Source: an optimization exercise on an open RTL-to-GDS flow (aim: small area, a short achievable clock period and few clock cycles). Production flows keep margins and buffers that such runs may drop.
RTL that was checked went through simulation tests only; none was proved equivalent to the original.
Some runs may be left out. An edit can pass the tests and still lose a function that they never use.
For runs 3 and 14 to 16, only the layout was checked, not whether the RTL still works.

==> config.mk <==
export PLATFORM = sky130hd
export DESIGN_NAME = CONVEX
export DESIGN_NICKNAME = CONVEX
export VERILOG_FILES = /design/flow/design.v
export SDC_FILE = /design/flow/constraint.sdc
export NUM_CORES = 4
export LEC_CHECK = 0
export CAP_MARGIN = 20
export CORE_MARGIN = 2
export CORE_UTILIZATION = 55
export SETUP_SLACK_MARGIN = 5
export SLEW_MARGIN = 20
==> constraint.sdc <==
create_clock -name core_clock -period 8.5 [get_ports {CLK}]
set_input_delay 1.7000 -clock core_clock [delete_from_list [all_inputs] [get_ports {CLK}]]
set_output_delay 1.7000 -clock core_clock [all_outputs]
set_load 0.01 [all_outputs]
==> design.v <==
module CONVEX(
input               CLK,
input               RST,
input       [4:0]   PT_XY,
output reg          READ_PT,
output reg  [9:0]   DROP_X,
output reg  [9:0]   DROP_Y,
output reg          DROP_V);
reg  [2:0]  rx_cnt;
reg  [19:0] rx;
reg         rx_full;
reg  [19:0] pn;
reg         pn_v;
reg  [1:0]  npts;
wire        accept   = READ_PT && (rx_cnt == 3'd0 || rx_cnt == 3'd1);
wire [2:0]  rx_cnt_n = accept ? 3'd4 : (rx_cnt != 3'd0 ? rx_cnt - 3'd1 : 3'd0);
wire        rx_done  = (rx_cnt == 3'd1);
wire        pn_take;                        
wire        rx_move  = rx_full && (!pn_v || pn_take);
wire        rx_full_n = rx_done || (rx_full && !rx_move);
wire        pn_v_n    = rx_move || (pn_v && !pn_take);
always @(posedge CLK) begin
    if (rx_cnt != 3'd0) rx <= {rx[14:0], PT_XY};
    if (rx_move) pn <= rx;
end
always @(posedge CLK or posedge RST) begin
    if (RST) begin
        rx_cnt  <= 3'd0;
        rx_full <= 1'b0;
        pn_v    <= 1'b0;
        READ_PT <= 1'b1;
    end
    else begin
        rx_cnt  <= rx_cnt_n;
        rx_full <= rx_full_n;
        pn_v    <= pn_v_n;
        READ_PT <= !rx_full_n && (rx_cnt_n == 3'd0 || (rx_cnt_n == 3'd1 && !pn_v_n));
    end
end
reg  [19:0] Q [0:11];
reg  [3:0]  cnt;
wire        pop;
reg  [1:0]  npush;
reg  [19:0] D0, D1;
wire [3:0]  base = cnt - {3'd0, pop};
reg  [12:0] at;                             
integer j;
always @(*) begin
    for (j = 0; j < 13; j = j + 1) at[j] = (cnt == j);
end
always @(posedge CLK) begin
    for (j = 0; j < 12; j = j + 1) begin
        if (pop ? at[j+1] : at[j])
            Q[j] <= D0;
        else if (j > 0 && (pop ? at[j] : at[(j > 0) ? j - 1 : 0]))
            Q[j] <= D1;
        else if (pop && j < 11)
            Q[j] <= Q[(j < 11) ? j + 1 : 11];
    end
end
always @(posedge CLK or posedge RST) begin
    if (RST) cnt <= 4'd0;
    else     cnt <= (npush == 2'd0) ? base : (npush == 2'd1) ? base + 4'd1 : base + 4'd2;
end
reg         in_pass, need_last;
reg  [3:0]  popcnt;
reg  [19:0] FIRST, PREV, PT;
reg         fin;                            
reg  [3:0]  Hp;                             
wire        fin_set;
wire [3:0]  Hp_new;
wire        can_pop = (cnt >= 4'd2) || (cnt != 4'd0 && fin);
wire        last_is = in_pass && need_last;                 
wire        start   = (!in_pass || last_is) && pn_v && npts == 2'd2 && cnt != 4'd0;
wire        direct  = pn_v && npts != 2'd2;             
wire        mid_pop = in_pass && !need_last && can_pop;
assign      pop     = start || mid_pop;
assign      pn_take = start || direct;
wire        issue   = mid_pop || last_is;
wire [19:0] B       = need_last ? FIRST : Q[0];
always @(posedge CLK) begin
    if (start) begin
        FIRST <= Q[0];
        PT    <= pn;
    end
    if (pop) PREV <= Q[0];
end
always @(posedge CLK or posedge RST) begin
    if (RST) begin
        in_pass   <= 1'b0;
        need_last <= 1'b0;
        popcnt    <= 4'd0;
        npts      <= 2'd0;
        fin       <= 1'b0;
        Hp        <= 4'd0;
    end
    else begin
        if (direct) begin
            npts <= npts + 2'd1;
            if (npts == 2'd1) begin
                fin <= 1'b1;
                Hp  <= 4'd2;
            end
        end
        if (last_is) begin
            in_pass   <= 1'b0;
            need_last <= 1'b0;
            fin       <= 1'b0;
        end
        if (start) begin
            in_pass <= 1'b1;
            popcnt  <= 4'd1;
        end
        else if (mid_pop) begin
            popcnt <= popcnt + 4'd1;
            if (fin && popcnt + 4'd1 == Hp) need_last <= 1'b1;
        end
        if (fin_set) begin
            fin <= 1'b1;
            Hp  <= Hp_new;
        end
    end
end
reg         s1_v, s1_first, s1_last;
reg  [19:0] s1_A;
reg  [10:0] s1_aX, s1_nY;
reg  [5:0]  s1_oneY, s1_twoY, s1_negY, s1_oneX, s1_twoX, s1_negX;
reg         s2_v, s2_first, s2_last;
reg  [19:0] s2_A;
reg  [22:0] s2_r0, s2_r1, s2_r2;
function [17:0] booth;
    input [10:0] m;
    reg   [12:0] e;
    integer k;
    begin
        e = {m[10], m, 1'b0};
        for (k = 0; k < 6; k = k + 1) begin
            booth[k]      = e[2*k+1] ^ e[2*k];
            booth[6 + k]  = (e[2*k+2] & ~e[2*k+1] & ~e[2*k]) | (~e[2*k+2] & e[2*k+1] & e[2*k]);
            booth[12 + k] = e[2*k+2];
        end
    end
endfunction
wire [10:0] i_bX = {1'b0, B[19:10]} - {1'b0, PT[19:10]};
wire [10:0] i_bY = {1'b0, B[9:0]}   - {1'b0, PT[9:0]};
always @(posedge CLK) begin
    s1_A  <= PREV;
    s1_aX <= {1'b0, PREV[19:10]} - {1'b0, PT[19:10]};
    s1_nY <= {1'b0, PT[9:0]}     - {1'b0, PREV[9:0]};
    {s1_negY, s1_twoY, s1_oneY} <= booth(i_bY);
    {s1_negX, s1_twoX, s1_oneX} <= booth(i_bX);
    s1_first <= (popcnt == 4'd1);
    s1_last  <= need_last;
end
wire [22:0] cs_r0, cs_r1, cs_r2;
CXS cxs(.aX(s1_aX), .nY(s1_nY),
        .oneY(s1_oneY), .twoY(s1_twoY), .negY(s1_negY),
        .oneX(s1_oneX), .twoX(s1_twoX), .negX(s1_negX),
        .r0(cs_r0), .r1(cs_r1), .r2(cs_r2));
always @(posedge CLK) begin
    s2_A  <= s1_A;
    s2_r0 <= cs_r0;
    s2_r1 <= cs_r1;
    s2_r2 <= cs_r2;
    s2_first <= s1_first;
    s2_last  <= s1_last;
end
wire [22:0] cs_s = s2_r0 ^ s2_r1 ^ s2_r2;
wire [22:0] cs_c = {(s2_r0[21:0] & s2_r1[21:0]) | (s2_r0[21:0] & s2_r2[21:0]) | (s2_r1[21:0] & s2_r2[21:0]), 1'b0};
wire [22:0] cs_t = cs_s + cs_c;
wire        s3_v     = s2_v;
wire        s3_first = s2_first;
wire        s3_last  = s2_last;
wire        s3_vis   = cs_t[22];
wire [19:0] s3_A     = s2_A;
always @(posedge CLK or posedge RST) begin
    if (RST) begin
        s1_v <= 1'b0;
        s2_v <= 1'b0;
    end
    else begin
        s1_v <= issue;
        s2_v <= s1_v;
    end
end
reg         prev_vis, vis0, anyvis;
reg  [19:0] R0, PD;
reg  [3:0]  Hrun;
reg         pend, pend_drop0, pend_ins0, pend_inside;
wire        vin   = prev_vis;
wire        vout  = s3_vis;
wire        dec   = s3_v && !s3_first;
wire        drop  = dec && vin && vout;
wire        ins   = dec && vout && !vin;
wire        drop0 = vout && vis0;
wire        ins0  = vis0 && !vout;
wire [3:0]  Hrun_m2 = Hrun - 4'd2;
wire [3:0]  Hrun_m1 = Hrun - 4'd1;
wire [3:0]  Hrun_p1 = Hrun + 4'd1;
wire [3:0]  Hrun_n = drop ? Hrun_m1 : ins ? Hrun_p1 : Hrun;
assign      fin_set = dec && s3_last;
assign      Hp_new  = (drop && drop0) ? Hrun_m2 :
                      ((drop && !drop0) || (!ins && drop0)) ? Hrun_m1 :
                      (!drop && !ins && ins0) || (ins && !drop0) ? Hrun_p1 : Hrun;
always @(*) begin
    npush = 2'd0;
    D0 = pn;
    D1 = PD;
    if (direct) begin
        npush = 2'd1;
    end
    else if (pend) begin
        D0 = R0;
        npush = pend_drop0 ? 2'd0 : pend_ins0 ? 2'd2 : 2'd1;
    end
    else if (dec) begin
        D0 = s3_A;
        npush = drop ? 2'd0 : ins ? 2'd2 : 2'd1;
    end
end
always @(posedge CLK) begin
    if (s3_v && s3_first) begin
        R0 <= s3_A;
        PD <= PT;
        vis0 <= s3_vis;
        prev_vis <= s3_vis;
        anyvis <= s3_vis;
        Hrun <= Hp;
    end
    else if (dec) begin
        prev_vis <= s3_vis;
        anyvis <= anyvis | s3_vis;
        Hrun <= Hrun_n;
    end
    if (fin_set) begin
        pend_drop0  <= drop0;
        pend_ins0   <= ins0;
        pend_inside <= !(anyvis || vout);
    end
end
always @(posedge CLK or posedge RST) begin
    if (RST) pend <= 1'b0;
    else     pend <= fin_set;
end
always @(posedge CLK) begin
    if (pend)
        {DROP_X, DROP_Y} <= pend_drop0 ? R0 : PD;
    else
        {DROP_X, DROP_Y} <= s3_A;
end
always @(posedge CLK or posedge RST) begin
    if (RST) DROP_V <= 1'b0;
    else     DROP_V <= pend ? (pend_drop0 || pend_inside) : drop;
end
endmodule
module CXS(input [10:0] aX, input [10:0] nY,
           input [5:0] oneY, input [5:0] twoY, input [5:0] negY,
           input [5:0] oneX, input [5:0] twoX, input [5:0] negX,
           output [22:0] r0, output [22:0] r1, output [22:0] r2);
wire pY0_0 = ((oneY[0] & aX[0]) | (twoY[0] & 1'b0)) ^ negY[0];
wire pY0_1 = ((oneY[0] & aX[1]) | (twoY[0] & aX[0])) ^ negY[0];
wire pY0_2 = ((oneY[0] & aX[2]) | (twoY[0] & aX[1])) ^ negY[0];
wire pY0_3 = ((oneY[0] & aX[3]) | (twoY[0] & aX[2])) ^ negY[0];
wire pY0_4 = ((oneY[0] & aX[4]) | (twoY[0] & aX[3])) ^ negY[0];
wire pY0_5 = ((oneY[0] & aX[5]) | (twoY[0] & aX[4])) ^ negY[0];
wire pY0_6 = ((oneY[0] & aX[6]) | (twoY[0] & aX[5])) ^ negY[0];
wire pY0_7 = ((oneY[0] & aX[7]) | (twoY[0] & aX[6])) ^ negY[0];
wire pY0_8 = ((oneY[0] & aX[8]) | (twoY[0] & aX[7])) ^ negY[0];
wire pY0_9 = ((oneY[0] & aX[9]) | (twoY[0] & aX[8])) ^ negY[0];
wire pY0_10 = ((oneY[0] & aX[10]) | (twoY[0] & aX[9])) ^ negY[0];
wire pY0_11 = ((oneY[0] & aX[10]) | (twoY[0] & aX[10])) ^ negY[0];
wire pY1_0 = ((oneY[1] & aX[0]) | (twoY[1] & 1'b0)) ^ negY[1];
wire pY1_1 = ((oneY[1] & aX[1]) | (twoY[1] & aX[0])) ^ negY[1];
wire pY1_2 = ((oneY[1] & aX[2]) | (twoY[1] & aX[1])) ^ negY[1];
wire pY1_3 = ((oneY[1] & aX[3]) | (twoY[1] & aX[2])) ^ negY[1];
wire pY1_4 = ((oneY[1] & aX[4]) | (twoY[1] & aX[3])) ^ negY[1];
wire pY1_5 = ((oneY[1] & aX[5]) | (twoY[1] & aX[4])) ^ negY[1];
wire pY1_6 = ((oneY[1] & aX[6]) | (twoY[1] & aX[5])) ^ negY[1];
wire pY1_7 = ((oneY[1] & aX[7]) | (twoY[1] & aX[6])) ^ negY[1];
wire pY1_8 = ((oneY[1] & aX[8]) | (twoY[1] & aX[7])) ^ negY[1];
wire pY1_9 = ((oneY[1] & aX[9]) | (twoY[1] & aX[8])) ^ negY[1];
wire pY1_10 = ((oneY[1] & aX[10]) | (twoY[1] & aX[9])) ^ negY[1];
wire pY1_11 = ((oneY[1] & aX[10]) | (twoY[1] & aX[10])) ^ negY[1];
wire pY2_0 = ((oneY[2] & aX[0]) | (twoY[2] & 1'b0)) ^ negY[2];
wire pY2_1 = ((oneY[2] & aX[1]) | (twoY[2] & aX[0])) ^ negY[2];
wire pY2_2 = ((oneY[2] & aX[2]) | (twoY[2] & aX[1])) ^ negY[2];
wire pY2_3 = ((oneY[2] & aX[3]) | (twoY[2] & aX[2])) ^ negY[2];
wire pY2_4 = ((oneY[2] & aX[4]) | (twoY[2] & aX[3])) ^ negY[2];
wire pY2_5 = ((oneY[2] & aX[5]) | (twoY[2] & aX[4])) ^ negY[2];
wire pY2_6 = ((oneY[2] & aX[6]) | (twoY[2] & aX[5])) ^ negY[2];
wire pY2_7 = ((oneY[2] & aX[7]) | (twoY[2] & aX[6])) ^ negY[2];
wire pY2_8 = ((oneY[2] & aX[8]) | (twoY[2] & aX[7])) ^ negY[2];
wire pY2_9 = ((oneY[2] & aX[9]) | (twoY[2] & aX[8])) ^ negY[2];
wire pY2_10 = ((oneY[2] & aX[10]) | (twoY[2] & aX[9])) ^ negY[2];
wire pY2_11 = ((oneY[2] & aX[10]) | (twoY[2] & aX[10])) ^ negY[2];
wire pY3_0 = ((oneY[3] & aX[0]) | (twoY[3] & 1'b0)) ^ negY[3];
wire pY3_1 = ((oneY[3] & aX[1]) | (twoY[3] & aX[0])) ^ negY[3];
wire pY3_2 = ((oneY[3] & aX[2]) | (twoY[3] & aX[1])) ^ negY[3];
wire pY3_3 = ((oneY[3] & aX[3]) | (twoY[3] & aX[2])) ^ negY[3];
wire pY3_4 = ((oneY[3] & aX[4]) | (twoY[3] & aX[3])) ^ negY[3];
wire pY3_5 = ((oneY[3] & aX[5]) | (twoY[3] & aX[4])) ^ negY[3];
wire pY3_6 = ((oneY[3] & aX[6]) | (twoY[3] & aX[5])) ^ negY[3];
wire pY3_7 = ((oneY[3] & aX[7]) | (twoY[3] & aX[6])) ^ negY[3];
wire pY3_8 = ((oneY[3] & aX[8]) | (twoY[3] & aX[7])) ^ negY[3];
wire pY3_9 = ((oneY[3] & aX[9]) | (twoY[3] & aX[8])) ^ negY[3];
wire pY3_10 = ((oneY[3] & aX[10]) | (twoY[3] & aX[9])) ^ negY[3];
wire pY3_11 = ((oneY[3] & aX[10]) | (twoY[3] & aX[10])) ^ negY[3];
wire pY4_0 = ((oneY[4] & aX[0]) | (twoY[4] & 1'b0)) ^ negY[4];
wire pY4_1 = ((oneY[4] & aX[1]) | (twoY[4] & aX[0])) ^ negY[4];
wire pY4_2 = ((oneY[4] & aX[2]) | (twoY[4] & aX[1])) ^ negY[4];
wire pY4_3 = ((oneY[4] & aX[3]) | (twoY[4] & aX[2])) ^ negY[4];
wire pY4_4 = ((oneY[4] & aX[4]) | (twoY[4] & aX[3])) ^ negY[4];
wire pY4_5 = ((oneY[4] & aX[5]) | (twoY[4] & aX[4])) ^ negY[4];
wire pY4_6 = ((oneY[4] & aX[6]) | (twoY[4] & aX[5])) ^ negY[4];
wire pY4_7 = ((oneY[4] & aX[7]) | (twoY[4] & aX[6])) ^ negY[4];
wire pY4_8 = ((oneY[4] & aX[8]) | (twoY[4] & aX[7])) ^ negY[4];
wire pY4_9 = ((oneY[4] & aX[9]) | (twoY[4] & aX[8])) ^ negY[4];
wire pY4_10 = ((oneY[4] & aX[10]) | (twoY[4] & aX[9])) ^ negY[4];
wire pY4_11 = ((oneY[4] & aX[10]) | (twoY[4] & aX[10])) ^ negY[4];
wire pY5_0 = ((oneY[5] & aX[0]) | (twoY[5] & 1'b0)) ^ negY[5];
wire pY5_1 = ((oneY[5] & aX[1]) | (twoY[5] & aX[0])) ^ negY[5];
wire pY5_2 = ((oneY[5] & aX[2]) | (twoY[5] & aX[1])) ^ negY[5];
wire pY5_3 = ((oneY[5] & aX[3]) | (twoY[5] & aX[2])) ^ negY[5];
wire pY5_4 = ((oneY[5] & aX[4]) | (twoY[5] & aX[3])) ^ negY[5];
wire pY5_5 = ((oneY[5] & aX[5]) | (twoY[5] & aX[4])) ^ negY[5];
wire pY5_6 = ((oneY[5] & aX[6]) | (twoY[5] & aX[5])) ^ negY[5];
wire pY5_7 = ((oneY[5] & aX[7]) | (twoY[5] & aX[6])) ^ negY[5];
wire pY5_8 = ((oneY[5] & aX[8]) | (twoY[5] & aX[7])) ^ negY[5];
wire pY5_9 = ((oneY[5] & aX[9]) | (twoY[5] & aX[8])) ^ negY[5];
wire pY5_10 = ((oneY[5] & aX[10]) | (twoY[5] & aX[9])) ^ negY[5];
wire pY5_11 = ((oneY[5] & aX[10]) | (twoY[5] & aX[10])) ^ negY[5];
wire pX0_0 = ((oneX[0] & nY[0]) | (twoX[0] & 1'b0)) ^ negX[0];
wire pX0_1 = ((oneX[0] & nY[1]) | (twoX[0] & nY[0])) ^ negX[0];
wire pX0_2 = ((oneX[0] & nY[2]) | (twoX[0] & nY[1])) ^ negX[0];
wire pX0_3 = ((oneX[0] & nY[3]) | (twoX[0] & nY[2])) ^ negX[0];
wire pX0_4 = ((oneX[0] & nY[4]) | (twoX[0] & nY[3])) ^ negX[0];
wire pX0_5 = ((oneX[0] & nY[5]) | (twoX[0] & nY[4])) ^ negX[0];
wire pX0_6 = ((oneX[0] & nY[6]) | (twoX[0] & nY[5])) ^ negX[0];
wire pX0_7 = ((oneX[0] & nY[7]) | (twoX[0] & nY[6])) ^ negX[0];
wire pX0_8 = ((oneX[0] & nY[8]) | (twoX[0] & nY[7])) ^ negX[0];
wire pX0_9 = ((oneX[0] & nY[9]) | (twoX[0] & nY[8])) ^ negX[0];
wire pX0_10 = ((oneX[0] & nY[10]) | (twoX[0] & nY[9])) ^ negX[0];
wire pX0_11 = ((oneX[0] & nY[10]) | (twoX[0] & nY[10])) ^ negX[0];
wire pX1_0 = ((oneX[1] & nY[0]) | (twoX[1] & 1'b0)) ^ negX[1];
wire pX1_1 = ((oneX[1] & nY[1]) | (twoX[1] & nY[0])) ^ negX[1];
wire pX1_2 = ((oneX[1] & nY[2]) | (twoX[1] & nY[1])) ^ negX[1];
wire pX1_3 = ((oneX[1] & nY[3]) | (twoX[1] & nY[2])) ^ negX[1];
wire pX1_4 = ((oneX[1] & nY[4]) | (twoX[1] & nY[3])) ^ negX[1];
wire pX1_5 = ((oneX[1] & nY[5]) | (twoX[1] & nY[4])) ^ negX[1];
wire pX1_6 = ((oneX[1] & nY[6]) | (twoX[1] & nY[5])) ^ negX[1];
wire pX1_7 = ((oneX[1] & nY[7]) | (twoX[1] & nY[6])) ^ negX[1];
wire pX1_8 = ((oneX[1] & nY[8]) | (twoX[1] & nY[7])) ^ negX[1];
wire pX1_9 = ((oneX[1] & nY[9]) | (twoX[1] & nY[8])) ^ negX[1];
wire pX1_10 = ((oneX[1] & nY[10]) | (twoX[1] & nY[9])) ^ negX[1];
wire pX1_11 = ((oneX[1] & nY[10]) | (twoX[1] & nY[10])) ^ negX[1];
wire pX2_0 = ((oneX[2] & nY[0]) | (twoX[2] & 1'b0)) ^ negX[2];
wire pX2_1 = ((oneX[2] & nY[1]) | (twoX[2] & nY[0])) ^ negX[2];
wire pX2_2 = ((oneX[2] & nY[2]) | (twoX[2] & nY[1])) ^ negX[2];
wire pX2_3 = ((oneX[2] & nY[3]) | (twoX[2] & nY[2])) ^ negX[2];
wire pX2_4 = ((oneX[2] & nY[4]) | (twoX[2] & nY[3])) ^ negX[2];
wire pX2_5 = ((oneX[2] & nY[5]) | (twoX[2] & nY[4])) ^ negX[2];
wire pX2_6 = ((oneX[2] & nY[6]) | (twoX[2] & nY[5])) ^ negX[2];
wire pX2_7 = ((oneX[2] & nY[7]) | (twoX[2] & nY[6])) ^ negX[2];
wire pX2_8 = ((oneX[2] & nY[8]) | (twoX[2] & nY[7])) ^ negX[2];
wire pX2_9 = ((oneX[2] & nY[9]) | (twoX[2] & nY[8])) ^ negX[2];
wire pX2_10 = ((oneX[2] & nY[10]) | (twoX[2] & nY[9])) ^ negX[2];
wire pX2_11 = ((oneX[2] & nY[10]) | (twoX[2] & nY[10])) ^ negX[2];
wire pX3_0 = ((oneX[3] & nY[0]) | (twoX[3] & 1'b0)) ^ negX[3];
wire pX3_1 = ((oneX[3] & nY[1]) | (twoX[3] & nY[0])) ^ negX[3];
wire pX3_2 = ((oneX[3] & nY[2]) | (twoX[3] & nY[1])) ^ negX[3];
wire pX3_3 = ((oneX[3] & nY[3]) | (twoX[3] & nY[2])) ^ negX[3];
wire pX3_4 = ((oneX[3] & nY[4]) | (twoX[3] & nY[3])) ^ negX[3];
wire pX3_5 = ((oneX[3] & nY[5]) | (twoX[3] & nY[4])) ^ negX[3];
wire pX3_6 = ((oneX[3] & nY[6]) | (twoX[3] & nY[5])) ^ negX[3];
wire pX3_7 = ((oneX[3] & nY[7]) | (twoX[3] & nY[6])) ^ negX[3];
wire pX3_8 = ((oneX[3] & nY[8]) | (twoX[3] & nY[7])) ^ negX[3];
wire pX3_9 = ((oneX[3] & nY[9]) | (twoX[3] & nY[8])) ^ negX[3];
wire pX3_10 = ((oneX[3] & nY[10]) | (twoX[3] & nY[9])) ^ negX[3];
wire pX3_11 = ((oneX[3] & nY[10]) | (twoX[3] & nY[10])) ^ negX[3];
wire pX4_0 = ((oneX[4] & nY[0]) | (twoX[4] & 1'b0)) ^ negX[4];
wire pX4_1 = ((oneX[4] & nY[1]) | (twoX[4] & nY[0])) ^ negX[4];
wire pX4_2 = ((oneX[4] & nY[2]) | (twoX[4] & nY[1])) ^ negX[4];
wire pX4_3 = ((oneX[4] & nY[3]) | (twoX[4] & nY[2])) ^ negX[4];
wire pX4_4 = ((oneX[4] & nY[4]) | (twoX[4] & nY[3])) ^ negX[4];
wire pX4_5 = ((oneX[4] & nY[5]) | (twoX[4] & nY[4])) ^ negX[4];
wire pX4_6 = ((oneX[4] & nY[6]) | (twoX[4] & nY[5])) ^ negX[4];
wire pX4_7 = ((oneX[4] & nY[7]) | (twoX[4] & nY[6])) ^ negX[4];
wire pX4_8 = ((oneX[4] & nY[8]) | (twoX[4] & nY[7])) ^ negX[4];
wire pX4_9 = ((oneX[4] & nY[9]) | (twoX[4] & nY[8])) ^ negX[4];
wire pX4_10 = ((oneX[4] & nY[10]) | (twoX[4] & nY[9])) ^ negX[4];
wire pX4_11 = ((oneX[4] & nY[10]) | (twoX[4] & nY[10])) ^ negX[4];
wire pX5_0 = ((oneX[5] & nY[0]) | (twoX[5] & 1'b0)) ^ negX[5];
wire pX5_1 = ((oneX[5] & nY[1]) | (twoX[5] & nY[0])) ^ negX[5];
wire pX5_2 = ((oneX[5] & nY[2]) | (twoX[5] & nY[1])) ^ negX[5];
wire pX5_3 = ((oneX[5] & nY[3]) | (twoX[5] & nY[2])) ^ negX[5];
wire pX5_4 = ((oneX[5] & nY[4]) | (twoX[5] & nY[3])) ^ negX[5];
wire pX5_5 = ((oneX[5] & nY[5]) | (twoX[5] & nY[4])) ^ negX[5];
wire pX5_6 = ((oneX[5] & nY[6]) | (twoX[5] & nY[5])) ^ negX[5];
wire pX5_7 = ((oneX[5] & nY[7]) | (twoX[5] & nY[6])) ^ negX[5];
wire pX5_8 = ((oneX[5] & nY[8]) | (twoX[5] & nY[7])) ^ negX[5];
wire pX5_9 = ((oneX[5] & nY[9]) | (twoX[5] & nY[8])) ^ negX[5];
wire pX5_10 = ((oneX[5] & nY[10]) | (twoX[5] & nY[9])) ^ negX[5];
wire pX5_11 = ((oneX[5] & nY[10]) | (twoX[5] & nY[10])) ^ negX[5];
wire w1 = pY0_10 ^ pY1_8;
wire w2 = pY0_10 & pY1_8;
wire w3 = pY0_6 ^ pY1_4;
wire w4 = pY0_6 & pY1_4;
wire w5 = pY0_8 ^ pY1_6 ^ pY2_4;
wire w6 = (pY0_8 & pY1_6) | (pY0_8 & pY2_4) | (pY1_6 & pY2_4);
wire w7 = pY3_2 ^ pY4_0;
wire w8 = pY3_2 & pY4_0;
wire w9 = pY0_9 ^ pY1_7 ^ pY2_5;
wire w10 = (pY0_9 & pY1_7) | (pY0_9 & pY2_5) | (pY1_7 & pY2_5);
wire w11 = pY3_3 ^ pY4_1;
wire w12 = pY3_3 & pY4_1;
wire w13 = w1 ^ pY2_6 ^ pY3_4;
wire w14 = (w1 & pY2_6) | (w1 & pY3_4) | (pY2_6 & pY3_4);
wire w15 = pY4_2 ^ pY5_0 ^ negY[5];
wire w16 = (pY4_2 & pY5_0) | (pY4_2 & negY[5]) | (pY5_0 & negY[5]);
wire w17 = pX0_10 ^ pX1_8 ^ pX2_6;
wire w18 = (pX0_10 & pX1_8) | (pX0_10 & pX2_6) | (pX1_8 & pX2_6);
wire w19 = ~pY0_11 ^ pY1_9 ^ pY2_7;
wire w20 = (~pY0_11 & pY1_9) | (~pY0_11 & pY2_7) | (pY1_9 & pY2_7);
wire w21 = pY3_5 ^ pY4_3 ^ pY5_1;
wire w22 = (pY3_5 & pY4_3) | (pY3_5 & pY5_1) | (pY4_3 & pY5_1);
wire w23 = ~pX0_11 ^ pX1_9 ^ pX2_7;
wire w24 = (~pX0_11 & pX1_9) | (~pX0_11 & pX2_7) | (pX1_9 & pX2_7);
wire w25 = pX3_5 ^ pX4_3;
wire w26 = pX3_5 & pX4_3;
wire w27 = pY1_10 ^ pY2_8 ^ pY3_6;
wire w28 = (pY1_10 & pY2_8) | (pY1_10 & pY3_6) | (pY2_8 & pY3_6);
wire w29 = pY4_4 ^ pY5_2 ^ pX1_10;
wire w30 = (pY4_4 & pY5_2) | (pY4_4 & pX1_10) | (pY5_2 & pX1_10);
wire w31 = pX2_8 ^ pX3_6 ^ pX4_4;
wire w32 = (pX2_8 & pX3_6) | (pX2_8 & pX4_4) | (pX3_6 & pX4_4);
wire w33 = ~pY1_11 ^ pY2_9 ^ pY3_7;
wire w34 = (~pY1_11 & pY2_9) | (~pY1_11 & pY3_7) | (pY2_9 & pY3_7);
wire w35 = pY4_5 ^ pY5_3 ^ ~pX1_11;
wire w36 = (pY4_5 & pY5_3) | (pY4_5 & ~pX1_11) | (pY5_3 & ~pX1_11);
wire w37 = pX2_9 ^ pX3_7;
wire w38 = pX2_9 & pX3_7;
wire w39 = pY2_10 ^ pY3_8 ^ pY4_6;
wire w40 = (pY2_10 & pY3_8) | (pY2_10 & pY4_6) | (pY3_8 & pY4_6);
wire w41 = ~pY2_11 ^ pY3_9;
wire w42 = ~pY2_11 & pY3_9;
wire w43 = pY0_4 ^ pY1_2 ^ pY2_0;
wire w44 = (pY0_4 & pY1_2) | (pY0_4 & pY2_0) | (pY1_2 & pY2_0);
wire w45 = pY0_5 ^ pY1_3;
wire w46 = pY0_5 & pY1_3;
wire w47 = w3 ^ pY2_2 ^ pY3_0;
wire w48 = (w3 & pY2_2) | (w3 & pY3_0) | (pY2_2 & pY3_0);
wire w49 = negY[3] ^ pX0_6 ^ pX1_4;
wire w50 = (negY[3] & pX0_6) | (negY[3] & pX1_4) | (pX0_6 & pX1_4);
wire w51 = pY0_7 ^ pY1_5 ^ pY2_3;
wire w52 = (pY0_7 & pY1_5) | (pY0_7 & pY2_3) | (pY1_5 & pY2_3);
wire w53 = pY3_1 ^ pX0_7 ^ pX1_5;
wire w54 = (pY3_1 & pX0_7) | (pY3_1 & pX1_5) | (pX0_7 & pX1_5);
wire w55 = pX2_3 ^ pX3_1;
wire w56 = pX2_3 & pX3_1;
wire w57 = w5 ^ w7 ^ negY[4];
wire w58 = (w5 & w7) | (w5 & negY[4]) | (w7 & negY[4]);
wire w59 = pX0_8 ^ pX1_6 ^ pX2_4;
wire w60 = (pX0_8 & pX1_6) | (pX0_8 & pX2_4) | (pX1_6 & pX2_4);
wire w61 = pX3_2 ^ pX4_0 ^ negX[4];
wire w62 = (pX3_2 & pX4_0) | (pX3_2 & negX[4]) | (pX4_0 & negX[4]);
wire w63 = w9 ^ w11 ^ pX0_9;
wire w64 = (w9 & w11) | (w9 & pX0_9) | (w11 & pX0_9);
wire w65 = pX1_7 ^ pX2_5 ^ pX3_3;
wire w66 = (pX1_7 & pX2_5) | (pX1_7 & pX3_3) | (pX2_5 & pX3_3);
wire w67 = pX4_1 ^ w6 ^ w8;
wire w68 = (pX4_1 & w6) | (pX4_1 & w8) | (w6 & w8);
wire w69 = w13 ^ w15 ^ w17;
wire w70 = (w13 & w15) | (w13 & w17) | (w15 & w17);
wire w71 = pX3_4 ^ pX4_2 ^ pX5_0;
wire w72 = (pX3_4 & pX4_2) | (pX3_4 & pX5_0) | (pX4_2 & pX5_0);
wire w73 = negX[5] ^ w10 ^ w12;
wire w74 = (negX[5] & w10) | (negX[5] & w12) | (w10 & w12);
wire w75 = w19 ^ w21 ^ w23;
wire w76 = (w19 & w21) | (w19 & w23) | (w21 & w23);
wire w77 = w25 ^ pX5_1 ^ w2;
wire w78 = (w25 & pX5_1) | (w25 & w2) | (pX5_1 & w2);
wire w79 = w14 ^ w16 ^ w18;
wire w80 = (w14 & w16) | (w14 & w18) | (w16 & w18);
wire w81 = w27 ^ w29 ^ w31;
wire w82 = (w27 & w29) | (w27 & w31) | (w29 & w31);
wire w83 = pX5_2 ^ 1'b1 ^ w20;
wire w84 = (pX5_2 & 1'b1) | (pX5_2 & w20) | (1'b1 & w20);
wire w85 = w22 ^ w24 ^ w26;
wire w86 = (w22 & w24) | (w22 & w26) | (w24 & w26);
wire w87 = w33 ^ w35 ^ w37;
wire w88 = (w33 & w35) | (w33 & w37) | (w35 & w37);
wire w89 = pX4_5 ^ pX5_3 ^ 1'b1;
wire w90 = (pX4_5 & pX5_3) | (pX4_5 & 1'b1) | (pX5_3 & 1'b1);
wire w91 = w28 ^ w30 ^ w32;
wire w92 = (w28 & w30) | (w28 & w32) | (w30 & w32);
wire w93 = w39 ^ pY5_4 ^ pX2_10;
wire w94 = (w39 & pY5_4) | (w39 & pX2_10) | (pY5_4 & pX2_10);
wire w95 = pX3_8 ^ pX4_6 ^ pX5_4;
wire w96 = (pX3_8 & pX4_6) | (pX3_8 & pX5_4) | (pX4_6 & pX5_4);
wire w97 = w34 ^ w36 ^ w38;
wire w98 = (w34 & w36) | (w34 & w38) | (w36 & w38);
wire w99 = w41 ^ pY4_7 ^ pY5_5;
wire w100 = (w41 & pY4_7) | (w41 & pY5_5) | (pY4_7 & pY5_5);
wire w101 = ~pX2_11 ^ pX3_9 ^ pX4_7;
wire w102 = (~pX2_11 & pX3_9) | (~pX2_11 & pX4_7) | (pX3_9 & pX4_7);
wire w103 = pX5_5 ^ 1'b1 ^ w40;
wire w104 = (pX5_5 & 1'b1) | (pX5_5 & w40) | (1'b1 & w40);
wire w105 = pY3_10 ^ pY4_8 ^ pY5_6;
wire w106 = (pY3_10 & pY4_8) | (pY3_10 & pY5_6) | (pY4_8 & pY5_6);
wire w107 = pX3_10 ^ pX4_8 ^ pX5_6;
wire w108 = (pX3_10 & pX4_8) | (pX3_10 & pX5_6) | (pX4_8 & pX5_6);
wire w109 = ~pY3_11 ^ pY4_9 ^ pY5_7;
wire w110 = (~pY3_11 & pY4_9) | (~pY3_11 & pY5_7) | (pY4_9 & pY5_7);
wire w111 = ~pX3_11 ^ pX4_9;
wire w112 = ~pX3_11 & pX4_9;
wire w113 = pY0_2 ^ pY1_0 ^ negY[1];
wire w114 = (pY0_2 & pY1_0) | (pY0_2 & negY[1]) | (pY1_0 & negY[1]);
wire w115 = pY0_3 ^ pY1_1;
wire w116 = pY0_3 & pY1_1;
wire w117 = w43 ^ negY[2] ^ pX0_4;
wire w118 = (w43 & negY[2]) | (w43 & pX0_4) | (negY[2] & pX0_4);
wire w119 = pX1_2 ^ pX2_0;
wire w120 = pX1_2 & pX2_0;
wire w121 = w45 ^ pY2_1 ^ pX0_5;
wire w122 = (w45 & pY2_1) | (w45 & pX0_5) | (pY2_1 & pX0_5);
wire w123 = pX1_3 ^ pX2_1 ^ w44;
wire w124 = (pX1_3 & pX2_1) | (pX1_3 & w44) | (pX2_1 & w44);
wire w125 = w47 ^ w49 ^ pX2_2;
wire w126 = (w47 & w49) | (w47 & pX2_2) | (w49 & pX2_2);
wire w127 = pX3_0 ^ negX[3] ^ w46;
wire w128 = (pX3_0 & negX[3]) | (pX3_0 & w46) | (negX[3] & w46);
wire w129 = w51 ^ w53 ^ w55;
wire w130 = (w51 & w53) | (w51 & w55) | (w53 & w55);
wire w131 = w4 ^ w48 ^ w50;
wire w132 = (w4 & w48) | (w4 & w50) | (w48 & w50);
wire w133 = w57 ^ w59 ^ w61;
wire w134 = (w57 & w59) | (w57 & w61) | (w59 & w61);
wire w135 = w52 ^ w54 ^ w56;
wire w136 = (w52 & w54) | (w52 & w56) | (w54 & w56);
wire w137 = w63 ^ w65 ^ w67;
wire w138 = (w63 & w65) | (w63 & w67) | (w65 & w67);
wire w139 = w58 ^ w60 ^ w62;
wire w140 = (w58 & w60) | (w58 & w62) | (w60 & w62);
wire w141 = w69 ^ w71 ^ w73;
wire w142 = (w69 & w71) | (w69 & w73) | (w71 & w73);
wire w143 = w64 ^ w66 ^ w68;
wire w144 = (w64 & w66) | (w64 & w68) | (w66 & w68);
wire w145 = w75 ^ w77 ^ w79;
wire w146 = (w75 & w77) | (w75 & w79) | (w77 & w79);
wire w147 = w70 ^ w72 ^ w74;
wire w148 = (w70 & w72) | (w70 & w74) | (w72 & w74);
wire w149 = w81 ^ w83 ^ w85;
wire w150 = (w81 & w83) | (w81 & w85) | (w83 & w85);
wire w151 = w76 ^ w78 ^ w80;
wire w152 = (w76 & w78) | (w76 & w80) | (w78 & w80);
wire w153 = w87 ^ w89 ^ w91;
wire w154 = (w87 & w89) | (w87 & w91) | (w89 & w91);
wire w155 = w82 ^ w84 ^ w86;
wire w156 = (w82 & w84) | (w82 & w86) | (w84 & w86);
wire w157 = w93 ^ w95 ^ w97;
wire w158 = (w93 & w95) | (w93 & w97) | (w95 & w97);
wire w159 = w88 ^ w90 ^ w92;
wire w160 = (w88 & w90) | (w88 & w92) | (w90 & w92);
wire w161 = w99 ^ w101 ^ w103;
wire w162 = (w99 & w101) | (w99 & w103) | (w101 & w103);
wire w163 = w94 ^ w96 ^ w98;
wire w164 = (w94 & w96) | (w94 & w98) | (w96 & w98);
wire w165 = w105 ^ w107 ^ w42;
wire w166 = (w105 & w107) | (w105 & w42) | (w107 & w42);
wire w167 = w100 ^ w102 ^ w104;
wire w168 = (w100 & w102) | (w100 & w104) | (w102 & w104);
wire w169 = w109 ^ w111 ^ pX5_7;
wire w170 = (w109 & w111) | (w109 & pX5_7) | (w111 & pX5_7);
wire w171 = 1'b1 ^ w106 ^ w108;
wire w172 = (1'b1 & w106) | (1'b1 & w108) | (w106 & w108);
wire w173 = pY4_10 ^ pY5_8 ^ pX4_10;
wire w174 = (pY4_10 & pY5_8) | (pY4_10 & pX4_10) | (pY5_8 & pX4_10);
wire w175 = pX5_8 ^ w110 ^ w112;
wire w176 = (pX5_8 & w110) | (pX5_8 & w112) | (w110 & w112);
wire w177 = ~pY4_11 ^ pY5_9 ^ ~pX4_11;
wire w178 = (~pY4_11 & pY5_9) | (~pY4_11 & ~pX4_11) | (pY5_9 & ~pX4_11);
wire w179 = pX5_9 ^ 1'b1;
wire w180 = pX5_9 & 1'b1;
wire w181 = pY0_0 ^ negY[0];
wire w182 = pY0_0 & negY[0];
wire w183 = w113 ^ pX0_2;
wire w184 = w113 & pX0_2;
wire w185 = w115 ^ pX0_3 ^ pX1_1;
wire w186 = (w115 & pX0_3) | (w115 & pX1_1) | (pX0_3 & pX1_1);
wire w187 = w117 ^ w119 ^ negX[2];
wire w188 = (w117 & w119) | (w117 & negX[2]) | (w119 & negX[2]);
wire w189 = w121 ^ w123 ^ w118;
wire w190 = (w121 & w123) | (w121 & w118) | (w123 & w118);
wire w191 = w125 ^ w127 ^ w122;
wire w192 = (w125 & w127) | (w125 & w122) | (w127 & w122);
wire w193 = w129 ^ w131 ^ w126;
wire w194 = (w129 & w131) | (w129 & w126) | (w131 & w126);
wire w195 = w133 ^ w135 ^ w130;
wire w196 = (w133 & w135) | (w133 & w130) | (w135 & w130);
wire w197 = w137 ^ w139 ^ w134;
wire w198 = (w137 & w139) | (w137 & w134) | (w139 & w134);
wire w199 = w141 ^ w143 ^ w138;
wire w200 = (w141 & w143) | (w141 & w138) | (w143 & w138);
wire w201 = w145 ^ w147 ^ w142;
wire w202 = (w145 & w147) | (w145 & w142) | (w147 & w142);
wire w203 = w149 ^ w151 ^ w146;
wire w204 = (w149 & w151) | (w149 & w146) | (w151 & w146);
wire w205 = w153 ^ w155 ^ w150;
wire w206 = (w153 & w155) | (w153 & w150) | (w155 & w150);
wire w207 = w157 ^ w159 ^ w154;
wire w208 = (w157 & w159) | (w157 & w154) | (w159 & w154);
wire w209 = w161 ^ w163 ^ w158;
wire w210 = (w161 & w163) | (w161 & w158) | (w163 & w158);
wire w211 = w165 ^ w167 ^ w162;
wire w212 = (w165 & w167) | (w165 & w162) | (w167 & w162);
wire w213 = w169 ^ w171 ^ w166;
wire w214 = (w169 & w171) | (w169 & w166) | (w171 & w166);
wire w215 = w173 ^ w175 ^ w170;
wire w216 = (w173 & w175) | (w173 & w170) | (w175 & w170);
wire w217 = w177 ^ w179 ^ w174;
wire w218 = (w177 & w179) | (w177 & w174) | (w179 & w174);
wire w219 = pY5_10 ^ pX5_10 ^ w178;
wire w220 = (pY5_10 & pX5_10) | (pY5_10 & w178) | (pX5_10 & w178);
wire w221 = ~pY5_11 ^ ~pX5_11;
wire w222 = ~pY5_11 & ~pX5_11;
assign r0 = {w222, w221, w219, w217, w215, w213, w211, w209, w207, w205, w203, w201, w199, w197, w195, w193, w191, w189, w187, w185, w183, pY0_1, w181};
assign r1 = {1'b0, 1'b1, w180, w176, w172, w168, w164, w160, w156, w152, w148, w144, w140, w136, w132, w128, w124, w120, w116, w114, pX1_0, pX0_1, pX0_0};
assign r2 = {1'b0, w220, w218, w216, w214, w212, w210, w208, w206, w204, w202, w200, w198, w196, w194, w192, w190, w188, w186, w184, negX[1], w182, negX[0]};
endmodule
==> run.sh <==
#!/bin/bash
# synth_recipe.tcl (not shown) runs the flow's synth.tcl, then flattens the netlist and writes it again
# the make line also repeats each setting of config.mk as NAME=value (left out here)
make -C /OpenROAD-flow-scripts/flow DESIGN_CONFIG=/design/flow/config.mk WORK_HOME=/design/flow/orfs CLKGATE_MAP_FILE= SYNTH_SCRIPT=/design/flow/synth_recipe.tcl finish
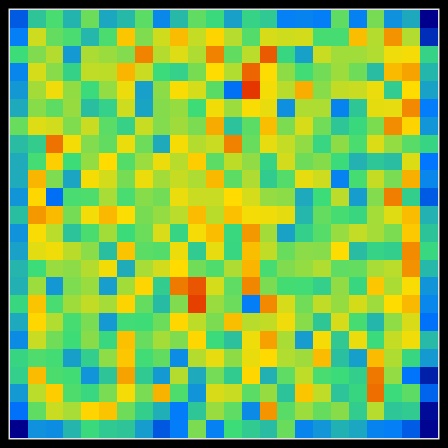
Fig. 1. Cell area per tile (run 1).
24 x 24 tiles, from dark blue (low) to red (high), 0 to 100% covered.
- fullest tile: 94%
- tiles over 75% full: 13%
- mean over tiles: 57%
- nearly empty tiles: 0.50%

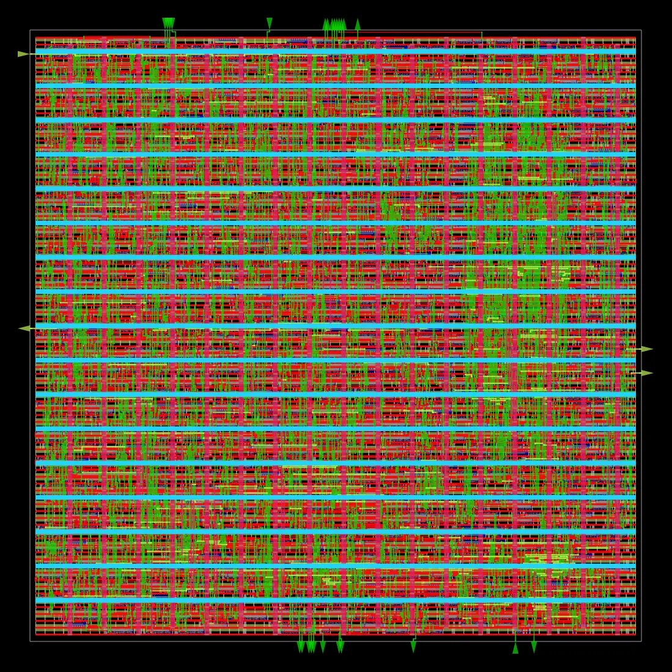
Fig. 2. Top view of the die (run 1).
final WL: 70200 um
post-layout util: 0.612
full die area: 0.0588 mm2
Non-Filler Instances: 3506
Die X: 242 um

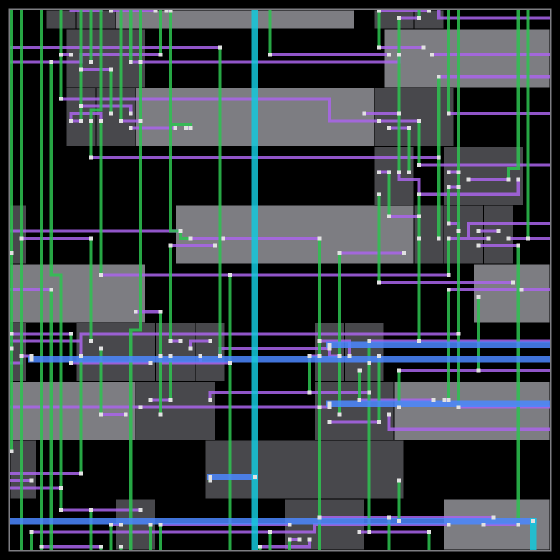
Fig. 3. Layout detail (run 1).
Region (48, 169) to (73, 194) um. Cells in gray, sequential cells in the stronger gray; small squares are vias.
- purple: metal 1
- green: metal 2
- blue: metal 3
- cyan: metal 4
- netlist names of flops here include: Q (6)
- sequential cells in the window: 6
- cells with their middle in the window: 26
- most frequent: mux2i_1 (7), edfxtp_1 (6), nand2_1 (4)

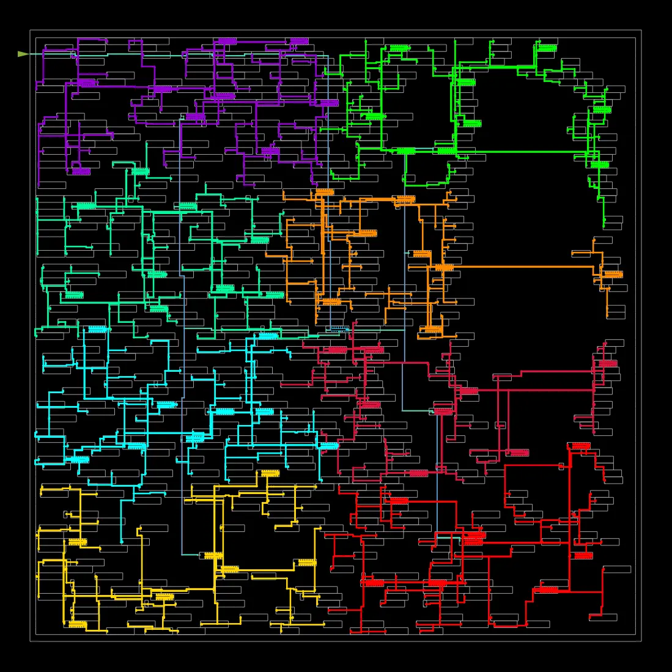
Fig. 4. Clock tree branches (run 1).
clock root buffer: clkbuf_16
H-tree Lvls: 3
Seq cells: 603
CTS Buf Count: 68
Clock Sinks: 603

==> flow_summary.yaml, run 1 <==
logic_synthesis:
  synth_area_leaders: "edfxtp_1 37%, dfxtp_1 12%, mux2i_1 8.0%"
  async_reset_ff_frac: 0.0448
  ys.flop_type: "edfxtp_1"
  syn-cell-area_mm2: 0.0313
  synth_warnings: 2
placed_design:
  dpl_cell_area_mm2: 0.0321
  place_ws_ps: 3420
  dp_cells: 3377
  hpwl_um: 47800
route:
  vias: 19547
  drtAntennaViolNets: 0
  drc: 0
  wl_per_cell_um: 20.0
timing:
  setup_tns_ps: 0
  hold_slack_ps: 326
  rsz0062_at_grt: "yes"
  fin_worst_skew_ps: 15.9
  layout_setup_ws_ps: 5120
  tightestPinTransition_ps: 1150
worst_setup_path:
  worstSetupEndpoint: "s2_r0[10]$_DFF_P_"
  criticalPathCategory: "flop to flop"
  worst_setup_path_end_kind: "flop"
  r2r_cells: 9
  path_max_fanout: 11
  cp.required_ps: 8970
  startpoint: "s1_twoY[1]$_DFF_P_"
global_routing:
  grt_pass1_vias: 19578
  grt_max_degree: 71
  grt_usage: 0.242
  antenna_found_initial: 0
status:
  status: "timing/DRC/antenna clean"
finish:
  layout.nets: 2913
  final_common_cell: "edfxtp_1"
  fillers: 4543
clocking:
  clkLatencyLatePin_ps: 590
  cts_buffer_depth: 3
  cts_resized: 29
Testbench counts for the RTL of run 1, summed over its fixed seeds: cycles 24,484.
-- run 1: sequential cells by signal (all words and copies together), names as in the netlist, 11 cells and up --
register and cells:
s2_r0 23, s2_r2 22, Q 240, FIRST 20
s2_A 20, s1_nY 11, s1_A 20, s1_aX 11
s2_r1 21, pn 20, R0 20, PREV 20
PD 20, rx 20, PT 20
-- run 1: worst max-delay path, stage by stage, from the launching register on --
cell     delay, ps
dfxtp_2        470
a22oi_1        150
xnor2_1        150
ha_1           310
fa_1           540
inv_1           70
fa_1           540
inv_1           60
fa_1           500
fa_1           470
-- run 1: cell type report --
type | instances | area share
inverter | 227 | 0.0248
clock inverter | 26 | 0.00650
clock buffer | 94 | 0.0547
tap | 756 | 0.0275
multi-input combinational | 1725 | 0.398
sequential | 603 | 0.469
timing repair buffer | 74 | 0.0194
timing repair inverter | 1 | 0.000145
-- run 1: layer usage --
| layer | vias to the layer above | part of all wire | GRT usage |
|---|---|---|---|
| met2 | 451 | 0.48 | 0.402 |
| met1 | 9553 | 0.45 | 0.327 |
| met5 | - | 0 | 0 |
| met4 | 0 | 0.028 | 0.0866 |
| met3 | 125 | 0.041 | 0.0328 |
| li1 | 9418 | - | - |
-- run 1: cell families (layout without fill, tap and decap cells) --
group | Yosys count | in the layout | synth area share
AND/OR/NAND/NOR | 504 | 506 | 0.0692
adder cells (fa/ha/maj) | 206 | 206 | 0.109
multiplexers | 311 | 311 | 0.102
flip-flops | 603 | 603 | 0.515
XOR/XNOR | 188 | 188 | 0.0527
AO/OA/AOI/OAI | 514 | 514 | 0.0977
buffers and inverters | 425 | 422 | 0.0542
-- run 1: how the worst min path moves through the flow --
stage,cells past startpoint,slack (ps),from,to
floorplan,0,310,s1_A[0]$_DFF_P_,s2_A[0]$_DFF_P_
global placement,0,310,s1_A[10]$_DFF_P_,s2_A[10]$_DFF_P_
detailed placement,0,310,s1_A[8]$_DFF_P_,s2_A[8]$_DFF_P_
CTS,0,330,s1_A[17]$_DFF_P_,s2_A[17]$_DFF_P_
global route,0,330,s1_last$_DFF_P_,s2_last$_DFF_P_
finish,0,330,s1_last$_DFF_P_,s2_last$_DFF_P_
==> run 2, diff against run 1 <==
==> flow/run.sh (new file) <==
#!/bin/bash
set -euo pipefail
MARGIN=${MARGIN:-6}
sed -E "s/SETUP_SLACK_MARGIN=[0-9.]+/SETUP_SLACK_MARGIN=${MARGIN}/" standard.sh > standard_margin.sh
grep -q "SETUP_SLACK_MARGIN=${MARGIN}" standard_margin.sh
bash standard_margin.sh > flow.log 2>&1
==> standard.sh (new file) <==
#!/bin/bash
# synth_recipe.tcl (not shown) runs the flow's synth.tcl, then flattens the netlist and writes it again
# the make line also repeats each setting of config.mk as NAME=value (left out here)
make -C /OpenROAD-flow-scripts/flow DESIGN_CONFIG=/design/flow/config.mk WORK_HOME=/design/flow/orfs CLKGATE_MAP_FILE= SYNTH_SCRIPT=/design/flow/synth_recipe.tcl "${@:-finish}"
removed: run.sh
==> flow_summary.yaml, run 2 <==
status:
  status: "timing/DRC/antenna clean"
placed_design:
  gp_congestion: 0.916
  hpwl_um: 48600
  dp_cells: 3376
  portBuffers: 28
  dpl_cell_area_mm2: 0.0325
  place_ws_ps: 4390
global_routing:
  grt_pass1_vias: 22392
  antenna_found_initial: 1
  grt_max_degree: 61
  grt_pass1_wl_um: 138000
  grt-ovfl-total: 0
  grt_usage: 0.309
timing:
  layout_min_cycle_time_ps: 3210
  fmaxAchievable_mhz: 311
  setup_tns_ps: 0
  fin_crit_sh: 0.378
  hold_viol: 0
  setup_violations: 0
  rsz0062_at_grt: "yes"
  fin_worst_skew_ps: 39.2
  finalMaxSlewViolations: 0
  hold_slack_ps: 326
  slew_headroom: 0.332
  layout_setup_ws_ps: 5290
  tightestPinTransition_ps: 1000
clocking:
  cts_tree: "built"
  htree_levels: 3
  cts_root_buf: "clkbuf_16"
  clkLatencyLatePin_ps: 630
  clock-sinks: 603
  clkTransAtPathRegs_ps: 60
  cts_buffer_depth: 3
  numCtsBuffers: 66
logic_synthesis:
  ys.flop_type: "edfxtp_1"
  synth_top_area_share: 0.374
  syn_avg_cell_area_um2: 11.4
  postSynthCellCount: 2751
  synth-seq-area-share: 0.515
  synthTopCellsByCount: "390 x edfxtp_1, 249 x mux2i_1, 227 x inv_1"
  synth_edf_count: 390
  post-synth-top-count-cell: "edfxtp_1"
  syn-cell-area_mm2: 0.0313
  synth_warnings: 2
  async_reset_ff_frac: 0.0448
  synth_seq_cells: 603
  synth_area_leader_cell: "edfxtp_1"
  yosysUniqueCellTypes: 63
  synth_area_leaders: "edfxtp_1 37%, dfxtp_1 12%, mux2i_1 8.0%"
  syn_nets: 2964
worst_setup_path:
  r2r-start: "s1_oneY[0]$_DFF_P_"
  cp.required_ps: 8960
  worst_setup_path_end_kind: "flop"
  arrival_ps: 3670
  r2r_cells: 9
  worstSetupStartpointType: "flop"
  path_max_fanout: 3
  criticalPathCategory: "flop to flop"
  rrSetupSlack_ps: 5290
  reg2reg_to: "s2_r0[10]$_DFF_P_"
route:
  drtAntennaViolNets: 0
  drt_first_pass_iters: 7
  drt_iter0_drc: 1910
  wl_um: 96200
  wl_per_cell_um: 25.7
  vias_per_cell: 5.98
  vias: 22379
  drc: 0
floorplanning:
  start_util: 0.556
  die_area_mm2: 0.0588
  die_x_um: 242
  core-area_mm2: 0.0563
  rows: 87
finish:
  reg.largest.list: "Q: 240 flops, s2_r0: 23 flops, s2_r2: 22 flops"
  antenna_cells: 0
  final_cell_mix: "390 x edfxtp_1, 202 x mux2i_1, 197 x inv_1"
  stdcell_area_mm2: 0.0409
  drive_above_1_share: 0.326
  top_register: "Q"
  syn_to_final_growth_pct: 30.6
  layout.nets: 3147
  largest_register_ffs: 240
  final_common_cell: "edfxtp_1"
flow_run:
  maxCapViolCount: 0
worst_hold_path:
  hold_class: "flop to flop"
  min_from: "s1_last$_DFF_P_"
  hold_path_depth: 0
  min_to: "s2_last$_DFF_P_"
[run 2: area by class of cell]
cell class                      count  area, um2
Clock buffer                       98       1970
Timing Repair Buffer              305       4350
Tap cell                          756        946
Multi-Input combinational cell   1730      16100
Fill cell                        3761      15400
Clock inverter                     22        307
Inverter                          227        862
Sequential cell                   603      16300
Timing Repair inverter              1       7.51
[run 2: routing by layer]
metal | share of wire | global-route usage | routed length, um
met3 | 0.060 | 0.0422 | 5810
met1 | 0.38 | 0.380 | 36400
met4 | 0.077 | 0.164 | 7380
met5 | 0 | 0 | 0
met2 | 0.48 | 0.532 | 46700
[run 2: worst max-delay path by stage]
stage	startpoint	slack [ps]	cells after the start	endpoint
detailed placement	cnt[3]$_DFF_PP0_	4390	12	cnt[3]$_DFF_PP0_
finish	s1_oneY[0]$_DFF_P_	5290	9	s2_r0[10]$_DFF_P_
CTS	s1_oneY[0]$_DFF_P_	5300	9	s2_r0[10]$_DFF_P_
global route	s1_aX[7]$_DFF_P_	5210	9	s2_r0[10]$_DFF_P_
floorplan	cnt[1]$_DFF_PP0_	5110	15	cnt[3]$_DFF_PP0_
global placement	cnt[3]$_DFF_PP0_	4480	12	cnt[3]$_DFF_PP0_
[run 2: cells by family (layout without fill, tap and decap cells)]
| kind of cell | Yosys count | after routing | share of synthesized area |
|---|---|---|---|
| and+or+nand+nor | 504 | 508 | 0.0692 |
| DFF | 603 | 603 | 0.515 |
| AOI/OAI and AO/OA | 514 | 517 | 0.0977 |
| buffers and inverters | 425 | 653 | 0.0542 |
| xor gates and xnor gates | 188 | 188 | 0.0527 |
| muxes | 311 | 311 | 0.102 |
| adders and majority gates | 206 | 206 | 0.109 |
[run 2: critical path, stage by stage, from the launching register on]
cell     delay [ps]
dfxtp_4         370
a22oi_2         190
xnor2_1         100
ha_1            320
fa_2            540
inv_2            40
fa_2            530
inv_2            40
fa_2            530
fa_2            430
[run 2: timing repair]
item	in CTS	in global routing
buffers inserted	121	54
pin swaps	157	155
setup endpoints to repair	511	423
cloned	60	11
hold buffers	0	0
gates resized for setup	649	324
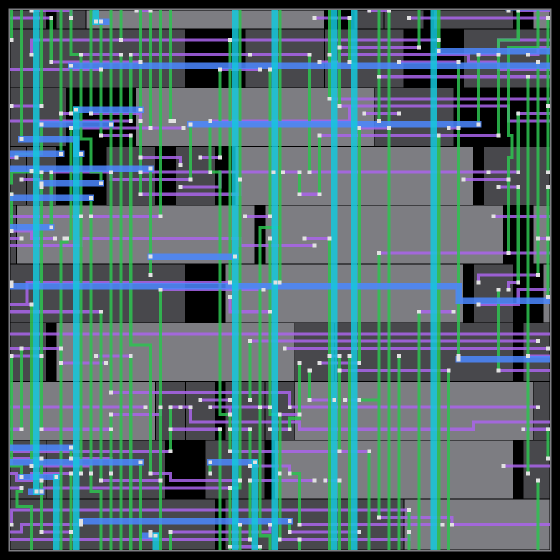
Fig. 5. Layout detail (run 2).
Region (48, 169) to (73, 194) um. Cells in gray, sequential cells in the stronger gray; small squares are vias.
- cyan: metal 4
- blue: metal 3
- green: metal 2
- purple: metal 1
- most frequent: edfxtp_1 (10), mux2i_1 (5), a21oi_1 (4)
- cells with their middle in the window: 32
- sequential cells in the window: 10
- netlist names of flops here include: Q (9), rx (1)

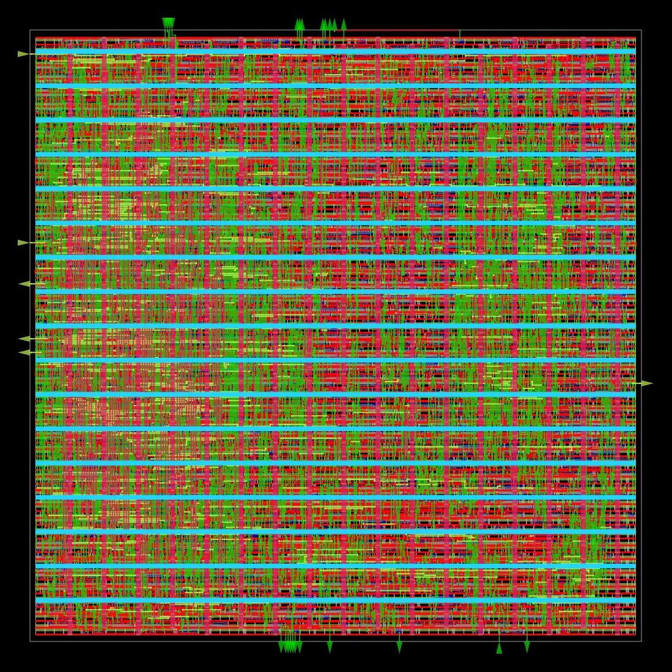
Fig. 6. Top view of the die (run 2).
Non-Filler Instances: 3742
I/O Pins: 29
post-layout util: 0.726
DIE HEIGHT: 242 um

--- run 3 (changed files replaced; the others as in run 2) ---
removed: flow/run.sh
removed: standard.sh
==> design.v <==
module CONVEX(
input               CLK,
input               RST,
input       [4:0]   PT_XY,
output reg          READ_PT,
output reg  [9:0]   DROP_X,
output reg  [9:0]   DROP_Y,
output reg          DROP_V);
reg  [2:0]  rx_cnt;
reg  [19:0] rx;
reg         rx_full;
reg  [19:0] pn;
reg         pn_v;
reg  [1:0]  npts;
wire        accept   = READ_PT && (rx_cnt == 3'd0 || rx_cnt == 3'd1);
wire [2:0]  rx_cnt_n = accept ? 3'd4 : (rx_cnt != 3'd0 ? rx_cnt - 3'd1 : 3'd0);
wire        rx_done  = (rx_cnt == 3'd1);
wire        pn_take;                        
wire        rx_move  = rx_full && (!pn_v || pn_take);
wire        rx_full_n = rx_done || (rx_full && !rx_move);
wire        pn_v_n    = rx_move || (pn_v && !pn_take);
always @(posedge CLK) begin
    if (rx_cnt != 3'd0) rx <= {rx[14:0], PT_XY};
    if (rx_move) pn <= rx;
end
always @(posedge CLK or posedge RST) begin
    if (RST) begin
        rx_cnt  <= 3'd0;
        rx_full <= 1'b0;
        pn_v    <= 1'b0;
        READ_PT <= 1'b1;
    end
    else begin
        rx_cnt  <= rx_cnt_n;
        rx_full <= rx_full_n;
        pn_v    <= pn_v_n;
        READ_PT <= !rx_full_n && (rx_cnt_n == 3'd0 || (rx_cnt_n == 3'd1 && !pn_v_n));
    end
end
reg  [19:0] Q [0:11];
reg  [3:0]  cnt;
wire        pop;
reg  [1:0]  npush;
reg  [19:0] D0, D1;
wire [3:0]  base = cnt - {3'd0, pop};
reg  [12:0] at;                             
integer j;
always @(*) begin
    for (j = 0; j < 13; j = j + 1) at[j] = (cnt == j);
end
always @(posedge CLK) begin
    for (j = 0; j < 12; j = j + 1) begin
        if (pop ? at[j+1] : at[j])
            Q[j] <= D0;
        else if (j > 0 && (pop ? at[j] : at[(j > 0) ? j - 1 : 0]))
            Q[j] <= D1;
        else if (pop && j < 11)
            Q[j] <= Q[(j < 11) ? j + 1 : 11];
    end
end
always @(posedge CLK or posedge RST) begin
    if (RST) cnt <= 4'd0;
    else     cnt <= vout ? cnt_n1 : cnt_n0;
end
reg         in_pass, need_last;
reg  [3:0]  popcnt;
reg  [19:0] FIRST, PREV, PT;
reg         fin;                            
reg  [3:0]  Hp;                             
wire        fin_set;
wire [3:0]  Hp_new;
wire        can_pop = (cnt >= 4'd2) || (cnt != 4'd0 && fin);
wire        last_is = in_pass && need_last;                 
wire        start   = (!in_pass || last_is) && pn_v && npts == 2'd2 && cnt != 4'd0;
wire        direct  = pn_v && npts != 2'd2;             
wire        mid_pop = in_pass && !need_last && can_pop;
assign      pop     = start || mid_pop;
assign      pn_take = start || direct;
wire        issue   = mid_pop || last_is;
wire [19:0] B       = need_last ? FIRST : Q[0];
always @(posedge CLK) begin
    if (start) begin
        FIRST <= Q[0];
        PT    <= pn;
    end
    if (pop) PREV <= Q[0];
end
always @(posedge CLK or posedge RST) begin
    if (RST) begin
        in_pass   <= 1'b0;
        need_last <= 1'b0;
        popcnt    <= 4'd0;
        npts      <= 2'd0;
        fin       <= 1'b0;
        Hp        <= 4'd0;
    end
    else begin
        if (direct) begin
            npts <= npts + 2'd1;
            if (npts == 2'd1) begin
                fin <= 1'b1;
                Hp  <= 4'd2;
            end
        end
        if (last_is) begin
            in_pass   <= 1'b0;
            need_last <= 1'b0;
            fin       <= 1'b0;
        end
        if (start) begin
            in_pass <= 1'b1;
            popcnt  <= 4'd1;
        end
        else if (mid_pop) begin
            popcnt <= popcnt + 4'd1;
            if (fin && popcnt + 4'd1 == Hp) need_last <= 1'b1;
        end
        if (fin_set) begin
            fin <= 1'b1;
            Hp  <= Hp_new;
        end
    end
end
reg         s1_v, s1_first, s1_last;
reg  [19:0] s1_A;
reg  [10:0] s1_aX, s1_nY;
reg  [5:0]  s1_oneY, s1_twoY, s1_negY, s1_oneX, s1_twoX, s1_negX;
reg         s2_v, s2_first, s2_last;
reg  [19:0] s2_A;
reg  [22:0] s2_r0, s2_r1, s2_r2;
function [17:0] booth;
    input [10:0] m;
    reg   [12:0] e;
    integer k;
    begin
        e = {m[10], m, 1'b0};
        for (k = 0; k < 6; k = k + 1) begin
            booth[k]      = e[2*k+1] ^ e[2*k];
            booth[6 + k]  = (e[2*k+2] & ~e[2*k+1] & ~e[2*k]) | (~e[2*k+2] & e[2*k+1] & e[2*k]);
            booth[12 + k] = e[2*k+2];
        end
    end
endfunction
wire [10:0] i_bX = {1'b0, B[19:10]} - {1'b0, PT[19:10]};
wire [10:0] i_bY = {1'b0, B[9:0]}   - {1'b0, PT[9:0]};
always @(posedge CLK) begin
    s1_A  <= PREV;
    s1_aX <= {1'b0, PREV[19:10]} - {1'b0, PT[19:10]};
    s1_nY <= {1'b0, PT[9:0]}     - {1'b0, PREV[9:0]};
    {s1_negY, s1_twoY, s1_oneY} <= booth(i_bY);
    {s1_negX, s1_twoX, s1_oneX} <= booth(i_bX);
    s1_first <= (popcnt == 4'd1);
    s1_last  <= need_last;
end
wire [22:0] cs_r0, cs_r1, cs_r2;
CXS cxs(.aX(s1_aX), .nY(s1_nY),
        .oneY(s1_oneY), .twoY(s1_twoY), .negY(s1_negY),
        .oneX(s1_oneX), .twoX(s1_twoX), .negX(s1_negX),
        .r0(cs_r0), .r1(cs_r1), .r2(cs_r2));
always @(posedge CLK) begin
    s2_A  <= s1_A;
    s2_r0 <= cs_r0;
    s2_r1 <= cs_r1;
    s2_r2 <= cs_r2;
    s2_first <= s1_first;
    s2_last  <= s1_last;
end
wire [22:0] cs_s = s2_r0 ^ s2_r1 ^ s2_r2;
wire [22:0] cs_c = {(s2_r0[21:0] & s2_r1[21:0]) | (s2_r0[21:0] & s2_r2[21:0]) | (s2_r1[21:0] & s2_r2[21:0]), 1'b0};
wire [22:0] cs_t = cs_s + cs_c;
wire        s3_v     = s2_v;
wire        s3_first = s2_first;
wire        s3_last  = s2_last;
wire        s3_vis   = cs_t[22];
wire [19:0] s3_A     = s2_A;
always @(posedge CLK or posedge RST) begin
    if (RST) begin
        s1_v <= 1'b0;
        s2_v <= 1'b0;
    end
    else begin
        s1_v <= issue;
        s2_v <= s1_v;
    end
end
reg         prev_vis, vis0, anyvis;
reg  [19:0] R0, PD;
reg  [3:0]  Hrun;
reg         pend, pend_drop0, pend_ins0, pend_inside;
wire        vin   = prev_vis;
wire        vout  = s3_vis;
wire        dec   = s3_v && !s3_first;
wire        drop  = dec && vin && vout;
wire        ins   = dec && vout && !vin;
wire        drop0 = vout && vis0;
wire        ins0  = vis0 && !vout;
wire [3:0]  Hrun_m2 = Hrun - 4'd2;
wire [3:0]  Hrun_m1 = Hrun - 4'd1;
wire [3:0]  Hrun_p1 = Hrun + 4'd1;
wire [3:0]  Hrun_n  = !vout ? Hrun : vin ? Hrun_m1 : Hrun_p1;
assign      fin_set = dec && s3_last;
wire [3:0]  Hp_v0   = vis0 ? Hrun_p1 : Hrun;
wire [3:0]  Hp_v1   = vin ? (vis0 ? Hrun_m2 : Hrun_m1) : (vis0 ? Hrun : Hrun_p1);
assign      Hp_new  = vout ? Hp_v1 : Hp_v0;
wire [1:0]  pend_n  = pend_drop0 ? 2'd0 : pend_ins0 ? 2'd2 : 2'd1;
wire [1:0]  npush0  = direct ? 2'd1 : pend ? pend_n : dec ? 2'd1 : 2'd0;
wire [1:0]  npush1  = direct ? 2'd1 : pend ? pend_n : dec ? (vin ? 2'd0 : 2'd2) : 2'd0;
wire [3:0]  cnt_n0  = (npush0 == 2'd0) ? base : (npush0 == 2'd1) ? base + 4'd1 : base + 4'd2;
wire [3:0]  cnt_n1  = (npush1 == 2'd0) ? base : (npush1 == 2'd1) ? base + 4'd1 : base + 4'd2;
always @(*) begin
    npush = vout ? npush1 : npush0;
    D0 = direct ? pn : pend ? R0 : s3_A;
    D1 = PD;
end
always @(posedge CLK) begin
    if (s3_v && s3_first) begin
        R0 <= s3_A;
        PD <= PT;
        vis0 <= s3_vis;
        prev_vis <= s3_vis;
        anyvis <= s3_vis;
        Hrun <= Hp;
    end
    else if (dec) begin
        prev_vis <= s3_vis;
        anyvis <= anyvis | s3_vis;
        Hrun <= Hrun_n;
    end
    if (fin_set) begin
        pend_drop0  <= drop0;
        pend_ins0   <= ins0;
        pend_inside <= !(anyvis || vout);
    end
end
always @(posedge CLK or posedge RST) begin
    if (RST) pend <= 1'b0;
    else     pend <= fin_set;
end
always @(posedge CLK) begin
    if (pend)
        {DROP_X, DROP_Y} <= pend_drop0 ? R0 : PD;
    else
        {DROP_X, DROP_Y} <= s3_A;
end
always @(posedge CLK or posedge RST) begin
    if (RST) DROP_V <= 1'b0;
    else     DROP_V <= pend ? (pend_drop0 || pend_inside) : drop;
end
endmodule
module CXS(input [10:0] aX, input [10:0] nY,
           input [5:0] oneY, input [5:0] twoY, input [5:0] negY,
           input [5:0] oneX, input [5:0] twoX, input [5:0] negX,
           output [22:0] r0, output [22:0] r1, output [22:0] r2);
wire pY0_0 = ((oneY[0] & aX[0]) | (twoY[0] & 1'b0)) ^ negY[0];
wire pY0_1 = ((oneY[0] & aX[1]) | (twoY[0] & aX[0])) ^ negY[0];
wire pY0_2 = ((oneY[0] & aX[2]) | (twoY[0] & aX[1])) ^ negY[0];
wire pY0_3 = ((oneY[0] & aX[3]) | (twoY[0] & aX[2])) ^ negY[0];
wire pY0_4 = ((oneY[0] & aX[4]) | (twoY[0] & aX[3])) ^ negY[0];
wire pY0_5 = ((oneY[0] & aX[5]) | (twoY[0] & aX[4])) ^ negY[0];
wire pY0_6 = ((oneY[0] & aX[6]) | (twoY[0] & aX[5])) ^ negY[0];
wire pY0_7 = ((oneY[0] & aX[7]) | (twoY[0] & aX[6])) ^ negY[0];
wire pY0_8 = ((oneY[0] & aX[8]) | (twoY[0] & aX[7])) ^ negY[0];
wire pY0_9 = ((oneY[0] & aX[9]) | (twoY[0] & aX[8])) ^ negY[0];
wire pY0_10 = ((oneY[0] & aX[10]) | (twoY[0] & aX[9])) ^ negY[0];
wire pY0_11 = ((oneY[0] & aX[10]) | (twoY[0] & aX[10])) ^ negY[0];
wire pY1_0 = ((oneY[1] & aX[0]) | (twoY[1] & 1'b0)) ^ negY[1];
wire pY1_1 = ((oneY[1] & aX[1]) | (twoY[1] & aX[0])) ^ negY[1];
wire pY1_2 = ((oneY[1] & aX[2]) | (twoY[1] & aX[1])) ^ negY[1];
wire pY1_3 = ((oneY[1] & aX[3]) | (twoY[1] & aX[2])) ^ negY[1];
wire pY1_4 = ((oneY[1] & aX[4]) | (twoY[1] & aX[3])) ^ negY[1];
wire pY1_5 = ((oneY[1] & aX[5]) | (twoY[1] & aX[4])) ^ negY[1];
wire pY1_6 = ((oneY[1] & aX[6]) | (twoY[1] & aX[5])) ^ negY[1];
wire pY1_7 = ((oneY[1] & aX[7]) | (twoY[1] & aX[6])) ^ negY[1];
wire pY1_8 = ((oneY[1] & aX[8]) | (twoY[1] & aX[7])) ^ negY[1];
wire pY1_9 = ((oneY[1] & aX[9]) | (twoY[1] & aX[8])) ^ negY[1];
wire pY1_10 = ((oneY[1] & aX[10]) | (twoY[1] & aX[9])) ^ negY[1];
wire pY1_11 = ((oneY[1] & aX[10]) | (twoY[1] & aX[10])) ^ negY[1];
wire pY2_0 = ((oneY[2] & aX[0]) | (twoY[2] & 1'b0)) ^ negY[2];
wire pY2_1 = ((oneY[2] & aX[1]) | (twoY[2] & aX[0])) ^ negY[2];
wire pY2_2 = ((oneY[2] & aX[2]) | (twoY[2] & aX[1])) ^ negY[2];
wire pY2_3 = ((oneY[2] & aX[3]) | (twoY[2] & aX[2])) ^ negY[2];
wire pY2_4 = ((oneY[2] & aX[4]) | (twoY[2] & aX[3])) ^ negY[2];
wire pY2_5 = ((oneY[2] & aX[5]) | (twoY[2] & aX[4])) ^ negY[2];
wire pY2_6 = ((oneY[2] & aX[6]) | (twoY[2] & aX[5])) ^ negY[2];
wire pY2_7 = ((oneY[2] & aX[7]) | (twoY[2] & aX[6])) ^ negY[2];
wire pY2_8 = ((oneY[2] & aX[8]) | (twoY[2] & aX[7])) ^ negY[2];
wire pY2_9 = ((oneY[2] & aX[9]) | (twoY[2] & aX[8])) ^ negY[2];
wire pY2_10 = ((oneY[2] & aX[10]) | (twoY[2] & aX[9])) ^ negY[2];
wire pY2_11 = ((oneY[2] & aX[10]) | (twoY[2] & aX[10])) ^ negY[2];
wire pY3_0 = ((oneY[3] & aX[0]) | (twoY[3] & 1'b0)) ^ negY[3];
wire pY3_1 = ((oneY[3] & aX[1]) | (twoY[3] & aX[0])) ^ negY[3];
wire pY3_2 = ((oneY[3] & aX[2]) | (twoY[3] & aX[1])) ^ negY[3];
wire pY3_3 = ((oneY[3] & aX[3]) | (twoY[3] & aX[2])) ^ negY[3];
wire pY3_4 = ((oneY[3] & aX[4]) | (twoY[3] & aX[3])) ^ negY[3];
wire pY3_5 = ((oneY[3] & aX[5]) | (twoY[3] & aX[4])) ^ negY[3];
wire pY3_6 = ((oneY[3] & aX[6]) | (twoY[3] & aX[5])) ^ negY[3];
wire pY3_7 = ((oneY[3] & aX[7]) | (twoY[3] & aX[6])) ^ negY[3];
wire pY3_8 = ((oneY[3] & aX[8]) | (twoY[3] & aX[7])) ^ negY[3];
wire pY3_9 = ((oneY[3] & aX[9]) | (twoY[3] & aX[8])) ^ negY[3];
wire pY3_10 = ((oneY[3] & aX[10]) | (twoY[3] & aX[9])) ^ negY[3];
wire pY3_11 = ((oneY[3] & aX[10]) | (twoY[3] & aX[10])) ^ negY[3];
wire pY4_0 = ((oneY[4] & aX[0]) | (twoY[4] & 1'b0)) ^ negY[4];
wire pY4_1 = ((oneY[4] & aX[1]) | (twoY[4] & aX[0])) ^ negY[4];
wire pY4_2 = ((oneY[4] & aX[2]) | (twoY[4] & aX[1])) ^ negY[4];
wire pY4_3 = ((oneY[4] & aX[3]) | (twoY[4] & aX[2])) ^ negY[4];
wire pY4_4 = ((oneY[4] & aX[4]) | (twoY[4] & aX[3])) ^ negY[4];
wire pY4_5 = ((oneY[4] & aX[5]) | (twoY[4] & aX[4])) ^ negY[4];
wire pY4_6 = ((oneY[4] & aX[6]) | (twoY[4] & aX[5])) ^ negY[4];
wire pY4_7 = ((oneY[4] & aX[7]) | (twoY[4] & aX[6])) ^ negY[4];
wire pY4_8 = ((oneY[4] & aX[8]) | (twoY[4] & aX[7])) ^ negY[4];
wire pY4_9 = ((oneY[4] & aX[9]) | (twoY[4] & aX[8])) ^ negY[4];
wire pY4_10 = ((oneY[4] & aX[10]) | (twoY[4] & aX[9])) ^ negY[4];
wire pY4_11 = ((oneY[4] & aX[10]) | (twoY[4] & aX[10])) ^ negY[4];
wire pY5_0 = ((oneY[5] & aX[0]) | (twoY[5] & 1'b0)) ^ negY[5];
wire pY5_1 = ((oneY[5] & aX[1]) | (twoY[5] & aX[0])) ^ negY[5];
wire pY5_2 = ((oneY[5] & aX[2]) | (twoY[5] & aX[1])) ^ negY[5];
wire pY5_3 = ((oneY[5] & aX[3]) | (twoY[5] & aX[2])) ^ negY[5];
wire pY5_4 = ((oneY[5] & aX[4]) | (twoY[5] & aX[3])) ^ negY[5];
wire pY5_5 = ((oneY[5] & aX[5]) | (twoY[5] & aX[4])) ^ negY[5];
wire pY5_6 = ((oneY[5] & aX[6]) | (twoY[5] & aX[5])) ^ negY[5];
wire pY5_7 = ((oneY[5] & aX[7]) | (twoY[5] & aX[6])) ^ negY[5];
wire pY5_8 = ((oneY[5] & aX[8]) | (twoY[5] & aX[7])) ^ negY[5];
wire pY5_9 = ((oneY[5] & aX[9]) | (twoY[5] & aX[8])) ^ negY[5];
wire pY5_10 = ((oneY[5] & aX[10]) | (twoY[5] & aX[9])) ^ negY[5];
wire pY5_11 = ((oneY[5] & aX[10]) | (twoY[5] & aX[10])) ^ negY[5];
wire pX0_0 = ((oneX[0] & nY[0]) | (twoX[0] & 1'b0)) ^ negX[0];
wire pX0_1 = ((oneX[0] & nY[1]) | (twoX[0] & nY[0])) ^ negX[0];
wire pX0_2 = ((oneX[0] & nY[2]) | (twoX[0] & nY[1])) ^ negX[0];
wire pX0_3 = ((oneX[0] & nY[3]) | (twoX[0] & nY[2])) ^ negX[0];
wire pX0_4 = ((oneX[0] & nY[4]) | (twoX[0] & nY[3])) ^ negX[0];
wire pX0_5 = ((oneX[0] & nY[5]) | (twoX[0] & nY[4])) ^ negX[0];
wire pX0_6 = ((oneX[0] & nY[6]) | (twoX[0] & nY[5])) ^ negX[0];
wire pX0_7 = ((oneX[0] & nY[7]) | (twoX[0] & nY[6])) ^ negX[0];
wire pX0_8 = ((oneX[0] & nY[8]) | (twoX[0] & nY[7])) ^ negX[0];
wire pX0_9 = ((oneX[0] & nY[9]) | (twoX[0] & nY[8])) ^ negX[0];
wire pX0_10 = ((oneX[0] & nY[10]) | (twoX[0] & nY[9])) ^ negX[0];
wire pX0_11 = ((oneX[0] & nY[10]) | (twoX[0] & nY[10])) ^ negX[0];
wire pX1_0 = ((oneX[1] & nY[0]) | (twoX[1] & 1'b0)) ^ negX[1];
wire pX1_1 = ((oneX[1] & nY[1]) | (twoX[1] & nY[0])) ^ negX[1];
wire pX1_2 = ((oneX[1] & nY[2]) | (twoX[1] & nY[1])) ^ negX[1];
wire pX1_3 = ((oneX[1] & nY[3]) | (twoX[1] & nY[2])) ^ negX[1];
wire pX1_4 = ((oneX[1] & nY[4]) | (twoX[1] & nY[3])) ^ negX[1];
wire pX1_5 = ((oneX[1] & nY[5]) | (twoX[1] & nY[4])) ^ negX[1];
wire pX1_6 = ((oneX[1] & nY[6]) | (twoX[1] & nY[5])) ^ negX[1];
wire pX1_7 = ((oneX[1] & nY[7]) | (twoX[1] & nY[6])) ^ negX[1];
wire pX1_8 = ((oneX[1] & nY[8]) | (twoX[1] & nY[7])) ^ negX[1];
wire pX1_9 = ((oneX[1] & nY[9]) | (twoX[1] & nY[8])) ^ negX[1];
wire pX1_10 = ((oneX[1] & nY[10]) | (twoX[1] & nY[9])) ^ negX[1];
wire pX1_11 = ((oneX[1] & nY[10]) | (twoX[1] & nY[10])) ^ negX[1];
wire pX2_0 = ((oneX[2] & nY[0]) | (twoX[2] & 1'b0)) ^ negX[2];
wire pX2_1 = ((oneX[2] & nY[1]) | (twoX[2] & nY[0])) ^ negX[2];
wire pX2_2 = ((oneX[2] & nY[2]) | (twoX[2] & nY[1])) ^ negX[2];
wire pX2_3 = ((oneX[2] & nY[3]) | (twoX[2] & nY[2])) ^ negX[2];
wire pX2_4 = ((oneX[2] & nY[4]) | (twoX[2] & nY[3])) ^ negX[2];
wire pX2_5 = ((oneX[2] & nY[5]) | (twoX[2] & nY[4])) ^ negX[2];
wire pX2_6 = ((oneX[2] & nY[6]) | (twoX[2] & nY[5])) ^ negX[2];
wire pX2_7 = ((oneX[2] & nY[7]) | (twoX[2] & nY[6])) ^ negX[2];
wire pX2_8 = ((oneX[2] & nY[8]) | (twoX[2] & nY[7])) ^ negX[2];
wire pX2_9 = ((oneX[2] & nY[9]) | (twoX[2] & nY[8])) ^ negX[2];
wire pX2_10 = ((oneX[2] & nY[10]) | (twoX[2] & nY[9])) ^ negX[2];
wire pX2_11 = ((oneX[2] & nY[10]) | (twoX[2] & nY[10])) ^ negX[2];
wire pX3_0 = ((oneX[3] & nY[0]) | (twoX[3] & 1'b0)) ^ negX[3];
wire pX3_1 = ((oneX[3] & nY[1]) | (twoX[3] & nY[0])) ^ negX[3];
wire pX3_2 = ((oneX[3] & nY[2]) | (twoX[3] & nY[1])) ^ negX[3];
wire pX3_3 = ((oneX[3] & nY[3]) | (twoX[3] & nY[2])) ^ negX[3];
wire pX3_4 = ((oneX[3] & nY[4]) | (twoX[3] & nY[3])) ^ negX[3];
wire pX3_5 = ((oneX[3] & nY[5]) | (twoX[3] & nY[4])) ^ negX[3];
wire pX3_6 = ((oneX[3] & nY[6]) | (twoX[3] & nY[5])) ^ negX[3];
wire pX3_7 = ((oneX[3] & nY[7]) | (twoX[3] & nY[6])) ^ negX[3];
wire pX3_8 = ((oneX[3] & nY[8]) | (twoX[3] & nY[7])) ^ negX[3];
wire pX3_9 = ((oneX[3] & nY[9]) | (twoX[3] & nY[8])) ^ negX[3];
wire pX3_10 = ((oneX[3] & nY[10]) | (twoX[3] & nY[9])) ^ negX[3];
wire pX3_11 = ((oneX[3] & nY[10]) | (twoX[3] & nY[10])) ^ negX[3];
wire pX4_0 = ((oneX[4] & nY[0]) | (twoX[4] & 1'b0)) ^ negX[4];
wire pX4_1 = ((oneX[4] & nY[1]) | (twoX[4] & nY[0])) ^ negX[4];
wire pX4_2 = ((oneX[4] & nY[2]) | (twoX[4] & nY[1])) ^ negX[4];
wire pX4_3 = ((oneX[4] & nY[3]) | (twoX[4] & nY[2])) ^ negX[4];
wire pX4_4 = ((oneX[4] & nY[4]) | (twoX[4] & nY[3])) ^ negX[4];
wire pX4_5 = ((oneX[4] & nY[5]) | (twoX[4] & nY[4])) ^ negX[4];
wire pX4_6 = ((oneX[4] & nY[6]) | (twoX[4] & nY[5])) ^ negX[4];
wire pX4_7 = ((oneX[4] & nY[7]) | (twoX[4] & nY[6])) ^ negX[4];
wire pX4_8 = ((oneX[4] & nY[8]) | (twoX[4] & nY[7])) ^ negX[4];
wire pX4_9 = ((oneX[4] & nY[9]) | (twoX[4] & nY[8])) ^ negX[4];
wire pX4_10 = ((oneX[4] & nY[10]) | (twoX[4] & nY[9])) ^ negX[4];
wire pX4_11 = ((oneX[4] & nY[10]) | (twoX[4] & nY[10])) ^ negX[4];
wire pX5_0 = ((oneX[5] & nY[0]) | (twoX[5] & 1'b0)) ^ negX[5];
wire pX5_1 = ((oneX[5] & nY[1]) | (twoX[5] & nY[0])) ^ negX[5];
wire pX5_2 = ((oneX[5] & nY[2]) | (twoX[5] & nY[1])) ^ negX[5];
wire pX5_3 = ((oneX[5] & nY[3]) | (twoX[5] & nY[2])) ^ negX[5];
wire pX5_4 = ((oneX[5] & nY[4]) | (twoX[5] & nY[3])) ^ negX[5];
wire pX5_5 = ((oneX[5] & nY[5]) | (twoX[5] & nY[4])) ^ negX[5];
wire pX5_6 = ((oneX[5] & nY[6]) | (twoX[5] & nY[5])) ^ negX[5];
wire pX5_7 = ((oneX[5] & nY[7]) | (twoX[5] & nY[6])) ^ negX[5];
wire pX5_8 = ((oneX[5] & nY[8]) | (twoX[5] & nY[7])) ^ negX[5];
wire pX5_9 = ((oneX[5] & nY[9]) | (twoX[5] & nY[8])) ^ negX[5];
wire pX5_10 = ((oneX[5] & nY[10]) | (twoX[5] & nY[9])) ^ negX[5];
wire pX5_11 = ((oneX[5] & nY[10]) | (twoX[5] & nY[10])) ^ negX[5];
wire neg5s = negY[5] ^ negX[5];
wire neg5c = negY[5] & negX[5];
wire w1 = pY0_6 ^ pY1_4;
wire w2 = pY0_6 & pY1_4;
wire w3 = pY0_8 ^ pY1_6 ^ pY2_4;
wire w4 = (pY0_8 & pY1_6) | (pY0_8 & pY2_4) | (pY1_6 & pY2_4);
wire w5 = pY3_2 ^ pY4_0;
wire w6 = pY3_2 & pY4_0;
wire w7 = pY0_9 ^ pY1_7 ^ pY2_5;
wire w8 = (pY0_9 & pY1_7) | (pY0_9 & pY2_5) | (pY1_7 & pY2_5);
wire w9 = pY3_3 ^ pY4_1;
wire w10 = pY3_3 & pY4_1;
wire w11 = pY0_10 ^ pY1_8 ^ pY2_6;
wire w12 = (pY0_10 & pY1_8) | (pY0_10 & pY2_6) | (pY1_8 & pY2_6);
wire w13 = pY3_4 ^ pY4_2 ^ pY5_0;
wire w14 = (pY3_4 & pY4_2) | (pY3_4 & pY5_0) | (pY4_2 & pY5_0);
wire w15 = pX0_10 ^ pX1_8 ^ pX2_6;
wire w16 = (pX0_10 & pX1_8) | (pX0_10 & pX2_6) | (pX1_8 & pX2_6);
wire w17 = ~pY0_11 ^ pY1_9 ^ pY2_7;
wire w18 = (~pY0_11 & pY1_9) | (~pY0_11 & pY2_7) | (pY1_9 & pY2_7);
wire w19 = pY3_5 ^ pY4_3 ^ pY5_1;
wire w20 = (pY3_5 & pY4_3) | (pY3_5 & pY5_1) | (pY4_3 & pY5_1);
wire w21 = ~pX0_11 ^ pX1_9 ^ pX2_7;
wire w22 = (~pX0_11 & pX1_9) | (~pX0_11 & pX2_7) | (pX1_9 & pX2_7);
wire w23 = pX3_5 ^ pX4_3;
wire w24 = pX3_5 & pX4_3;
wire w25 = pY1_10 ^ pY2_8 ^ pY3_6;
wire w26 = (pY1_10 & pY2_8) | (pY1_10 & pY3_6) | (pY2_8 & pY3_6);
wire w27 = pY4_4 ^ pY5_2 ^ pX1_10;
wire w28 = (pY4_4 & pY5_2) | (pY4_4 & pX1_10) | (pY5_2 & pX1_10);
wire w29 = pX2_8 ^ pX3_6 ^ pX4_4;
wire w30 = (pX2_8 & pX3_6) | (pX2_8 & pX4_4) | (pX3_6 & pX4_4);
wire w31 = ~pY1_11 ^ pY2_9 ^ pY3_7;
wire w32 = (~pY1_11 & pY2_9) | (~pY1_11 & pY3_7) | (pY2_9 & pY3_7);
wire w33 = pY4_5 ^ pY5_3 ^ ~pX1_11;
wire w34 = (pY4_5 & pY5_3) | (pY4_5 & ~pX1_11) | (pY5_3 & ~pX1_11);
wire w35 = pX2_9 ^ pX3_7;
wire w36 = pX2_9 & pX3_7;
wire w37 = pY2_10 ^ pY3_8 ^ pY4_6;
wire w38 = (pY2_10 & pY3_8) | (pY2_10 & pY4_6) | (pY3_8 & pY4_6);
wire w39 = ~pY2_11 ^ pY3_9;
wire w40 = ~pY2_11 & pY3_9;
wire w41 = pY0_4 ^ pY1_2 ^ pY2_0;
wire w42 = (pY0_4 & pY1_2) | (pY0_4 & pY2_0) | (pY1_2 & pY2_0);
wire w43 = pY0_5 ^ pY1_3;
wire w44 = pY0_5 & pY1_3;
wire w45 = w1 ^ pY2_2 ^ pY3_0;
wire w46 = (w1 & pY2_2) | (w1 & pY3_0) | (pY2_2 & pY3_0);
wire w47 = negY[3] ^ pX0_6 ^ pX1_4;
wire w48 = (negY[3] & pX0_6) | (negY[3] & pX1_4) | (pX0_6 & pX1_4);
wire w49 = pY0_7 ^ pY1_5 ^ pY2_3;
wire w50 = (pY0_7 & pY1_5) | (pY0_7 & pY2_3) | (pY1_5 & pY2_3);
wire w51 = pY3_1 ^ pX0_7 ^ pX1_5;
wire w52 = (pY3_1 & pX0_7) | (pY3_1 & pX1_5) | (pX0_7 & pX1_5);
wire w53 = pX2_3 ^ pX3_1;
wire w54 = pX2_3 & pX3_1;
wire w55 = w3 ^ w5 ^ negY[4];
wire w56 = (w3 & w5) | (w3 & negY[4]) | (w5 & negY[4]);
wire w57 = pX0_8 ^ pX1_6 ^ pX2_4;
wire w58 = (pX0_8 & pX1_6) | (pX0_8 & pX2_4) | (pX1_6 & pX2_4);
wire w59 = pX3_2 ^ pX4_0 ^ negX[4];
wire w60 = (pX3_2 & pX4_0) | (pX3_2 & negX[4]) | (pX4_0 & negX[4]);
wire w61 = w7 ^ w9 ^ pX0_9;
wire w62 = (w7 & w9) | (w7 & pX0_9) | (w9 & pX0_9);
wire w63 = pX1_7 ^ pX2_5 ^ pX3_3;
wire w64 = (pX1_7 & pX2_5) | (pX1_7 & pX3_3) | (pX2_5 & pX3_3);
wire w65 = pX4_1 ^ w4 ^ w6;
wire w66 = (pX4_1 & w4) | (pX4_1 & w6) | (w4 & w6);
wire w67 = w11 ^ w13 ^ w15;
wire w68 = (w11 & w13) | (w11 & w15) | (w13 & w15);
wire w69 = pX3_4 ^ pX4_2 ^ pX5_0;
wire w70 = (pX3_4 & pX4_2) | (pX3_4 & pX5_0) | (pX4_2 & pX5_0);
wire w71 = neg5s ^ w8 ^ w10;
wire w72 = (neg5s & w8) | (neg5s & w10) | (w8 & w10);
wire w73 = w17 ^ w19 ^ w21;
wire w74 = (w17 & w19) | (w17 & w21) | (w19 & w21);
wire w75 = w23 ^ pX5_1 ^ neg5c;
wire w76 = (w23 & pX5_1) | (w23 & neg5c) | (pX5_1 & neg5c);
wire w77 = w12 ^ w14 ^ w16;
wire w78 = (w12 & w14) | (w12 & w16) | (w14 & w16);
wire w79 = w25 ^ w27 ^ w29;
wire w80 = (w25 & w27) | (w25 & w29) | (w27 & w29);
wire w81 = pX5_2 ^ 1'b1 ^ w18;
wire w82 = (pX5_2 & 1'b1) | (pX5_2 & w18) | (1'b1 & w18);
wire w83 = w20 ^ w22 ^ w24;
wire w84 = (w20 & w22) | (w20 & w24) | (w22 & w24);
wire w85 = w31 ^ w33 ^ w35;
wire w86 = (w31 & w33) | (w31 & w35) | (w33 & w35);
wire w87 = pX4_5 ^ pX5_3 ^ 1'b1;
wire w88 = (pX4_5 & pX5_3) | (pX4_5 & 1'b1) | (pX5_3 & 1'b1);
wire w89 = w26 ^ w28 ^ w30;
wire w90 = (w26 & w28) | (w26 & w30) | (w28 & w30);
wire w91 = w37 ^ pY5_4 ^ pX2_10;
wire w92 = (w37 & pY5_4) | (w37 & pX2_10) | (pY5_4 & pX2_10);
wire w93 = pX3_8 ^ pX4_6 ^ pX5_4;
wire w94 = (pX3_8 & pX4_6) | (pX3_8 & pX5_4) | (pX4_6 & pX5_4);
wire w95 = w32 ^ w34 ^ w36;
wire w96 = (w32 & w34) | (w32 & w36) | (w34 & w36);
wire w97 = w39 ^ pY4_7 ^ pY5_5;
wire w98 = (w39 & pY4_7) | (w39 & pY5_5) | (pY4_7 & pY5_5);
wire w99 = ~pX2_11 ^ pX3_9 ^ pX4_7;
wire w100 = (~pX2_11 & pX3_9) | (~pX2_11 & pX4_7) | (pX3_9 & pX4_7);
wire w101 = pX5_5 ^ 1'b1 ^ w38;
wire w102 = (pX5_5 & 1'b1) | (pX5_5 & w38) | (1'b1 & w38);
wire w103 = pY3_10 ^ pY4_8 ^ pY5_6;
wire w104 = (pY3_10 & pY4_8) | (pY3_10 & pY5_6) | (pY4_8 & pY5_6);
wire w105 = pX3_10 ^ pX4_8 ^ pX5_6;
wire w106 = (pX3_10 & pX4_8) | (pX3_10 & pX5_6) | (pX4_8 & pX5_6);
wire w107 = ~pY3_11 ^ pY4_9 ^ pY5_7;
wire w108 = (~pY3_11 & pY4_9) | (~pY3_11 & pY5_7) | (pY4_9 & pY5_7);
wire w109 = ~pX3_11 ^ pX4_9;
wire w110 = ~pX3_11 & pX4_9;
wire w111 = pY0_2 ^ pY1_0 ^ negY[1];
wire w112 = (pY0_2 & pY1_0) | (pY0_2 & negY[1]) | (pY1_0 & negY[1]);
wire w113 = pY0_3 ^ pY1_1;
wire w114 = pY0_3 & pY1_1;
wire w115 = w41 ^ negY[2] ^ pX0_4;
wire w116 = (w41 & negY[2]) | (w41 & pX0_4) | (negY[2] & pX0_4);
wire w117 = pX1_2 ^ pX2_0;
wire w118 = pX1_2 & pX2_0;
wire w119 = w43 ^ pY2_1 ^ pX0_5;
wire w120 = (w43 & pY2_1) | (w43 & pX0_5) | (pY2_1 & pX0_5);
wire w121 = pX1_3 ^ pX2_1 ^ w42;
wire w122 = (pX1_3 & pX2_1) | (pX1_3 & w42) | (pX2_1 & w42);
wire w123 = w45 ^ w47 ^ pX2_2;
wire w124 = (w45 & w47) | (w45 & pX2_2) | (w47 & pX2_2);
wire w125 = pX3_0 ^ negX[3] ^ w44;
wire w126 = (pX3_0 & negX[3]) | (pX3_0 & w44) | (negX[3] & w44);
wire w127 = w49 ^ w51 ^ w53;
wire w128 = (w49 & w51) | (w49 & w53) | (w51 & w53);
wire w129 = w2 ^ w46 ^ w48;
wire w130 = (w2 & w46) | (w2 & w48) | (w46 & w48);
wire w131 = w55 ^ w57 ^ w59;
wire w132 = (w55 & w57) | (w55 & w59) | (w57 & w59);
wire w133 = w50 ^ w52 ^ w54;
wire w134 = (w50 & w52) | (w50 & w54) | (w52 & w54);
wire w135 = w61 ^ w63 ^ w65;
wire w136 = (w61 & w63) | (w61 & w65) | (w63 & w65);
wire w137 = w56 ^ w58 ^ w60;
wire w138 = (w56 & w58) | (w56 & w60) | (w58 & w60);
wire w139 = w67 ^ w69 ^ w71;
wire w140 = (w67 & w69) | (w67 & w71) | (w69 & w71);
wire w141 = w62 ^ w64 ^ w66;
wire w142 = (w62 & w64) | (w62 & w66) | (w64 & w66);
wire w143 = w73 ^ w75 ^ w77;
wire w144 = (w73 & w75) | (w73 & w77) | (w75 & w77);
wire w145 = w68 ^ w70 ^ w72;
wire w146 = (w68 & w70) | (w68 & w72) | (w70 & w72);
wire w147 = w79 ^ w81 ^ w83;
wire w148 = (w79 & w81) | (w79 & w83) | (w81 & w83);
wire w149 = w74 ^ w76 ^ w78;
wire w150 = (w74 & w76) | (w74 & w78) | (w76 & w78);
wire w151 = w85 ^ w87 ^ w89;
wire w152 = (w85 & w87) | (w85 & w89) | (w87 & w89);
wire w153 = w80 ^ w82 ^ w84;
wire w154 = (w80 & w82) | (w80 & w84) | (w82 & w84);
wire w155 = w91 ^ w93 ^ w95;
wire w156 = (w91 & w93) | (w91 & w95) | (w93 & w95);
wire w157 = w86 ^ w88 ^ w90;
wire w158 = (w86 & w88) | (w86 & w90) | (w88 & w90);
wire w159 = w97 ^ w99 ^ w101;
wire w160 = (w97 & w99) | (w97 & w101) | (w99 & w101);
wire w161 = w92 ^ w94 ^ w96;
wire w162 = (w92 & w94) | (w92 & w96) | (w94 & w96);
wire w163 = w103 ^ w105 ^ w40;
wire w164 = (w103 & w105) | (w103 & w40) | (w105 & w40);
wire w165 = w98 ^ w100 ^ w102;
wire w166 = (w98 & w100) | (w98 & w102) | (w100 & w102);
wire w167 = w107 ^ w109 ^ pX5_7;
wire w168 = (w107 & w109) | (w107 & pX5_7) | (w109 & pX5_7);
wire w169 = 1'b1 ^ w104 ^ w106;
wire w170 = (1'b1 & w104) | (1'b1 & w106) | (w104 & w106);
wire w171 = pY4_10 ^ pY5_8 ^ pX4_10;
wire w172 = (pY4_10 & pY5_8) | (pY4_10 & pX4_10) | (pY5_8 & pX4_10);
wire w173 = pX5_8 ^ w108 ^ w110;
wire w174 = (pX5_8 & w108) | (pX5_8 & w110) | (w108 & w110);
wire w175 = ~pY4_11 ^ pY5_9 ^ ~pX4_11;
wire w176 = (~pY4_11 & pY5_9) | (~pY4_11 & ~pX4_11) | (pY5_9 & ~pX4_11);
wire w177 = pX5_9 ^ 1'b1;
wire w178 = pX5_9 & 1'b1;
wire w179 = pY0_0 ^ negY[0];
wire w180 = pY0_0 & negY[0];
wire w181 = w111 ^ pX0_2;
wire w182 = w111 & pX0_2;
wire w183 = w113 ^ pX0_3 ^ pX1_1;
wire w184 = (w113 & pX0_3) | (w113 & pX1_1) | (pX0_3 & pX1_1);
wire w185 = w115 ^ w117 ^ negX[2];
wire w186 = (w115 & w117) | (w115 & negX[2]) | (w117 & negX[2]);
wire w187 = w119 ^ w121 ^ w116;
wire w188 = (w119 & w121) | (w119 & w116) | (w121 & w116);
wire w189 = w123 ^ w125 ^ w120;
wire w190 = (w123 & w125) | (w123 & w120) | (w125 & w120);
wire w191 = w127 ^ w129 ^ w124;
wire w192 = (w127 & w129) | (w127 & w124) | (w129 & w124);
wire w193 = w131 ^ w133 ^ w128;
wire w194 = (w131 & w133) | (w131 & w128) | (w133 & w128);
wire w195 = w135 ^ w137 ^ w132;
wire w196 = (w135 & w137) | (w135 & w132) | (w137 & w132);
wire w197 = w139 ^ w141 ^ w136;
wire w198 = (w139 & w141) | (w139 & w136) | (w141 & w136);
wire w199 = w143 ^ w145 ^ w140;
wire w200 = (w143 & w145) | (w143 & w140) | (w145 & w140);
wire w201 = w147 ^ w149 ^ w144;
wire w202 = (w147 & w149) | (w147 & w144) | (w149 & w144);
wire w203 = w151 ^ w153 ^ w148;
wire w204 = (w151 & w153) | (w151 & w148) | (w153 & w148);
wire w205 = w155 ^ w157 ^ w152;
wire w206 = (w155 & w157) | (w155 & w152) | (w157 & w152);
wire w207 = w159 ^ w161 ^ w156;
wire w208 = (w159 & w161) | (w159 & w156) | (w161 & w156);
wire w209 = w163 ^ w165 ^ w160;
wire w210 = (w163 & w165) | (w163 & w160) | (w165 & w160);
wire w211 = w167 ^ w169 ^ w164;
wire w212 = (w167 & w169) | (w167 & w164) | (w169 & w164);
wire w213 = w171 ^ w173 ^ w168;
wire w214 = (w171 & w173) | (w171 & w168) | (w173 & w168);
wire w215 = w175 ^ w177 ^ w172;
wire w216 = (w175 & w177) | (w175 & w172) | (w177 & w172);
wire w217 = pY5_10 ^ pX5_10 ^ w176;
wire w218 = (pY5_10 & pX5_10) | (pY5_10 & w176) | (pX5_10 & w176);
wire w219 = ~pY5_11 ^ ~pX5_11;
wire w220 = ~pY5_11 & ~pX5_11;
assign r0 = {w220, w219, w217, w215, w213, w211, w209, w207, w205, w203, w201, w199, w197, w195, w193, w191, w189, w187, w185, w183, w181, pY0_1, w179};
assign r1 = {1'b0, 1'b1, w178, w174, w170, w166, w162, w158, w154, w150, w146, w142, w138, w134, w130, w126, w122, w118, w114, w112, pX1_0, pX0_1, pX0_0};
assign r2 = {1'b0, w218, w216, w214, w212, w210, w208, w206, w204, w202, w200, w198, w196, w194, w192, w190, w188, w186, w184, w182, negX[1], w180, negX[0]};
endmodule
==> run.sh <==
#!/bin/bash
# synth_recipe.tcl (not shown) runs the flow's synth.tcl, then flattens the netlist and writes it again
# the make line also repeats each setting of config.mk as NAME=value (left out here)
make -C /OpenROAD-flow-scripts/flow DESIGN_CONFIG=/design/flow/config.mk WORK_HOME=/design/flow/orfs CLKGATE_MAP_FILE= SYNTH_SCRIPT=/design/flow/synth_recipe.tcl finish
==> flow_summary.yaml, run 3 <==
worst_setup_path:
  path_buf_inv: 1
  criticalPathCategory: "flop to output port"
  cp.required_ps: 6800
  worstSetupStartpointType: "flop"
  path_max_fanout: 3
  crit_chain: "clkdlybuf4s50_1"
  arrival_ps: 1740
  max_stage_delay_ps: 590
  worst_setup_path_end_kind: "output port"
  crit_family: "flip-flops"
  slowest_stage: "dfstp_2"
logic_synthesis:
  ys.flop_type: "edfxtp_1"
  synth-seq-area-share: 0.514
  synthTopCellsByCount: "390 x edfxtp_1, 285 x nand2_1, 250 x mux2i_1"
  yosysUniqueCellTypes: 75
  synth_warnings: 2
  synth_top_area_share: 0.374
  postSynthCellCount: 2730
  post-synth-top-count-cell: "edfxtp_1"
  syn_nets: 2944
  syn_avg_cell_area_um2: 11.5
  synth_seq_cells: 603
  async_reset_ff_frac: 0.0448
  synth_area_leader_cell: "edfxtp_1"
  syn-cell-area_mm2: 0.0313
  synth_area_leaders: "edfxtp_1 37%, dfxtp_1 12%, mux2i_1 8.0%"
  synth_edf_count: 390
clocking:
  cts_buffer_depth: 3
  htree_levels: 3
  cts_root_buf: "clkbuf_16"
  clock-sinks: 603
  clkLatencyLatePin_ps: 610
  clkTransAtPathRegs_ps: 60
  numCtsBuffers: 67
  cts_hold_buf: 0
  cts_tree: "built"
route:
  drtAntennaViolNets: 0
  wl_per_cell_um: 19.9
  drt_iter0_drc: 1245
  vias: 19467
  drc: 0
  wl_um: 69300
  drt_first_pass_iters: 6
  vias_per_cell: 5.58
status:
  status: "timing/DRC/antenna clean"
timing:
  setup_tns_ps: 0
  hold_viol: 0
  layout_min_cycle_time_ps: 3440
  fmaxAchievable_mhz: 290
  layout_setup_ws_ps: 5060
  fin_worst_skew_ps: 21.6
  rsz0062_at_grt: "yes"
  finalMaxSlewViolations: 0
  tightestPinTransition_ps: 1100
  slew_headroom: 0.258
  setup_violations: 0
  fin_crit_sh: 0.405
floorplanning:
  ios: 29
  core-area_mm2: 0.0564
  die_height_um: 243
  die_area_mm2: 0.0589
  rows: 87
  die_x_um: 243
  start_util: 0.556
placed_design:
  gp_congestion: 0.927
  dpl_cell_area_mm2: 0.0322
  portBuffers: 28
  dp_cells: 3367
  hpwl_um: 47400
  place_ws_ps: 4600
finish:
  final_cell_mix: "390 x edfxtp_1, 284 x nand2_1, 248 x mux2i_1"
  reg.largest.list: "Q: 240 flops, s2_r0: 23 flops, s2_r2: 22 flops"
  stdcell_area_mm2: 0.0346
  largest_register_ffs: 240
  top_register: "Q"
  finalNonFillerCells: 3491
  drive_above_1_share: 0.103
  antenna_cells: 0
  fillers: 4590
  syn_to_final_growth_pct: 10.5
  final_common_cell: "edfxtp_1"
  layout.nets: 2901
global_routing:
  grt_pass1_wl_um: 111000
  grt_usage: 0.238
  grt_pass1_vias: 19638
  antenna_found_initial: 2
  grt_max_degree: 66
  grt-ovfl-total: 0
worst_hold_path:
  hold_class: "flop to flop"
flow_run:
  maxCapViolCount: 0
==> run 3: cell count changes after synthesis, moves of 7 or more <==
cell	change
nor2_1	-85
buf_2	-9
nand3_1	-13
o21ai_0	+18
o21ai_1	+75
nand2_1	+73
mux2_1	-7
a21oi_1	-89
==> run 3: timing repair <==
item	in CTS	in global routing
cloned	1	0
buffers inserted	2	3
gates resized for setup	8	34
pin swaps	1	1
endpoints found under the setup margin	196	168
==> run 3: worst paths after layout <==
| kind | from | to | slack (ps) | cells past startpoint |
|---|---|---|---|---|
| worst min-delay path | s1_A[1]$_DFF_P_ | s2_A[1]$_DFF_P_ | 330 | 0 |
| worst max register to register | s1_twoY[1]$_DFF_P_ | s2_r0[10]$_DFF_P_ | 5100 | 8 |
| worst max-delay path | READ_PT$_DFF_PP1_ | READ_PT | 5060 | 1 |
| worst min register to register | s1_A[1]$_DFF_P_ | s2_A[1]$_DFF_P_ | 330 | 0 |
| min in group asynchronous | RST | DROP_V$_DFF_PP0_ | 1510 | 2 |
| max in group asynchronous | RST | cnt[1]$_DFF_PP0_ | 6530 | 2 |
==> run 3: cells by family after synthesis <==
family	after synthesis	share of synthesized area
flops	603	0.514
buf+inv	422	0.0539
simple gates	473	0.0658
compound gates	516	0.0984
xor+xnor	198	0.0564
fa+ha+maj	208	0.110
mux	310	0.101
==> run 3: cell type report <==
| cell class | count | area (um2) | area share |
|---|---|---|---|
| flip-flops and latches | 603 | 16100 | 0.466 |
| multi-input cells | 1706 | 13700 | 0.397 |
| clock buffers | 87 | 1840 | 0.0533 |
| well taps | 756 | 946 | 0.0273 |
| inverters | 231 | 876 | 0.0253 |
| repair buffers | 78 | 728 | 0.0210 |
| clock inverters | 30 | 364 | 0.0105 |
==> run 3: per-stage QoR <==
step | hold slack [ps] | util
finish | 325 | 0.614
global route | 336 | 0.614
CTS | 326 | 0.612
detailed placement | 312 | 0.571
global placement | 312 | 0.571
floorplan | 310 | -
==> run 3: layer usage <==
layer	vias to the layer above	global-route usage	part of all wire
met1	9547	0.320	0.45
met3	145	0.0364	0.038
met5	-	0	0
met4	0	0.0817	0.030
li1	9327	-	-
met2	448	0.397	0.48
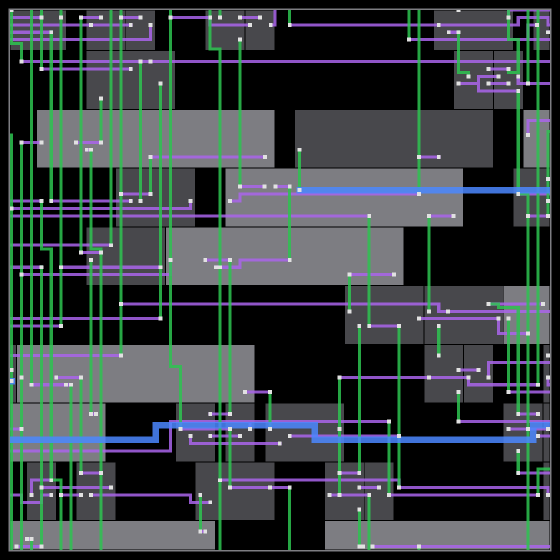
Fig. 7. Layout detail (run 3).
Region (48, 170) to (73, 195) um. Cells in gray, sequential cells in the stronger gray; small squares are vias.
- purple: metal 1
- blue: metal 3
- green: metal 2
- cells with their middle in the window: 32
- netlist names of flops here include: Q (6)
- most frequent: mux2i_1 (8), nand2_1 (7)
- sequential cells in the window: 6

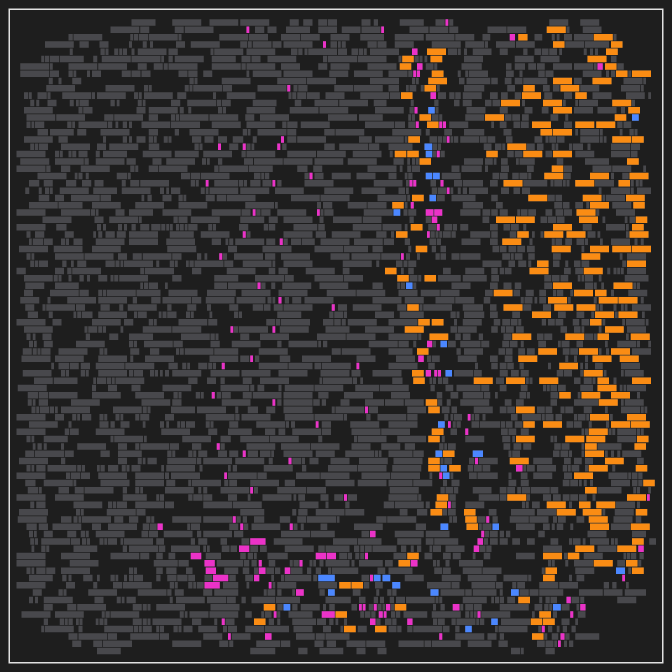
Fig. 8. Gate families picked out (run 3).
- magenta: NOR gates (cells 124; most used nor2_1)
- blue: AND-OR and OR-AND gates (cells 30; most used a21o_1)
- orange: adder and majority cells (cells 208; most used fa_1)

==> run 4, diff against run 3 <==
--- a/design.v
+++ b/design.v
@@ -2,7 +2,7 @@
 input               CLK,
 input               RST,
 input       [4:0]   PT_XY,
-output reg          READ_PT,
+output              READ_PT,
 output reg  [9:0]   DROP_X,
 output reg  [9:0]   DROP_Y,
 output reg          DROP_V);
@@ -12,29 +12,34 @@
 reg  [19:0] pn;
 reg         pn_v;
 reg  [1:0]  npts;
+reg         rp_n;                           
+assign      READ_PT = !rp_n;
 wire        accept   = READ_PT && (rx_cnt == 3'd0 || rx_cnt == 3'd1);
 wire [2:0]  rx_cnt_n = accept ? 3'd4 : (rx_cnt != 3'd0 ? rx_cnt - 3'd1 : 3'd0);
 wire        rx_done  = (rx_cnt == 3'd1);
 wire        pn_take;                        
-wire        rx_move  = rx_full && (!pn_v || pn_take);
-wire        rx_full_n = rx_done || (rx_full && !rx_move);
-wire        pn_v_n    = rx_move || (pn_v && !pn_take);
+wire        pn_free  = !pn_v || pn_take;
+wire        rx_move  = rx_full && pn_free;
+wire        rx_byp   = rx_done && pn_free;
+wire        rx_full_n = (rx_done && !pn_free) || (rx_full && !rx_move);
+wire        pn_v_n    = rx_move || rx_byp || (pn_v && !pn_take);
 always @(posedge CLK) begin
     if (rx_cnt != 3'd0) rx <= {rx[14:0], PT_XY};
-    if (rx_move) pn <= rx;
+    if (rx_move)     pn <= rx;
+    else if (rx_byp) pn <= {rx[14:0], PT_XY};
 end
 always @(posedge CLK or posedge RST) begin
     if (RST) begin
         rx_cnt  <= 3'd0;
         rx_full <= 1'b0;
         pn_v    <= 1'b0;
-        READ_PT <= 1'b1;
+        rp_n    <= 1'b0;
     end
     else begin
         rx_cnt  <= rx_cnt_n;
         rx_full <= rx_full_n;
         pn_v    <= pn_v_n;
-        READ_PT <= !rx_full_n && (rx_cnt_n == 3'd0 || (rx_cnt_n == 3'd1 && !pn_v_n));
+        rp_n    <= !(!rx_full_n && (rx_cnt_n == 3'd0 || (rx_cnt_n == 3'd1 && !pn_v_n)));
     end
 end
 reg  [19:0] Q [0:11];
@@ -69,11 +74,11 @@
 reg  [3:0]  Hp;                             
 wire        fin_set;
 wire [3:0]  Hp_new;
-wire        can_pop = (cnt >= 4'd2) || (cnt != 4'd0 && fin);
+wire        all_popped = fin && (popcnt == Hp);
 wire        last_is = in_pass && need_last;                 
 wire        start   = (!in_pass || last_is) && pn_v && npts == 2'd2 && cnt != 4'd0;
 wire        direct  = pn_v && npts != 2'd2;             
-wire        mid_pop = in_pass && !need_last && can_pop;
+wire        mid_pop = in_pass && !need_last && !all_popped && cnt != 4'd0;
 assign      pop     = start || mid_pop;
 assign      pn_take = start || direct;
 wire        issue   = mid_pop || last_is;
@@ -115,6 +120,8 @@
             popcnt <= popcnt + 4'd1;
             if (fin && popcnt + 4'd1 == Hp) need_last <= 1'b1;
         end
+        else if (in_pass && !need_last && all_popped)
+            need_last <= 1'b1;
         if (fin_set) begin
             fin <= 1'b1;
             Hp  <= Hp_new;
==> flow_summary.yaml, run 4 <==
global_routing:
  grt-ovfl-total: 0
  grt_pass1_vias: 20749
  grt_usage: 0.263
  grt_pass1_wl_um: 121000
  antenna_found_initial: 0
logic_synthesis:
  synth_area_leaders: "edfxtp_1 37%, dfxtp_1 12%, fa_1 7.1%"
  post-synth-top-count-cell: "edfxtp_1"
  syn_nets: 3097
  yosys.area_share.simple: 0.0742
  synth_edf_count: 390
  syn-cell-area_mm2: 0.0317
  synth-seq-area-share: 0.509
  synth_seq_cells: 603
  synth-compound-area-share: 0.131
  muxShareOfSynthArea: 0.0676
  yosysUniqueCellTypes: 77
  synth_top_area_share: 0.370
  synth_top_family_by_area: "compound AO/OA/AOI/OAI gates"
  synthTopCellsByCount: "390 x edfxtp_1, 254 x a21oi_1, 231 x inv_1"
  async_reset_ff_frac: 0.0448
  synth_warnings: 2
  postSynthCellCount: 2883
  synth_xor_xnor_area_share: 0.0555
  syn_avg_cell_area_um2: 11.0
floorplanning:
  rows: 87
  core-area_mm2: 0.0567
  start_util: 0.558
  die_height_um: 244
clocking:
  numCtsBuffers: 67
  clkTransAtPathRegs_ps: 60
  htree_levels: 3
  clkLatencyLatePin_ps: 610
  cts_buffer_depth: 3
  cts_root_buf: "clkbuf_16"
worst_setup_path:
  arrival_ps: 3870
  worstSetupStartpointType: "flop"
  r2r_cells: 9
  crit_family: "adder cells"
  r2r-start: "s1_aX[4]$_DFF_P_"
  reg2reg_to: "s2_r0[10]$_DFF_P_"
  path_max_fanout: 11
  crit_top_cell: "fa_1"
  cp.required_ps: 8970
  worst_setup_path_end_kind: "flop"
  slowest_stage: "dfxtp_1"
  path_buf_inv: 3
timing:
  tightestPinTransition_ps: 1170
  fmaxAchievable_mhz: 294
  fin_crit_sh: 0.400
  rsz0062_at_grt: "yes"
  layout_setup_ws_ps: 5100
  setup_violations: 0
  hold_viol: 0
  layout_min_cycle_time_ps: 3400
  finalMaxSlewViolations: 0
placed_design:
  gp_congestion: 0.907
  dp_cells: 3507
  portBuffers: 28
  place_ws_ps: 3960
finish:
  final_common_cell: "edfxtp_1"
  largest_register_ffs: 240
  syn_to_final_growth_pct: 10.3
  seq_area_mm2: 0.0161
  multi_input_comb_area_mm2: 0.0141
  fillers: 4633
  reg.largest.list: "Q: 240 flops, s2_r0: 23 flops, s2_r2: 22 flops"
  drive_above_1_share: 0.0937
  top_register: "Q"
worst_hold_path:
  min_to: "s2_A[17]$_DFF_P_"
  hold_class: "flop to flop"
  min_from: "s1_A[17]$_DFF_P_"
  hold_path_depth: 0
route:
  vias_per_cell: 5.79
  drc: 0
  drt_first_pass_iters: 7
  vias: 21070
  drt_iter0_drc: 1538
  drtAntennaViolNets: 0
  wl_per_cell_um: 21.6
status:
  status: "timing/DRC/antenna clean"
Testbench counts for the RTL of run 4, summed over its fixed seeds: cycles 23,697.
run 4: kinds of logic (layout without fill, tap and decap cells):
logic type / after synthesis / in the layout
AOI/OAI and AO/OA: 706 / 706
muxes: 209 / 209
and+or+nand+nor: 524 / 524
other: 0 / 1
DFF: 603 / 603
buffers and inverters: 434 / 432
adders and majority gates: 207 / 207
xor gates and xnor gates: 200 / 202
run 4: worst max path at each step:
stage / end / cells after the start / from / slack [ps]
floorplan: s2_r0[12]$_DFF_P_ / 10 / s1_negY[4]$_DFF_P_ / 5040
global placement: Q[5][8]$_DFFE_PP_ / 12 / popcnt[2]$_DFFE_PP0N_ / 4100
detailed placement: Q[5][19]$_DFFE_PP_ / 12 / popcnt[1]$_DFFE_PP0N_ / 3960
CTS: Q[10][18]$_DFFE_PP_ / 11 / Hp[1]$_DFFE_PP0P_ / 5000
global route: Hp[2]$_DFFE_PP0P_ / 14 / s2_r0[3]$_DFF_P_ / 4980
finish: s2_r0[10]$_DFF_P_ / 9 / s1_aX[4]$_DFF_P_ / 5100
run 4: repair_timing:
item | in CTS | in global routing
endpoints found under the setup margin | 167 | 88
cloned | 1 | 3
pin swaps | 2 | 4
buffers inserted | 1 | 5
resized for setup | 17 | 39
run 4: area by class of cell:
type / count / area share
antenna: 1 / 0.0000716
multi-input combinational: 1848 / 0.403
clock inverter: 25 / 0.00573
timing repair buffer: 76 / 0.0206
inverter: 234 / 0.0256
clock buffer: 97 / 0.0559
sequential: 603 / 0.462
tap: 756 / 0.0271
run 4: metal layers:
layer	GRT usage	part of all wire
met4	0.0823	0.027
met5	0	0
met1	0.354	0.43
met3	0.0391	0.054
met2	0.442	0.48
run 4: metrics by stage:
stage	hold WS, ps	utilization	instance area, um2
after floorplan	310	-	31700
after detailed placement	312	0.572	32500
after CTS	324	0.612	34700
after global placement	312	0.572	32500
final	325	0.616	34900
after global routing	331	0.616	34900
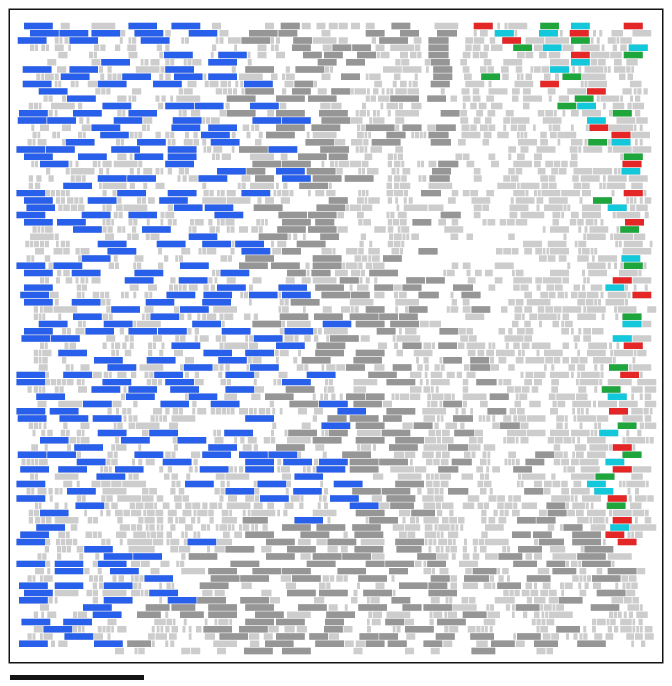
Fig. 9. Where the registers sit (run 4).
Bar = 50 um. Other sequential cells in the stronger gray, the rest of the logic in the fainter gray.
- blue: Q (sequential cells 240)
- cyan: s2_r2 (sequential cells 22)
- green: s2_r1 (sequential cells 21)
- red: s2_r0 (sequential cells 23)
- not colored: 297

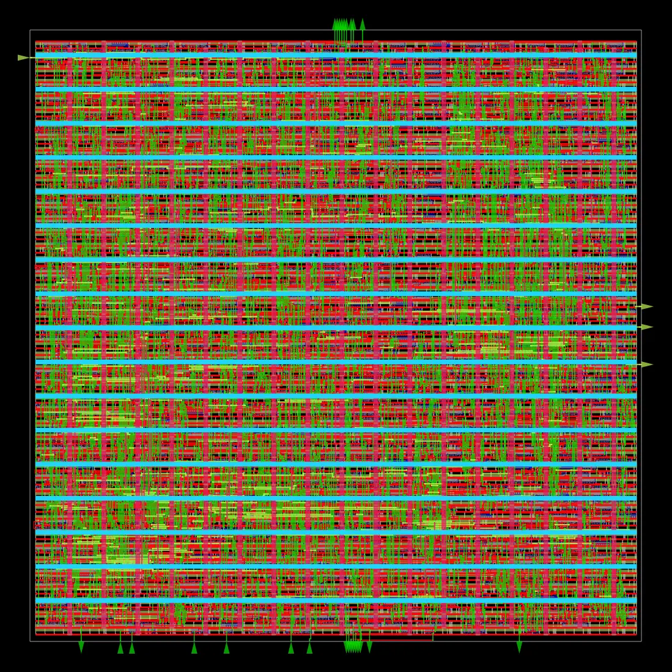
Fig. 10. Top view of the die (run 4).
post-layout util: 0.616
Non-Filler Instances: 3640
final WL: 78500 um
full die area: 0.0595 mm2
Final Cell Area: 0.0349 mm2

==> run 5, diff against run 4 <==
==> flow/run.sh (new file) <==
#!/bin/bash
set -euo pipefail
MARGIN=${MARGIN:-5.3}
sed -E "s/SETUP_SLACK_MARGIN=[0-9.]+/SETUP_SLACK_MARGIN=${MARGIN}/" standard.sh > standard_margin.sh
grep -q "SETUP_SLACK_MARGIN=${MARGIN}" standard_margin.sh
bash standard_margin.sh > flow.log 2>&1
==> standard.sh (new file) <==
#!/bin/bash
# synth_recipe.tcl (not shown) runs the flow's synth.tcl, then flattens the netlist and writes it again
# the make line also repeats each setting of config.mk as NAME=value (left out here)
make -C /OpenROAD-flow-scripts/flow DESIGN_CONFIG=/design/flow/config.mk WORK_HOME=/design/flow/orfs CLKGATE_MAP_FILE= SYNTH_SCRIPT=/design/flow/synth_recipe.tcl "${@:-finish}"
removed: run.sh
==> flow_summary.yaml, run 5 <==
logic_synthesis:
  yosys.area_share.simple: 0.0742
  postSynthCellCount: 2883
  synth_warnings: 2
  yosysUniqueCellTypes: 77
  synth-compound-area-share: 0.131
  synth_area_leader_cell: "edfxtp_1"
  syn-cell-area_mm2: 0.0317
  syn_nets: 3097
  synth_seq_cells: 603
  synth_adder_area_share: 0.108
  synth_edf_count: 390
  post-synth-top-count-cell: "edfxtp_1"
  synth_top_area_share: 0.370
  synth-seq-area-share: 0.509
  async_reset_ff_frac: 0.0448
  synth_top_family_by_area: "compound AO/OA/AOI/OAI gates"
  syn_avg_cell_area_um2: 11.0
  ys.flop_type: "edfxtp_1"
worst_setup_path:
  criticalPathCategory: "flop to flop"
  path_max_fanout: 5
  r2r-start: "s2_r2[3]$_DFF_P_"
  slowest_stage: "fa_1"
  worstSetupStartpointType: "flop"
  reg2reg_to: "cnt[3]$_DFF_PP0_"
  worst_setup_path_end_kind: "flop"
  rrSetupSlack_ps: 5270
  r2r_cells: 14
  cp.required_ps: 9020
  max_stage_delay_ps: 540
  crit_chain: "inv_2 -> fa_1 -> inv_2 -> ha_4 -> a21o_1 -> a211o_1 -> o211ai_1 -> nand3_2 -> a31oi_4 -> xnor2_2 -> buf_6 -> o21bai_2 -> a211oi_2 -> xnor2_1"
  crit_family: "compound AO/OA/AOI/OAI gates"
global_routing:
  grt-ovfl-total: 0
  antenna_found_initial: 2
  grt_usage: 0.266
  grt_pass1_vias: 20899
  grt_max_degree: 62
finish:
  final_cell_mix: "390 x edfxtp_1, 249 x a21oi_1, 228 x inv_1"
  largest_register_ffs: 240
  multi_input_comb_area_mm2: 0.0142
  layout.nets: 3061
  reg.largest.list: "Q: 240 flops, s2_r0: 23 flops, s2_r2: 22 flops"
  seq_area_mm2: 0.0163
  drive_above_1_share: 0.118
  syn_to_final_growth_pct: 11.7
  final_common_cell: "edfxtp_1"
flow_run:
  maxCapViolCount: 0
status:
  status: "timing/DRC/antenna clean"
timing:
  tightestPinTransition_ps: 1140
  slew_headroom: 0.239
  rsz0062_at_grt: "yes"
  fin_crit_sh: 0.380
  fin_worst_skew_ps: 24.1
  finalMaxSlewViolations: 0
route:
  drc: 0
  wl_per_cell_um: 21.8
  vias: 21232
  drt_first_pass_iters: 6
  drt_iter0_drc: 1726
  drtAntennaViolNets: 0
clocking:
  clkLatencyLatePin_ps: 600
  cts_buffer_depth: 3
  clkTransAtPathRegs_ps: 60
  cts_hold_buf: 0
  htree_levels: 3
  numCtsBuffers: 67
  clock-sinks: 603
floorplanning:
  rows: 87
  start_util: 0.558
  die_area_mm2: 0.0595
  core-area_mm2: 0.0567
placed_design:
  dp_cells: 3506
  hpwl_um: 54200
  dpl_cell_area_mm2: 0.0324
  portBuffers: 28
  gp_congestion: 0.869
worst_hold_path:
  hold_path_depth: 0
  hold_class: "flop to flop"
  min_from: "s1_A[3]$_DFF_P_"
-- run 5: cell counts after synthesis --
Identical to the previous run, type by type.
-- run 5: layer usage --
| layer | vias to the layer above | global-route usage | part of all wire |
|---|---|---|---|
| met3 | 122 | 0.0349 | 0.047 |
| li1 | 9977 | - | - |
| met1 | 10523 | 0.363 | 0.44 |
| met5 | - | 0 | 0 |
| met4 | 0 | 0.0800 | 0.026 |
| met2 | 610 | 0.446 | 0.49 |
-- run 5: repair_timing --
action,CTS,global route
buffers inserted,5,16
endpoints found under the setup margin,266,209
gates cloned,4,3
resized for setup,115,75
pin swaps,13,12
-- run 5: how the worst max path moves through the flow --
stage                                      from                end  slack, ps  depth (start not counted)
after global routing           s2_r2[3]$_DFF_P_   cnt[3]$_DFF_PP0_       5150                         14
after detailed placement      Hp[1]$_DFFE_PP0P_  Q[5][6]$_DFFE_PP_       3990                         12
after CTS                      s2_r2[3]$_DFF_P_   cnt[3]$_DFF_PP0_       5260                         14
after floorplan                s2_r0[3]$_DFF_P_  Hrun[0]$_DFFE_PP_       5300                         12
after global placement    popcnt[2]$_DFFE_PP0N_  Q[5][5]$_DFFE_PP_       4120                         12
final                          s2_r2[3]$_DFF_P_   cnt[3]$_DFF_PP0_       5270                         14
-- run 5: through the flow --
stage               utilization  hold slack, ps  setup WS, ps
global route              0.624             332          5150
floorplan                     -             310          5300
finish                    0.624             325          5270
global placement          0.572             313          4120
CTS                       0.617             325          5260
detailed placement        0.572             312          3990
-- run 5: area by class of cell --
| cell class | instances | area share |
|---|---|---|
| repair buffers | 92 | 0.0255 |
| flip-flops and latches | 603 | 0.460 |
| multi-input cells | 1848 | 0.402 |
| clock buffers | 97 | 0.0544 |
| well taps | 756 | 0.0267 |
| inverters | 234 | 0.0253 |
| repair inverters | 1 | 0.000248 |
| clock inverters | 25 | 0.00608 |
-- run 5: kinds of logic after synthesis --
kind of cell / after synthesis
mux: 209
flops: 603
xor+xnor: 200
fa+ha+maj: 207
simple gates: 524
compound gates: 706
buf+inv: 434
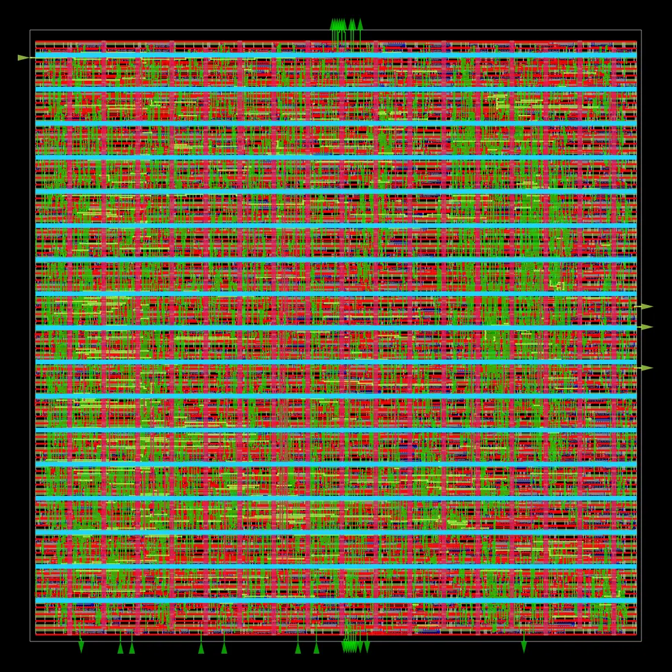
Fig. 11. Top view of the die (run 5).
post-layout util: 0.624
final WL: 79600 um
Die X: 244 um
Final Cell Area: 0.0354 mm2

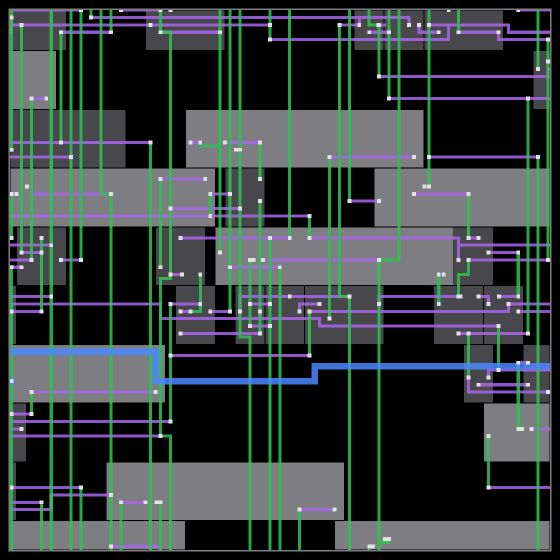
Fig. 12. Layout detail (run 5).
Region (48, 170) to (73, 195) um. Cells in gray, sequential cells in the stronger gray; small squares are vias.
- blue: metal 3
- purple: metal 1
- green: metal 2
- cells with their middle in the window: 26
- sequential cells in the window: 8
- netlist names of flops here include: Q (8)
- most frequent: edfxtp_1 (8), a21oi_1 (5), mux2i_1 (4)

==> run 6, diff against run 5 <==
--- a/design.v
+++ b/design.v
@@ -48,17 +48,20 @@
 reg  [1:0]  npush;
 reg  [19:0] D0, D1;
 wire [3:0]  base = cnt - {3'd0, pop};
+wire        s3_v, s3_first, s3_last, s3_vis;
+wire [19:0] s3_A;
 reg  [12:0] at;                             
-integer j;
+integer k, j;
 always @(*) begin
-    for (j = 0; j < 13; j = j + 1) at[j] = (cnt == j);
+    for (k = 0; k < 13; k = k + 1) at[k] = (cnt == k);
 end
+wire        base_odd = cnt[0] ^ pop;
+wire [19:0] DE = base_odd ? D1 : D0;        
+wire [19:0] DO = base_odd ? D0 : D1;        
 always @(posedge CLK) begin
     for (j = 0; j < 12; j = j + 1) begin
-        if (pop ? at[j+1] : at[j])
-            Q[j] <= D0;
-        else if (j > 0 && (pop ? at[j] : at[(j > 0) ? j - 1 : 0]))
-            Q[j] <= D1;
+        if (pop ? (at[j+1] || at[j]) : (at[j] || (j > 0 && at[(j > 0) ? j - 1 : 0])))
+            Q[j] <= (j % 2 == 0) ? DE : DO;
         else if (pop && j < 11)
             Q[j] <= Q[(j < 11) ? j + 1 : 11];
     end
@@ -69,25 +72,23 @@
 end
 reg         in_pass, need_last;
 reg  [3:0]  popcnt;
-reg  [19:0] FIRST, PREV, PT;
+reg  [19:0] PREV, PT, R0;
+reg         r0_ok;                          
 reg         fin;                            
 reg  [3:0]  Hp;                             
 wire        fin_set;
 wire [3:0]  Hp_new;
 wire        all_popped = fin && (popcnt == Hp);
-wire        last_is = in_pass && need_last;                 
+wire        last_is = in_pass && need_last && r0_ok;
 wire        start   = (!in_pass || last_is) && pn_v && npts == 2'd2 && cnt != 4'd0;
 wire        direct  = pn_v && npts != 2'd2;             
 wire        mid_pop = in_pass && !need_last && !all_popped && cnt != 4'd0;
 assign      pop     = start || mid_pop;
 assign      pn_take = start || direct;
 wire        issue   = mid_pop || last_is;
-wire [19:0] B       = need_last ? FIRST : Q[0];
+wire [19:0] B       = need_last ? R0 : Q[0];
 always @(posedge CLK) begin
-    if (start) begin
-        FIRST <= Q[0];
-        PT    <= pn;
-    end
+    if (start) PT <= pn;
     if (pop) PREV <= Q[0];
 end
 always @(posedge CLK or posedge RST) begin
@@ -175,11 +176,11 @@
 wire [22:0] cs_s = s2_r0 ^ s2_r1 ^ s2_r2;
 wire [22:0] cs_c = {(s2_r0[21:0] & s2_r1[21:0]) | (s2_r0[21:0] & s2_r2[21:0]) | (s2_r1[21:0] & s2_r2[21:0]), 1'b0};
 wire [22:0] cs_t = cs_s + cs_c;
-wire        s3_v     = s2_v;
-wire        s3_first = s2_first;
-wire        s3_last  = s2_last;
-wire        s3_vis   = cs_t[22];
-wire [19:0] s3_A     = s2_A;
+assign      s3_v     = s2_v;
+assign      s3_first = s2_first;
+assign      s3_last  = s2_last;
+assign      s3_vis   = cs_t[22];
+assign      s3_A     = s2_A;
 always @(posedge CLK or posedge RST) begin
     if (RST) begin
         s1_v <= 1'b0;
@@ -191,7 +192,7 @@
     end
 end
 reg         prev_vis, vis0, anyvis;
-reg  [19:0] R0, PD;
+reg  [19:0] PD;
 reg  [3:0]  Hrun;
 reg         pend, pend_drop0, pend_ins0, pend_inside;
 wire        vin   = prev_vis;
@@ -240,8 +241,14 @@
     end
 end
 always @(posedge CLK or posedge RST) begin
-    if (RST) pend <= 1'b0;
-    else     pend <= fin_set;
+    if (RST) begin
+        pend  <= 1'b0;
+        r0_ok <= 1'b0;
+    end
+    else begin
+        pend  <= fin_set;
+        r0_ok <= start ? 1'b0 : (s3_v && s3_first) ? 1'b1 : r0_ok;
+    end
 end
 always @(posedge CLK) begin
     if (pend)
==> flow_summary.yaml, run 6 <==
timing:
  setup_violations: 0
  fmaxAchievable_mhz: 295
  slew_headroom: 0.259
  layout_setup_ws_ps: 5110
  finalMaxSlewViolations: 0
  setup_tns_ps: 0
  rsz0062_at_grt: "yes"
  tightestPinTransition_ps: 1110
  fin_worst_skew_ps: 33.4
  hold_viol: 0
finish:
  final_cell_mix: "370 x edfxtp_1, 241 x inv_1, 208 x nor2_1"
  fillers: 4100
  reg.largest.list: "Q: 240 flops, s2_r0: 23 flops, s2_r2: 22 flops"
  final_common_cell: "edfxtp_1"
  layout.nets: 2811
  largest_register_ffs: 240
  top_register: "Q"
  utilization: 0.646
  drive_above_1_share: 0.166
clocking:
  post_cts_buffers: 15
  numCtsBuffers: 61
  cts_resized: 112
  cts_buffer_depth: 3
  htree_levels: 2
placed_design:
  place_ws_ps: 3120
  hpwl_um: 47200
  gp_congestion: 0.953
  portBuffers: 28
flow_run:
  maxCapViolCount: 0
worst_setup_path:
  arrival_ps: 3920
  criticalPathCategory: "flop to flop"
  max_stage_delay_ps: 550
  cp.required_ps: 9030
  crit_family: "compound AO/OA/AOI/OAI gates"
  worst_setup_path_end_kind: "flop"
  crit_top_cell: "inv_2"
  slowest_stage: "fa_1"
  crit_chain: "inv_2 -> fa_1 -> inv_2 -> ha_4 -> a21o_1 -> a211o_1 -> o211ai_1 -> nand4_1 -> a31oi_4 -> xnor2_4 -> buf_8 -> mux2i_2 -> xor2_1 -> a22o_1"
  worstSetupStartpointType: "flop"
global_routing:
  grt-ovfl-total: 0
  grt_pass1_wl_um: 109000
  grt_usage: 0.268
  grt_pass1_vias: 18550
  grt_max_degree: 62
floorplanning:
  start_util: 0.558
  die_x_um: 233
  ios: 29
  rows: 83
  die_area_mm2: 0.0541
  core-area_mm2: 0.0515
logic_synthesis:
  yosysUniqueCellTypes: 65
  synth_area_leaders: "edfxtp_1 39%, dfxtp_1 13%, fa_1 7.8%"
  synthTopCellsByCount: "370 x edfxtp_1, 249 x inv_1, 222 x nor2_1"
  synth_area_leader_cell: "edfxtp_1"
  ys.flop_type: "edfxtp_1"
  post-synth-top-count-cell: "edfxtp_1"
  syn_avg_cell_area_um2: 11.3
  synth_edf_count: 370
  synth-seq-area-share: 0.541
  async_reset_ff_frac: 0.0479
  synth_top_area_share: 0.387
route:
  drtAntennaViolNets: 0
  drt_iter0_drc: 1571
  drt_first_pass_iters: 5
  vias: 19026
  drc: 0
  wl_um: 73400
status:
  status: "timing/DRC/antenna clean"
worst_hold_path:
  hold_class: "flop to flop"
Testbench counts for the RTL of run 6, summed over its fixed seeds: cycles 24,019.
==> run 6: cell types whose count changed in the layout (fill, tap and decap cells not counted), sizes merged, moves of 20 or more <==
cell    delta
a21oi     -45
and3      -39
buf       +25
nand2     +21
o211ai    -20
edfxtp    -20
nor2      +42
o21ai     -43
mux2i    -114
o22ai     -22
==> run 6: per-layer routing <==
metal  global-route usage  share of wire  routed length [um]  vias up
li1                     -              -                   -     8792
met1                0.338           0.40               29200     9326
met2                0.461           0.50               36400      712
met3               0.0375          0.063                4660      196
met4                0.117          0.043                3190        0
met5                    0              0                   0        -
==> run 6: worst paths after layout <==
check	from	to	slack [ps]	cells past startpoint
worst max-delay path	s2_r2[3]$_DFF_P_	Hp[3]$_DFFE_PP0P_	5110	14
worst min-delay path	s1_A[4]$_DFF_P_	s2_A[4]$_DFF_P_	330	0
worst max register to register	s2_r2[3]$_DFF_P_	Hp[3]$_DFFE_PP0P_	5110	14
worst min register to register	s1_A[4]$_DFF_P_	s2_A[4]$_DFF_P_	330	0
max in group asynchronous	RST	cnt[3]$_DFF_PP0_	6740	3
min in group asynchronous	RST	popcnt[3]$_DFFE_PP0N_	1440	3
==> run 6: logic make-up (layout without fill, tap and decap cells) <==
logic type / count (synthesis) / after routing / synth area share
multiplexers: 97 / 97 / 0.0356
AO/OA/AOI/OAI: 550 / 550 / 0.113
XOR/XNOR: 202 / 202 / 0.0624
AND/OR/NAND/NOR: 522 / 525 / 0.0765
buffers and inverters: 390 / 481 / 0.0527
adder cells (fa/ha/maj): 207 / 207 / 0.119
flip-flops: 584 / 584 / 0.541
==> run 6: cell type report <==
type,instances,area (um2),area share
well taps,680,851,0.0256
inverters,251,963,0.0289
clock buffers,90,1720,0.0516
flip-flops and latches,584,15700,0.471
clock inverters,22,203,0.00609
repair buffers,117,1180,0.0354
multi-input cells,1581,12700,0.381
repair inverters,1,5.00,0.000150
==> run 6: stage by stage <==
step	hold WS (ps)	instance area (um2)	instances
floorplan	310	29000	2552
global placement	311	29800	3142
detailed placement	312	29800	3142
CTS	326	32100	3273
global route	331	33300	3326
finish	326	33300	3326
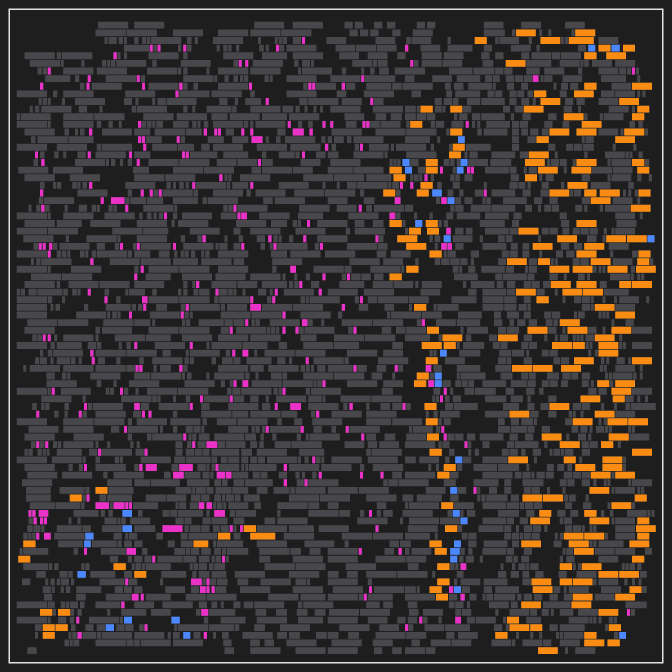
Fig. 13. Gate families picked out (run 6).
- blue: AND-OR and OR-AND gates (cells 33; most used a21o_1; where widely spread)
- magenta: NOR gates (cells 253; most used nor2_1)
- orange: adder and majority cells (cells 207; most used fa_1)

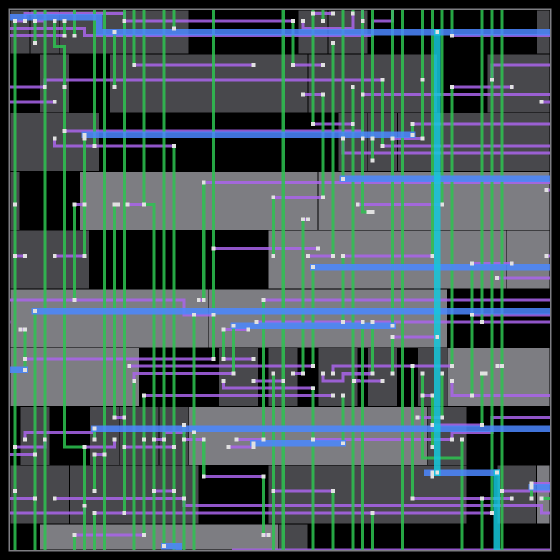
Fig. 14. Layout detail (run 6).
Region (46, 162) to (71, 187) um. Cells in gray, sequential cells in the stronger gray; small squares are vias.
- green: metal 2
- cyan: metal 4
- blue: metal 3
- purple: metal 1
- sequential cells in the window: 7
- most frequent: nor2_1 (10), edfxtp_1 (7), a21oi_4 (4)
- netlist names of flops here include: Q (7)
- cells with their middle in the window: 34

==> run 7, diff against run 6 <==
==> run.sh (new file) <==
#!/bin/bash
# synth_recipe.tcl (not shown) runs the flow's synth.tcl, then flattens the netlist and writes it again
# the make line also repeats each setting of config.mk as NAME=value (left out here)
make -C /OpenROAD-flow-scripts/flow DESIGN_CONFIG=/design/flow/config.mk WORK_HOME=/design/flow/orfs CLKGATE_MAP_FILE= SYNTH_SCRIPT=/design/flow/synth_recipe.tcl finish
--- a/config.mk
+++ b/config.mk
@@ -8,5 +8,6 @@
 export CAP_MARGIN = 20
 export CORE_MARGIN = 2
 export CORE_UTILIZATION = 55
+export CTS_BUF_LIST = sky130_fd_sc_hd__clkbuf_4
 export SETUP_SLACK_MARGIN = 5
 export SLEW_MARGIN = 20
removed: flow/run.sh
removed: standard.sh
==> flow_summary.yaml, run 7 <==
status:
  status: "timing/DRC/antenna clean"
logic_synthesis:
  syn_nets: 2766
  synth_adder_area_share: 0.119
  muxShareOfSynthArea: 0.0356
  yosysUniqueCellTypes: 65
  synthTopCellsByCount: "370 x edfxtp_1, 249 x inv_1, 222 x nor2_1"
  synth_xor_xnor_area_share: 0.0624
  synth_warnings: 2
  syn_avg_cell_area_um2: 11.3
  synth_edf_count: 370
  postSynthCellCount: 2552
  async_reset_ff_frac: 0.0479
  synth-seq-area-share: 0.541
  synth_area_leaders: "edfxtp_1 39%, dfxtp_1 13%, fa_1 7.8%"
route:
  drt_first_pass_iters: 5
  wl_per_cell_um: 20.7
  drt-met1-wl_um: 29000
  dr_wl_met3_um: 4130
  drtAntennaViolNets: 0
  top_layer_used: "met4"
timing:
  tightestPinTransition_ps: 1080
  fmaxAchievable_mhz: 293
  fin_crit_sh: 0.402
  rsz0062_at_grt: "yes"
  finalMaxSlewViolations: 0
  setup_tns_ps: 0
  layout_setup_ws_ps: 5090
worst_setup_path:
  cp.required_ps: 9330
  reg2reg_to: "s2_r0[9]$_DFF_P_"
  worst_setup_path_end_kind: "flop"
  path_buf_inv: 3
  crit_chain: "a22oi_1 -> xor2_1 -> fa_1 -> inv_1 -> fa_1 -> inv_1 -> fa_1 -> inv_1 -> fa_1"
  worst-path-stages: 9
  criticalPathCategory: "flop to flop"
  slowest_stage: "dfxtp_1"
  worstSetupStartpointType: "flop"
  rrSetupSlack_ps: 5090
placed_design:
  dpl_cell_area_mm2: 0.0296
  hpwl_um: 47000
  dp_cells: 3141
clocking:
  clkLatencyLatePin_ps: 990
  htree_levels: 4
  cts_tree: "built"
  clkTransAtPathRegs_ps: 60
  cts_buffer_depth: 3
finish:
  finalNonFillerCells: 3443
  final_cell_mix: "370 x edfxtp_1, 245 x inv_1, 229 x clkbuf_4"
  syn_to_final_growth_pct: 11.2
  utilization: 0.620
  fillers: 4329
flow_run:
  maxCapViolCount: 0
floorplanning:
  ios: 29
  start_util: 0.558
  core-area_mm2: 0.0515
global_routing:
  grt-ovfl-total: 0
  grt_pass1_wl_um: 110000
## run 7: cell count changes in the layout (fill, tap and decap cells not counted), moves of 20 or more
| cell | previous run | this run |
|---|---|---|
| o21ai_0 | 74 | 105 |
| dfxtp_4 | 36 | 0 |
| clkbuf_4 | 1 | 229 |
| a21oi_1 | 136 | 193 |
| clkbuf_16 | 64 | 0 |
| o21ai_1 | 87 | 61 |
| buf_4 | 58 | 30 |
| dfxtp_1 | 134 | 171 |
| clkbuf_1 | 20 | 0 |
| clkinv_1 | 8 | 32 |
| a21oi_4 | 28 | 1 |
| a21oi_2 | 45 | 15 |
## run 7: how the worst min path moves through the flow
stage / from / end / depth (start not counted)
6_report: s1_A[4]$_DFF_P_ / s2_A[4]$_DFF_P_ / 0
3_5_place_dp: s1_A[16]$_DFF_P_ / s2_A[16]$_DFF_P_ / 0
4_1_cts: s1_A[17]$_DFF_P_ / s2_A[17]$_DFF_P_ / 0
3_3_place_gp: s1_A[18]$_DFF_P_ / s2_A[18]$_DFF_P_ / 0
2_1_floorplan: s1_A[0]$_DFF_P_ / s2_A[0]$_DFF_P_ / 0
5_1_grt: s1_A[4]$_DFF_P_ / s2_A[4]$_DFF_P_ / 0
## run 7: worst reg2reg max path: stages (launching register included)
cell	delay, ps
dfxtp_1	660
a22oi_1	200
xor2_1	200
fa_1	520
inv_1	60
fa_1	540
inv_1	60
fa_1	540
inv_1	60
fa_1	460
## run 7: area by class of cell
type,instances,area (um2),share of cell area
clock inverter,54,363,0.0114
tap,680,851,0.0266
timing repair buffer,62,549,0.0172
antenna,3,7.51,0.000235
sequential,584,15600,0.487
timing repair inverter,1,5.00,0.000157
clock buffer,229,1720,0.0538
inverter,251,952,0.0298
multi-input combinational,1579,11900,0.374
## run 7: repair_timing
item / CTS / global route
pin swaps: 14 / 2
endpoints found under the setup margin: 308 / 217
buffers inserted: 12 / 2
hold buffers: 0 / 0
gates cloned: 2 / 0
resized for setup: 41 / 23
hold endpoints to repair: 0 / 0
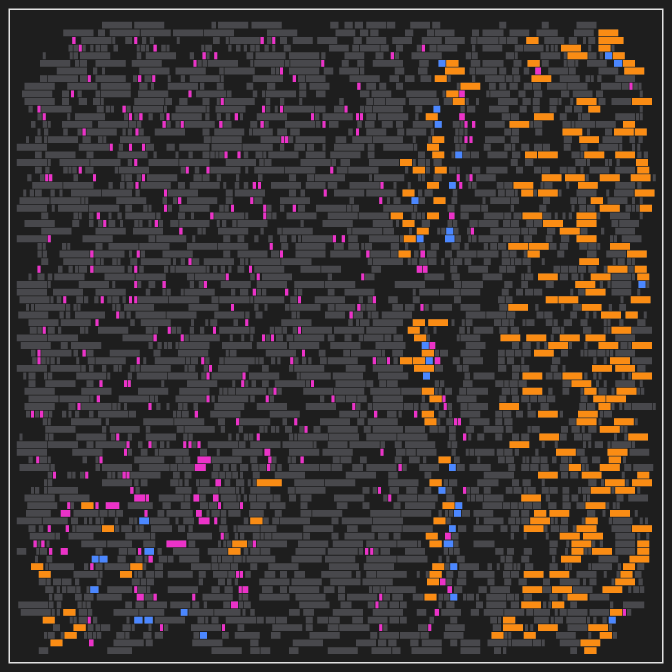
Fig. 15. Gate families picked out (run 7).
- magenta: NOR gates (cells 252; most used nor2_1)
- blue: AND-OR and OR-AND gates (cells 33; most used a21o_1; where widely spread)
- orange: adder and majority cells (cells 207; most used fa_1)

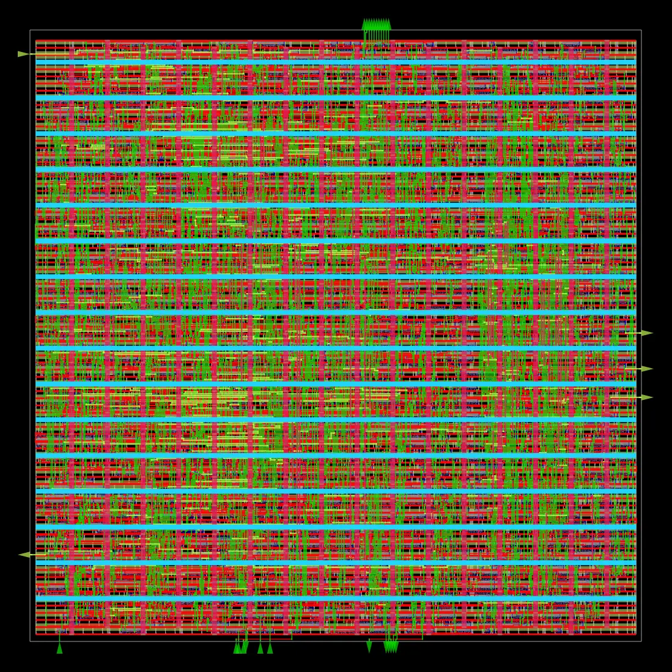
Fig. 16. Top view of the die (run 7).
Die X: 233 um
DIE HEIGHT: 233 um
Final Cell Area: 0.0319 mm2
full die area: 0.0541 mm2
final WL: 71200 um

==> run 8, diff against run 7 <==
--- a/config.mk
+++ b/config.mk
@@ -8,6 +8,7 @@
 export CAP_MARGIN = 20
 export CORE_MARGIN = 2
 export CORE_UTILIZATION = 55
-export CTS_BUF_LIST = sky130_fd_sc_hd__clkbuf_4
+export CTS_CLUSTER_DIAMETER = 150
+export CTS_CLUSTER_SIZE = 30
 export SETUP_SLACK_MARGIN = 5
 export SLEW_MARGIN = 20
==> flow_summary.yaml, run 8 <==
worst_setup_path:
  worstSetupStartpointType: "flop"
  path_max_fanout: 5
  criticalPathCategory: "flop to flop"
  rrSetupSlack_ps: 5050
  arrival_ps: 3930
  worst_setup_path_end_kind: "flop"
  cp.required_ps: 8980
clocking:
  clock-sinks: 584
  post_cts_buffers: 11
  numCtsBuffers: 23
  cts_resized: 24
  cts_buffer_depth: 3
  htree_levels: 1
  clkTransAtPathRegs_ps: 120
  cts_root_buf: "clkbuf_16"
  clkLatencyLatePin_ps: 590
global_routing:
  busiest_layer: "met2"
  gr-usage-met1: 0.339
  use_met2: 0.465
  antenna_found_initial: 1
  grt_use_met3: 0.0265
  grt_usage: 0.260
  grt_pass1_wl_um: 107000
  grt-ovfl-total: 0
finish:
  drive_above_1_share: 0.0761
  reg.largest.list: "Q: 240 flops, s2_r0: 23 flops, s2_r2: 22 flops"
  final_common_cell: "edfxtp_1"
  multi_input_comb_area_mm2: 0.0120
  fillers: 4352
  largest_register_ffs: 240
  syn_to_final_growth_pct: 6.72
  seq_area_mm2: 0.0156
  layout.nets: 2721
logic_synthesis:
  synthTopCellsByCount: "370 x edfxtp_1, 249 x inv_1, 222 x nor2_1"
  syn_nets: 2766
  async_reset_ff_frac: 0.0479
  synth_edf_count: 370
  synth_xor_xnor_area_share: 0.0624
  syn_avg_cell_area_um2: 11.3
  synth-compound-area-share: 0.113
  postSynthCellCount: 2552
  synth_top_family_by_area: "adder cells"
  post-synth-top-count-cell: "edfxtp_1"
  synth_area_leaders: "edfxtp_1 39%, dfxtp_1 13%, fa_1 7.8%"
  muxShareOfSynthArea: 0.0356
  synth-seq-area-share: 0.541
  syn-cell-area_mm2: 0.0287
  synth_top_area_share: 0.387
  synth_seq_cells: 584
  synth_adder_area_share: 0.119
  yosys.area_share.simple: 0.0765
status:
  status: "timing/DRC/antenna clean"
route:
  route.met2.wl_um: 35300
  vias_per_cell: 5.71
  vias: 18290
  drt_iter0_drc: 1477
  wl_per_cell_um: 21.6
  drt-met1-wl_um: 28700
  top_layer_used: "met4"
  drt_first_pass_iters: 5
  drc: 0
timing:
  setup_violations: 0
  fin_worst_skew_ps: 37.4
  fmaxAchievable_mhz: 290
  setup_tns_ps: 0
  tightestPinTransition_ps: 1110
  hold_slack_ps: 333
  hold_viol: 0
  fin_crit_sh: 0.406
  layout_min_cycle_time_ps: 3450
  slew_headroom: 0.254
  rsz0062_at_grt: "yes"
  finalMaxSlewViolations: 0
flow_run:
  maxCapViolCount: 0
worst_hold_path:
  hold_class: "flop to flop"
floorplanning:
  die_x_um: 233
  die_height_um: 233
  core-area_mm2: 0.0515
  ios: 29
placed_design:
  gp_congestion: 0.992
  hpwl_um: 47000
  portBuffers: 28
[run 8: changes by cell type in the layout (fill, tap and decap cells not counted), moves of 5 or more]
| cell | previous run | this run |
|---|---|---|
| clkbuf_4 | 229 | 0 |
| clkinv_1 | 32 | 0 |
| clkbuf_16 | 0 | 23 |
| clkdlybuf4s50_1 | 6 | 28 |
| dlygate4sd2_1 | 21 | 0 |
| clkbuf_1 | 0 | 16 |
| clkinv_2 | 11 | 1 |
| bufinv_16 | 5 | 0 |
[run 8: stage by stage]
stage / worst slack, ps / utilization / cell area, um2 / instances
floorplan: 5000 / - / 28800 / 2552
global placement: 3450 / 0.575 / 29600 / 3141
detailed placement: 3370 / 0.575 / 29600 / 3141
CTS: 4860 / 0.592 / 30500 / 3196
global route: 4830 / 0.595 / 30700 / 3203
finish: 5050 / 0.595 / 30700 / 3204
[run 8: critical path, stage by stage, from the launching register on]
cell,delay [ps]
dfxtp_2,330
inv_2,30
fa_1,540
inv_2,50
ha_4,210
a21o_1,150
a211o_1,250
o211ai_1,240
nand4_1,320
a31oi_4,360
xnor2_4,160
buf_8,180
mux2i_2,230
xor2_1,90
a22o_1,180
[run 8: final timing paths]
kind,startpoint,to,cells past startpoint
max in group asynchronous,RST,r0_ok$_DFFE_PP0P_,3
worst max register to register,s2_r2[3]$_DFF_P_,Hp[3]$_DFFE_PP0P_,14
worst min-delay path,s1_A[17]$_DFF_P_,s2_A[17]$_DFF_P_,0
min in group asynchronous,RST,DROP_V$_DFF_PP0_,3
worst max-delay path,s2_r2[3]$_DFF_P_,Hp[3]$_DFFE_PP0P_,14
worst min register to register,s1_A[17]$_DFF_P_,s2_A[17]$_DFF_P_,0
[run 8: logic make-up after synthesis]
group                    after synthesis
XOR/XNOR                             202
adder cells (fa/ha/maj)              207
AND/OR/NAND/NOR                      522
AO/OA/AOI/OAI                        550
flip-flops                           584
buffers and inverters                390
multiplexers                          97
[run 8: cell type report]
cell class	count	share of cell area
Sequential cell	584	0.508
Multi-Input combinational cell	1579	0.391
Inverter	251	0.0311
Tap cell	680	0.0278
Timing Repair Buffer	67	0.0210
Clock buffer	39	0.0207
Clock inverter	2	0.000816
Timing Repair inverter	1	0.000163
Antenna cell	1	0.0000816
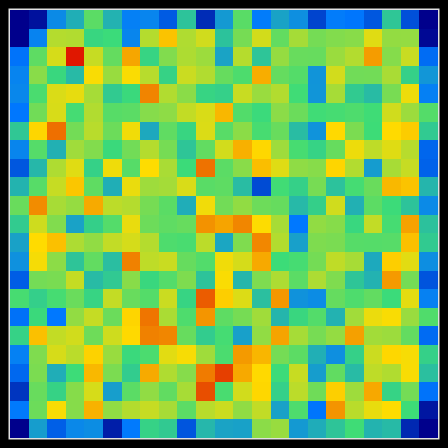
Fig. 17. Cell area per tile (run 8).
23 x 23 tiles, from dark blue (low) to red (high), 0 to 100% covered.
- mean over tiles: 55%
- tiles over 75% full: 12%
- fullest tile: 97%
- nearly empty tiles: 1.1%

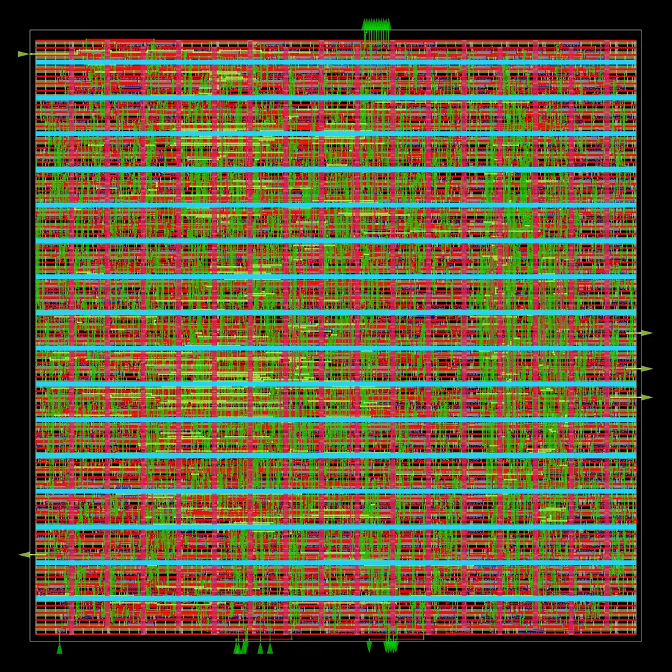
Fig. 18. Top view of the die (run 8).
Final Cell Area: 0.0307 mm2
post-layout util: 0.595
site row count: 83
Non-Filler Instances: 3204
final WL: 69100 um

==> run 9, diff against run 8 <==
--- a/config.mk
+++ b/config.mk
@@ -8,7 +8,5 @@
 export CAP_MARGIN = 20
 export CORE_MARGIN = 2
 export CORE_UTILIZATION = 55
-export CTS_CLUSTER_DIAMETER = 150
-export CTS_CLUSTER_SIZE = 30
 export SETUP_SLACK_MARGIN = 5
 export SLEW_MARGIN = 20
==> flow_summary.yaml, run 9 <==
logic_synthesis:
  synth_warnings: 2
  synth_top_area_share: 0.387
  syn_nets: 2766
  synth_edf_count: 370
  synth_top_family_by_area: "adder cells"
  syn_avg_cell_area_um2: 11.3
  synth_xor_xnor_area_share: 0.0624
  syn-cell-area_mm2: 0.0287
  synth_area_leader_cell: "edfxtp_1"
  yosys.area_share.simple: 0.0765
  synth_area_leaders: "edfxtp_1 39%, dfxtp_1 13%, fa_1 7.8%"
  synth-seq-area-share: 0.541
  synth_seq_cells: 584
worst_setup_path:
  worstSetupStartpointType: "flop"
  rrSetupSlack_ps: 5080
  worstSetupEndpoint: "Hp[3]$_DFFE_PP0P_"
  arrival_ps: 3930
  reg2reg_to: "Hp[3]$_DFFE_PP0P_"
  r2r_cells: 14
  r2r-start: "s2_r2[3]$_DFF_P_"
route:
  wl_per_cell_um: 21.3
  drtAntennaViolNets: 0
  vias_per_cell: 5.68
clocking:
  clkLatencyLatePin_ps: 630
  cts_buffer_depth: 3
  cts_root_buf: "clkbuf_16"
  cts_tree: "built"
  htree_levels: 2
finish:
  final_cell_mix: "370 x edfxtp_1, 245 x inv_1, 221 x nor2_1"
  layout.nets: 2754
  antenna_cells: 0
  final_common_cell: "edfxtp_1"
  syn_to_final_growth_pct: 10.8
  largest_register_ffs: 240
  top_register: "Q"
  drive_above_1_share: 0.0927
  fillers: 4244
status:
  status: "timing/DRC/antenna clean"
timing:
  fin_worst_skew_ps: 27.8
  setup_tns_ps: 0
  fin_crit_sh: 0.403
  layout_min_cycle_time_ps: 3420
floorplanning:
  rows: 83
  core-area_mm2: 0.0515
  die_height_um: 233
  start_util: 0.558
global_routing:
  grt_max_degree: 65
  grt_pass1_wl_um: 108000
worst_hold_path:
  min_from: "s1_A[8]$_DFF_P_"
placed_design:
  dp_cells: 3141
flow_run:
  maxCapViolCount: 0
## run 9: changes by cell type in the layout (fill, tap and decap cells not counted), moves of 4 or more
cell        before  now
clkinvlp_4       1    6
clkinv_1         0   12
buf_6            4    0
a21oi_1        193  197
clkinv_2         1   10
a21oi_2         15   11
clkbuf_16       23   60
## run 9: worst min path at each step
stage                            end  cells past startpoint
floorplan            s2_A[0]$_DFF_P_                      0
global placement    s2_A[18]$_DFF_P_                      0
detailed placement  s2_A[16]$_DFF_P_                      0
CTS                  s2_A[9]$_DFF_P_                      0
global route         s2_A[7]$_DFF_P_                      0
finish               s2_A[8]$_DFF_P_                      0
## run 9: what timing repair did
item,CTS,global route
gates cloned,3,0
hold buffers,0,0
buffers inserted,12,2
hold endpoints to repair,0,0
pin swaps,15,2
setup endpoints to repair,286,45
gates resized for setup,20,26
## run 9: cells by family (layout without fill, tap and decap cells)
family,after synthesis,count (layout)
AO/OA/AOI/OAI,550,550
XOR/XNOR,202,202
adder cells (fa/ha/maj),207,207
buffers and inverters,390,427
flip-flops,584,584
multiplexers,97,97
AND/OR/NAND/NOR,522,523
## run 9: through the flow
step | setup slack (ps) | utilization
3_3_place_gp | 3450 | 0.575
2_1_floorplan | 5000 | -
5_1_grt | 4900 | 0.618
4_1_cts | 4910 | 0.616
3_5_place_dp | 3370 | 0.575
6_report | 5080 | 0.618
## run 9: area by class of cell
type                       instances  area, um2  share of cell area
clock buffer                      80       1610              0.0505
clock inverter                    32        263             0.00826
inverter                         251        952              0.0299
multi-input combinational       1579      12000               0.376
sequential                       584      15600               0.489
tap                              680        851              0.0267
timing repair buffer              63        623              0.0196
timing repair inverter             1       5.00            0.000157
## run 9: routing by layer
layer | wire length (um) | GRT usage | up-vias
met5 | 0 | 0 | -
met4 | 2370 | 0.0949 | 0
met3 | 4320 | 0.0392 | 159
met2 | 34900 | 0.460 | 663
met1 | 28200 | 0.337 | 9083
li1 | - | - | 8665
## run 9: worst max-delay path, cell delays in order, from the launching register on
cell      delay [ps]
dfxtp_2          320
inv_2             30
fa_1             540
inv_2             50
ha_4             210
a21o_1           150
a211o_1          250
o211ai_1         230
nand4_1          320
a31oi_4          320
xnor2_4          180
buf_8            190
mux2i_2          230
xor2_1            90
a22o_1           180
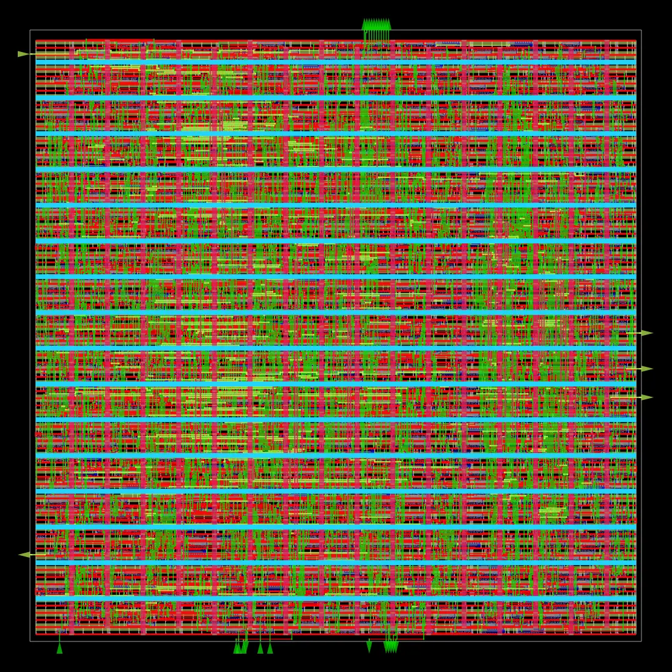
Fig. 19. Top view of the die (run 9).
post-layout util: 0.618
Final Cell Area: 0.0318 mm2
final WL: 69800 um
Non-Filler Instances: 3270

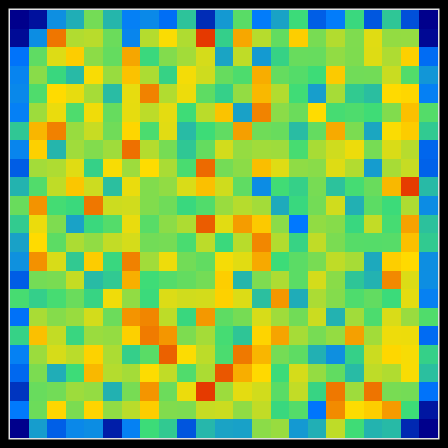
Fig. 20. Cell area per tile (run 9).
23 x 23 tiles, from dark blue (low) to red (high), 0 to 100% covered.
- nearly empty tiles: 0.90%
- mean over tiles: 57%
- fullest tile: 94%

==> run 10, diff against run 9 <==
--- a/config.mk
+++ b/config.mk
@@ -8,5 +8,7 @@
 export CAP_MARGIN = 20
 export CORE_MARGIN = 2
 export CORE_UTILIZATION = 55
+export CTS_CLUSTER_DIAMETER = 100
+export CTS_CLUSTER_SIZE = 25
 export SETUP_SLACK_MARGIN = 5
 export SLEW_MARGIN = 20
==> flow_summary.yaml, run 10 <==
worst_setup_path:
  reg2reg_to: "cnt[2]$_DFF_PP0_"
  criticalPathCategory: "flop to flop"
  path_max_fanout: 10
  rrSetupSlack_ps: 5080
  r2r_cells: 15
  worstSetupStartpointType: "flop"
  cp.required_ps: 9000
  worst_setup_path_end_kind: "flop"
  r2r-start: "cnt[1]$_DFF_PP0_"
placed_design:
  place_ws_ps: 3370
  portBuffers: 28
  gp_congestion: 0.992
  hpwl_um: 47000
  dpl_cell_area_mm2: 0.0296
finish:
  syn_to_final_growth_pct: 7.51
  drive_above_1_share: 0.0817
  reg.largest.list: "Q: 240 flops, s2_r0: 23 flops, s2_r2: 22 flops"
  finalNonFillerCells: 3215
  final_cell_mix: "370 x edfxtp_1, 245 x inv_1, 220 x nor2_1"
  final_common_cell: "edfxtp_1"
global_routing:
  grt_pass1_wl_um: 107000
  grt_pass1_vias: 18323
  grt_max_degree: 65
  grt_usage: 0.262
  antenna_found_initial: 0
floorplanning:
  die_x_um: 233
  die_height_um: 233
  start_util: 0.558
  ios: 29
logic_synthesis:
  async_reset_ff_frac: 0.0479
  synth_edf_count: 370
  synth_area_leader_cell: "edfxtp_1"
  synth_area_leaders: "edfxtp_1 39%, dfxtp_1 13%, fa_1 7.8%"
  post-synth-top-count-cell: "edfxtp_1"
  yosysUniqueCellTypes: 65
  synth-seq-area-share: 0.541
  syn_nets: 2766
  postSynthCellCount: 2552
  synth_seq_cells: 584
  syn_avg_cell_area_um2: 11.3
  synth_warnings: 2
route:
  wl_per_cell_um: 21.6
  drt_iter0_drc: 1409
  drc: 0
timing:
  layout_min_cycle_time_ps: 3420
  rsz0062_at_grt: "yes"
  layout_setup_ws_ps: 5080
  setup_tns_ps: 0
  finalMaxSlewViolations: 0
  hold_viol: 0
  fin_worst_skew_ps: 24.7
  slew_headroom: 0.268
clocking:
  numCtsBuffers: 28
  cts_buffer_depth: 3
  htree_levels: 1
  clkTransAtPathRegs_ps: 110
  cts_tree: "built"
  clock-sinks: 584
status:
  status: "timing/DRC/antenna clean"
worst_hold_path:
  min_to: "s2_A[0]$_DFF_P_"
  hold_path_depth: 0
-- run 10: critical path, stage by stage, from the launching register on --
cell and delay, ps:
dfrtp_4 550, or4_4 590, nand2_4 160, nor2_4 70, nor2_8 140, clkinvlp_4 120, buf_4 220, ha_1 230
xnor2_2 250, inv_1 110, ha_2 200, inv_1 50, nor2_1 40, mux2_2 280, a221oi_2 210, a31oi_1 70
-- run 10: layout make-up --
| cell class | instances | area, um2 |
|---|---|---|
| Clock buffer | 48 | 840 |
| Clock inverter | 4 | 38.8 |
| Fill cell | 4352 | 20600 |
| Inverter | 251 | 952 |
| Multi-Input combinational cell | 1579 | 12000 |
| Sequential cell | 584 | 15600 |
| Tap cell | 680 | 851 |
| Timing Repair Buffer | 68 | 667 |
| Timing Repair inverter | 1 | 5.00 |
-- run 10: cells by family after synthesis --
group	share of synthesized area
DFF	0.541
adders and majority gates	0.119
muxes	0.0356
xor gates and xnor gates	0.0624
and+or+nand+nor	0.0765
buffers and inverters	0.0527
AOI/OAI and AO/OA	0.113
-- run 10: worst max-delay path by stage --
| stage | startpoint | cells after the start | slack, ps | end |
|---|---|---|---|---|
| floorplan | cnt[1]$_DFF_PP0_ | 16 | 5000 | cnt[2]$_DFF_PP0_ |
| global placement | cnt[3]$_DFF_PP0_ | 13 | 3450 | cnt[2]$_DFF_PP0_ |
| detailed placement | cnt[3]$_DFF_PP0_ | 13 | 3370 | cnt[2]$_DFF_PP0_ |
| CTS | s2_r2[3]$_DFF_P_ | 15 | 4870 | cnt[2]$_DFF_PP0_ |
| global route | s2_r2[3]$_DFF_P_ | 14 | 4890 | Hp[3]$_DFFE_PP0P_ |
| finish | cnt[1]$_DFF_PP0_ | 15 | 5080 | cnt[2]$_DFF_PP0_ |
-- run 10: metal layers --
layer	track usage	wire [um]	vias to the layer above
li1	-	-	8569
met1	0.340	29000	9120
met2	0.463	35200	516
met3	0.0306	3540	115
met4	0.0717	1790	0
met5	0	0	-
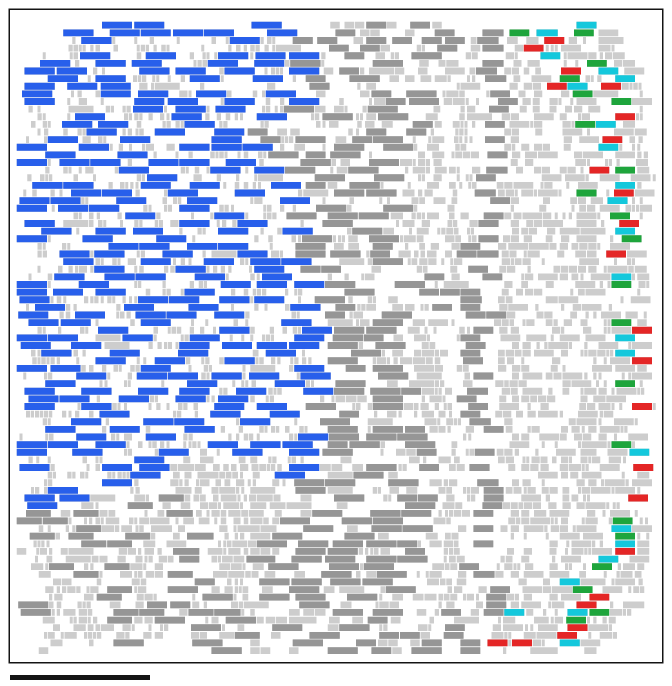
Fig. 21. Where the registers sit (run 10).
Bar = 50 um. Other sequential cells in the stronger gray, the rest of the logic in the fainter gray.
- green: s2_r1 (sequential cells 21)
- cyan: s2_r2 (sequential cells 22)
- red: s2_r0 (sequential cells 23)
- blue: Q (sequential cells 240)
- not colored: 278

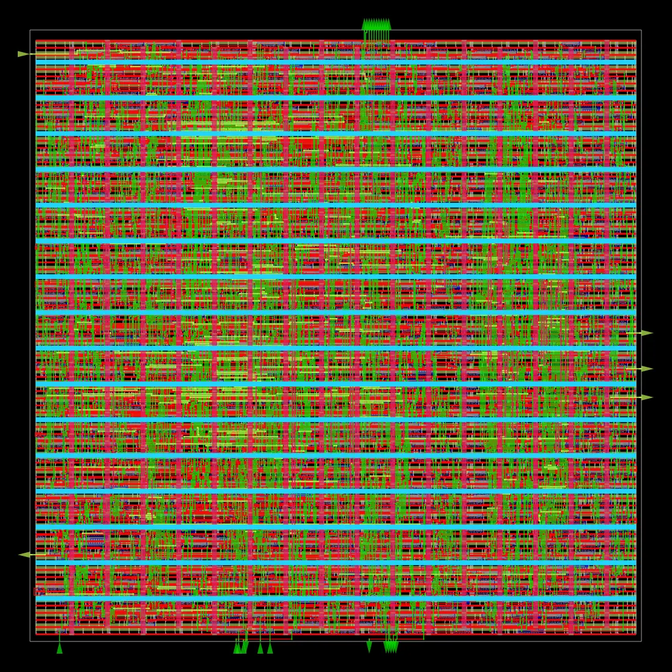
Fig. 22. Top view of the die (run 10).
post-layout util: 0.600
final WL: 69500 um

==> run 11, diff against run 10 <==
--- a/config.mk
+++ b/config.mk
@@ -8,7 +8,7 @@
 export CAP_MARGIN = 20
 export CORE_MARGIN = 2
 export CORE_UTILIZATION = 55
-export CTS_CLUSTER_DIAMETER = 100
-export CTS_CLUSTER_SIZE = 25
+export CTS_CLUSTER_DIAMETER = 120
+export CTS_CLUSTER_SIZE = 20
 export SETUP_SLACK_MARGIN = 5
 export SLEW_MARGIN = 20
==> flow_summary.yaml, run 11 <==
worst_setup_path:
  crit_top_cell: "inv_2"
  worst_setup_path_end_kind: "flop"
  slowest_stage: "fa_1"
  max_stage_delay_ps: 540
  crit_chain: "inv_2 -> fa_1 -> inv_2 -> ha_4 -> a21o_1 -> a211o_1 -> o211ai_1 -> nand4_1 -> a31oi_4 -> xnor2_4 -> buf_8 -> mux2i_2 -> xor2_1 -> a22o_1"
  arrival_ps: 3890
  cp.required_ps: 8980
route:
  wl_per_cell_um: 21.6
  drtAntennaViolNets: 0
  drt_iter0_drc: 1477
  drc: 0
  vias: 18483
  vias_per_cell: 5.73
logic_synthesis:
  async_reset_ff_frac: 0.0479
  post-synth-top-count-cell: "edfxtp_1"
  synth_warnings: 2
  synth_area_leaders: "edfxtp_1 39%, dfxtp_1 13%, fa_1 7.8%"
  ys.flop_type: "edfxtp_1"
  yosysUniqueCellTypes: 65
  synth_xor_xnor_area_share: 0.0624
  syn_avg_cell_area_um2: 11.3
  synth_top_area_share: 0.387
  synthTopCellsByCount: "370 x edfxtp_1, 249 x inv_1, 222 x nor2_1"
  synth_area_leader_cell: "edfxtp_1"
  synth_adder_area_share: 0.119
floorplanning:
  core-area_mm2: 0.0515
  die_area_mm2: 0.0541
  start_util: 0.558
  ios: 29
timing:
  layout_min_cycle_time_ps: 3410
  fin_worst_skew_ps: 38.8
  fmaxAchievable_mhz: 294
  tightestPinTransition_ps: 1080
finish:
  drive_above_1_share: 0.0794
  antenna_cells: 0
  top_register: "Q"
  reg.largest.list: "Q: 240 flops, s2_r0: 23 flops, s2_r2: 22 flops"
  final_common_cell: "edfxtp_1"
  largest_register_ffs: 240
  layout.nets: 2733
  final_cell_mix: "370 x edfxtp_1, 245 x inv_1, 221 x nor2_1"
global_routing:
  grt_pass1_wl_um: 107000
  grt_max_degree: 65
  grt-ovfl-total: 0
clocking:
  htree_levels: 2
  clkLatencyLatePin_ps: 600
  clock-sinks: 584
  numCtsBuffers: 35
  cts_buffer_depth: 3
  cts_root_buf: "clkbuf_16"
placed_design:
  gp_congestion: 0.992
  portBuffers: 28
status:
  status: "timing/DRC/antenna clean"
[run 11: cell types whose count changed in the layout (fill, tap and decap cells not counted), sizes merged]
cell,before,now
buf,40,38
bufbuf,0,1
clkbuf,48,60
clkinv,1,2
clkinvlp,3,2
inv,252,251
[run 11: critical path, delay by kind of cell, from the launching register on]
kind | cells | cell delay, ps
AND/OR/NAND/NOR | 1 | 320
XOR/XNOR | 2 | 280
multiplexers | 1 | 230
AO/OA/AOI/OAI | 5 | 1120
adder cells (fa/ha/maj) | 2 | 750
flip-flops | 1 | 330
buffers and inverters | 3 | 280
[run 11: layout make-up]
type                       count  area (um2)
fill                        4345       20500
sequential                   584       15600
multi-input combinational   1579       12000
clock buffer                  60         991
inverter                     251         952
tap                          680         851
timing repair buffer          67         633
clock inverter                 3        41.3
timing repair inverter         1        5.00
[run 11: per-layer routing]
layer / share of wire / global-route usage
met2: 0.50 / 0.458
met3: 0.056 / 0.0335
met4: 0.033 / 0.0918
met1: 0.41 / 0.340
met5: 0 / 0
[run 11: timing repair]
action / CTS / global route
gates resized for setup: 20 / 25
setup buffers: 12 / 6
setup endpoints to repair: 284 / 66
pin swaps: 15 / 2
cloned: 3 / 0
[run 11: stage by stage]
stage / area, um2 / std cells / util / worst slack [ps] / hold slack, ps
global route: 31000 / 3225 / 0.602 / 4900 / 334
CTS: 30900 / 3219 / 0.600 / 4930 / 324
detailed placement: 29600 / 3141 / 0.575 / 3370 / 312
floorplan: 28800 / 2552 / - / 5000 / 310
global placement: 29600 / 3141 / 0.575 / 3450 / 310
finish: 31000 / 3225 / 0.602 / 5090 / 323
[run 11: path summary, 6_finish.rpt]
kind                                   from                   to  slack, ps  cells past startpoint
max                        s2_r2[3]$_DFF_P_    Hp[3]$_DFFE_PP0P_       5090                     14
min                         s1_A[8]$_DFF_P_      s2_A[8]$_DFF_P_        320                      0
max reg2reg                s2_r2[3]$_DFF_P_    Hp[3]$_DFFE_PP0P_       5090                     14
min reg2reg                 s1_A[8]$_DFF_P_      s2_A[8]$_DFF_P_        320                      0
max in group asynchronous               RST  need_last$_DFF_PP0_       6710                      3
min in group asynchronous               RST     cnt[1]$_DFF_PP0_       1480                      3
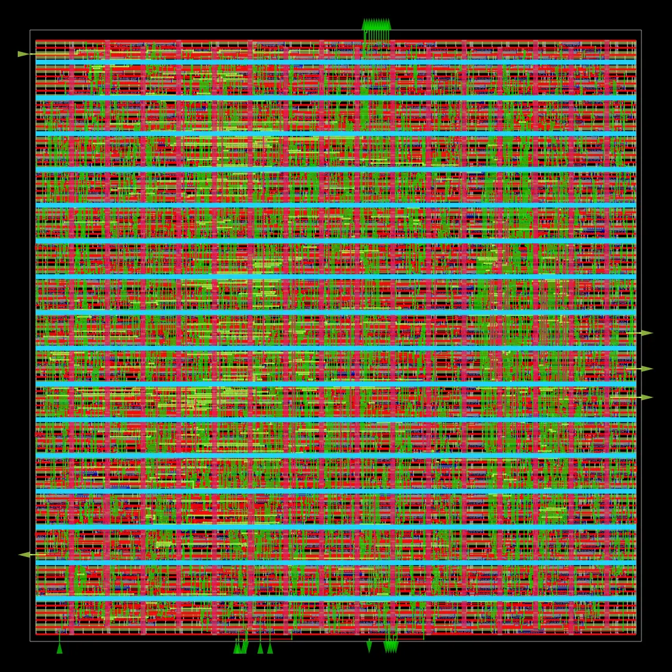
Fig. 23. Top view of the die (run 11).
Final Cell Area: 0.0310 mm2
Non-Filler Instances: 3225
post-layout util: 0.602
final WL: 69700 um

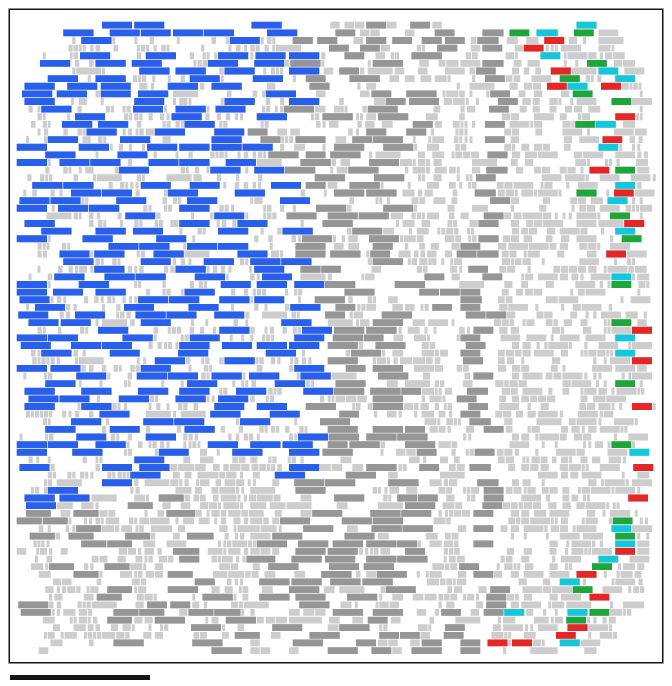
Fig. 24. Where the registers sit (run 11).
Bar = 50 um. Other sequential cells in the stronger gray, the rest of the logic in the fainter gray.
- red: s2_r0 (sequential cells 23)
- green: s2_r1 (sequential cells 21)
- blue: Q (sequential cells 240)
- cyan: s2_r2 (sequential cells 22)

==> run 12, diff against run 11 <==
--- a/design.v
+++ b/design.v
@@ -71,31 +71,34 @@
     else     cnt <= vout ? cnt_n1 : cnt_n0;
 end
 reg         in_pass, need_last;
-reg  [3:0]  popcnt;
-reg  [19:0] PREV, PT, R0;
+reg  [3:0]  tc;                             
+reg  [19:0] PT, R0;
 reg         r0_ok;                          
 reg         fin;                            
 reg  [3:0]  Hp;                             
 wire        fin_set;
 wire [3:0]  Hp_new;
-wire        all_popped = fin && (popcnt == Hp);
+reg         s1_v, s2_v;
+wire [1:0]  ip      = {1'b0, s1_v} + {1'b0, s2_v};
+wire [19:0] A       = (ip == 2'd0) ? Q[0] : (ip == 2'd1) ? Q[1] : Q[2];
+wire [19:0] B       = need_last ? R0 : (ip == 2'd0) ? Q[1] : (ip == 2'd1) ? Q[2] : Q[3];
+wire        avail2  = (cnt >= {2'd0, ip} + 4'd2);
+wire        all_normal = fin && (tc + 4'd1 == Hp);
 wire        last_is = in_pass && need_last && r0_ok;
-wire        start   = (!in_pass || last_is) && pn_v && npts == 2'd2 && cnt != 4'd0;
+wire        start   = (!in_pass || last_is) && pn_v && npts == 2'd2;
 wire        direct  = pn_v && npts != 2'd2;             
-wire        mid_pop = in_pass && !need_last && !all_popped && cnt != 4'd0;
-assign      pop     = start || mid_pop;
+wire        normal  = in_pass && !need_last && !all_normal && avail2;
 assign      pn_take = start || direct;
-wire        issue   = mid_pop || last_is;
-wire [19:0] B       = need_last ? R0 : Q[0];
+wire        issue   = normal || last_is;
+assign      pop     = s2_v;                 
 always @(posedge CLK) begin
     if (start) PT <= pn;
-    if (pop) PREV <= Q[0];
 end
 always @(posedge CLK or posedge RST) begin
     if (RST) begin
         in_pass   <= 1'b0;
         need_last <= 1'b0;
-        popcnt    <= 4'd0;
+        tc        <= 4'd0;
         npts      <= 2'd0;
         fin       <= 1'b0;
         Hp        <= 4'd0;
@@ -115,13 +118,13 @@
         end
         if (start) begin
             in_pass <= 1'b1;
-            popcnt  <= 4'd1;
+            tc      <= 4'd0;
         end
-        else if (mid_pop) begin
-            popcnt <= popcnt + 4'd1;
-            if (fin && popcnt + 4'd1 == Hp) need_last <= 1'b1;
+        else if (normal) begin
+            tc <= tc + 4'd1;
+            if (fin && tc + 4'd2 == Hp) need_last <= 1'b1;
         end
-        else if (in_pass && !need_last && all_popped)
+        else if (in_pass && !need_last && all_normal)
             need_last <= 1'b1;
         if (fin_set) begin
             fin <= 1'b1;
@@ -129,12 +132,10 @@
         end
     end
 end
-reg         s1_v, s1_first, s1_last;
-reg  [19:0] s1_A;
+reg         s1_first, s1_last;
 reg  [10:0] s1_aX, s1_nY;
 reg  [5:0]  s1_oneY, s1_twoY, s1_negY, s1_oneX, s1_twoX, s1_negX;
-reg         s2_v, s2_first, s2_last;
-reg  [19:0] s2_A;
+reg         s2_first, s2_last;
 reg  [22:0] s2_r0, s2_r1, s2_r2;
 function [17:0] booth;
     input [10:0] m;
@@ -152,12 +153,11 @@
 wire [10:0] i_bX = {1'b0, B[19:10]} - {1'b0, PT[19:10]};
 wire [10:0] i_bY = {1'b0, B[9:0]}   - {1'b0, PT[9:0]};
 always @(posedge CLK) begin
-    s1_A  <= PREV;
-    s1_aX <= {1'b0, PREV[19:10]} - {1'b0, PT[19:10]};
-    s1_nY <= {1'b0, PT[9:0]}     - {1'b0, PREV[9:0]};
+    s1_aX <= {1'b0, A[19:10]} - {1'b0, PT[19:10]};
+    s1_nY <= {1'b0, PT[9:0]}     - {1'b0, A[9:0]};
     {s1_negY, s1_twoY, s1_oneY} <= booth(i_bY);
     {s1_negX, s1_twoX, s1_oneX} <= booth(i_bX);
-    s1_first <= (popcnt == 4'd1);
+    s1_first <= (tc == 4'd0) && !need_last;
     s1_last  <= need_last;
 end
 wire [22:0] cs_r0, cs_r1, cs_r2;
@@ -166,7 +166,6 @@
         .oneX(s1_oneX), .twoX(s1_twoX), .negX(s1_negX),
         .r0(cs_r0), .r1(cs_r1), .r2(cs_r2));
 always @(posedge CLK) begin
-    s2_A  <= s1_A;
     s2_r0 <= cs_r0;
     s2_r1 <= cs_r1;
     s2_r2 <= cs_r2;
@@ -180,7 +179,7 @@
 assign      s3_first = s2_first;
 assign      s3_last  = s2_last;
 assign      s3_vis   = cs_t[22];
-assign      s3_A     = s2_A;
+assign      s3_A     = Q[0];                  
 always @(posedge CLK or posedge RST) begin
     if (RST) begin
         s1_v <= 1'b0;
--- a/config.mk
+++ b/config.mk
@@ -8,7 +8,7 @@
 export CAP_MARGIN = 20
 export CORE_MARGIN = 2
 export CORE_UTILIZATION = 55
-export CTS_CLUSTER_DIAMETER = 120
-export CTS_CLUSTER_SIZE = 20
+export CTS_CLUSTER_DIAMETER = 140
+export CTS_CLUSTER_SIZE = 24
 export SETUP_SLACK_MARGIN = 5
 export SLEW_MARGIN = 20
==> flow_summary.yaml, run 12 <==
status:
  status: "timing/DRC/antenna clean"
finish:
  finalNonFillerCells: 3366
  drive_above_1_share: 0.0625
  fillers: 4362
  reg.largest.list: "Q: 240 flops, s2_r0: 23 flops, s2_r2: 22 flops"
  layout.nets: 2888
  final_cell_mix: "350 x edfxtp_1, 307 x nor2_1, 269 x a21oi_1"
  final_common_cell: "edfxtp_1"
route:
  vias_per_cell: 5.68
  drt_first_pass_iters: 6
  drt-met1-wl_um: 30000
  drtAntennaViolNets: 0
  drc: 0
  drt_iter0_drc: 1564
  route.met2.wl_um: 31300
worst_setup_path:
  slowest_stage: "dfxtp_1"
  crit_family: "adder cells"
  crit_chain: "a22oi_1 -> xor2_1 -> fa_1 -> inv_1 -> fa_1 -> inv_1 -> fa_1 -> inv_1 -> fa_1"
  r2r-start: "s1_aX[4]$_DFF_P_"
  path_buf_inv: 3
  max_stage_delay_ps: 640
  worstSetupStartpointType: "flop"
  reg2reg_to: "s2_r0[10]$_DFF_P_"
  rrSetupSlack_ps: 5110
  worst_setup_path_end_kind: "flop"
  crit_top_cell: "fa_1"
logic_synthesis:
  synth_area_leader_cell: "edfxtp_1"
  synth_seq_cells: 524
  postSynthCellCount: 2727
  synth_area_leaders: "edfxtp_1 37%, dfxtp_1 10%, fa_1 7.9%"
  synthTopCellsByCount: "350 x edfxtp_1, 312 x nor2_1, 284 x a21oi_1"
  synth_top_area_share: 0.371
floorplanning:
  die_area_mm2: 0.0534
  start_util: 0.555
  die_x_um: 231
global_routing:
  grt_usage: 0.254
  grt_pass1_vias: 18728
  grt_max_degree: 65
  antenna_found_initial: 0
  grt_pass1_wl_um: 107000
clocking:
  post_cts_buffers: 11
  cts_resized: 16
  clkLatencyLatePin_ps: 610
  htree_levels: 1
  clkTransAtPathRegs_ps: 100
timing:
  fin_worst_skew_ps: 40.0
  setup_tns_ps: 0
  setup_violations: 0
flow_run:
  maxCapViolCount: 0
worst_hold_path:
  hold_class: "flop to flop"
  min_from: "s1_first$_DFF_P_"
  min_to: "s2_first$_DFF_P_"
placed_design:
  portBuffers: 28
  gp_congestion: 0.941
Testbench counts for the RTL of run 12, summed over its fixed seeds: cycles 23,933.
[run 12: layer usage]
layer / vias up / track usage
met2: 541 / 0.419
met1: 9393 / 0.359
met4: 0 / 0.0690
met3: 80 / 0.0261
li1: 9116 / -
met5: - / 0
[run 12: area by class of cell]
| type | count | area [um2] | share of cell area |
|---|---|---|---|
| clock buffer | 44 | 718 | 0.0237 |
| timing repair buffer | 74 | 711 | 0.0235 |
| inverter | 262 | 997 | 0.0329 |
| clock inverter | 1 | 8.76 | 0.000289 |
| multi-input combinational | 1781 | 12900 | 0.424 |
| sequential | 524 | 14200 | 0.467 |
| tap | 680 | 851 | 0.0281 |
[run 12: per-stage QoR]
step / util / hold slack (ps) / instance area [um2] / worst slack, ps
2_1_floorplan: - / 310 / 28400 / 5010
3_3_place_gp: 0.571 / 313 / 29200 / 4110
3_5_place_dp: 0.571 / 323 / 29200 / 4000
4_1_cts: 0.589 / 352 / 30100 / 4990
5_1_grt: 0.593 / 358 / 30300 / 4910
6_report: 0.593 / 353 / 30300 / 5110
[run 12: worst max path at each step]
stage	end	cells after the start	start	slack, ps
6_report	s2_r0[10]$_DFF_P_	9	s1_aX[4]$_DFF_P_	5110
5_1_grt	s1_twoX[4]$_DFF_P_	16	s1_v$_DFF_PP0_	4910
4_1_cts	s1_twoX[4]$_DFF_P_	17	s2_v$_DFF_PP0_	4990
3_5_place_dp	s1_twoX[4]$_DFF_P_	17	s2_v$_DFF_PP0_	4000
3_3_place_gp	s1_twoX[4]$_DFF_P_	17	s2_v$_DFF_PP0_	4110
2_1_floorplan	s1_aX[9]$_DFF_P_	18	s2_v$_DFF_PP0_	5010
[run 12: cells by family after synthesis]
logic type	share of synthesized area
buffers and inverters	0.0561
AOI/OAI and AO/OA	0.127
DFF	0.499
muxes	0.0406
xor gates and xnor gates	0.0609
and+or+nand+nor	0.0933
adders and majority gates	0.124
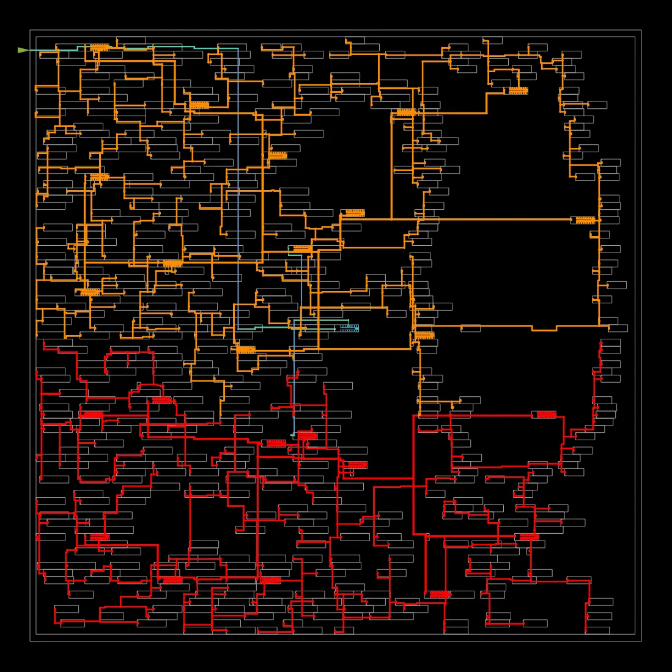
Fig. 25. Clock tree branches (run 12).
Seq cells: 524
CTS Buf Count: 25
Clock Sinks: 524

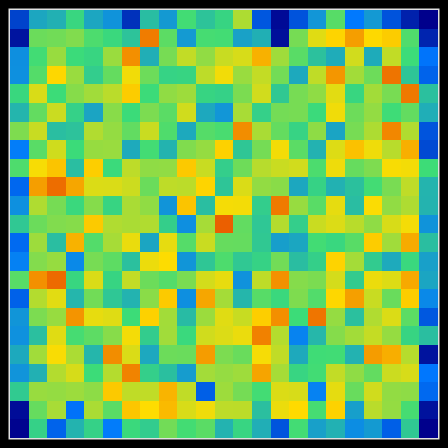
Fig. 26. Cell area per tile (run 12).
23 x 23 tiles, from dark blue (low) to red (high), 0 to 100% covered.
- tiles over 75% full: 11%
- fullest tile: 89%
- nearly empty tiles: 0.60%

==> run 13, diff against run 12 <==
--- a/config.mk
+++ b/config.mk
@@ -8,7 +8,7 @@
 export CAP_MARGIN = 20
 export CORE_MARGIN = 2
 export CORE_UTILIZATION = 55
-export CTS_CLUSTER_DIAMETER = 140
-export CTS_CLUSTER_SIZE = 24
+export CTS_CLUSTER_DIAMETER = 120
+export CTS_CLUSTER_SIZE = 20
 export SETUP_SLACK_MARGIN = 5
 export SLEW_MARGIN = 20
==> flow_summary.yaml, run 13 <==
clocking:
  cts_buffer_depth: 3
  cts_root_buf: "clkbuf_16"
  clkTransAtPathRegs_ps: 100
  clkLatencyLatePin_ps: 650
  clock-sinks: 524
status:
  status: "timing/DRC/antenna clean"
placed_design:
  place_ws_ps: 4000
  hpwl_um: 47600
  gp_congestion: 0.941
  dpl_cell_area_mm2: 0.0292
  portBuffers: 28
worst_setup_path:
  r2r_cells: 15
  worst_setup_path_end_kind: "flop"
  max_stage_delay_ps: 700
  arrival_ps: 4020
  crit_family: "simple AND/OR/NAND/NOR gates"
  criticalPathCategory: "flop to flop"
  slowest_stage: "or4b_2"
  crit_chain: "inv_1 -> ha_4 -> buf_6 -> buf_4 -> buf_12 -> mux2i_1 -> nor2_1 -> a21oi_1 -> o21ai_0 -> ha_1 -> or4b_2 -> o2111ai_1 -> nor2_1 -> inv_1 -> mux2i_1"
  path_max_fanout: 11
  startpoint: "s1_v$_DFF_PP0_"
  worstSetupStartpointType: "flop"
  cp.required_ps: 9040
  reg2reg_to: "s1_twoX[4]$_DFF_P_"
logic_synthesis:
  postSynthCellCount: 2727
  synth_seq_cells: 524
  post-synth-top-count-cell: "edfxtp_1"
  ys.flop_type: "edfxtp_1"
  synth_area_leader_cell: "edfxtp_1"
  synth_warnings: 2
  synth_edf_count: 350
  syn_nets: 2947
  syn_avg_cell_area_um2: 10.4
  synth_area_leaders: "edfxtp_1 37%, dfxtp_1 10%, fa_1 7.9%"
  async_reset_ff_frac: 0.0534
  syn-cell-area_mm2: 0.0283
  synthTopCellsByCount: "350 x edfxtp_1, 312 x nor2_1, 284 x a21oi_1"
timing:
  fin_worst_skew_ps: 48.2
  setup_violations: 0
  hold_slack_ps: 351
  tightestPinTransition_ps: 1080
  layout_setup_ws_ps: 5020
  setup_tns_ps: 0
  fmaxAchievable_mhz: 287
  hold_viol: 0
  layout_min_cycle_time_ps: 3480
  rsz0062_at_grt: "yes"
  finalMaxSlewViolations: 0
  fin_crit_sh: 0.410
floorplanning:
  die_height_um: 231
  ios: 29
  die_area_mm2: 0.0534
  core-area_mm2: 0.0511
  die_x_um: 231
  rows: 83
global_routing:
  grt_usage: 0.254
  grt-ovfl-total: 0
  grt_pass1_vias: 18787
  grt_pass1_wl_um: 107000
route:
  drt_iter0_drc: 1671
  vias: 19275
  wl_um: 67500
  drt_first_pass_iters: 5
  vias_per_cell: 5.70
  wl_per_cell_um: 20.0
  drc: 0
  drtAntennaViolNets: 0
finish:
  seq_area_mm2: 0.0142
  fillers: 4334
  finalNonFillerCells: 3381
  antenna_cells: 0
  final_common_cell: "edfxtp_1"
  layout.nets: 2899
  largest_register_ffs: 240
  reg.largest.list: "Q: 240 flops, s2_r0: 23 flops, s2_r2: 22 flops"
  stdcell_area_mm2: 0.0305
  final_cell_mix: "350 x edfxtp_1, 307 x nor2_1, 270 x a21oi_1"
  drive_above_1_share: 0.0663
  multi_input_comb_area_mm2: 0.0129
worst_hold_path:
  hold_path_depth: 0
-- run 13: worst reg2reg max path, stage by stage (launching register included) --
cell       delay, ps
dfrtp_1          390
inv_1             90
ha_4             320
buf_6            150
buf_4            170
buf_12           170
mux2i_1          200
nor2_1            60
a21oi_1          180
o21ai_0          140
ha_1             400
or4b_2           700
o2111ai_1        110
nor2_1            90
inv_1             80
mux2i_1          160
-- run 13: logic make-up after synthesis --
group                    count (synthesis)  synth area share
AO/OA/AOI/OAI                          626             0.127
flip-flops                             524             0.499
XOR/XNOR                               197            0.0609
adder cells (fa/ha/maj)                213             0.124
buffers and inverters                  422            0.0561
AND/OR/NAND/NOR                        633            0.0933
multiplexers                           112            0.0406
-- run 13: worst max path at each step --
stage | endpoint | slack [ps] | cells past startpoint
4_1_cts | s1_twoX[4]$_DFF_P_ | 4990 | 17
5_1_grt | s1_aX[10]$_DFF_P_ | 4890 | 18
3_5_place_dp | s1_twoX[4]$_DFF_P_ | 4000 | 17
6_report | s1_twoX[4]$_DFF_P_ | 5020 | 15
2_1_floorplan | s1_aX[9]$_DFF_P_ | 5010 | 18
3_3_place_gp | s1_twoX[4]$_DFF_P_ | 4110 | 17
-- run 13: per-layer routing --
layer / up-vias / global-route usage / part of all wire
met3: 91 / 0.0278 / 0.052
met2: 549 / 0.419 / 0.47
met5: - / 0 / 0
met4: 0 / 0.0754 / 0.034
met1: 9473 / 0.357 / 0.45
li1: 9162 / - / -
-- run 13: area by class of cell --
type                    count  area share
well taps                 680      0.0279
inverters                 262      0.0327
multi-input cells        1781       0.422
clock buffers              52      0.0273
clock inverters             2     0.00152
flip-flops and latches    524       0.464
repair buffers             80      0.0253
-- run 13: repair_timing --
item	CTS	global route
pin swaps	7	19
endpoints found under the setup margin	73	46
cloned	0	1
hold buffers	0	0
gates resized for setup	19	52
buffers inserted	12	9
endpoints found under the hold margin	0	0
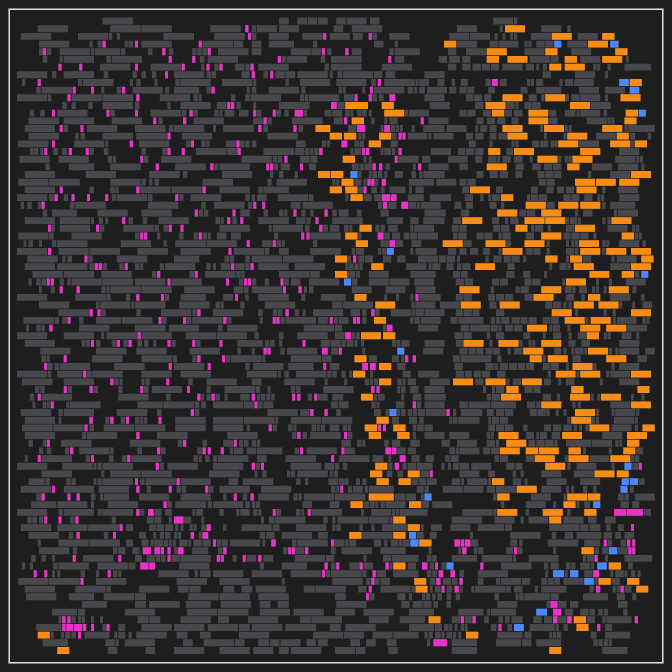
Fig. 27. Gate families picked out (run 13).
- magenta: NOR gates (cells 359; most used nor2_1)
- blue: AND-OR and OR-AND gates (cells 27; most used a21o_1)
- orange: adder and majority cells (cells 213; most used fa_1)

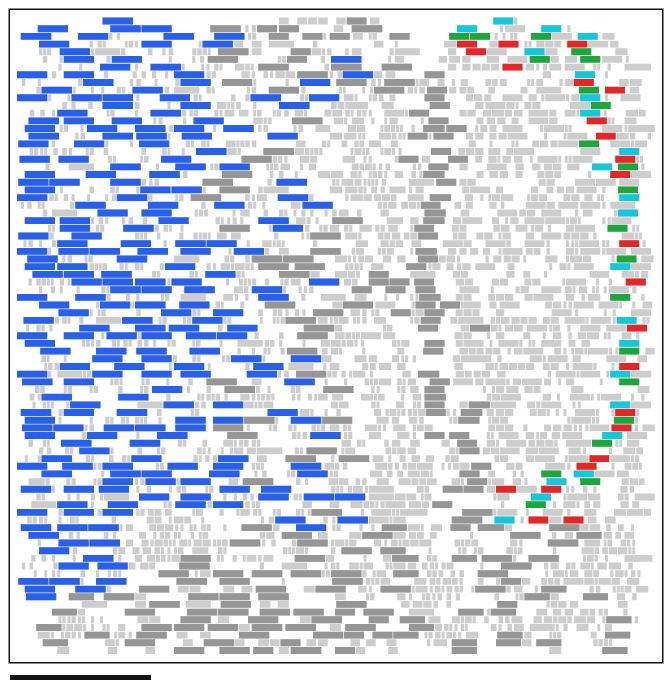
Fig. 28. Where the registers sit (run 13).
Bar = 50 um. Other sequential cells in the stronger gray, the rest of the logic in the fainter gray.
- cyan: s2_r2 (sequential cells 22)
- green: s2_r1 (sequential cells 21)
- red: s2_r0 (sequential cells 23)
- blue: Q (sequential cells 240)
- not colored: 218

==> run 14, diff against run 13 <==
--- a/design.v
+++ b/design.v
@@ -78,13 +78,14 @@
 reg  [3:0]  Hp;                             
 wire        fin_set;
 wire [3:0]  Hp_new;
-reg         s1_v, s2_v;
+reg         s1_v, s2_v, s1_first, s1_last, s2_first, s2_last;
 wire [1:0]  ip      = {1'b0, s1_v} + {1'b0, s2_v};
 wire [19:0] A       = (ip == 2'd0) ? Q[0] : (ip == 2'd1) ? Q[1] : Q[2];
-wire [19:0] B       = need_last ? R0 : (ip == 2'd0) ? Q[1] : (ip == 2'd1) ? Q[2] : Q[3];
+wire        r0_now  = s2_v && s2_first;
+wire [19:0] B       = need_last ? (r0_ok ? R0 : Q[0]) : (ip == 2'd0) ? Q[1] : (ip == 2'd1) ? Q[2] : Q[3];
 wire        avail2  = (cnt >= {2'd0, ip} + 4'd2);
 wire        all_normal = fin && (tc + 4'd1 == Hp);
-wire        last_is = in_pass && need_last && r0_ok;
+wire        last_is = in_pass && need_last && (r0_ok || r0_now);
 wire        start   = (!in_pass || last_is) && pn_v && npts == 2'd2;
 wire        direct  = pn_v && npts != 2'd2;             
 wire        normal  = in_pass && !need_last && !all_normal && avail2;
@@ -132,10 +133,8 @@
         end
     end
 end
-reg         s1_first, s1_last;
 reg  [10:0] s1_aX, s1_nY;
 reg  [5:0]  s1_oneY, s1_twoY, s1_negY, s1_oneX, s1_twoX, s1_negX;
-reg         s2_first, s2_last;
 reg  [22:0] s2_r0, s2_r1, s2_r2;
 function [17:0] booth;
     input [10:0] m;
--- a/config.mk
+++ b/config.mk
@@ -5,6 +5,7 @@
 export SDC_FILE = /design/flow/constraint.sdc
 export NUM_CORES = 4
 export LEC_CHECK = 0
+export ABC_AREA = 1
 export CAP_MARGIN = 20
 export CORE_MARGIN = 2
 export CORE_UTILIZATION = 55
==> flow_summary.yaml, run 14 <==
status:
  status: "timing/DRC/antenna clean"
finish:
  syn_to_final_growth_pct: 7.75
  drive_above_1_share: 0.122
  reg.largest.list: "Q: 240 flops, s2_r0: 23 flops, s2_r2: 22 flops"
  utilization: 0.599
  top_register: "Q"
  largest_register_ffs: 240
  final_common_cell: "nand2_1"
  layout.nets: 3170
  antenna_cells: 0
  final_cell_mix: "654 x nand2_1, 368 x inv_1, 350 x edfxtp_1"
global_routing:
  grt_pass1_wl_um: 117000
  busiest_layer: "met2"
  grt_usage: 0.269
  grt_max_degree: 57
  antenna_found_initial: 0
  gr-usage-met1: 0.374
  grt-ovfl-total: 0
  grt_pass1_vias: 20057
  use_met2: 0.450
  grt_use_met3: 0.0261
clocking:
  cts_buffer_depth: 3
  clkTransAtPathRegs_ps: 90
  cts_tree: "built"
  clkLatencyLatePin_ps: 660
  clock-sinks: 524
  cts_root_buf: "clkbuf_16"
  cts_resized: 21
  post_cts_buffers: 1
  cts_hold_buf: 0
worst_setup_path:
  cp.required_ps: 9050
  worstSetupStartpointType: "flop"
  startpoint: "s1_negY[4]$_DFF_P_"
  arrival_ps: 3920
  rrSetupSlack_ps: 5120
  r2r_cells: 9
  path_max_fanout: 8
  criticalPathCategory: "flop to flop"
  reg2reg_to: "s2_r0[12]$_DFF_P_"
  r2r-start: "s1_negY[4]$_DFF_P_"
  worst_setup_path_end_kind: "flop"
logic_synthesis:
  syn-cell-area_mm2: 0.0293
  synth_warnings: 2
  synth_seq_cells: 524
  syn_avg_cell_area_um2: 9.96
  synth_top_area_share: 0.359
  synth_edf_count: 350
  post-synth-top-count-cell: "nand2_1"
  async_reset_ff_frac: 0.0534
  syn_nets: 3160
  synth_area_leaders: "edfxtp_1 36%, dfxtp_1 10%, nand2_1 8.4%"
  ys.flop_type: "edfxtp_1"
  yosysUniqueCellTypes: 55
  postSynthCellCount: 2940
  synth_area_leader_cell: "edfxtp_1"
  synthTopCellsByCount: "655 x nand2_1, 371 x inv_1, 350 x edfxtp_1"
worst_hold_path:
  min_to: "s2_last$_DFF_P_"
  hold_class: "flop to flop"
  min_from: "s1_last$_DFF_P_"
  hold_path_depth: 0
route:
  drt-met1-wl_um: 33400
  drc: 0
  drt_iter0_drc: 1913
  vias: 20458
  dr_wl_met3_um: 3740
  route.met2.wl_um: 36000
  vias_per_cell: 5.59
  drt_first_pass_iters: 6
  wl_per_cell_um: 20.7
  wl_um: 75700
  top_layer_used: "met4"
floorplanning:
  ios: 29
  die_area_mm2: 0.0551
  die_x_um: 235
  die_height_um: 235
  core-area_mm2: 0.0527
  start_util: 0.556
  rows: 84
placed_design:
  gp_congestion: 0.952
  portBuffers: 28
  hpwl_um: 56000
timing:
  rsz0062_at_grt: "no"
  fin_worst_skew_ps: 68.7
  tightestPinTransition_ps: 1090
  slew_headroom: 0.271
  setup_violations: 0
  hold_slack_ps: 334
  hold_viol: 0
  fmaxAchievable_mhz: 296
  fin_crit_sh: 0.398
  setup_tns_ps: 0
  finalMaxSlewViolations: 0
flow_run:
  maxCapViolCount: 0
[run 14: cell types whose count changed in the layout (fill, tap and decap cells not counted), moves of 26 or more]
cell,delta
clkinvlp_4,+26
mux2i_1,-89
mux2_2,+87
nand3_1,+57
a22oi_1,-93
o22ai_1,+102
o21ai_2,+57
xor2_1,+107
inv_1,+113
nor2_1,-210
a21oi_1,-170
nand2_1,+441
xnor2_1,-106
[run 14: worst max-delay path by stage]
stage / end
2_1_floorplan: s1_twoY[4]$_DFF_P_
3_3_place_gp: s1_twoY[4]$_DFF_P_
3_5_place_dp: s1_twoY[3]$_DFF_P_
4_1_cts: s2_r0[9]$_DFF_P_
5_1_grt: s2_r0[14]$_DFF_P_
6_report: s2_r0[12]$_DFF_P_
[run 14: kinds of logic (layout without fill, tap and decap cells)]
group	after synthesis	count (layout)	synth area share
buffers and inverters	528	561	0.0734
adders and majority gates	213	213	0.120
AOI/OAI and AO/OA	504	504	0.105
DFF	524	524	0.483
and+or+nand+nor	860	860	0.117
xor gates and xnor gates	198	198	0.0592
muxes	113	113	0.0437
[run 14: stage by stage]
stage	std cells	worst slack [ps]	area [um2]
floorplan	2940	5060	29300
global placement	3576	3880	30100
detailed placement	3576	3800	30100
CTS	3633	5010	31100
global route	3661	4990	31600
finish	3661	5120	31600
[run 14: cell type report]
| cell class | count | area, um2 |
|---|---|---|
| multi-input cells | 1888 | 13100 |
| well taps | 688 | 861 |
| repair buffers | 83 | 773 |
| clock inverters | 3 | 76.3 |
| inverters | 421 | 1700 |
| flip-flops and latches | 524 | 14200 |
| fillers | 4572 | 21100 |
| clock buffers | 52 | 833 |
| repair inverters | 2 | 12.5 |
[run 14: critical path: stages (launching register included)]
cell and delay [ps]:
dfxtp_1 630, inv_2 210, xor2_1 220, fa_1 560, inv_1 60, fa_1 490, inv_1 50, fa_1 520
inv_1 50, fa_1 520
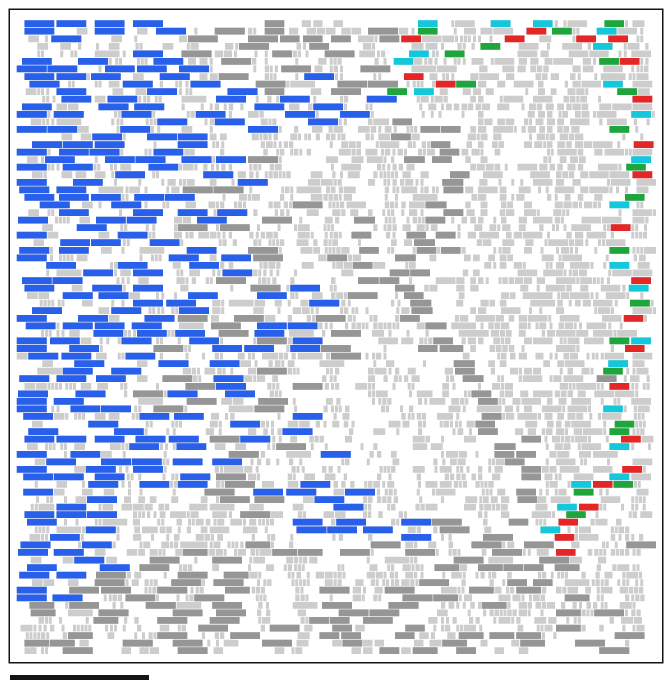
Fig. 29. Where the registers sit (run 14).
Bar = 50 um. Other sequential cells in the stronger gray, the rest of the logic in the fainter gray.
- cyan: s2_r2 (sequential cells 22)
- blue: Q (sequential cells 240)
- green: s2_r1 (sequential cells 21)
- red: s2_r0 (sequential cells 23)

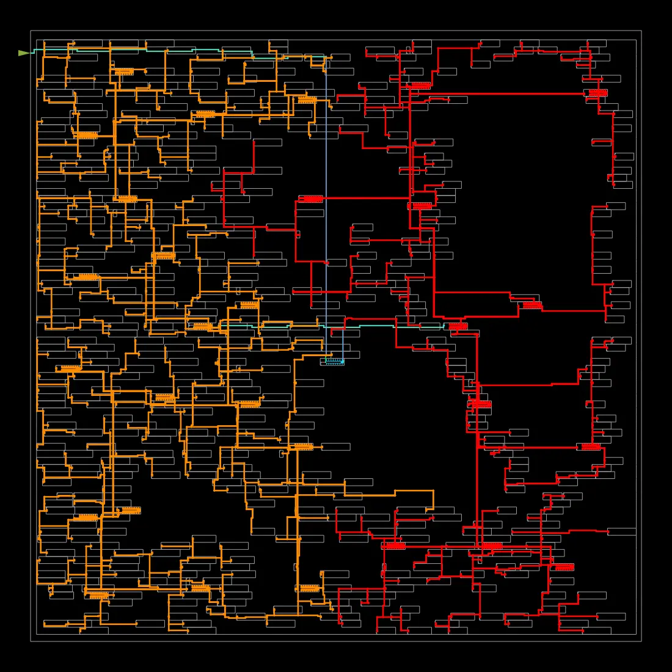
Fig. 30. Clock tree branches (run 14).
H-tree Lvls: 1
CTS Buf Count: 30

==> run 15, diff against run 14 <==
--- a/design.v
+++ b/design.v
@@ -80,9 +80,10 @@
 wire [3:0]  Hp_new;
 reg         s1_v, s2_v, s1_first, s1_last, s2_first, s2_last;
 wire [1:0]  ip      = {1'b0, s1_v} + {1'b0, s2_v};
-wire [19:0] A       = (ip == 2'd0) ? Q[0] : (ip == 2'd1) ? Q[1] : Q[2];
+reg         ip_0, ip_1, ip_2;
+wire [19:0] A       = ip_0 ? Q[0] : ip_1 ? Q[1] : Q[2];
 wire        r0_now  = s2_v && s2_first;
-wire [19:0] B       = need_last ? (r0_ok ? R0 : Q[0]) : (ip == 2'd0) ? Q[1] : (ip == 2'd1) ? Q[2] : Q[3];
+wire [19:0] B       = need_last ? (r0_ok ? R0 : Q[0]) : ip_0 ? Q[1] : ip_1 ? Q[2] : Q[3];
 wire        avail2  = (cnt >= {2'd0, ip} + 4'd2);
 wire        all_normal = fin && (tc + 4'd1 == Hp);
 wire        last_is = in_pass && need_last && (r0_ok || r0_now);
@@ -183,10 +184,16 @@
     if (RST) begin
         s1_v <= 1'b0;
         s2_v <= 1'b0;
+        ip_0 <= 1'b1;
+        ip_1 <= 1'b0;
+        ip_2 <= 1'b0;
     end
     else begin
         s1_v <= issue;
         s2_v <= s1_v;
+        ip_0 <= !issue && !s1_v;
+        ip_1 <= issue ^ s1_v;
+        ip_2 <= issue && s1_v;
     end
 end
 reg         prev_vis, vis0, anyvis;
--- a/config.mk
+++ b/config.mk
@@ -5,7 +5,6 @@
 export SDC_FILE = /design/flow/constraint.sdc
 export NUM_CORES = 4
 export LEC_CHECK = 0
-export ABC_AREA = 1
 export CAP_MARGIN = 20
 export CORE_MARGIN = 2
 export CORE_UTILIZATION = 55
==> flow_summary.yaml, run 15 <==
placed_design:
  hpwl_um: 48800
  portBuffers: 28
  place_ws_ps: 4710
  gp_congestion: 0.887
worst_setup_path:
  crit_top_cell: "fa_1"
  crit_family: "adder cells"
  worst-path-stages: 9
  crit_chain: "a22oi_1 -> xor2_1 -> fa_1 -> inv_1 -> fa_1 -> inv_1 -> fa_1 -> inv_1 -> fa_1"
  worstSetupStartpointType: "flop"
  reg2reg_to: "s2_r0[14]$_DFF_P_"
  arrival_ps: 3950
  cp.required_ps: 9060
  startpoint: "s1_oneY[2]$_DFF_P_"
  criticalPathCategory: "flop to flop"
  r2r-start: "s1_oneY[2]$_DFF_P_"
  worstSetupEndpoint: "s2_r0[14]$_DFF_P_"
  r2r_cells: 9
  rrSetupSlack_ps: 5110
floorplanning:
  die_height_um: 232
  die_x_um: 232
  start_util: 0.556
  rows: 83
  core-area_mm2: 0.0513
  die_area_mm2: 0.0537
  ios: 29
logic_synthesis:
  synth-seq-area-share: 0.498
  postSynthCellCount: 2714
  syn_avg_cell_area_um2: 10.5
  synth_warnings: 2
  syn_nets: 2934
  syn-cell-area_mm2: 0.0285
  synth_area_leader_cell: "edfxtp_1"
  ys.flop_type: "edfxtp_1"
  synth_seq_cells: 526
  synthTopCellsByCount: "350 x edfxtp_1, 317 x nor2_1, 276 x a21oi_1"
  post-synth-top-count-cell: "edfxtp_1"
  synth_area_leaders: "edfxtp_1 37%, dfxtp_1 10%, fa_1 7.9%"
  async_reset_ff_frac: 0.0570
  synth_edf_count: 350
  synth_top_area_share: 0.369
clocking:
  cts_tree: "built"
  cts_resized: 7
  htree_levels: 1
  clock-sinks: 526
  cts_buffer_depth: 3
  clkTransAtPathRegs_ps: 90
  numCtsBuffers: 30
  post_cts_buffers: 3
status:
  status: "timing/DRC/antenna clean"
timing:
  finalMaxSlewViolations: 0
  layout_setup_ws_ps: 5110
  tightestPinTransition_ps: 963
  rsz0062_at_grt: "yes"
  fin_crit_sh: 0.399
  layout_min_cycle_time_ps: 3390
  setup_violations: 0
  setup_tns_ps: 0
  fmaxAchievable_mhz: 295
route:
  vias_per_cell: 5.64
  drt_first_pass_iters: 5
  wl_um: 66900
  drc: 0
  drtAntennaViolNets: 0
  drt_iter0_drc: 1419
  vias: 18967
  wl_per_cell_um: 19.9
worst_hold_path:
  hold_class: "flop to flop"
finish:
  top_register: "Q"
  syn_to_final_growth_pct: 6.82
  largest_register_ffs: 240
  drive_above_1_share: 0.0582
  layout.nets: 2878
global_routing:
  use_met2: 0.417
  grt_pass1_vias: 18800
  busiest_layer: "met2"
  antenna_found_initial: 0
  grt_use_met3: 0.0338
  grt_pass1_wl_um: 106000
  grt-ovfl-total: 0
  gr-usage-met1: 0.348
  grt_max_degree: 81
flow_run:
  maxCapViolCount: 0
-- run 15: cell types whose count changed in the layout (fill, tap and decap cells not counted), moves of 25 or more --
cell / delta
o21ai_2: -56
mux2_2: -85
inv_1: -116
nand3_1: -57
a22oi_1: +94
clkinvlp_4: -25
xor2_1: -107
mux2i_1: +110
xnor2_1: +110
a21oi_1: +173
o22ai_1: -103
nand2_1: -453
nor2_1: +215
-- run 15: through the flow --
stage | cells | utilization | hold slack, ps | area (um2)
2_1_floorplan | 2714 | - | 310 | 28500
3_3_place_gp | 3294 | 0.571 | 312 | 29300
3_5_place_dp | 3294 | 0.571 | 313 | 29300
4_1_cts | 3353 | 0.590 | 332 | 30200
5_1_grt | 3362 | 0.593 | 348 | 30400
6_report | 3363 | 0.594 | 328 | 30400
-- run 15: cell type report --
| type | count | area, um2 |
|---|---|---|
| Antenna cell | 1 | 2.50 |
| Clock inverter | 1 | 16.3 |
| Inverter | 259 | 976 |
| Tap cell | 680 | 851 |
| Fill cell | 4354 | 20900 |
| Multi-Input combinational cell | 1772 | 12800 |
| Timing Repair Buffer | 69 | 703 |
| Sequential cell | 526 | 14200 |
| Clock buffer | 55 | 866 |
-- run 15: cells by family (layout without fill, tap and decap cells) --
logic type | after synthesis | count (layout) | synth area share
AOI/OAI and AO/OA | 612 | 612 | 0.125
DFF | 526 | 526 | 0.498
xor gates and xnor gates | 197 | 197 | 0.0605
other | 0 | 1 | 0
and+or+nand+nor | 615 | 615 | 0.0898
adders and majority gates | 213 | 213 | 0.123
buffers and inverters | 416 | 384 | 0.0557
muxes | 135 | 135 | 0.0485
-- run 15: worst min-delay path by stage --
stage | cells after the start | end | from | slack (ps)
floorplan | 0 | s2_first$_DFF_P_ | s1_first$_DFF_P_ | 310
detailed placement | 0 | s2_first$_DFF_P_ | s1_first$_DFF_P_ | 310
finish | 0 | s2_first$_DFF_P_ | s1_first$_DFF_P_ | 330
global route | 0 | s2_first$_DFF_P_ | s1_first$_DFF_P_ | 350
CTS | 0 | s2_first$_DFF_P_ | s1_first$_DFF_P_ | 330
global placement | 0 | s2_last$_DFF_P_ | s1_last$_DFF_P_ | 310
-- run 15: per-layer routing --
layer	wire length (um)	share of wire
met3	3330	0.050
met2	31800	0.48
met5	0	0
met4	1480	0.022
met1	30300	0.45
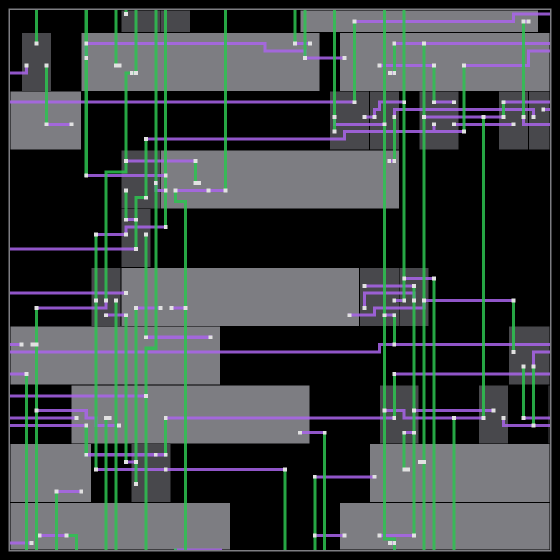
Fig. 31. Layout detail (run 15).
Region (45, 161) to (70, 186) um. Cells in gray, sequential cells in the stronger gray; small squares are vias.
- purple: metal 1
- green: metal 2
- most frequent: edfxtp_1 (9), nor2_1 (4), a21oi_1 (4)
- sequential cells in the window: 9
- cells with their middle in the window: 23
- netlist names of flops here include: Q (9)

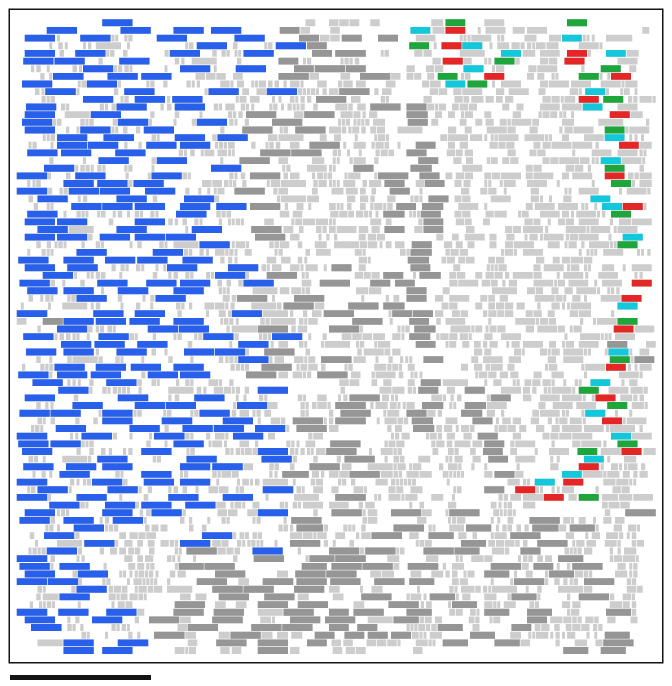
Fig. 32. Where the registers sit (run 15).
Bar = 50 um. Other sequential cells in the stronger gray, the rest of the logic in the fainter gray.
- blue: Q (sequential cells 240)
- green: s2_r1 (sequential cells 21)
- red: s2_r0 (sequential cells 23)
- cyan: s2_r2 (sequential cells 22)

==> run 16, diff against run 15 <==
--- a/config.mk
+++ b/config.mk
@@ -7,7 +7,7 @@
 export LEC_CHECK = 0
 export CAP_MARGIN = 20
 export CORE_MARGIN = 2
-export CORE_UTILIZATION = 55
+export CORE_UTILIZATION = 70
 export CTS_CLUSTER_DIAMETER = 120
 export CTS_CLUSTER_SIZE = 20
 export SETUP_SLACK_MARGIN = 5
==> flow_summary.yaml, run 16 <==
global_routing:
  use_met2: 0.512
  grt_pass1_vias: 19032
  grt-ovfl-total: 0
  busiest_layer: "met2"
  grt_max_degree: 81
worst_hold_path:
  hold_class: "flop to flop"
  min_to: "s2_first$_DFF_P_"
  min_from: "s1_first$_DFF_P_"
worst_setup_path:
  worstSetupStartpointType: "flop"
  worst_setup_path_end_kind: "flop"
  r2r_cells: 8
  criticalPathCategory: "flop to flop"
  crit_top_cell: "fa_1"
logic_synthesis:
  syn-cell-area_mm2: 0.0285
  syn_nets: 2934
  synthTopCellsByCount: "350 x edfxtp_1, 317 x nor2_1, 276 x a21oi_1"
  synth_seq_cells: 526
  synth-seq-area-share: 0.498
  post-synth-top-count-cell: "edfxtp_1"
  synth_area_leaders: "edfxtp_1 37%, dfxtp_1 10%, fa_1 7.9%"
  synth_area_leader_cell: "edfxtp_1"
  yosysUniqueCellTypes: 67
floorplanning:
  ios: 29
  die_area_mm2: 0.0424
timing:
  tightestPinTransition_ps: 994
  finalMaxSlewViolations: 0
  hold_viol: 0
  setup_violations: 0
route:
  drtAntennaViolNets: 0
  top_layer_used: "met4"
  drt_iter0_drc: 1920
  drt_first_pass_iters: 7
  dr_wl_met3_um: 5270
flow_run:
  maxCapViolCount: 0
clocking:
  clock-sinks: 526
  numCtsBuffers: 30
finish:
  final_cell_mix: "350 x edfxtp_1, 314 x nor2_1, 273 x a21oi_1"
  reg.largest.list: "Q: 240 flops, s2_r0: 23 flops, s2_r2: 22 flops"
  layout.nets: 2878
  largest_register_ffs: 240
status:
  status: "timing/DRC/antenna clean"
placed_design:
  dp_cells: 3134
  portBuffers: 28
  place_ws_ps: 4720
==> run 16: cell counts after synthesis <==
Identical to the previous run, type by type.
==> run 16: area by class of cell <==
class | instances | area, um2 | share of cell area
well taps | 525 | 657 | 0.0217
clock buffers | 52 | 833 | 0.0275
repair buffers | 68 | 741 | 0.0244
multi-input cells | 1773 | 12800 | 0.424
inverters | 259 | 978 | 0.0323
clock inverters | 2 | 46.3 | 0.00153
flip-flops and latches | 526 | 14200 | 0.469
==> run 16: worst max path at each step <==
stage | startpoint | to | slack [ps] | depth (start not counted)
final | s1_negX[1]$_DFF_P_ | s2_r0[10]$_DFF_P_ | 5110 | 8
after global routing | s2_v$_DFF_PP0_ | pn[5]$_DFFE_PP_ | 4980 | 7
after CTS | r0_ok$_DFFE_PP0P_ | s1_twoX[4]$_DFF_P_ | 5010 | 15
after detailed placement | ip_0$_DFF_PP1_ | s1_oneX[5]$_DFF_P_ | 4720 | 14
after global placement | cnt[0]$_DFF_PP0_ | Q[0][5]$_DFFE_PP_ | 4750 | 6
after floorplan | s1_negY[4]$_DFF_P_ | s2_r0[12]$_DFF_P_ | 5040 | 10
==> run 16: cell families after synthesis <==
| family | count (synthesis) | synth area share |
|---|---|---|
| AO/OA/AOI/OAI | 612 | 0.125 |
| adder cells (fa/ha/maj) | 213 | 0.123 |
| buffers and inverters | 416 | 0.0557 |
| multiplexers | 135 | 0.0485 |
| XOR/XNOR | 197 | 0.0605 |
| flip-flops | 526 | 0.498 |
| AND/OR/NAND/NOR | 615 | 0.0898 |
==> run 16: through the flow <==
stage | hold WS (ps) | cell area (um2)
floorplan | 310 | 28500
global placement | 310 | 29100
detailed placement | 312 | 29100
CTS | 333 | 30000
global route | 341 | 30300
finish | 333 | 30300
==> run 16: worst register-to-register path: stages (launching register included) <==
cell and delay (ps):
dfxtp_1 880, xor2_1 210, fa_1 540, inv_1 50, fa_1 470, inv_1 50
fa_1 540, inv_1 60, fa_1 460
==> run 16: repair_timing <==
action | in CTS | in global routing
buffers inserted | 4 | 5
gates resized for setup | 8 | 22
gates cloned | 0 | 6
endpoints found under the setup margin | 25 | 37
pin swaps | 1 | 2
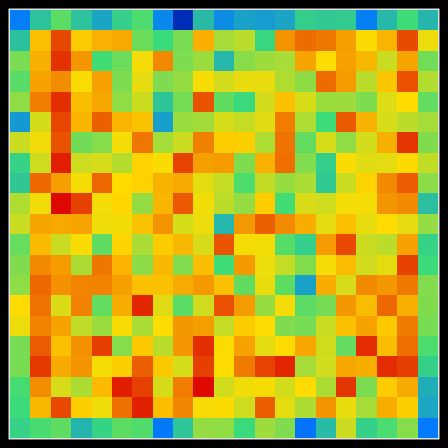
Fig. 33. Cell area per tile (run 16).
21 x 21 tiles, from dark blue (low) to red (high), 0 to 100% covered.
- fullest tile: 99%
- mean over tiles: 70%
- tiles over 75% full: 42%

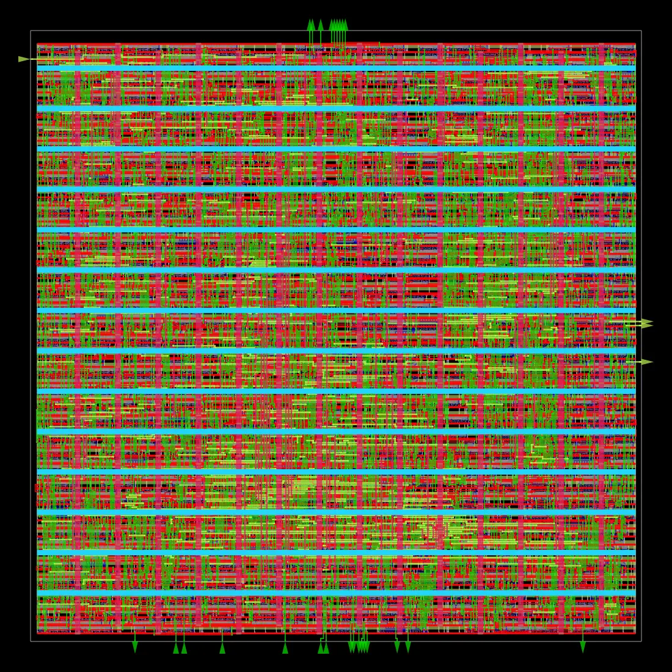
Fig. 34. Top view of the die (run 16).
final WL: 66600 um
post-layout util: 0.757
DIE HEIGHT: 206 um

==> run 17, diff against run 16 <==
--- a/design.v
+++ b/design.v
@@ -55,7 +55,8 @@
 always @(*) begin
     for (k = 0; k < 13; k = k + 1) at[k] = (cnt == k);
 end
-wire        base_odd = cnt[0] ^ pop;
+reg         pend, pend_drop0, pend_ins0, pend_inside, pend_swap;
+wire        base_odd = cnt[0] ^ pop ^ (pend && pend_swap);
 wire [19:0] DE = base_odd ? D1 : D0;        
 wire [19:0] DO = base_odd ? D0 : D1;        
 always @(posedge CLK) begin
@@ -78,7 +79,9 @@
 reg  [3:0]  Hp;                             
 wire        fin_set;
 wire [3:0]  Hp_new;
-reg         s1_v, s2_v, s1_first, s1_last, s2_first, s2_last;
+reg         s1_v, s2_v, s1_first, s1_last, s2_first, s2_last, s1_tri, s2_tri;
+reg         tri_act;
+wire        tri_d;
 wire [1:0]  ip      = {1'b0, s1_v} + {1'b0, s2_v};
 reg         ip_0, ip_1, ip_2;
 wire [19:0] A       = ip_0 ? Q[0] : ip_1 ? Q[1] : Q[2];
@@ -86,7 +89,7 @@
 wire [19:0] B       = need_last ? (r0_ok ? R0 : Q[0]) : ip_0 ? Q[1] : ip_1 ? Q[2] : Q[3];
 wire        avail2  = (cnt >= {2'd0, ip} + 4'd2);
 wire        all_normal = fin && (tc + 4'd1 == Hp);
-wire        last_is = in_pass && need_last && (r0_ok || r0_now);
+wire        last_is = in_pass && need_last && (r0_ok || r0_now) && !tri_act;
 wire        start   = (!in_pass || last_is) && pn_v && npts == 2'd2;
 wire        direct  = pn_v && npts != 2'd2;             
 wire        normal  = in_pass && !need_last && !all_normal && avail2;
@@ -102,6 +105,7 @@
         need_last <= 1'b0;
         tc        <= 4'd0;
         npts      <= 2'd0;
+        tri_act   <= 1'b0;
         fin       <= 1'b0;
         Hp        <= 4'd0;
     end
@@ -109,8 +113,9 @@
         if (direct) begin
             npts <= npts + 2'd1;
             if (npts == 2'd1) begin
-                fin <= 1'b1;
-                Hp  <= 4'd2;
+                fin     <= 1'b1;
+                Hp      <= 4'd2;
+                tri_act <= 1'b1;
             end
         end
         if (last_is) begin
@@ -132,6 +137,11 @@
             fin <= 1'b1;
             Hp  <= Hp_new;
         end
+        if (tri_d) begin
+            in_pass   <= 1'b0;
+            need_last <= 1'b0;
+            tri_act   <= 1'b0;
+        end
     end
 end
 reg  [10:0] s1_aX, s1_nY;
@@ -159,6 +169,7 @@
     {s1_negX, s1_twoX, s1_oneX} <= booth(i_bX);
     s1_first <= (tc == 4'd0) && !need_last;
     s1_last  <= need_last;
+    s1_tri   <= tri_act;
 end
 wire [22:0] cs_r0, cs_r1, cs_r2;
 CXS cxs(.aX(s1_aX), .nY(s1_nY),
@@ -171,6 +182,7 @@
     s2_r2 <= cs_r2;
     s2_first <= s1_first;
     s2_last  <= s1_last;
+    s2_tri   <= s1_tri;
 end
 wire [22:0] cs_s = s2_r0 ^ s2_r1 ^ s2_r2;
 wire [22:0] cs_c = {(s2_r0[21:0] & s2_r1[21:0]) | (s2_r0[21:0] & s2_r2[21:0]) | (s2_r1[21:0] & s2_r2[21:0]), 1'b0};
@@ -199,7 +211,6 @@
 reg         prev_vis, vis0, anyvis;
 reg  [19:0] PD;
 reg  [3:0]  Hrun;
-reg         pend, pend_drop0, pend_ins0, pend_inside;
 wire        vin   = prev_vis;
 wire        vout  = s3_vis;
 wire        dec   = s3_v && !s3_first;
@@ -211,10 +222,11 @@
 wire [3:0]  Hrun_m1 = Hrun - 4'd1;
 wire [3:0]  Hrun_p1 = Hrun + 4'd1;
 wire [3:0]  Hrun_n  = !vout ? Hrun : vin ? Hrun_m1 : Hrun_p1;
-assign      fin_set = dec && s3_last;
+assign      tri_d   = s3_v && s2_tri;
+assign      fin_set = (dec && s3_last) || tri_d;
 wire [3:0]  Hp_v0   = vis0 ? Hrun_p1 : Hrun;
 wire [3:0]  Hp_v1   = vin ? (vis0 ? Hrun_m2 : Hrun_m1) : (vis0 ? Hrun : Hrun_p1);
-assign      Hp_new  = vout ? Hp_v1 : Hp_v0;
+assign      Hp_new  = tri_d ? 4'd3 : vout ? Hp_v1 : Hp_v0;
 wire [1:0]  pend_n  = pend_drop0 ? 2'd0 : pend_ins0 ? 2'd2 : 2'd1;
 wire [1:0]  npush0  = direct ? 2'd1 : pend ? pend_n : dec ? 2'd1 : 2'd0;
 wire [1:0]  npush1  = direct ? 2'd1 : pend ? pend_n : dec ? (vin ? 2'd0 : 2'd2) : 2'd0;
@@ -240,9 +252,10 @@
         Hrun <= Hrun_n;
     end
     if (fin_set) begin
-        pend_drop0  <= drop0;
-        pend_ins0   <= ins0;
-        pend_inside <= !(anyvis || vout);
+        pend_drop0  <= drop0 && !tri_d;
+        pend_ins0   <= ins0 || tri_d;
+        pend_inside <= !(anyvis || vout) && !tri_d;
+        pend_swap   <= tri_d && !vout;
     end
 end
 always @(posedge CLK or posedge RST) begin
--- a/config.mk
+++ b/config.mk
@@ -7,7 +7,7 @@
 export LEC_CHECK = 0
 export CAP_MARGIN = 20
 export CORE_MARGIN = 2
-export CORE_UTILIZATION = 70
+export CORE_UTILIZATION = 55
 export CTS_CLUSTER_DIAMETER = 120
 export CTS_CLUSTER_SIZE = 20
 export SETUP_SLACK_MARGIN = 5
==> flow_summary.yaml, run 17 <==
global_routing:
  antenna_found_initial: 0
  grt_usage: 0.258
  grt_pass1_wl_um: 107000
  grt_pass1_vias: 18821
  grt_max_degree: 64
finish:
  drive_above_1_share: 0.0588
  reg.largest.list: "Q: 240 flops, s2_r0: 23 flops, s2_r2: 22 flops"
  final_cell_mix: "351 x edfxtp_1, 248 x inv_1, 246 x nor2_1"
  utilization: 0.597
  top_register: "Q"
  antenna_cells: 0
  final_common_cell: "edfxtp_1"
  finalNonFillerCells: 3315
  syn_to_final_growth_pct: 7.27
  layout.nets: 2833
  largest_register_ffs: 240
floorplanning:
  die_area_mm2: 0.0538
  core-area_mm2: 0.0513
  die_x_um: 232
  ios: 29
route:
  drc: 0
  drt_iter0_drc: 1199
  wl_per_cell_um: 20.7
  vias_per_cell: 5.65
  drt_first_pass_iters: 5
placed_design:
  hpwl_um: 49700
  dp_cells: 3247
  portBuffers: 28
  gp_congestion: 0.919
logic_synthesis:
  synth_area_leaders: "edfxtp_1 37%, dfxtp_1 10%, fa_1 7.9%"
  ys.flop_type: "edfxtp_1"
  postSynthCellCount: 2667
  synth_area_leader_cell: "edfxtp_1"
  synthTopCellsByCount: "351 x edfxtp_1, 252 x nor2_1, 248 x inv_1"
  synth_seq_cells: 530
  syn_nets: 2887
  post-synth-top-count-cell: "edfxtp_1"
  synth_warnings: 2
  yosysUniqueCellTypes: 59
  synth_top_area_share: 0.369
  syn-cell-area_mm2: 0.0286
worst_setup_path:
  worstSetupStartpointType: "flop"
  r2r_cells: 7
  max_stage_delay_ps: 910
  crit_chain: "clkinv_1 -> ha_1 -> inv_1 -> xnor2_2 -> buf_4 -> mux2i_1 -> o21ai_0"
  worst_setup_path_end_kind: "flop"
  arrival_ps: 3800
  path_max_fanout: 40
  slowest_stage: "mux2i_1"
timing:
  slew_headroom: 0.304
  fin_worst_skew_ps: 61.1
  layout_min_cycle_time_ps: 3430
  hold_viol: 0
  fin_crit_sh: 0.404
  rsz0062_at_grt: "yes"
  setup_violations: 0
  tightestPinTransition_ps: 1020
  setup_tns_ps: 0
  finalMaxSlewViolations: 0
clocking:
  cts_root_buf: "clkbuf_16"
  numCtsBuffers: 30
  clkLatencyLatePin_ps: 650
  cts_buffer_depth: 3
  post_cts_buffers: 5
  cts_hold_buf: 0
worst_hold_path:
  hold_path_depth: 0
status:
  status: "timing/DRC/antenna clean"
Testbench counts for the RTL of run 17, summed over its fixed seeds: cycles 23,534.
-- run 17: changes by cell type after synthesis, sizes merged, moves of 11 or more --
cell	before	now
nand2	204	222
buf	35	24
nor2	317	252
mux2i	110	151
a21oi	278	231
o21ai	159	170
-- run 17: metal layers --
metal  up-vias  GRT usage  part of all wire
met4         0     0.0859             0.037
met2       383      0.463              0.50
li1       8988          -                 -
met1      9255      0.327              0.43
met3       115     0.0273             0.029
met5         -          0                 0
-- run 17: cell families (layout without fill, tap and decap cells) --
group                    count (synthesis)  in the layout  share of synthesized area
adder cells (fa/ha/maj)                214            214                      0.123
multiplexers                           175            175                     0.0624
flip-flops                             530            530                      0.500
AO/OA/AOI/OAI                          574            574                      0.117
XOR/XNOR                               198            199                     0.0614
buffers and inverters                  404            371                     0.0532
AND/OR/NAND/NOR                        572            572                     0.0831
-- run 17: cell type report --
cell class	instances	area, um2
Clock buffer	52	833
Clock inverter	2	41.3
Fill cell	4297	20700
Inverter	252	946
Multi-Input combinational cell	1734	12900
Sequential cell	530	14300
Tap cell	680	851
Timing Repair Buffer	65	714
-- run 17: worst max-delay path, delay by kind of cell, from the launching register on --
family                     cells  cell delay (ps)
AOI/OAI and AO/OA              1              220
adders and majority gates      1              410
buffers and inverters          3             1060
muxes                          1              910
DFF                            1              380
xor gates and xnor gates       1              150
-- run 17: worst paths after layout --
kind | startpoint | end | slack (ps)
max | cnt[0]$_DFF_PP0_ | Q[9][16]$_DFFE_PP_ | 5070
min | s1_first$_DFF_P_ | s2_first$_DFF_P_ | 340
max reg2reg | cnt[0]$_DFF_PP0_ | Q[9][16]$_DFFE_PP_ | 5070
min reg2reg | s1_first$_DFF_P_ | s2_first$_DFF_P_ | 340
max in group asynchronous | RST | pend$_DFF_PP0_ | 6720
min in group asynchronous | RST | Hp[1]$_DFFE_PP0P_ | 1430
-- run 17: through the flow --
stage	hold WS [ps]	setup WS, ps	cell area (um2)
global route	343	4870	30600
finish	338	5070	30600
CTS	336	4970	30400
global placement	314	4490	29400
floorplan	310	5030	28600
detailed placement	315	4410	29400
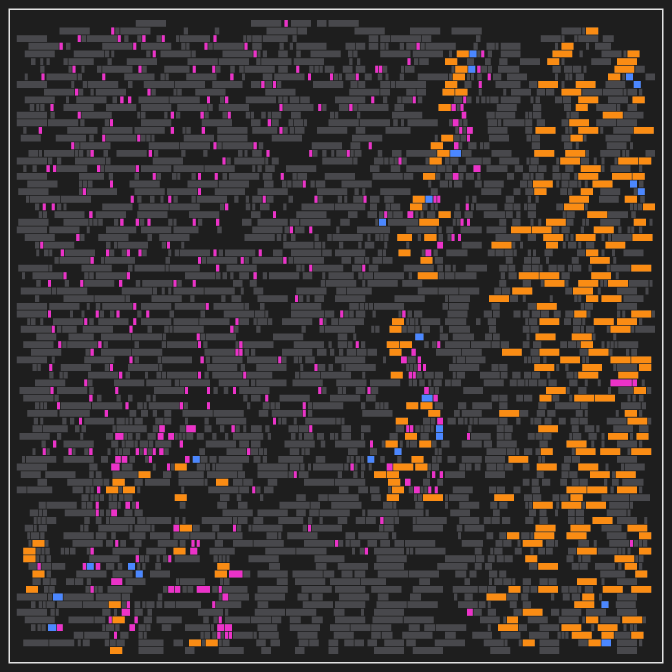
Fig. 35. Gate families picked out (run 17).
- magenta: NOR gates (cells 293; most used nor2_1)
- orange: adder and majority cells (cells 214; most used fa_1)
- blue: AND-OR and OR-AND gates (cells 23; most used a21o_1; where widely spread)

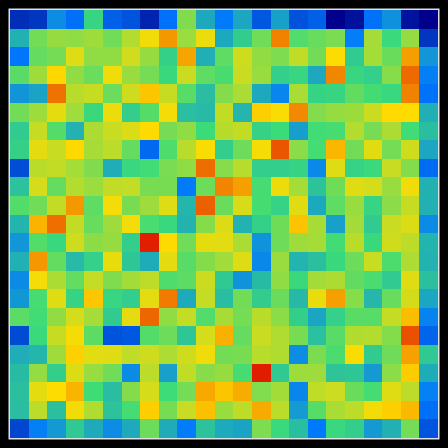
Fig. 36. Cell area per tile (run 17).
23 x 23 tiles, from dark blue (low) to red (high), 0 to 100% covered.
- nearly empty tiles: 0.40%
- fullest tile: 97%
- tiles over 75% full: 9.1%
- mean over tiles: 55%

==> run 18, diff against run 17 <==
==> flow/run.sh (new file) <==
#!/bin/bash
set -euo pipefail
MARGIN=${MARGIN:-5.3}
sed -E "s/SETUP_SLACK_MARGIN=[0-9.]+/SETUP_SLACK_MARGIN=${MARGIN}/" standard.sh > standard_margin.sh
grep -q "SETUP_SLACK_MARGIN=${MARGIN}" standard_margin.sh
bash standard_margin.sh > flow.log 2>&1
==> standard.sh (new file) <==
#!/bin/bash
# synth_recipe.tcl (not shown) runs the flow's synth.tcl, then flattens the netlist and writes it again
# the make line also repeats each setting of config.mk as NAME=value (left out here)
make -C /OpenROAD-flow-scripts/flow DESIGN_CONFIG=/design/flow/config.mk WORK_HOME=/design/flow/orfs CLKGATE_MAP_FILE= SYNTH_SCRIPT=/design/flow/synth_recipe.tcl "${@:-finish}"
removed: run.sh
==> flow_summary.yaml, run 18 <==
timing:
  fmaxAchievable_mhz: 299
  hold_viol: 0
  fin_worst_skew_ps: 36.2
  setup_violations: 0
  fin_crit_sh: 0.394
  setup_tns_ps: 0
clocking:
  clkLatencyLatePin_ps: 620
  clkTransAtPathRegs_ps: 80
  cts_root_buf: "clkbuf_16"
  htree_levels: 1
  cts_tree: "built"
  cts_buffer_depth: 3
  cts_hold_buf: 0
route:
  dr_wl_met3_um: 3310
  wl_um: 70500
  vias: 18842
  drt_first_pass_iters: 5
  drtAntennaViolNets: 0
  drt-met1-wl_um: 29800
worst_setup_path:
  path_max_fanout: 5
  rrSetupSlack_ps: 5150
  worst_setup_path_end_kind: "flop"
  criticalPathCategory: "flop to flop"
floorplanning:
  ios: 29
  start_util: 0.557
placed_design:
  portBuffers: 28
status:
  status: "timing/DRC/antenna clean"
global_routing:
  grt_pass1_vias: 18840
  grt_max_degree: 65
  grt-ovfl-total: 0
logic_synthesis:
  synth_edf_count: 351
  synth_area_leaders: "edfxtp_1 37%, dfxtp_1 10%, fa_1 7.9%"
  synth-seq-area-share: 0.500
finish:
  final_common_cell: "edfxtp_1"
  top_register: "Q"
  antenna_cells: 0
  reg.largest.list: "Q: 240 flops, s2_r0: 23 flops, s2_r2: 22 flops"
  largest_register_ffs: 240
==> run 18: cell counts after synthesis <==
No cell type changed its count.
==> run 18: what timing repair did <==
action	CTS	global route
gates cloned	7	1
resized for setup	134	111
pin swaps	24	42
hold endpoints to repair	0	0
endpoints found under the setup margin	179	197
setup buffers	12	14
==> run 18: cell families after synthesis <==
family / share of synthesized area
flip-flops: 0.500
AO/OA/AOI/OAI: 0.117
buffers and inverters: 0.0532
AND/OR/NAND/NOR: 0.0831
adder cells (fa/ha/maj): 0.123
multiplexers: 0.0624
XOR/XNOR: 0.0614
==> run 18: worst paths after layout <==
check | startpoint | to | depth (start not counted)
max | s2_r0[20]$_DFF_P_ | Hp[3]$_DFFE_PP0P_ | 10
min | s1_last$_DFF_P_ | s2_last$_DFF_P_ | 0
max reg2reg | s2_r0[20]$_DFF_P_ | Hp[3]$_DFFE_PP0P_ | 10
min reg2reg | s1_last$_DFF_P_ | s2_last$_DFF_P_ | 0
max in group asynchronous | RST | ip_0$_DFF_PP1_ | 3
min in group asynchronous | RST | DROP_V$_DFF_PP0_ | 3
==> run 18: worst max-delay path: stages (launching register included) <==
cell and delay (ps):
dfxtp_1 320, fa_1 480, ha_1 360, a21o_1 170, a21o_1 240, a221oi_4 300, o211ai_4 160, xnor2_4 440
mux2i_1 160, or3_1 320, a32o_1 260
==> run 18: cell type report <==
type | count | area share
sequential | 530 | 0.459
multi-input combinational | 1735 | 0.426
inverter | 252 | 0.0302
timing repair buffer | 88 | 0.0300
clock buffer | 53 | 0.0273
tap | 680 | 0.0271
clock inverter | 1 | 0.000359
==> run 18: through the flow <==
| stage | hold slack (ps) | setup WS [ps] | util |
|---|---|---|---|
| finish | 320 | 5150 | 0.612 |
| global route | 327 | 5060 | 0.612 |
| CTS | 318 | 5110 | 0.601 |
| detailed placement | 312 | 4590 | 0.573 |
| global placement | 313 | 4610 | 0.573 |
| floorplan | 310 | 5300 | - |
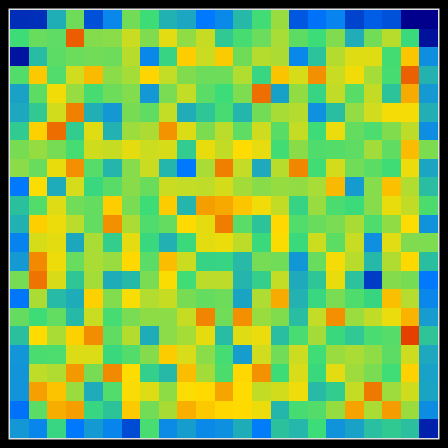
Fig. 37. Cell area per tile (run 18).
23 x 23 tiles, from dark blue (low) to red (high), 0 to 100% covered.
- tiles over 75% full: 13%
- mean over tiles: 57%
- fullest tile: 93%
- nearly empty tiles: 0.40%

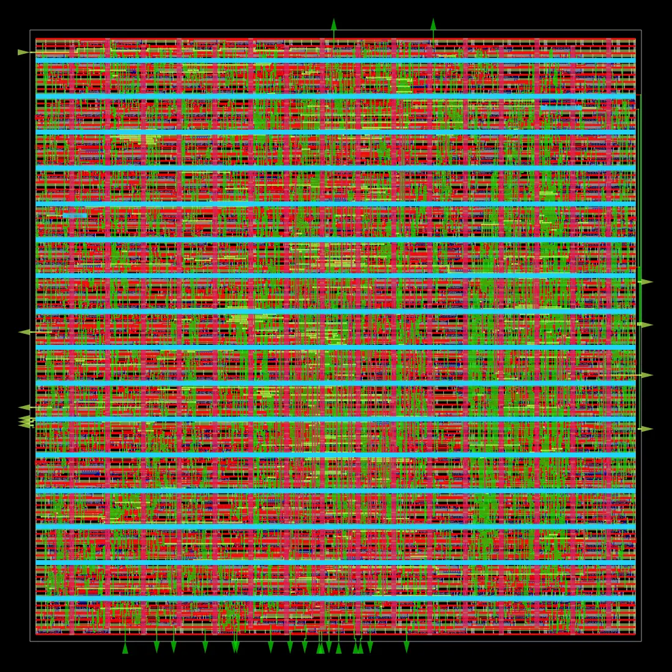
Fig. 38. Top view of the die (run 18).
Die X: 232 um
DIE HEIGHT: 232 um
Non-Filler Instances: 3339
full die area: 0.0538 mm2
post-layout util: 0.612

==> run 19, diff against run 18 <==
--- a/design.v
+++ b/design.v
@@ -56,7 +56,8 @@
     for (k = 0; k < 13; k = k + 1) at[k] = (cnt == k);
 end
 reg         pend, pend_drop0, pend_ins0, pend_inside, pend_swap;
-wire        base_odd = cnt[0] ^ pop ^ (pend && pend_swap);
+reg         bodd;
+wire        base_odd = bodd;
 wire [19:0] DE = base_odd ? D1 : D0;        
 wire [19:0] DO = base_odd ? D0 : D1;        
 always @(posedge CLK) begin
@@ -68,8 +69,14 @@
     end
 end
 always @(posedge CLK or posedge RST) begin
-    if (RST) cnt <= 4'd0;
-    else     cnt <= vout ? cnt_n1 : cnt_n0;
+    if (RST) begin
+        cnt  <= 4'd0;
+        bodd <= 1'b0;
+    end
+    else begin
+        cnt  <= vout ? cnt_n1 : cnt_n0;
+        bodd <= (vout ? cnt_n1[0] : cnt_n0[0]) ^ s1_v ^ (tri_d && !vout);
+    end
 end
 reg         in_pass, need_last;
 reg  [3:0]  tc;                             
==> flow_summary.yaml, run 19 <==
logic_synthesis:
  yosysUniqueCellTypes: 62
  postSynthCellCount: 2654
  syn_avg_cell_area_um2: 10.8
  synth-compound-area-share: 0.124
  synth-seq-area-share: 0.499
  synth_area_leader_cell: "edfxtp_1"
  syn-cell-area_mm2: 0.0286
  synth_xor_xnor_area_share: 0.0606
  yosys.area_share.simple: 0.0804
  synth_top_family_by_area: "compound AO/OA/AOI/OAI gates"
  async_reset_ff_frac: 0.0604
  synth_warnings: 2
route:
  drtAntennaViolNets: 0
  drt_first_pass_iters: 5
  drc: 0
  vias_per_cell: 5.72
timing:
  hold_viol: 0
  layout_min_cycle_time_ps: 3350
  setup_tns_ps: 0
  rsz0062_at_grt: "yes"
  slew_headroom: 0.301
  fin_worst_skew_ps: 46.3
  finalMaxSlewViolations: 0
  tightestPinTransition_ps: 1050
  setup_violations: 0
worst_hold_path:
  hold_class: "flop to flop"
worst_setup_path:
  worst_setup_path_end_kind: "flop"
  path_max_fanout: 5
  crit_chain: "inv_2 -> fa_1 -> inv_1 -> ha_1 -> nand4_1 -> nor3_4 -> and3_4 -> a221oi_4 -> o211ai_4 -> xnor2_4 -> buf_12 -> buf_16 -> a21o_1 -> a221oi_2 -> xnor2_1"
  criticalPathCategory: "flop to flop"
  arrival_ps: 3920
  slowest_stage: "fa_1"
  worstSetupStartpointType: "flop"
global_routing:
  grt_max_degree: 65
floorplanning:
  die_area_mm2: 0.0538
  ios: 29
  core-area_mm2: 0.0514
placed_design:
  gp_congestion: 0.989
clocking:
  cts_tree: "built"
  cts_buffer_depth: 3
  htree_levels: 1
finish:
  drive_above_1_share: 0.121
  utilization: 0.616
  antenna_cells: 0
  reg.largest.list: "Q: 240 flops, s2_r0: 23 flops, s2_r2: 22 flops"
  final_common_cell: "edfxtp_1"
status:
  status: "timing/DRC/antenna clean"
flow_run:
  maxCapViolCount: 0
Testbench counts for the RTL of run 19, summed over its fixed seeds: cycles 23,534.
-- run 19: cell types whose count changed in the layout (fill, tap and decap cells not counted), sizes merged, moves of 11 or more --
cell / previous run / this run
buf: 55 / 79
nand2: 222 / 206
inv: 250 / 239
nand2b: 13 / 27
o21a: 2 / 14
-- run 19: area by class of cell --
class / count / area [um2] / area share
Tap cell: 680 / 851 / 0.0268
Inverter: 238 / 893 / 0.0282
Clock buffer: 51 / 830 / 0.0262
Clock inverter: 2 / 41.3 / 0.00130
Timing Repair Buffer: 112 / 1230 / 0.0387
Multi-Input combinational cell: 1731 / 13400 / 0.422
Sequential cell: 530 / 14500 / 0.456
-- run 19: final timing paths --
check	start	slack, ps	to	depth (start not counted)
worst max-delay path	s2_r0[15]$_DFF_P_	5150	cnt[3]$_DFF_PP0_	15
worst min-delay path	s1_last$_DFF_P_	330	s2_last$_DFF_P_	0
worst max register to register	s2_r0[15]$_DFF_P_	5150	cnt[3]$_DFF_PP0_	15
worst min register to register	s1_last$_DFF_P_	330	s2_last$_DFF_P_	0
max in group asynchronous	RST	6670	Hp[3]$_DFFE_PP0P_	3
min in group asynchronous	RST	1450	npts[0]$_DFFE_PP0P_	3
-- run 19: logic make-up (layout without fill, tap and decap cells) --
| logic type | after synthesis | after routing |
|---|---|---|
| AND/OR/NAND/NOR | 548 | 548 |
| adder cells (fa/ha/maj) | 213 | 213 |
| XOR/XNOR | 197 | 197 |
| buffers and inverters | 393 | 403 |
| flip-flops | 530 | 530 |
| multiplexers | 171 | 171 |
| AO/OA/AOI/OAI | 602 | 602 |
-- run 19: layer usage --
| layer | share of wire | vias to the layer above | global-route usage |
|---|---|---|---|
| met5 | 0 | - | 0 |
| met4 | 0.033 | 0 | 0.0827 |
| met3 | 0.039 | 142 | 0.0235 |
| met2 | 0.49 | 505 | 0.458 |
| met1 | 0.44 | 9424 | 0.356 |
| li1 | - | 9050 | - |
-- run 19: repair_timing --
item / 4_1_cts / 5_1_grt
resized for setup: 137 / 131
setup endpoints to repair: 139 / 100
cloned: 8 / 1
pin swaps: 37 / 54
hold buffers: 0 / 0
setup buffers: 28 / 18
endpoints found under the hold margin: 0 / 0
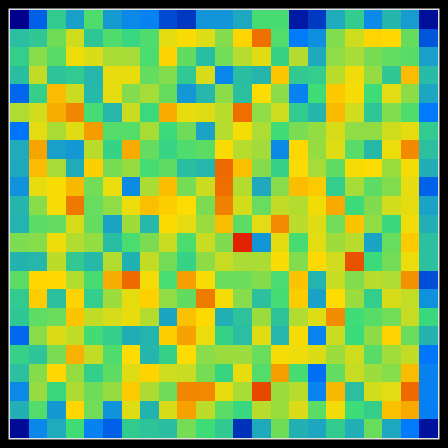
Fig. 39. Cell area per tile (run 19).
23 x 23 tiles, from dark blue (low) to red (high), 0 to 100% covered.
- mean over tiles: 57%
- nearly empty tiles: 0.20%
- fullest tile: 96%
- tiles over 75% full: 14%

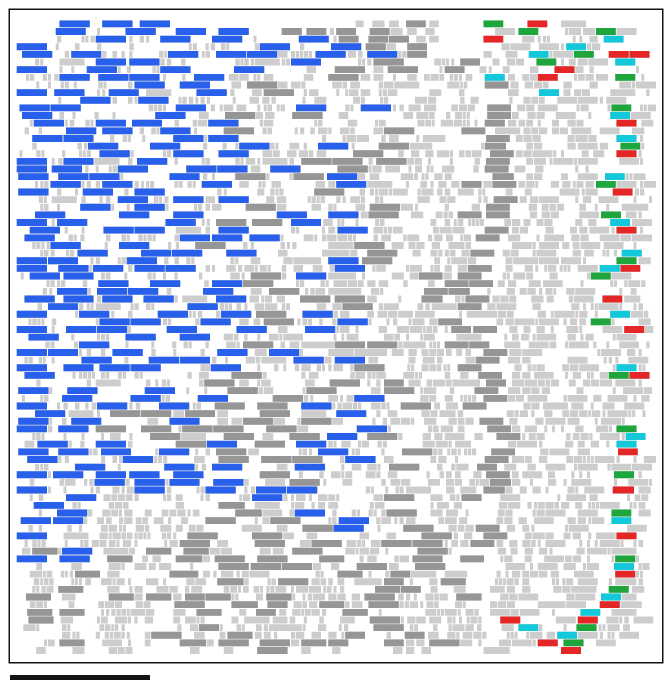
Fig. 40. Where the registers sit (run 19).
Bar = 50 um. Other sequential cells in the stronger gray, the rest of the logic in the fainter gray.
- green: s2_r1 (sequential cells 21)
- cyan: s2_r2 (sequential cells 22)
- blue: Q (sequential cells 240)
- red: s2_r0 (sequential cells 23)
- not colored: 224

==> run 20, diff against run 19 <==
==> flow/run.sh (replaced) <==
#!/bin/bash
set -euo pipefail
MARGIN=${MARGIN:-5.6}
sed -E "s/SETUP_SLACK_MARGIN=[0-9.]+/SETUP_SLACK_MARGIN=${MARGIN}/" standard.sh > standard_margin.sh
grep -q "SETUP_SLACK_MARGIN=${MARGIN}" standard_margin.sh
bash standard_margin.sh > flow.log 2>&1
==> flow_summary.yaml, run 20 <==
status:
  status: "timing/DRC/antenna clean"
floorplanning:
  ios: 29
  rows: 83
  die_area_mm2: 0.0538
  core-area_mm2: 0.0514
  start_util: 0.556
timing:
  fmaxAchievable_mhz: 308
  layout_min_cycle_time_ps: 3250
  setup_tns_ps: 0
  finalMaxSlewViolations: 0
  hold_slack_ps: 338
  tightestPinTransition_ps: 1010
  layout_setup_ws_ps: 5250
  hold_viol: 0
  rsz0062_at_grt: "yes"
  fin_crit_sh: 0.383
  setup_violations: 0
  fin_worst_skew_ps: 21.8
  slew_headroom: 0.326
finish:
  largest_register_ffs: 240
  reg.largest.list: "Q: 240 flops, s2_r0: 23 flops, s2_r2: 22 flops"
  layout.nets: 2955
  fillers: 4085
  final_cell_mix: "350 x edfxtp_1, 235 x nor2_1, 215 x inv_1"
  top_register: "Q"
  drive_above_1_share: 0.193
  antenna_cells: 0
  final_common_cell: "edfxtp_1"
  syn_to_final_growth_pct: 15.2
logic_synthesis:
  synthTopCellsByCount: "350 x edfxtp_1, 247 x nor2_1, 235 x inv_1"
  syn_avg_cell_area_um2: 10.8
  synth-seq-area-share: 0.499
  yosysUniqueCellTypes: 62
  postSynthCellCount: 2654
  synth_top_area_share: 0.367
  synth_area_leaders: "edfxtp_1 37%, dfxtp_1 10%, fa_1 7.8%"
  synth_edf_count: 350
  ys.flop_type: "edfxtp_1"
  syn_nets: 2874
  synth_area_leader_cell: "edfxtp_1"
  synth_warnings: 2
  post-synth-top-count-cell: "edfxtp_1"
  async_reset_ff_frac: 0.0604
  syn-cell-area_mm2: 0.0286
  synth_seq_cells: 530
worst_setup_path:
  path_max_fanout: 5
  cp.required_ps: 9010
  worstSetupStartpointType: "flop"
  r2r_cells: 14
  criticalPathCategory: "flop to flop"
  rrSetupSlack_ps: 5250
  arrival_ps: 3760
  worst_setup_path_end_kind: "flop"
  r2r-start: "s2_r2[3]$_DFF_P_"
  reg2reg_to: "Hp[3]$_DFFE_PP0P_"
clocking:
  cts_buffer_depth: 3
  clkTransAtPathRegs_ps: 90
  numCtsBuffers: 30
  cts_root_buf: "clkbuf_16"
  cts_tree: "built"
  htree_levels: 1
  post_cts_buffers: 95
  clock-sinks: 530
  clkLatencyLatePin_ps: 620
  cts_hold_buf: 0
  cts_resized: 304
global_routing:
  grt_usage: 0.276
  antenna_found_initial: 0
  grt_pass1_vias: 19374
  grt-ovfl-total: 0
  grt_max_degree: 65
  grt_pass1_wl_um: 114000
route:
  wl_per_cell_um: 21.9
  drt_first_pass_iters: 5
  vias_per_cell: 5.77
  drtAntennaViolNets: 0
  drt_iter0_drc: 1384
  drc: 0
  vias: 19839
placed_design:
  hpwl_um: 49200
  portBuffers: 28
  gp_congestion: 0.933
  place_ws_ps: 4520
worst_hold_path:
  hold_path_depth: 0
  min_from: "s1_tri$_DFF_P_"
  hold_class: "flop to flop"
  min_to: "s2_tri$_DFF_P_"
flow_run:
  maxCapViolCount: 0
-- run 20: per-stage QoR --
step                cells  cell area, um2
floorplan            2654           29200
global placement     3234           29600
detailed placement   3234           29600
CTS                  3393           32100
global route         3438           33000
finish               3438           33000
-- run 20: cells by family after synthesis --
| logic type | after synthesis | synth area share |
|---|---|---|
| AOI/OAI and AO/OA | 602 | 0.124 |
| xor gates and xnor gates | 197 | 0.0606 |
| muxes | 171 | 0.0609 |
| buffers and inverters | 393 | 0.0520 |
| adders and majority gates | 213 | 0.123 |
| and+or+nand+nor | 548 | 0.0804 |
| DFF | 530 | 0.499 |
-- run 20: area by class of cell --
class                   count  area (um2)  area share
well taps                 680         851      0.0258
multi-input cells        1732       13900       0.420
clock buffers              54         862      0.0262
inverters                 238         893      0.0271
flip-flops and latches    530       14500       0.440
repair buffers            203        2000      0.0607
clock inverters             1        11.3    0.000342
-- run 20: worst max-delay path, stage by stage, from the launching register on --
cell and delay [ps]:
dfxtp_2 330, inv_2 30, fa_1 540, inv_2 50, ha_4 200, a21o_1 180, a21oi_2 160, o21ai_4 100
a221oi_4 390, o211ai_4 170, xnor2_4 240, buf_8 190, mux2i_4 250, a221oi_1 100, nand3b_1 180
-- run 20: per-layer routing --
layer	up-vias	global-route usage	wire, um
li1	9239	-	-
met5	-	0	0
met4	0	0.0785	2230
met2	590	0.480	37200
met3	141	0.0273	3690
met1	9869	0.368	32100
-- run 20: worst max-delay path by stage --
stage,end,cells after the start,slack (ps),start
2_1_floorplan,s1_twoY[4]$_DFF_P_,16,5530,ip_0$_DFF_PP1_
3_3_place_gp,pn[18]$_DFFE_PP_,9,4550,s2_v$_DFF_PP0_
3_5_place_dp,pn[0]$_DFFE_PP_,9,4520,s2_v$_DFF_PP0_
4_1_cts,Hp[3]$_DFFE_PP0P_,14,5230,s2_r2[3]$_DFF_P_
5_1_grt,s1_twoX[4]$_DFF_P_,16,5100,ip_1$_DFF_PP0_
6_report,Hp[3]$_DFFE_PP0P_,14,5250,s2_r2[3]$_DFF_P_
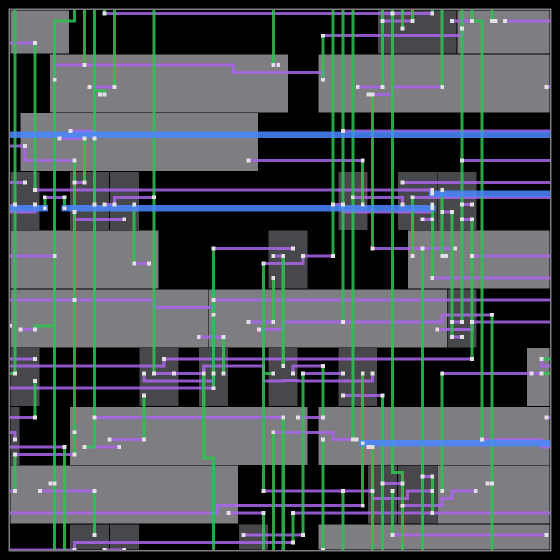
Fig. 41. Layout detail (run 20).
Region (46, 162) to (71, 187) um. Cells in gray, sequential cells in the stronger gray; small squares are vias.
- green: metal 2
- purple: metal 1
- blue: metal 3
- cells with their middle in the window: 26
- netlist names of flops here include: Q (9), PT (1)
- sequential cells in the window: 10
- most frequent: edfxtp_1 (10), a21oi_1 (7), nor2_1 (6)

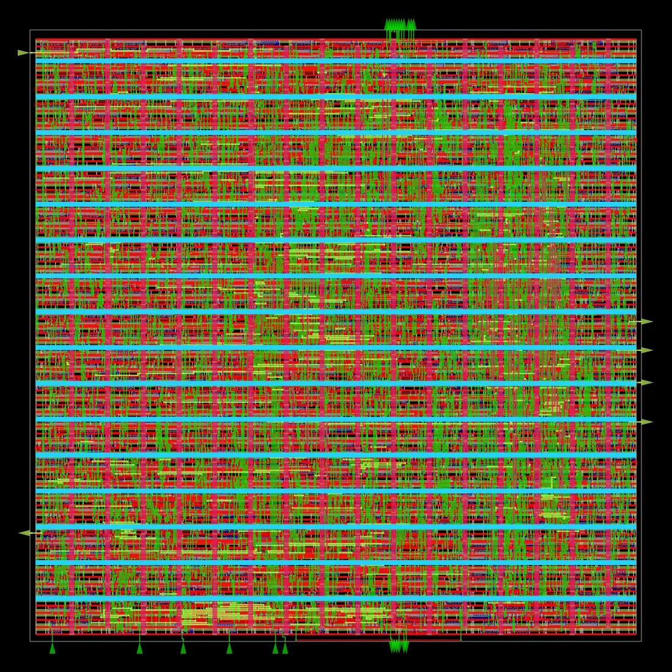
Fig. 42. Top view of the die (run 20).
post-layout util: 0.641
Die X: 232 um
final WL: 75100 um
Final Cell Area: 0.0330 mm2
Non-Filler Instances: 3438

==> run 21, diff against run 20 <==
==> run.sh (new file) <==
#!/bin/bash
# synth_recipe.tcl (not shown) runs the flow's synth.tcl, then flattens the netlist and writes it again
# the make line also repeats each setting of config.mk as NAME=value (left out here)
make -C /OpenROAD-flow-scripts/flow DESIGN_CONFIG=/design/flow/config.mk WORK_HOME=/design/flow/orfs CLKGATE_MAP_FILE= SYNTH_SCRIPT=/design/flow/synth_recipe.tcl finish
removed: flow/run.sh
removed: standard.sh
==> flow_summary.yaml, run 21 <==
status:
  status: "timing/DRC/antenna clean"
timing:
  hold_slack_ps: 331
  fin_worst_skew_ps: 26.4
  finalMaxSlewViolations: 0
  tightestPinTransition_ps: 973
  setup_violations: 0
  fin_crit_sh: 0.398
  slew_headroom: 0.352
  layout_min_cycle_time_ps: 3390
  rsz0062_at_grt: "yes"
  hold_viol: 0
  layout_setup_ws_ps: 5110
  fmaxAchievable_mhz: 295
  setup_tns_ps: 0
clocking:
  cts_buffer_depth: 3
  numCtsBuffers: 30
  clkLatencyLatePin_ps: 620
  cts_tree: "built"
  htree_levels: 1
  clkTransAtPathRegs_ps: 90
  clock-sinks: 530
  cts_root_buf: "clkbuf_16"
  cts_hold_buf: 0
finish:
  finalNonFillerCells: 3302
  antenna_cells: 0
  final_common_cell: "edfxtp_1"
  drive_above_1_share: 0.0683
  layout.nets: 2820
  final_cell_mix: "350 x edfxtp_1, 244 x nor2_1, 235 x inv_1"
  reg.largest.list: "Q: 240 flops, s2_r0: 23 flops, s2_r2: 22 flops"
  top_register: "Q"
  largest_register_ffs: 240
  syn_to_final_growth_pct: 7.08
worst_setup_path:
  worst_setup_path_end_kind: "flop"
  worstSetupStartpointType: "flop"
  criticalPathCategory: "flop to flop"
  arrival_ps: 3870
  cp.required_ps: 8980
  path_max_fanout: 12
  r2r_cells: 9
logic_synthesis:
  postSynthCellCount: 2654
  async_reset_ff_frac: 0.0604
  synth_seq_cells: 530
  synth_area_leader_cell: "edfxtp_1"
  ys.flop_type: "edfxtp_1"
  synth_warnings: 2
  synth_edf_count: 350
  syn_nets: 2874
  synthTopCellsByCount: "350 x edfxtp_1, 247 x nor2_1, 235 x inv_1"
  syn-cell-area_mm2: 0.0286
  synth-seq-area-share: 0.499
  yosysUniqueCellTypes: 62
  post-synth-top-count-cell: "edfxtp_1"
  synth_area_leaders: "edfxtp_1 37%, dfxtp_1 10%, fa_1 7.8%"
  syn_avg_cell_area_um2: 10.8
  synth_top_area_share: 0.367
worst_hold_path:
  hold_class: "flop to flop"
  hold_path_depth: 0
global_routing:
  grt_usage: 0.260
  grt_pass1_vias: 18661
  grt_pass1_wl_um: 108000
  antenna_found_initial: 0
  grt_max_degree: 65
  grt-ovfl-total: 0
placed_design:
  portBuffers: 28
  dp_cells: 3238
  place_ws_ps: 4530
  gp_congestion: 0.963
  hpwl_um: 49600
floorplanning:
  die_height_um: 232
  start_util: 0.556
  die_x_um: 232
  die_area_mm2: 0.0538
  core-area_mm2: 0.0514
  rows: 83
  ios: 29
route:
  wl_um: 69500
  drtAntennaViolNets: 0
  vias: 18766
  wl_per_cell_um: 21.0
  drt_iter0_drc: 1517
  vias_per_cell: 5.68
  drt_first_pass_iters: 6
  drc: 0
flow_run:
  maxCapViolCount: 0
[run 21: metrics by stage]
stage | util | area, um2
3_3_place_gp | 0.572 | 29400
2_1_floorplan | - | 28600
6_report | 0.596 | 30600
5_1_grt | 0.596 | 30600
3_5_place_dp | 0.572 | 29400
4_1_cts | 0.593 | 30500
[run 21: final cells by class]
class | count | area [um2]
well taps | 680 | 851
clock buffers | 53 | 858
clock inverters | 1 | 11.3
fillers | 4337 | 20800
repair buffers | 69 | 733
inverters | 238 | 893
multi-input cells | 1731 | 13000
flip-flops and latches | 530 | 14300
[run 21: repair_timing]
action,in CTS,in global routing
pin swaps,3,1
resized for setup,19,41
cloned,4,1
setup buffers,1,4
setup endpoints to repair,71,50
[run 21: per-layer routing]
layer	vias to the layer above	GRT usage	wire, um
li1	8952	-	-
met1	9253	0.362	31500
met2	463	0.443	33500
met3	98	0.0216	2990
met4	0	0.0663	1550
met5	-	0	0
[run 21: final timing paths]
check                      slack (ps)                 to               start
min reg2reg                       330   s2_first$_DFF_P_    s1_first$_DFF_P_
max                              5110  s2_r0[12]$_DFF_P_  s1_oneX[4]$_DFF_P_
min                               330   s2_first$_DFF_P_    s1_first$_DFF_P_
min in group asynchronous        1490   cnt[2]$_DFF_PP0_                 RST
max in group asynchronous        6640     ip_0$_DFF_PP1_                 RST
max reg2reg                      5110  s2_r0[12]$_DFF_P_  s1_oneX[4]$_DFF_P_
[run 21: worst max-delay path: stages (launching register included)]
cell,delay [ps]
dfxtp_1,720
a22oi_1,210
xor2_1,190
fa_1,520
inv_1,50
fa_1,480
inv_1,60
fa_1,530
inv_1,60
fa_1,460
[run 21: cell families after synthesis]
family          Yosys count  synth area share
fa+ha+maj               213             0.123
mux                     171            0.0609
flops                   530             0.499
xor+xnor                197            0.0606
compound gates          602             0.124
simple gates            548            0.0804
buf+inv                 393            0.0520
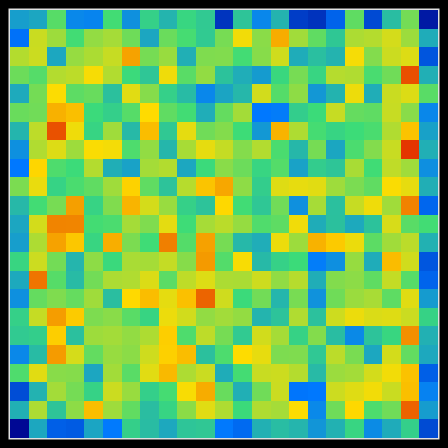
Fig. 43. Cell area per tile (run 21).
23 x 23 tiles, from dark blue (low) to red (high), 0 to 100% covered.
- tiles over 75% full: 9.5%
- mean over tiles: 55%
- fullest tile: 94%
- nearly empty tiles: 0.20%

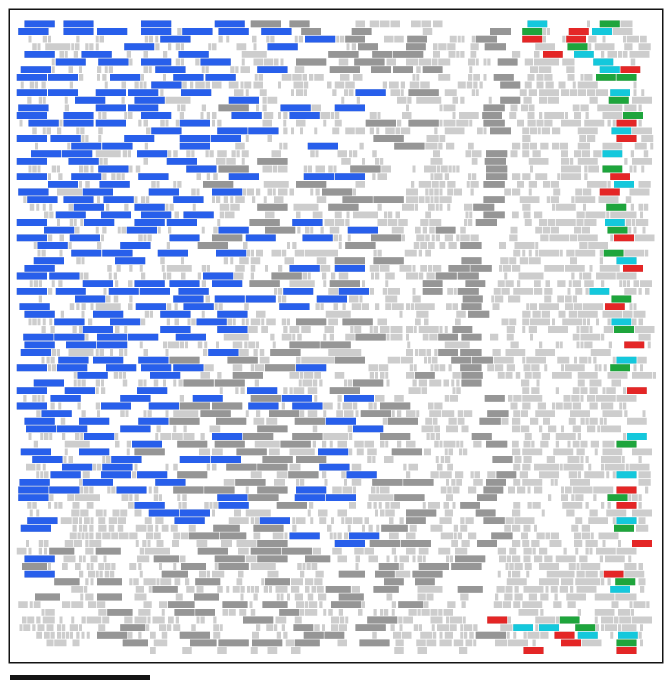
Fig. 44. Where the registers sit (run 21).
Bar = 50 um. Other sequential cells in the stronger gray, the rest of the logic in the fainter gray.
- green: s2_r1 (sequential cells 21)
- blue: Q (sequential cells 240)
- cyan: s2_r2 (sequential cells 22)
- red: s2_r0 (sequential cells 23)

-- afterwards: timing with drivers on the ports --
No port has a modelled driver above. Below, the same layouts with a new extraction and two added sets of constraints. Step 1 sets driving cells, clkbuf_16 on the clock port and buf_2 on the other inputs (assumed; they add their load-dependent delay and slew). Step 2 times the ports against the registers' clock, not the clock port: input delays grow and output delays shrink by t, the midpoint of the rising clock arrivals with the driver on. Slacks: ideal / step 1 / step 2; pairs: ideal / step 1.
run	t, ns	setup WS [ns]	latest minus earliest clock arrival (ns)	worst register clock-pin slew, ns	cell pins on the clock port's net
run 1	0.648	5.124 / 5.095 / 5.124	0.016 / 0.016	0.07 / 0.07	1
run 2	0.666	5.289 / 5.289 / 5.289	0.046 / 0.046	0.07 / 0.07	1
run 3	0.655	5.058 / 4.999 / 5.098	0.026 / 0.025	0.06 / 0.06	1
run 4	0.655	5.098 / 5.098 / 5.098	0.027 / 0.027	0.06 / 0.06	1
run 5	0.653	5.270 / 5.270 / 5.270	0.027 / 0.028	0.06 / 0.06	1
run 6	0.695	5.113 / 5.113 / 5.113	0.036 / 0.036	0.07 / 0.07	1
run 7	1.028	5.086 / 5.083 / 5.086	0.042 / 0.041	0.08 / 0.08	1
run 8	0.633	5.049 / 5.049 / 5.049	0.037 / 0.038	0.12 / 0.12	1
run 9	0.687	5.078 / 5.078 / 5.078	0.033 / 0.034	0.07 / 0.07	1
run 10	0.665	5.083 / 5.083 / 5.083	0.028 / 0.028	0.11 / 0.11	1
run 11	0.641	5.093 / 5.093 / 5.093	0.039 / 0.039	0.09 / 0.09	1
run 12	0.654	5.106 / 5.106 / 5.106	0.040 / 0.040	0.11 / 0.11	1
run 13	0.674	5.016 / 5.016 / 5.016	0.056 / 0.056	0.10 / 0.10	1
run 14	0.688	5.121 / 5.121 / 5.121	0.070 / 0.070	0.10 / 0.10	1
run 15	0.678	5.112 / 5.053 / 5.112	0.024 / 0.025	0.09 / 0.09	1
run 16	0.680	5.113 / 5.076 / 5.113	0.028 / 0.028	0.09 / 0.09	1
run 17	0.680	5.065 / 5.065 / 5.065	0.064 / 0.064	0.09 / 0.09	1
run 18	0.666	5.152 / 5.152 / 5.152	0.038 / 0.038	0.10 / 0.10	1
run 19	0.683	5.153 / 5.153 / 5.153	0.047 / 0.047	0.09 / 0.09	1
run 20	0.674	5.248 / 5.248 / 5.248	0.024 / 0.024	0.09 / 0.09	1
run 21	0.661	5.113 / 5.113 / 5.113	0.033 / 0.033	0.09 / 0.09	1
After both steps every run listed still meets setup and hold.
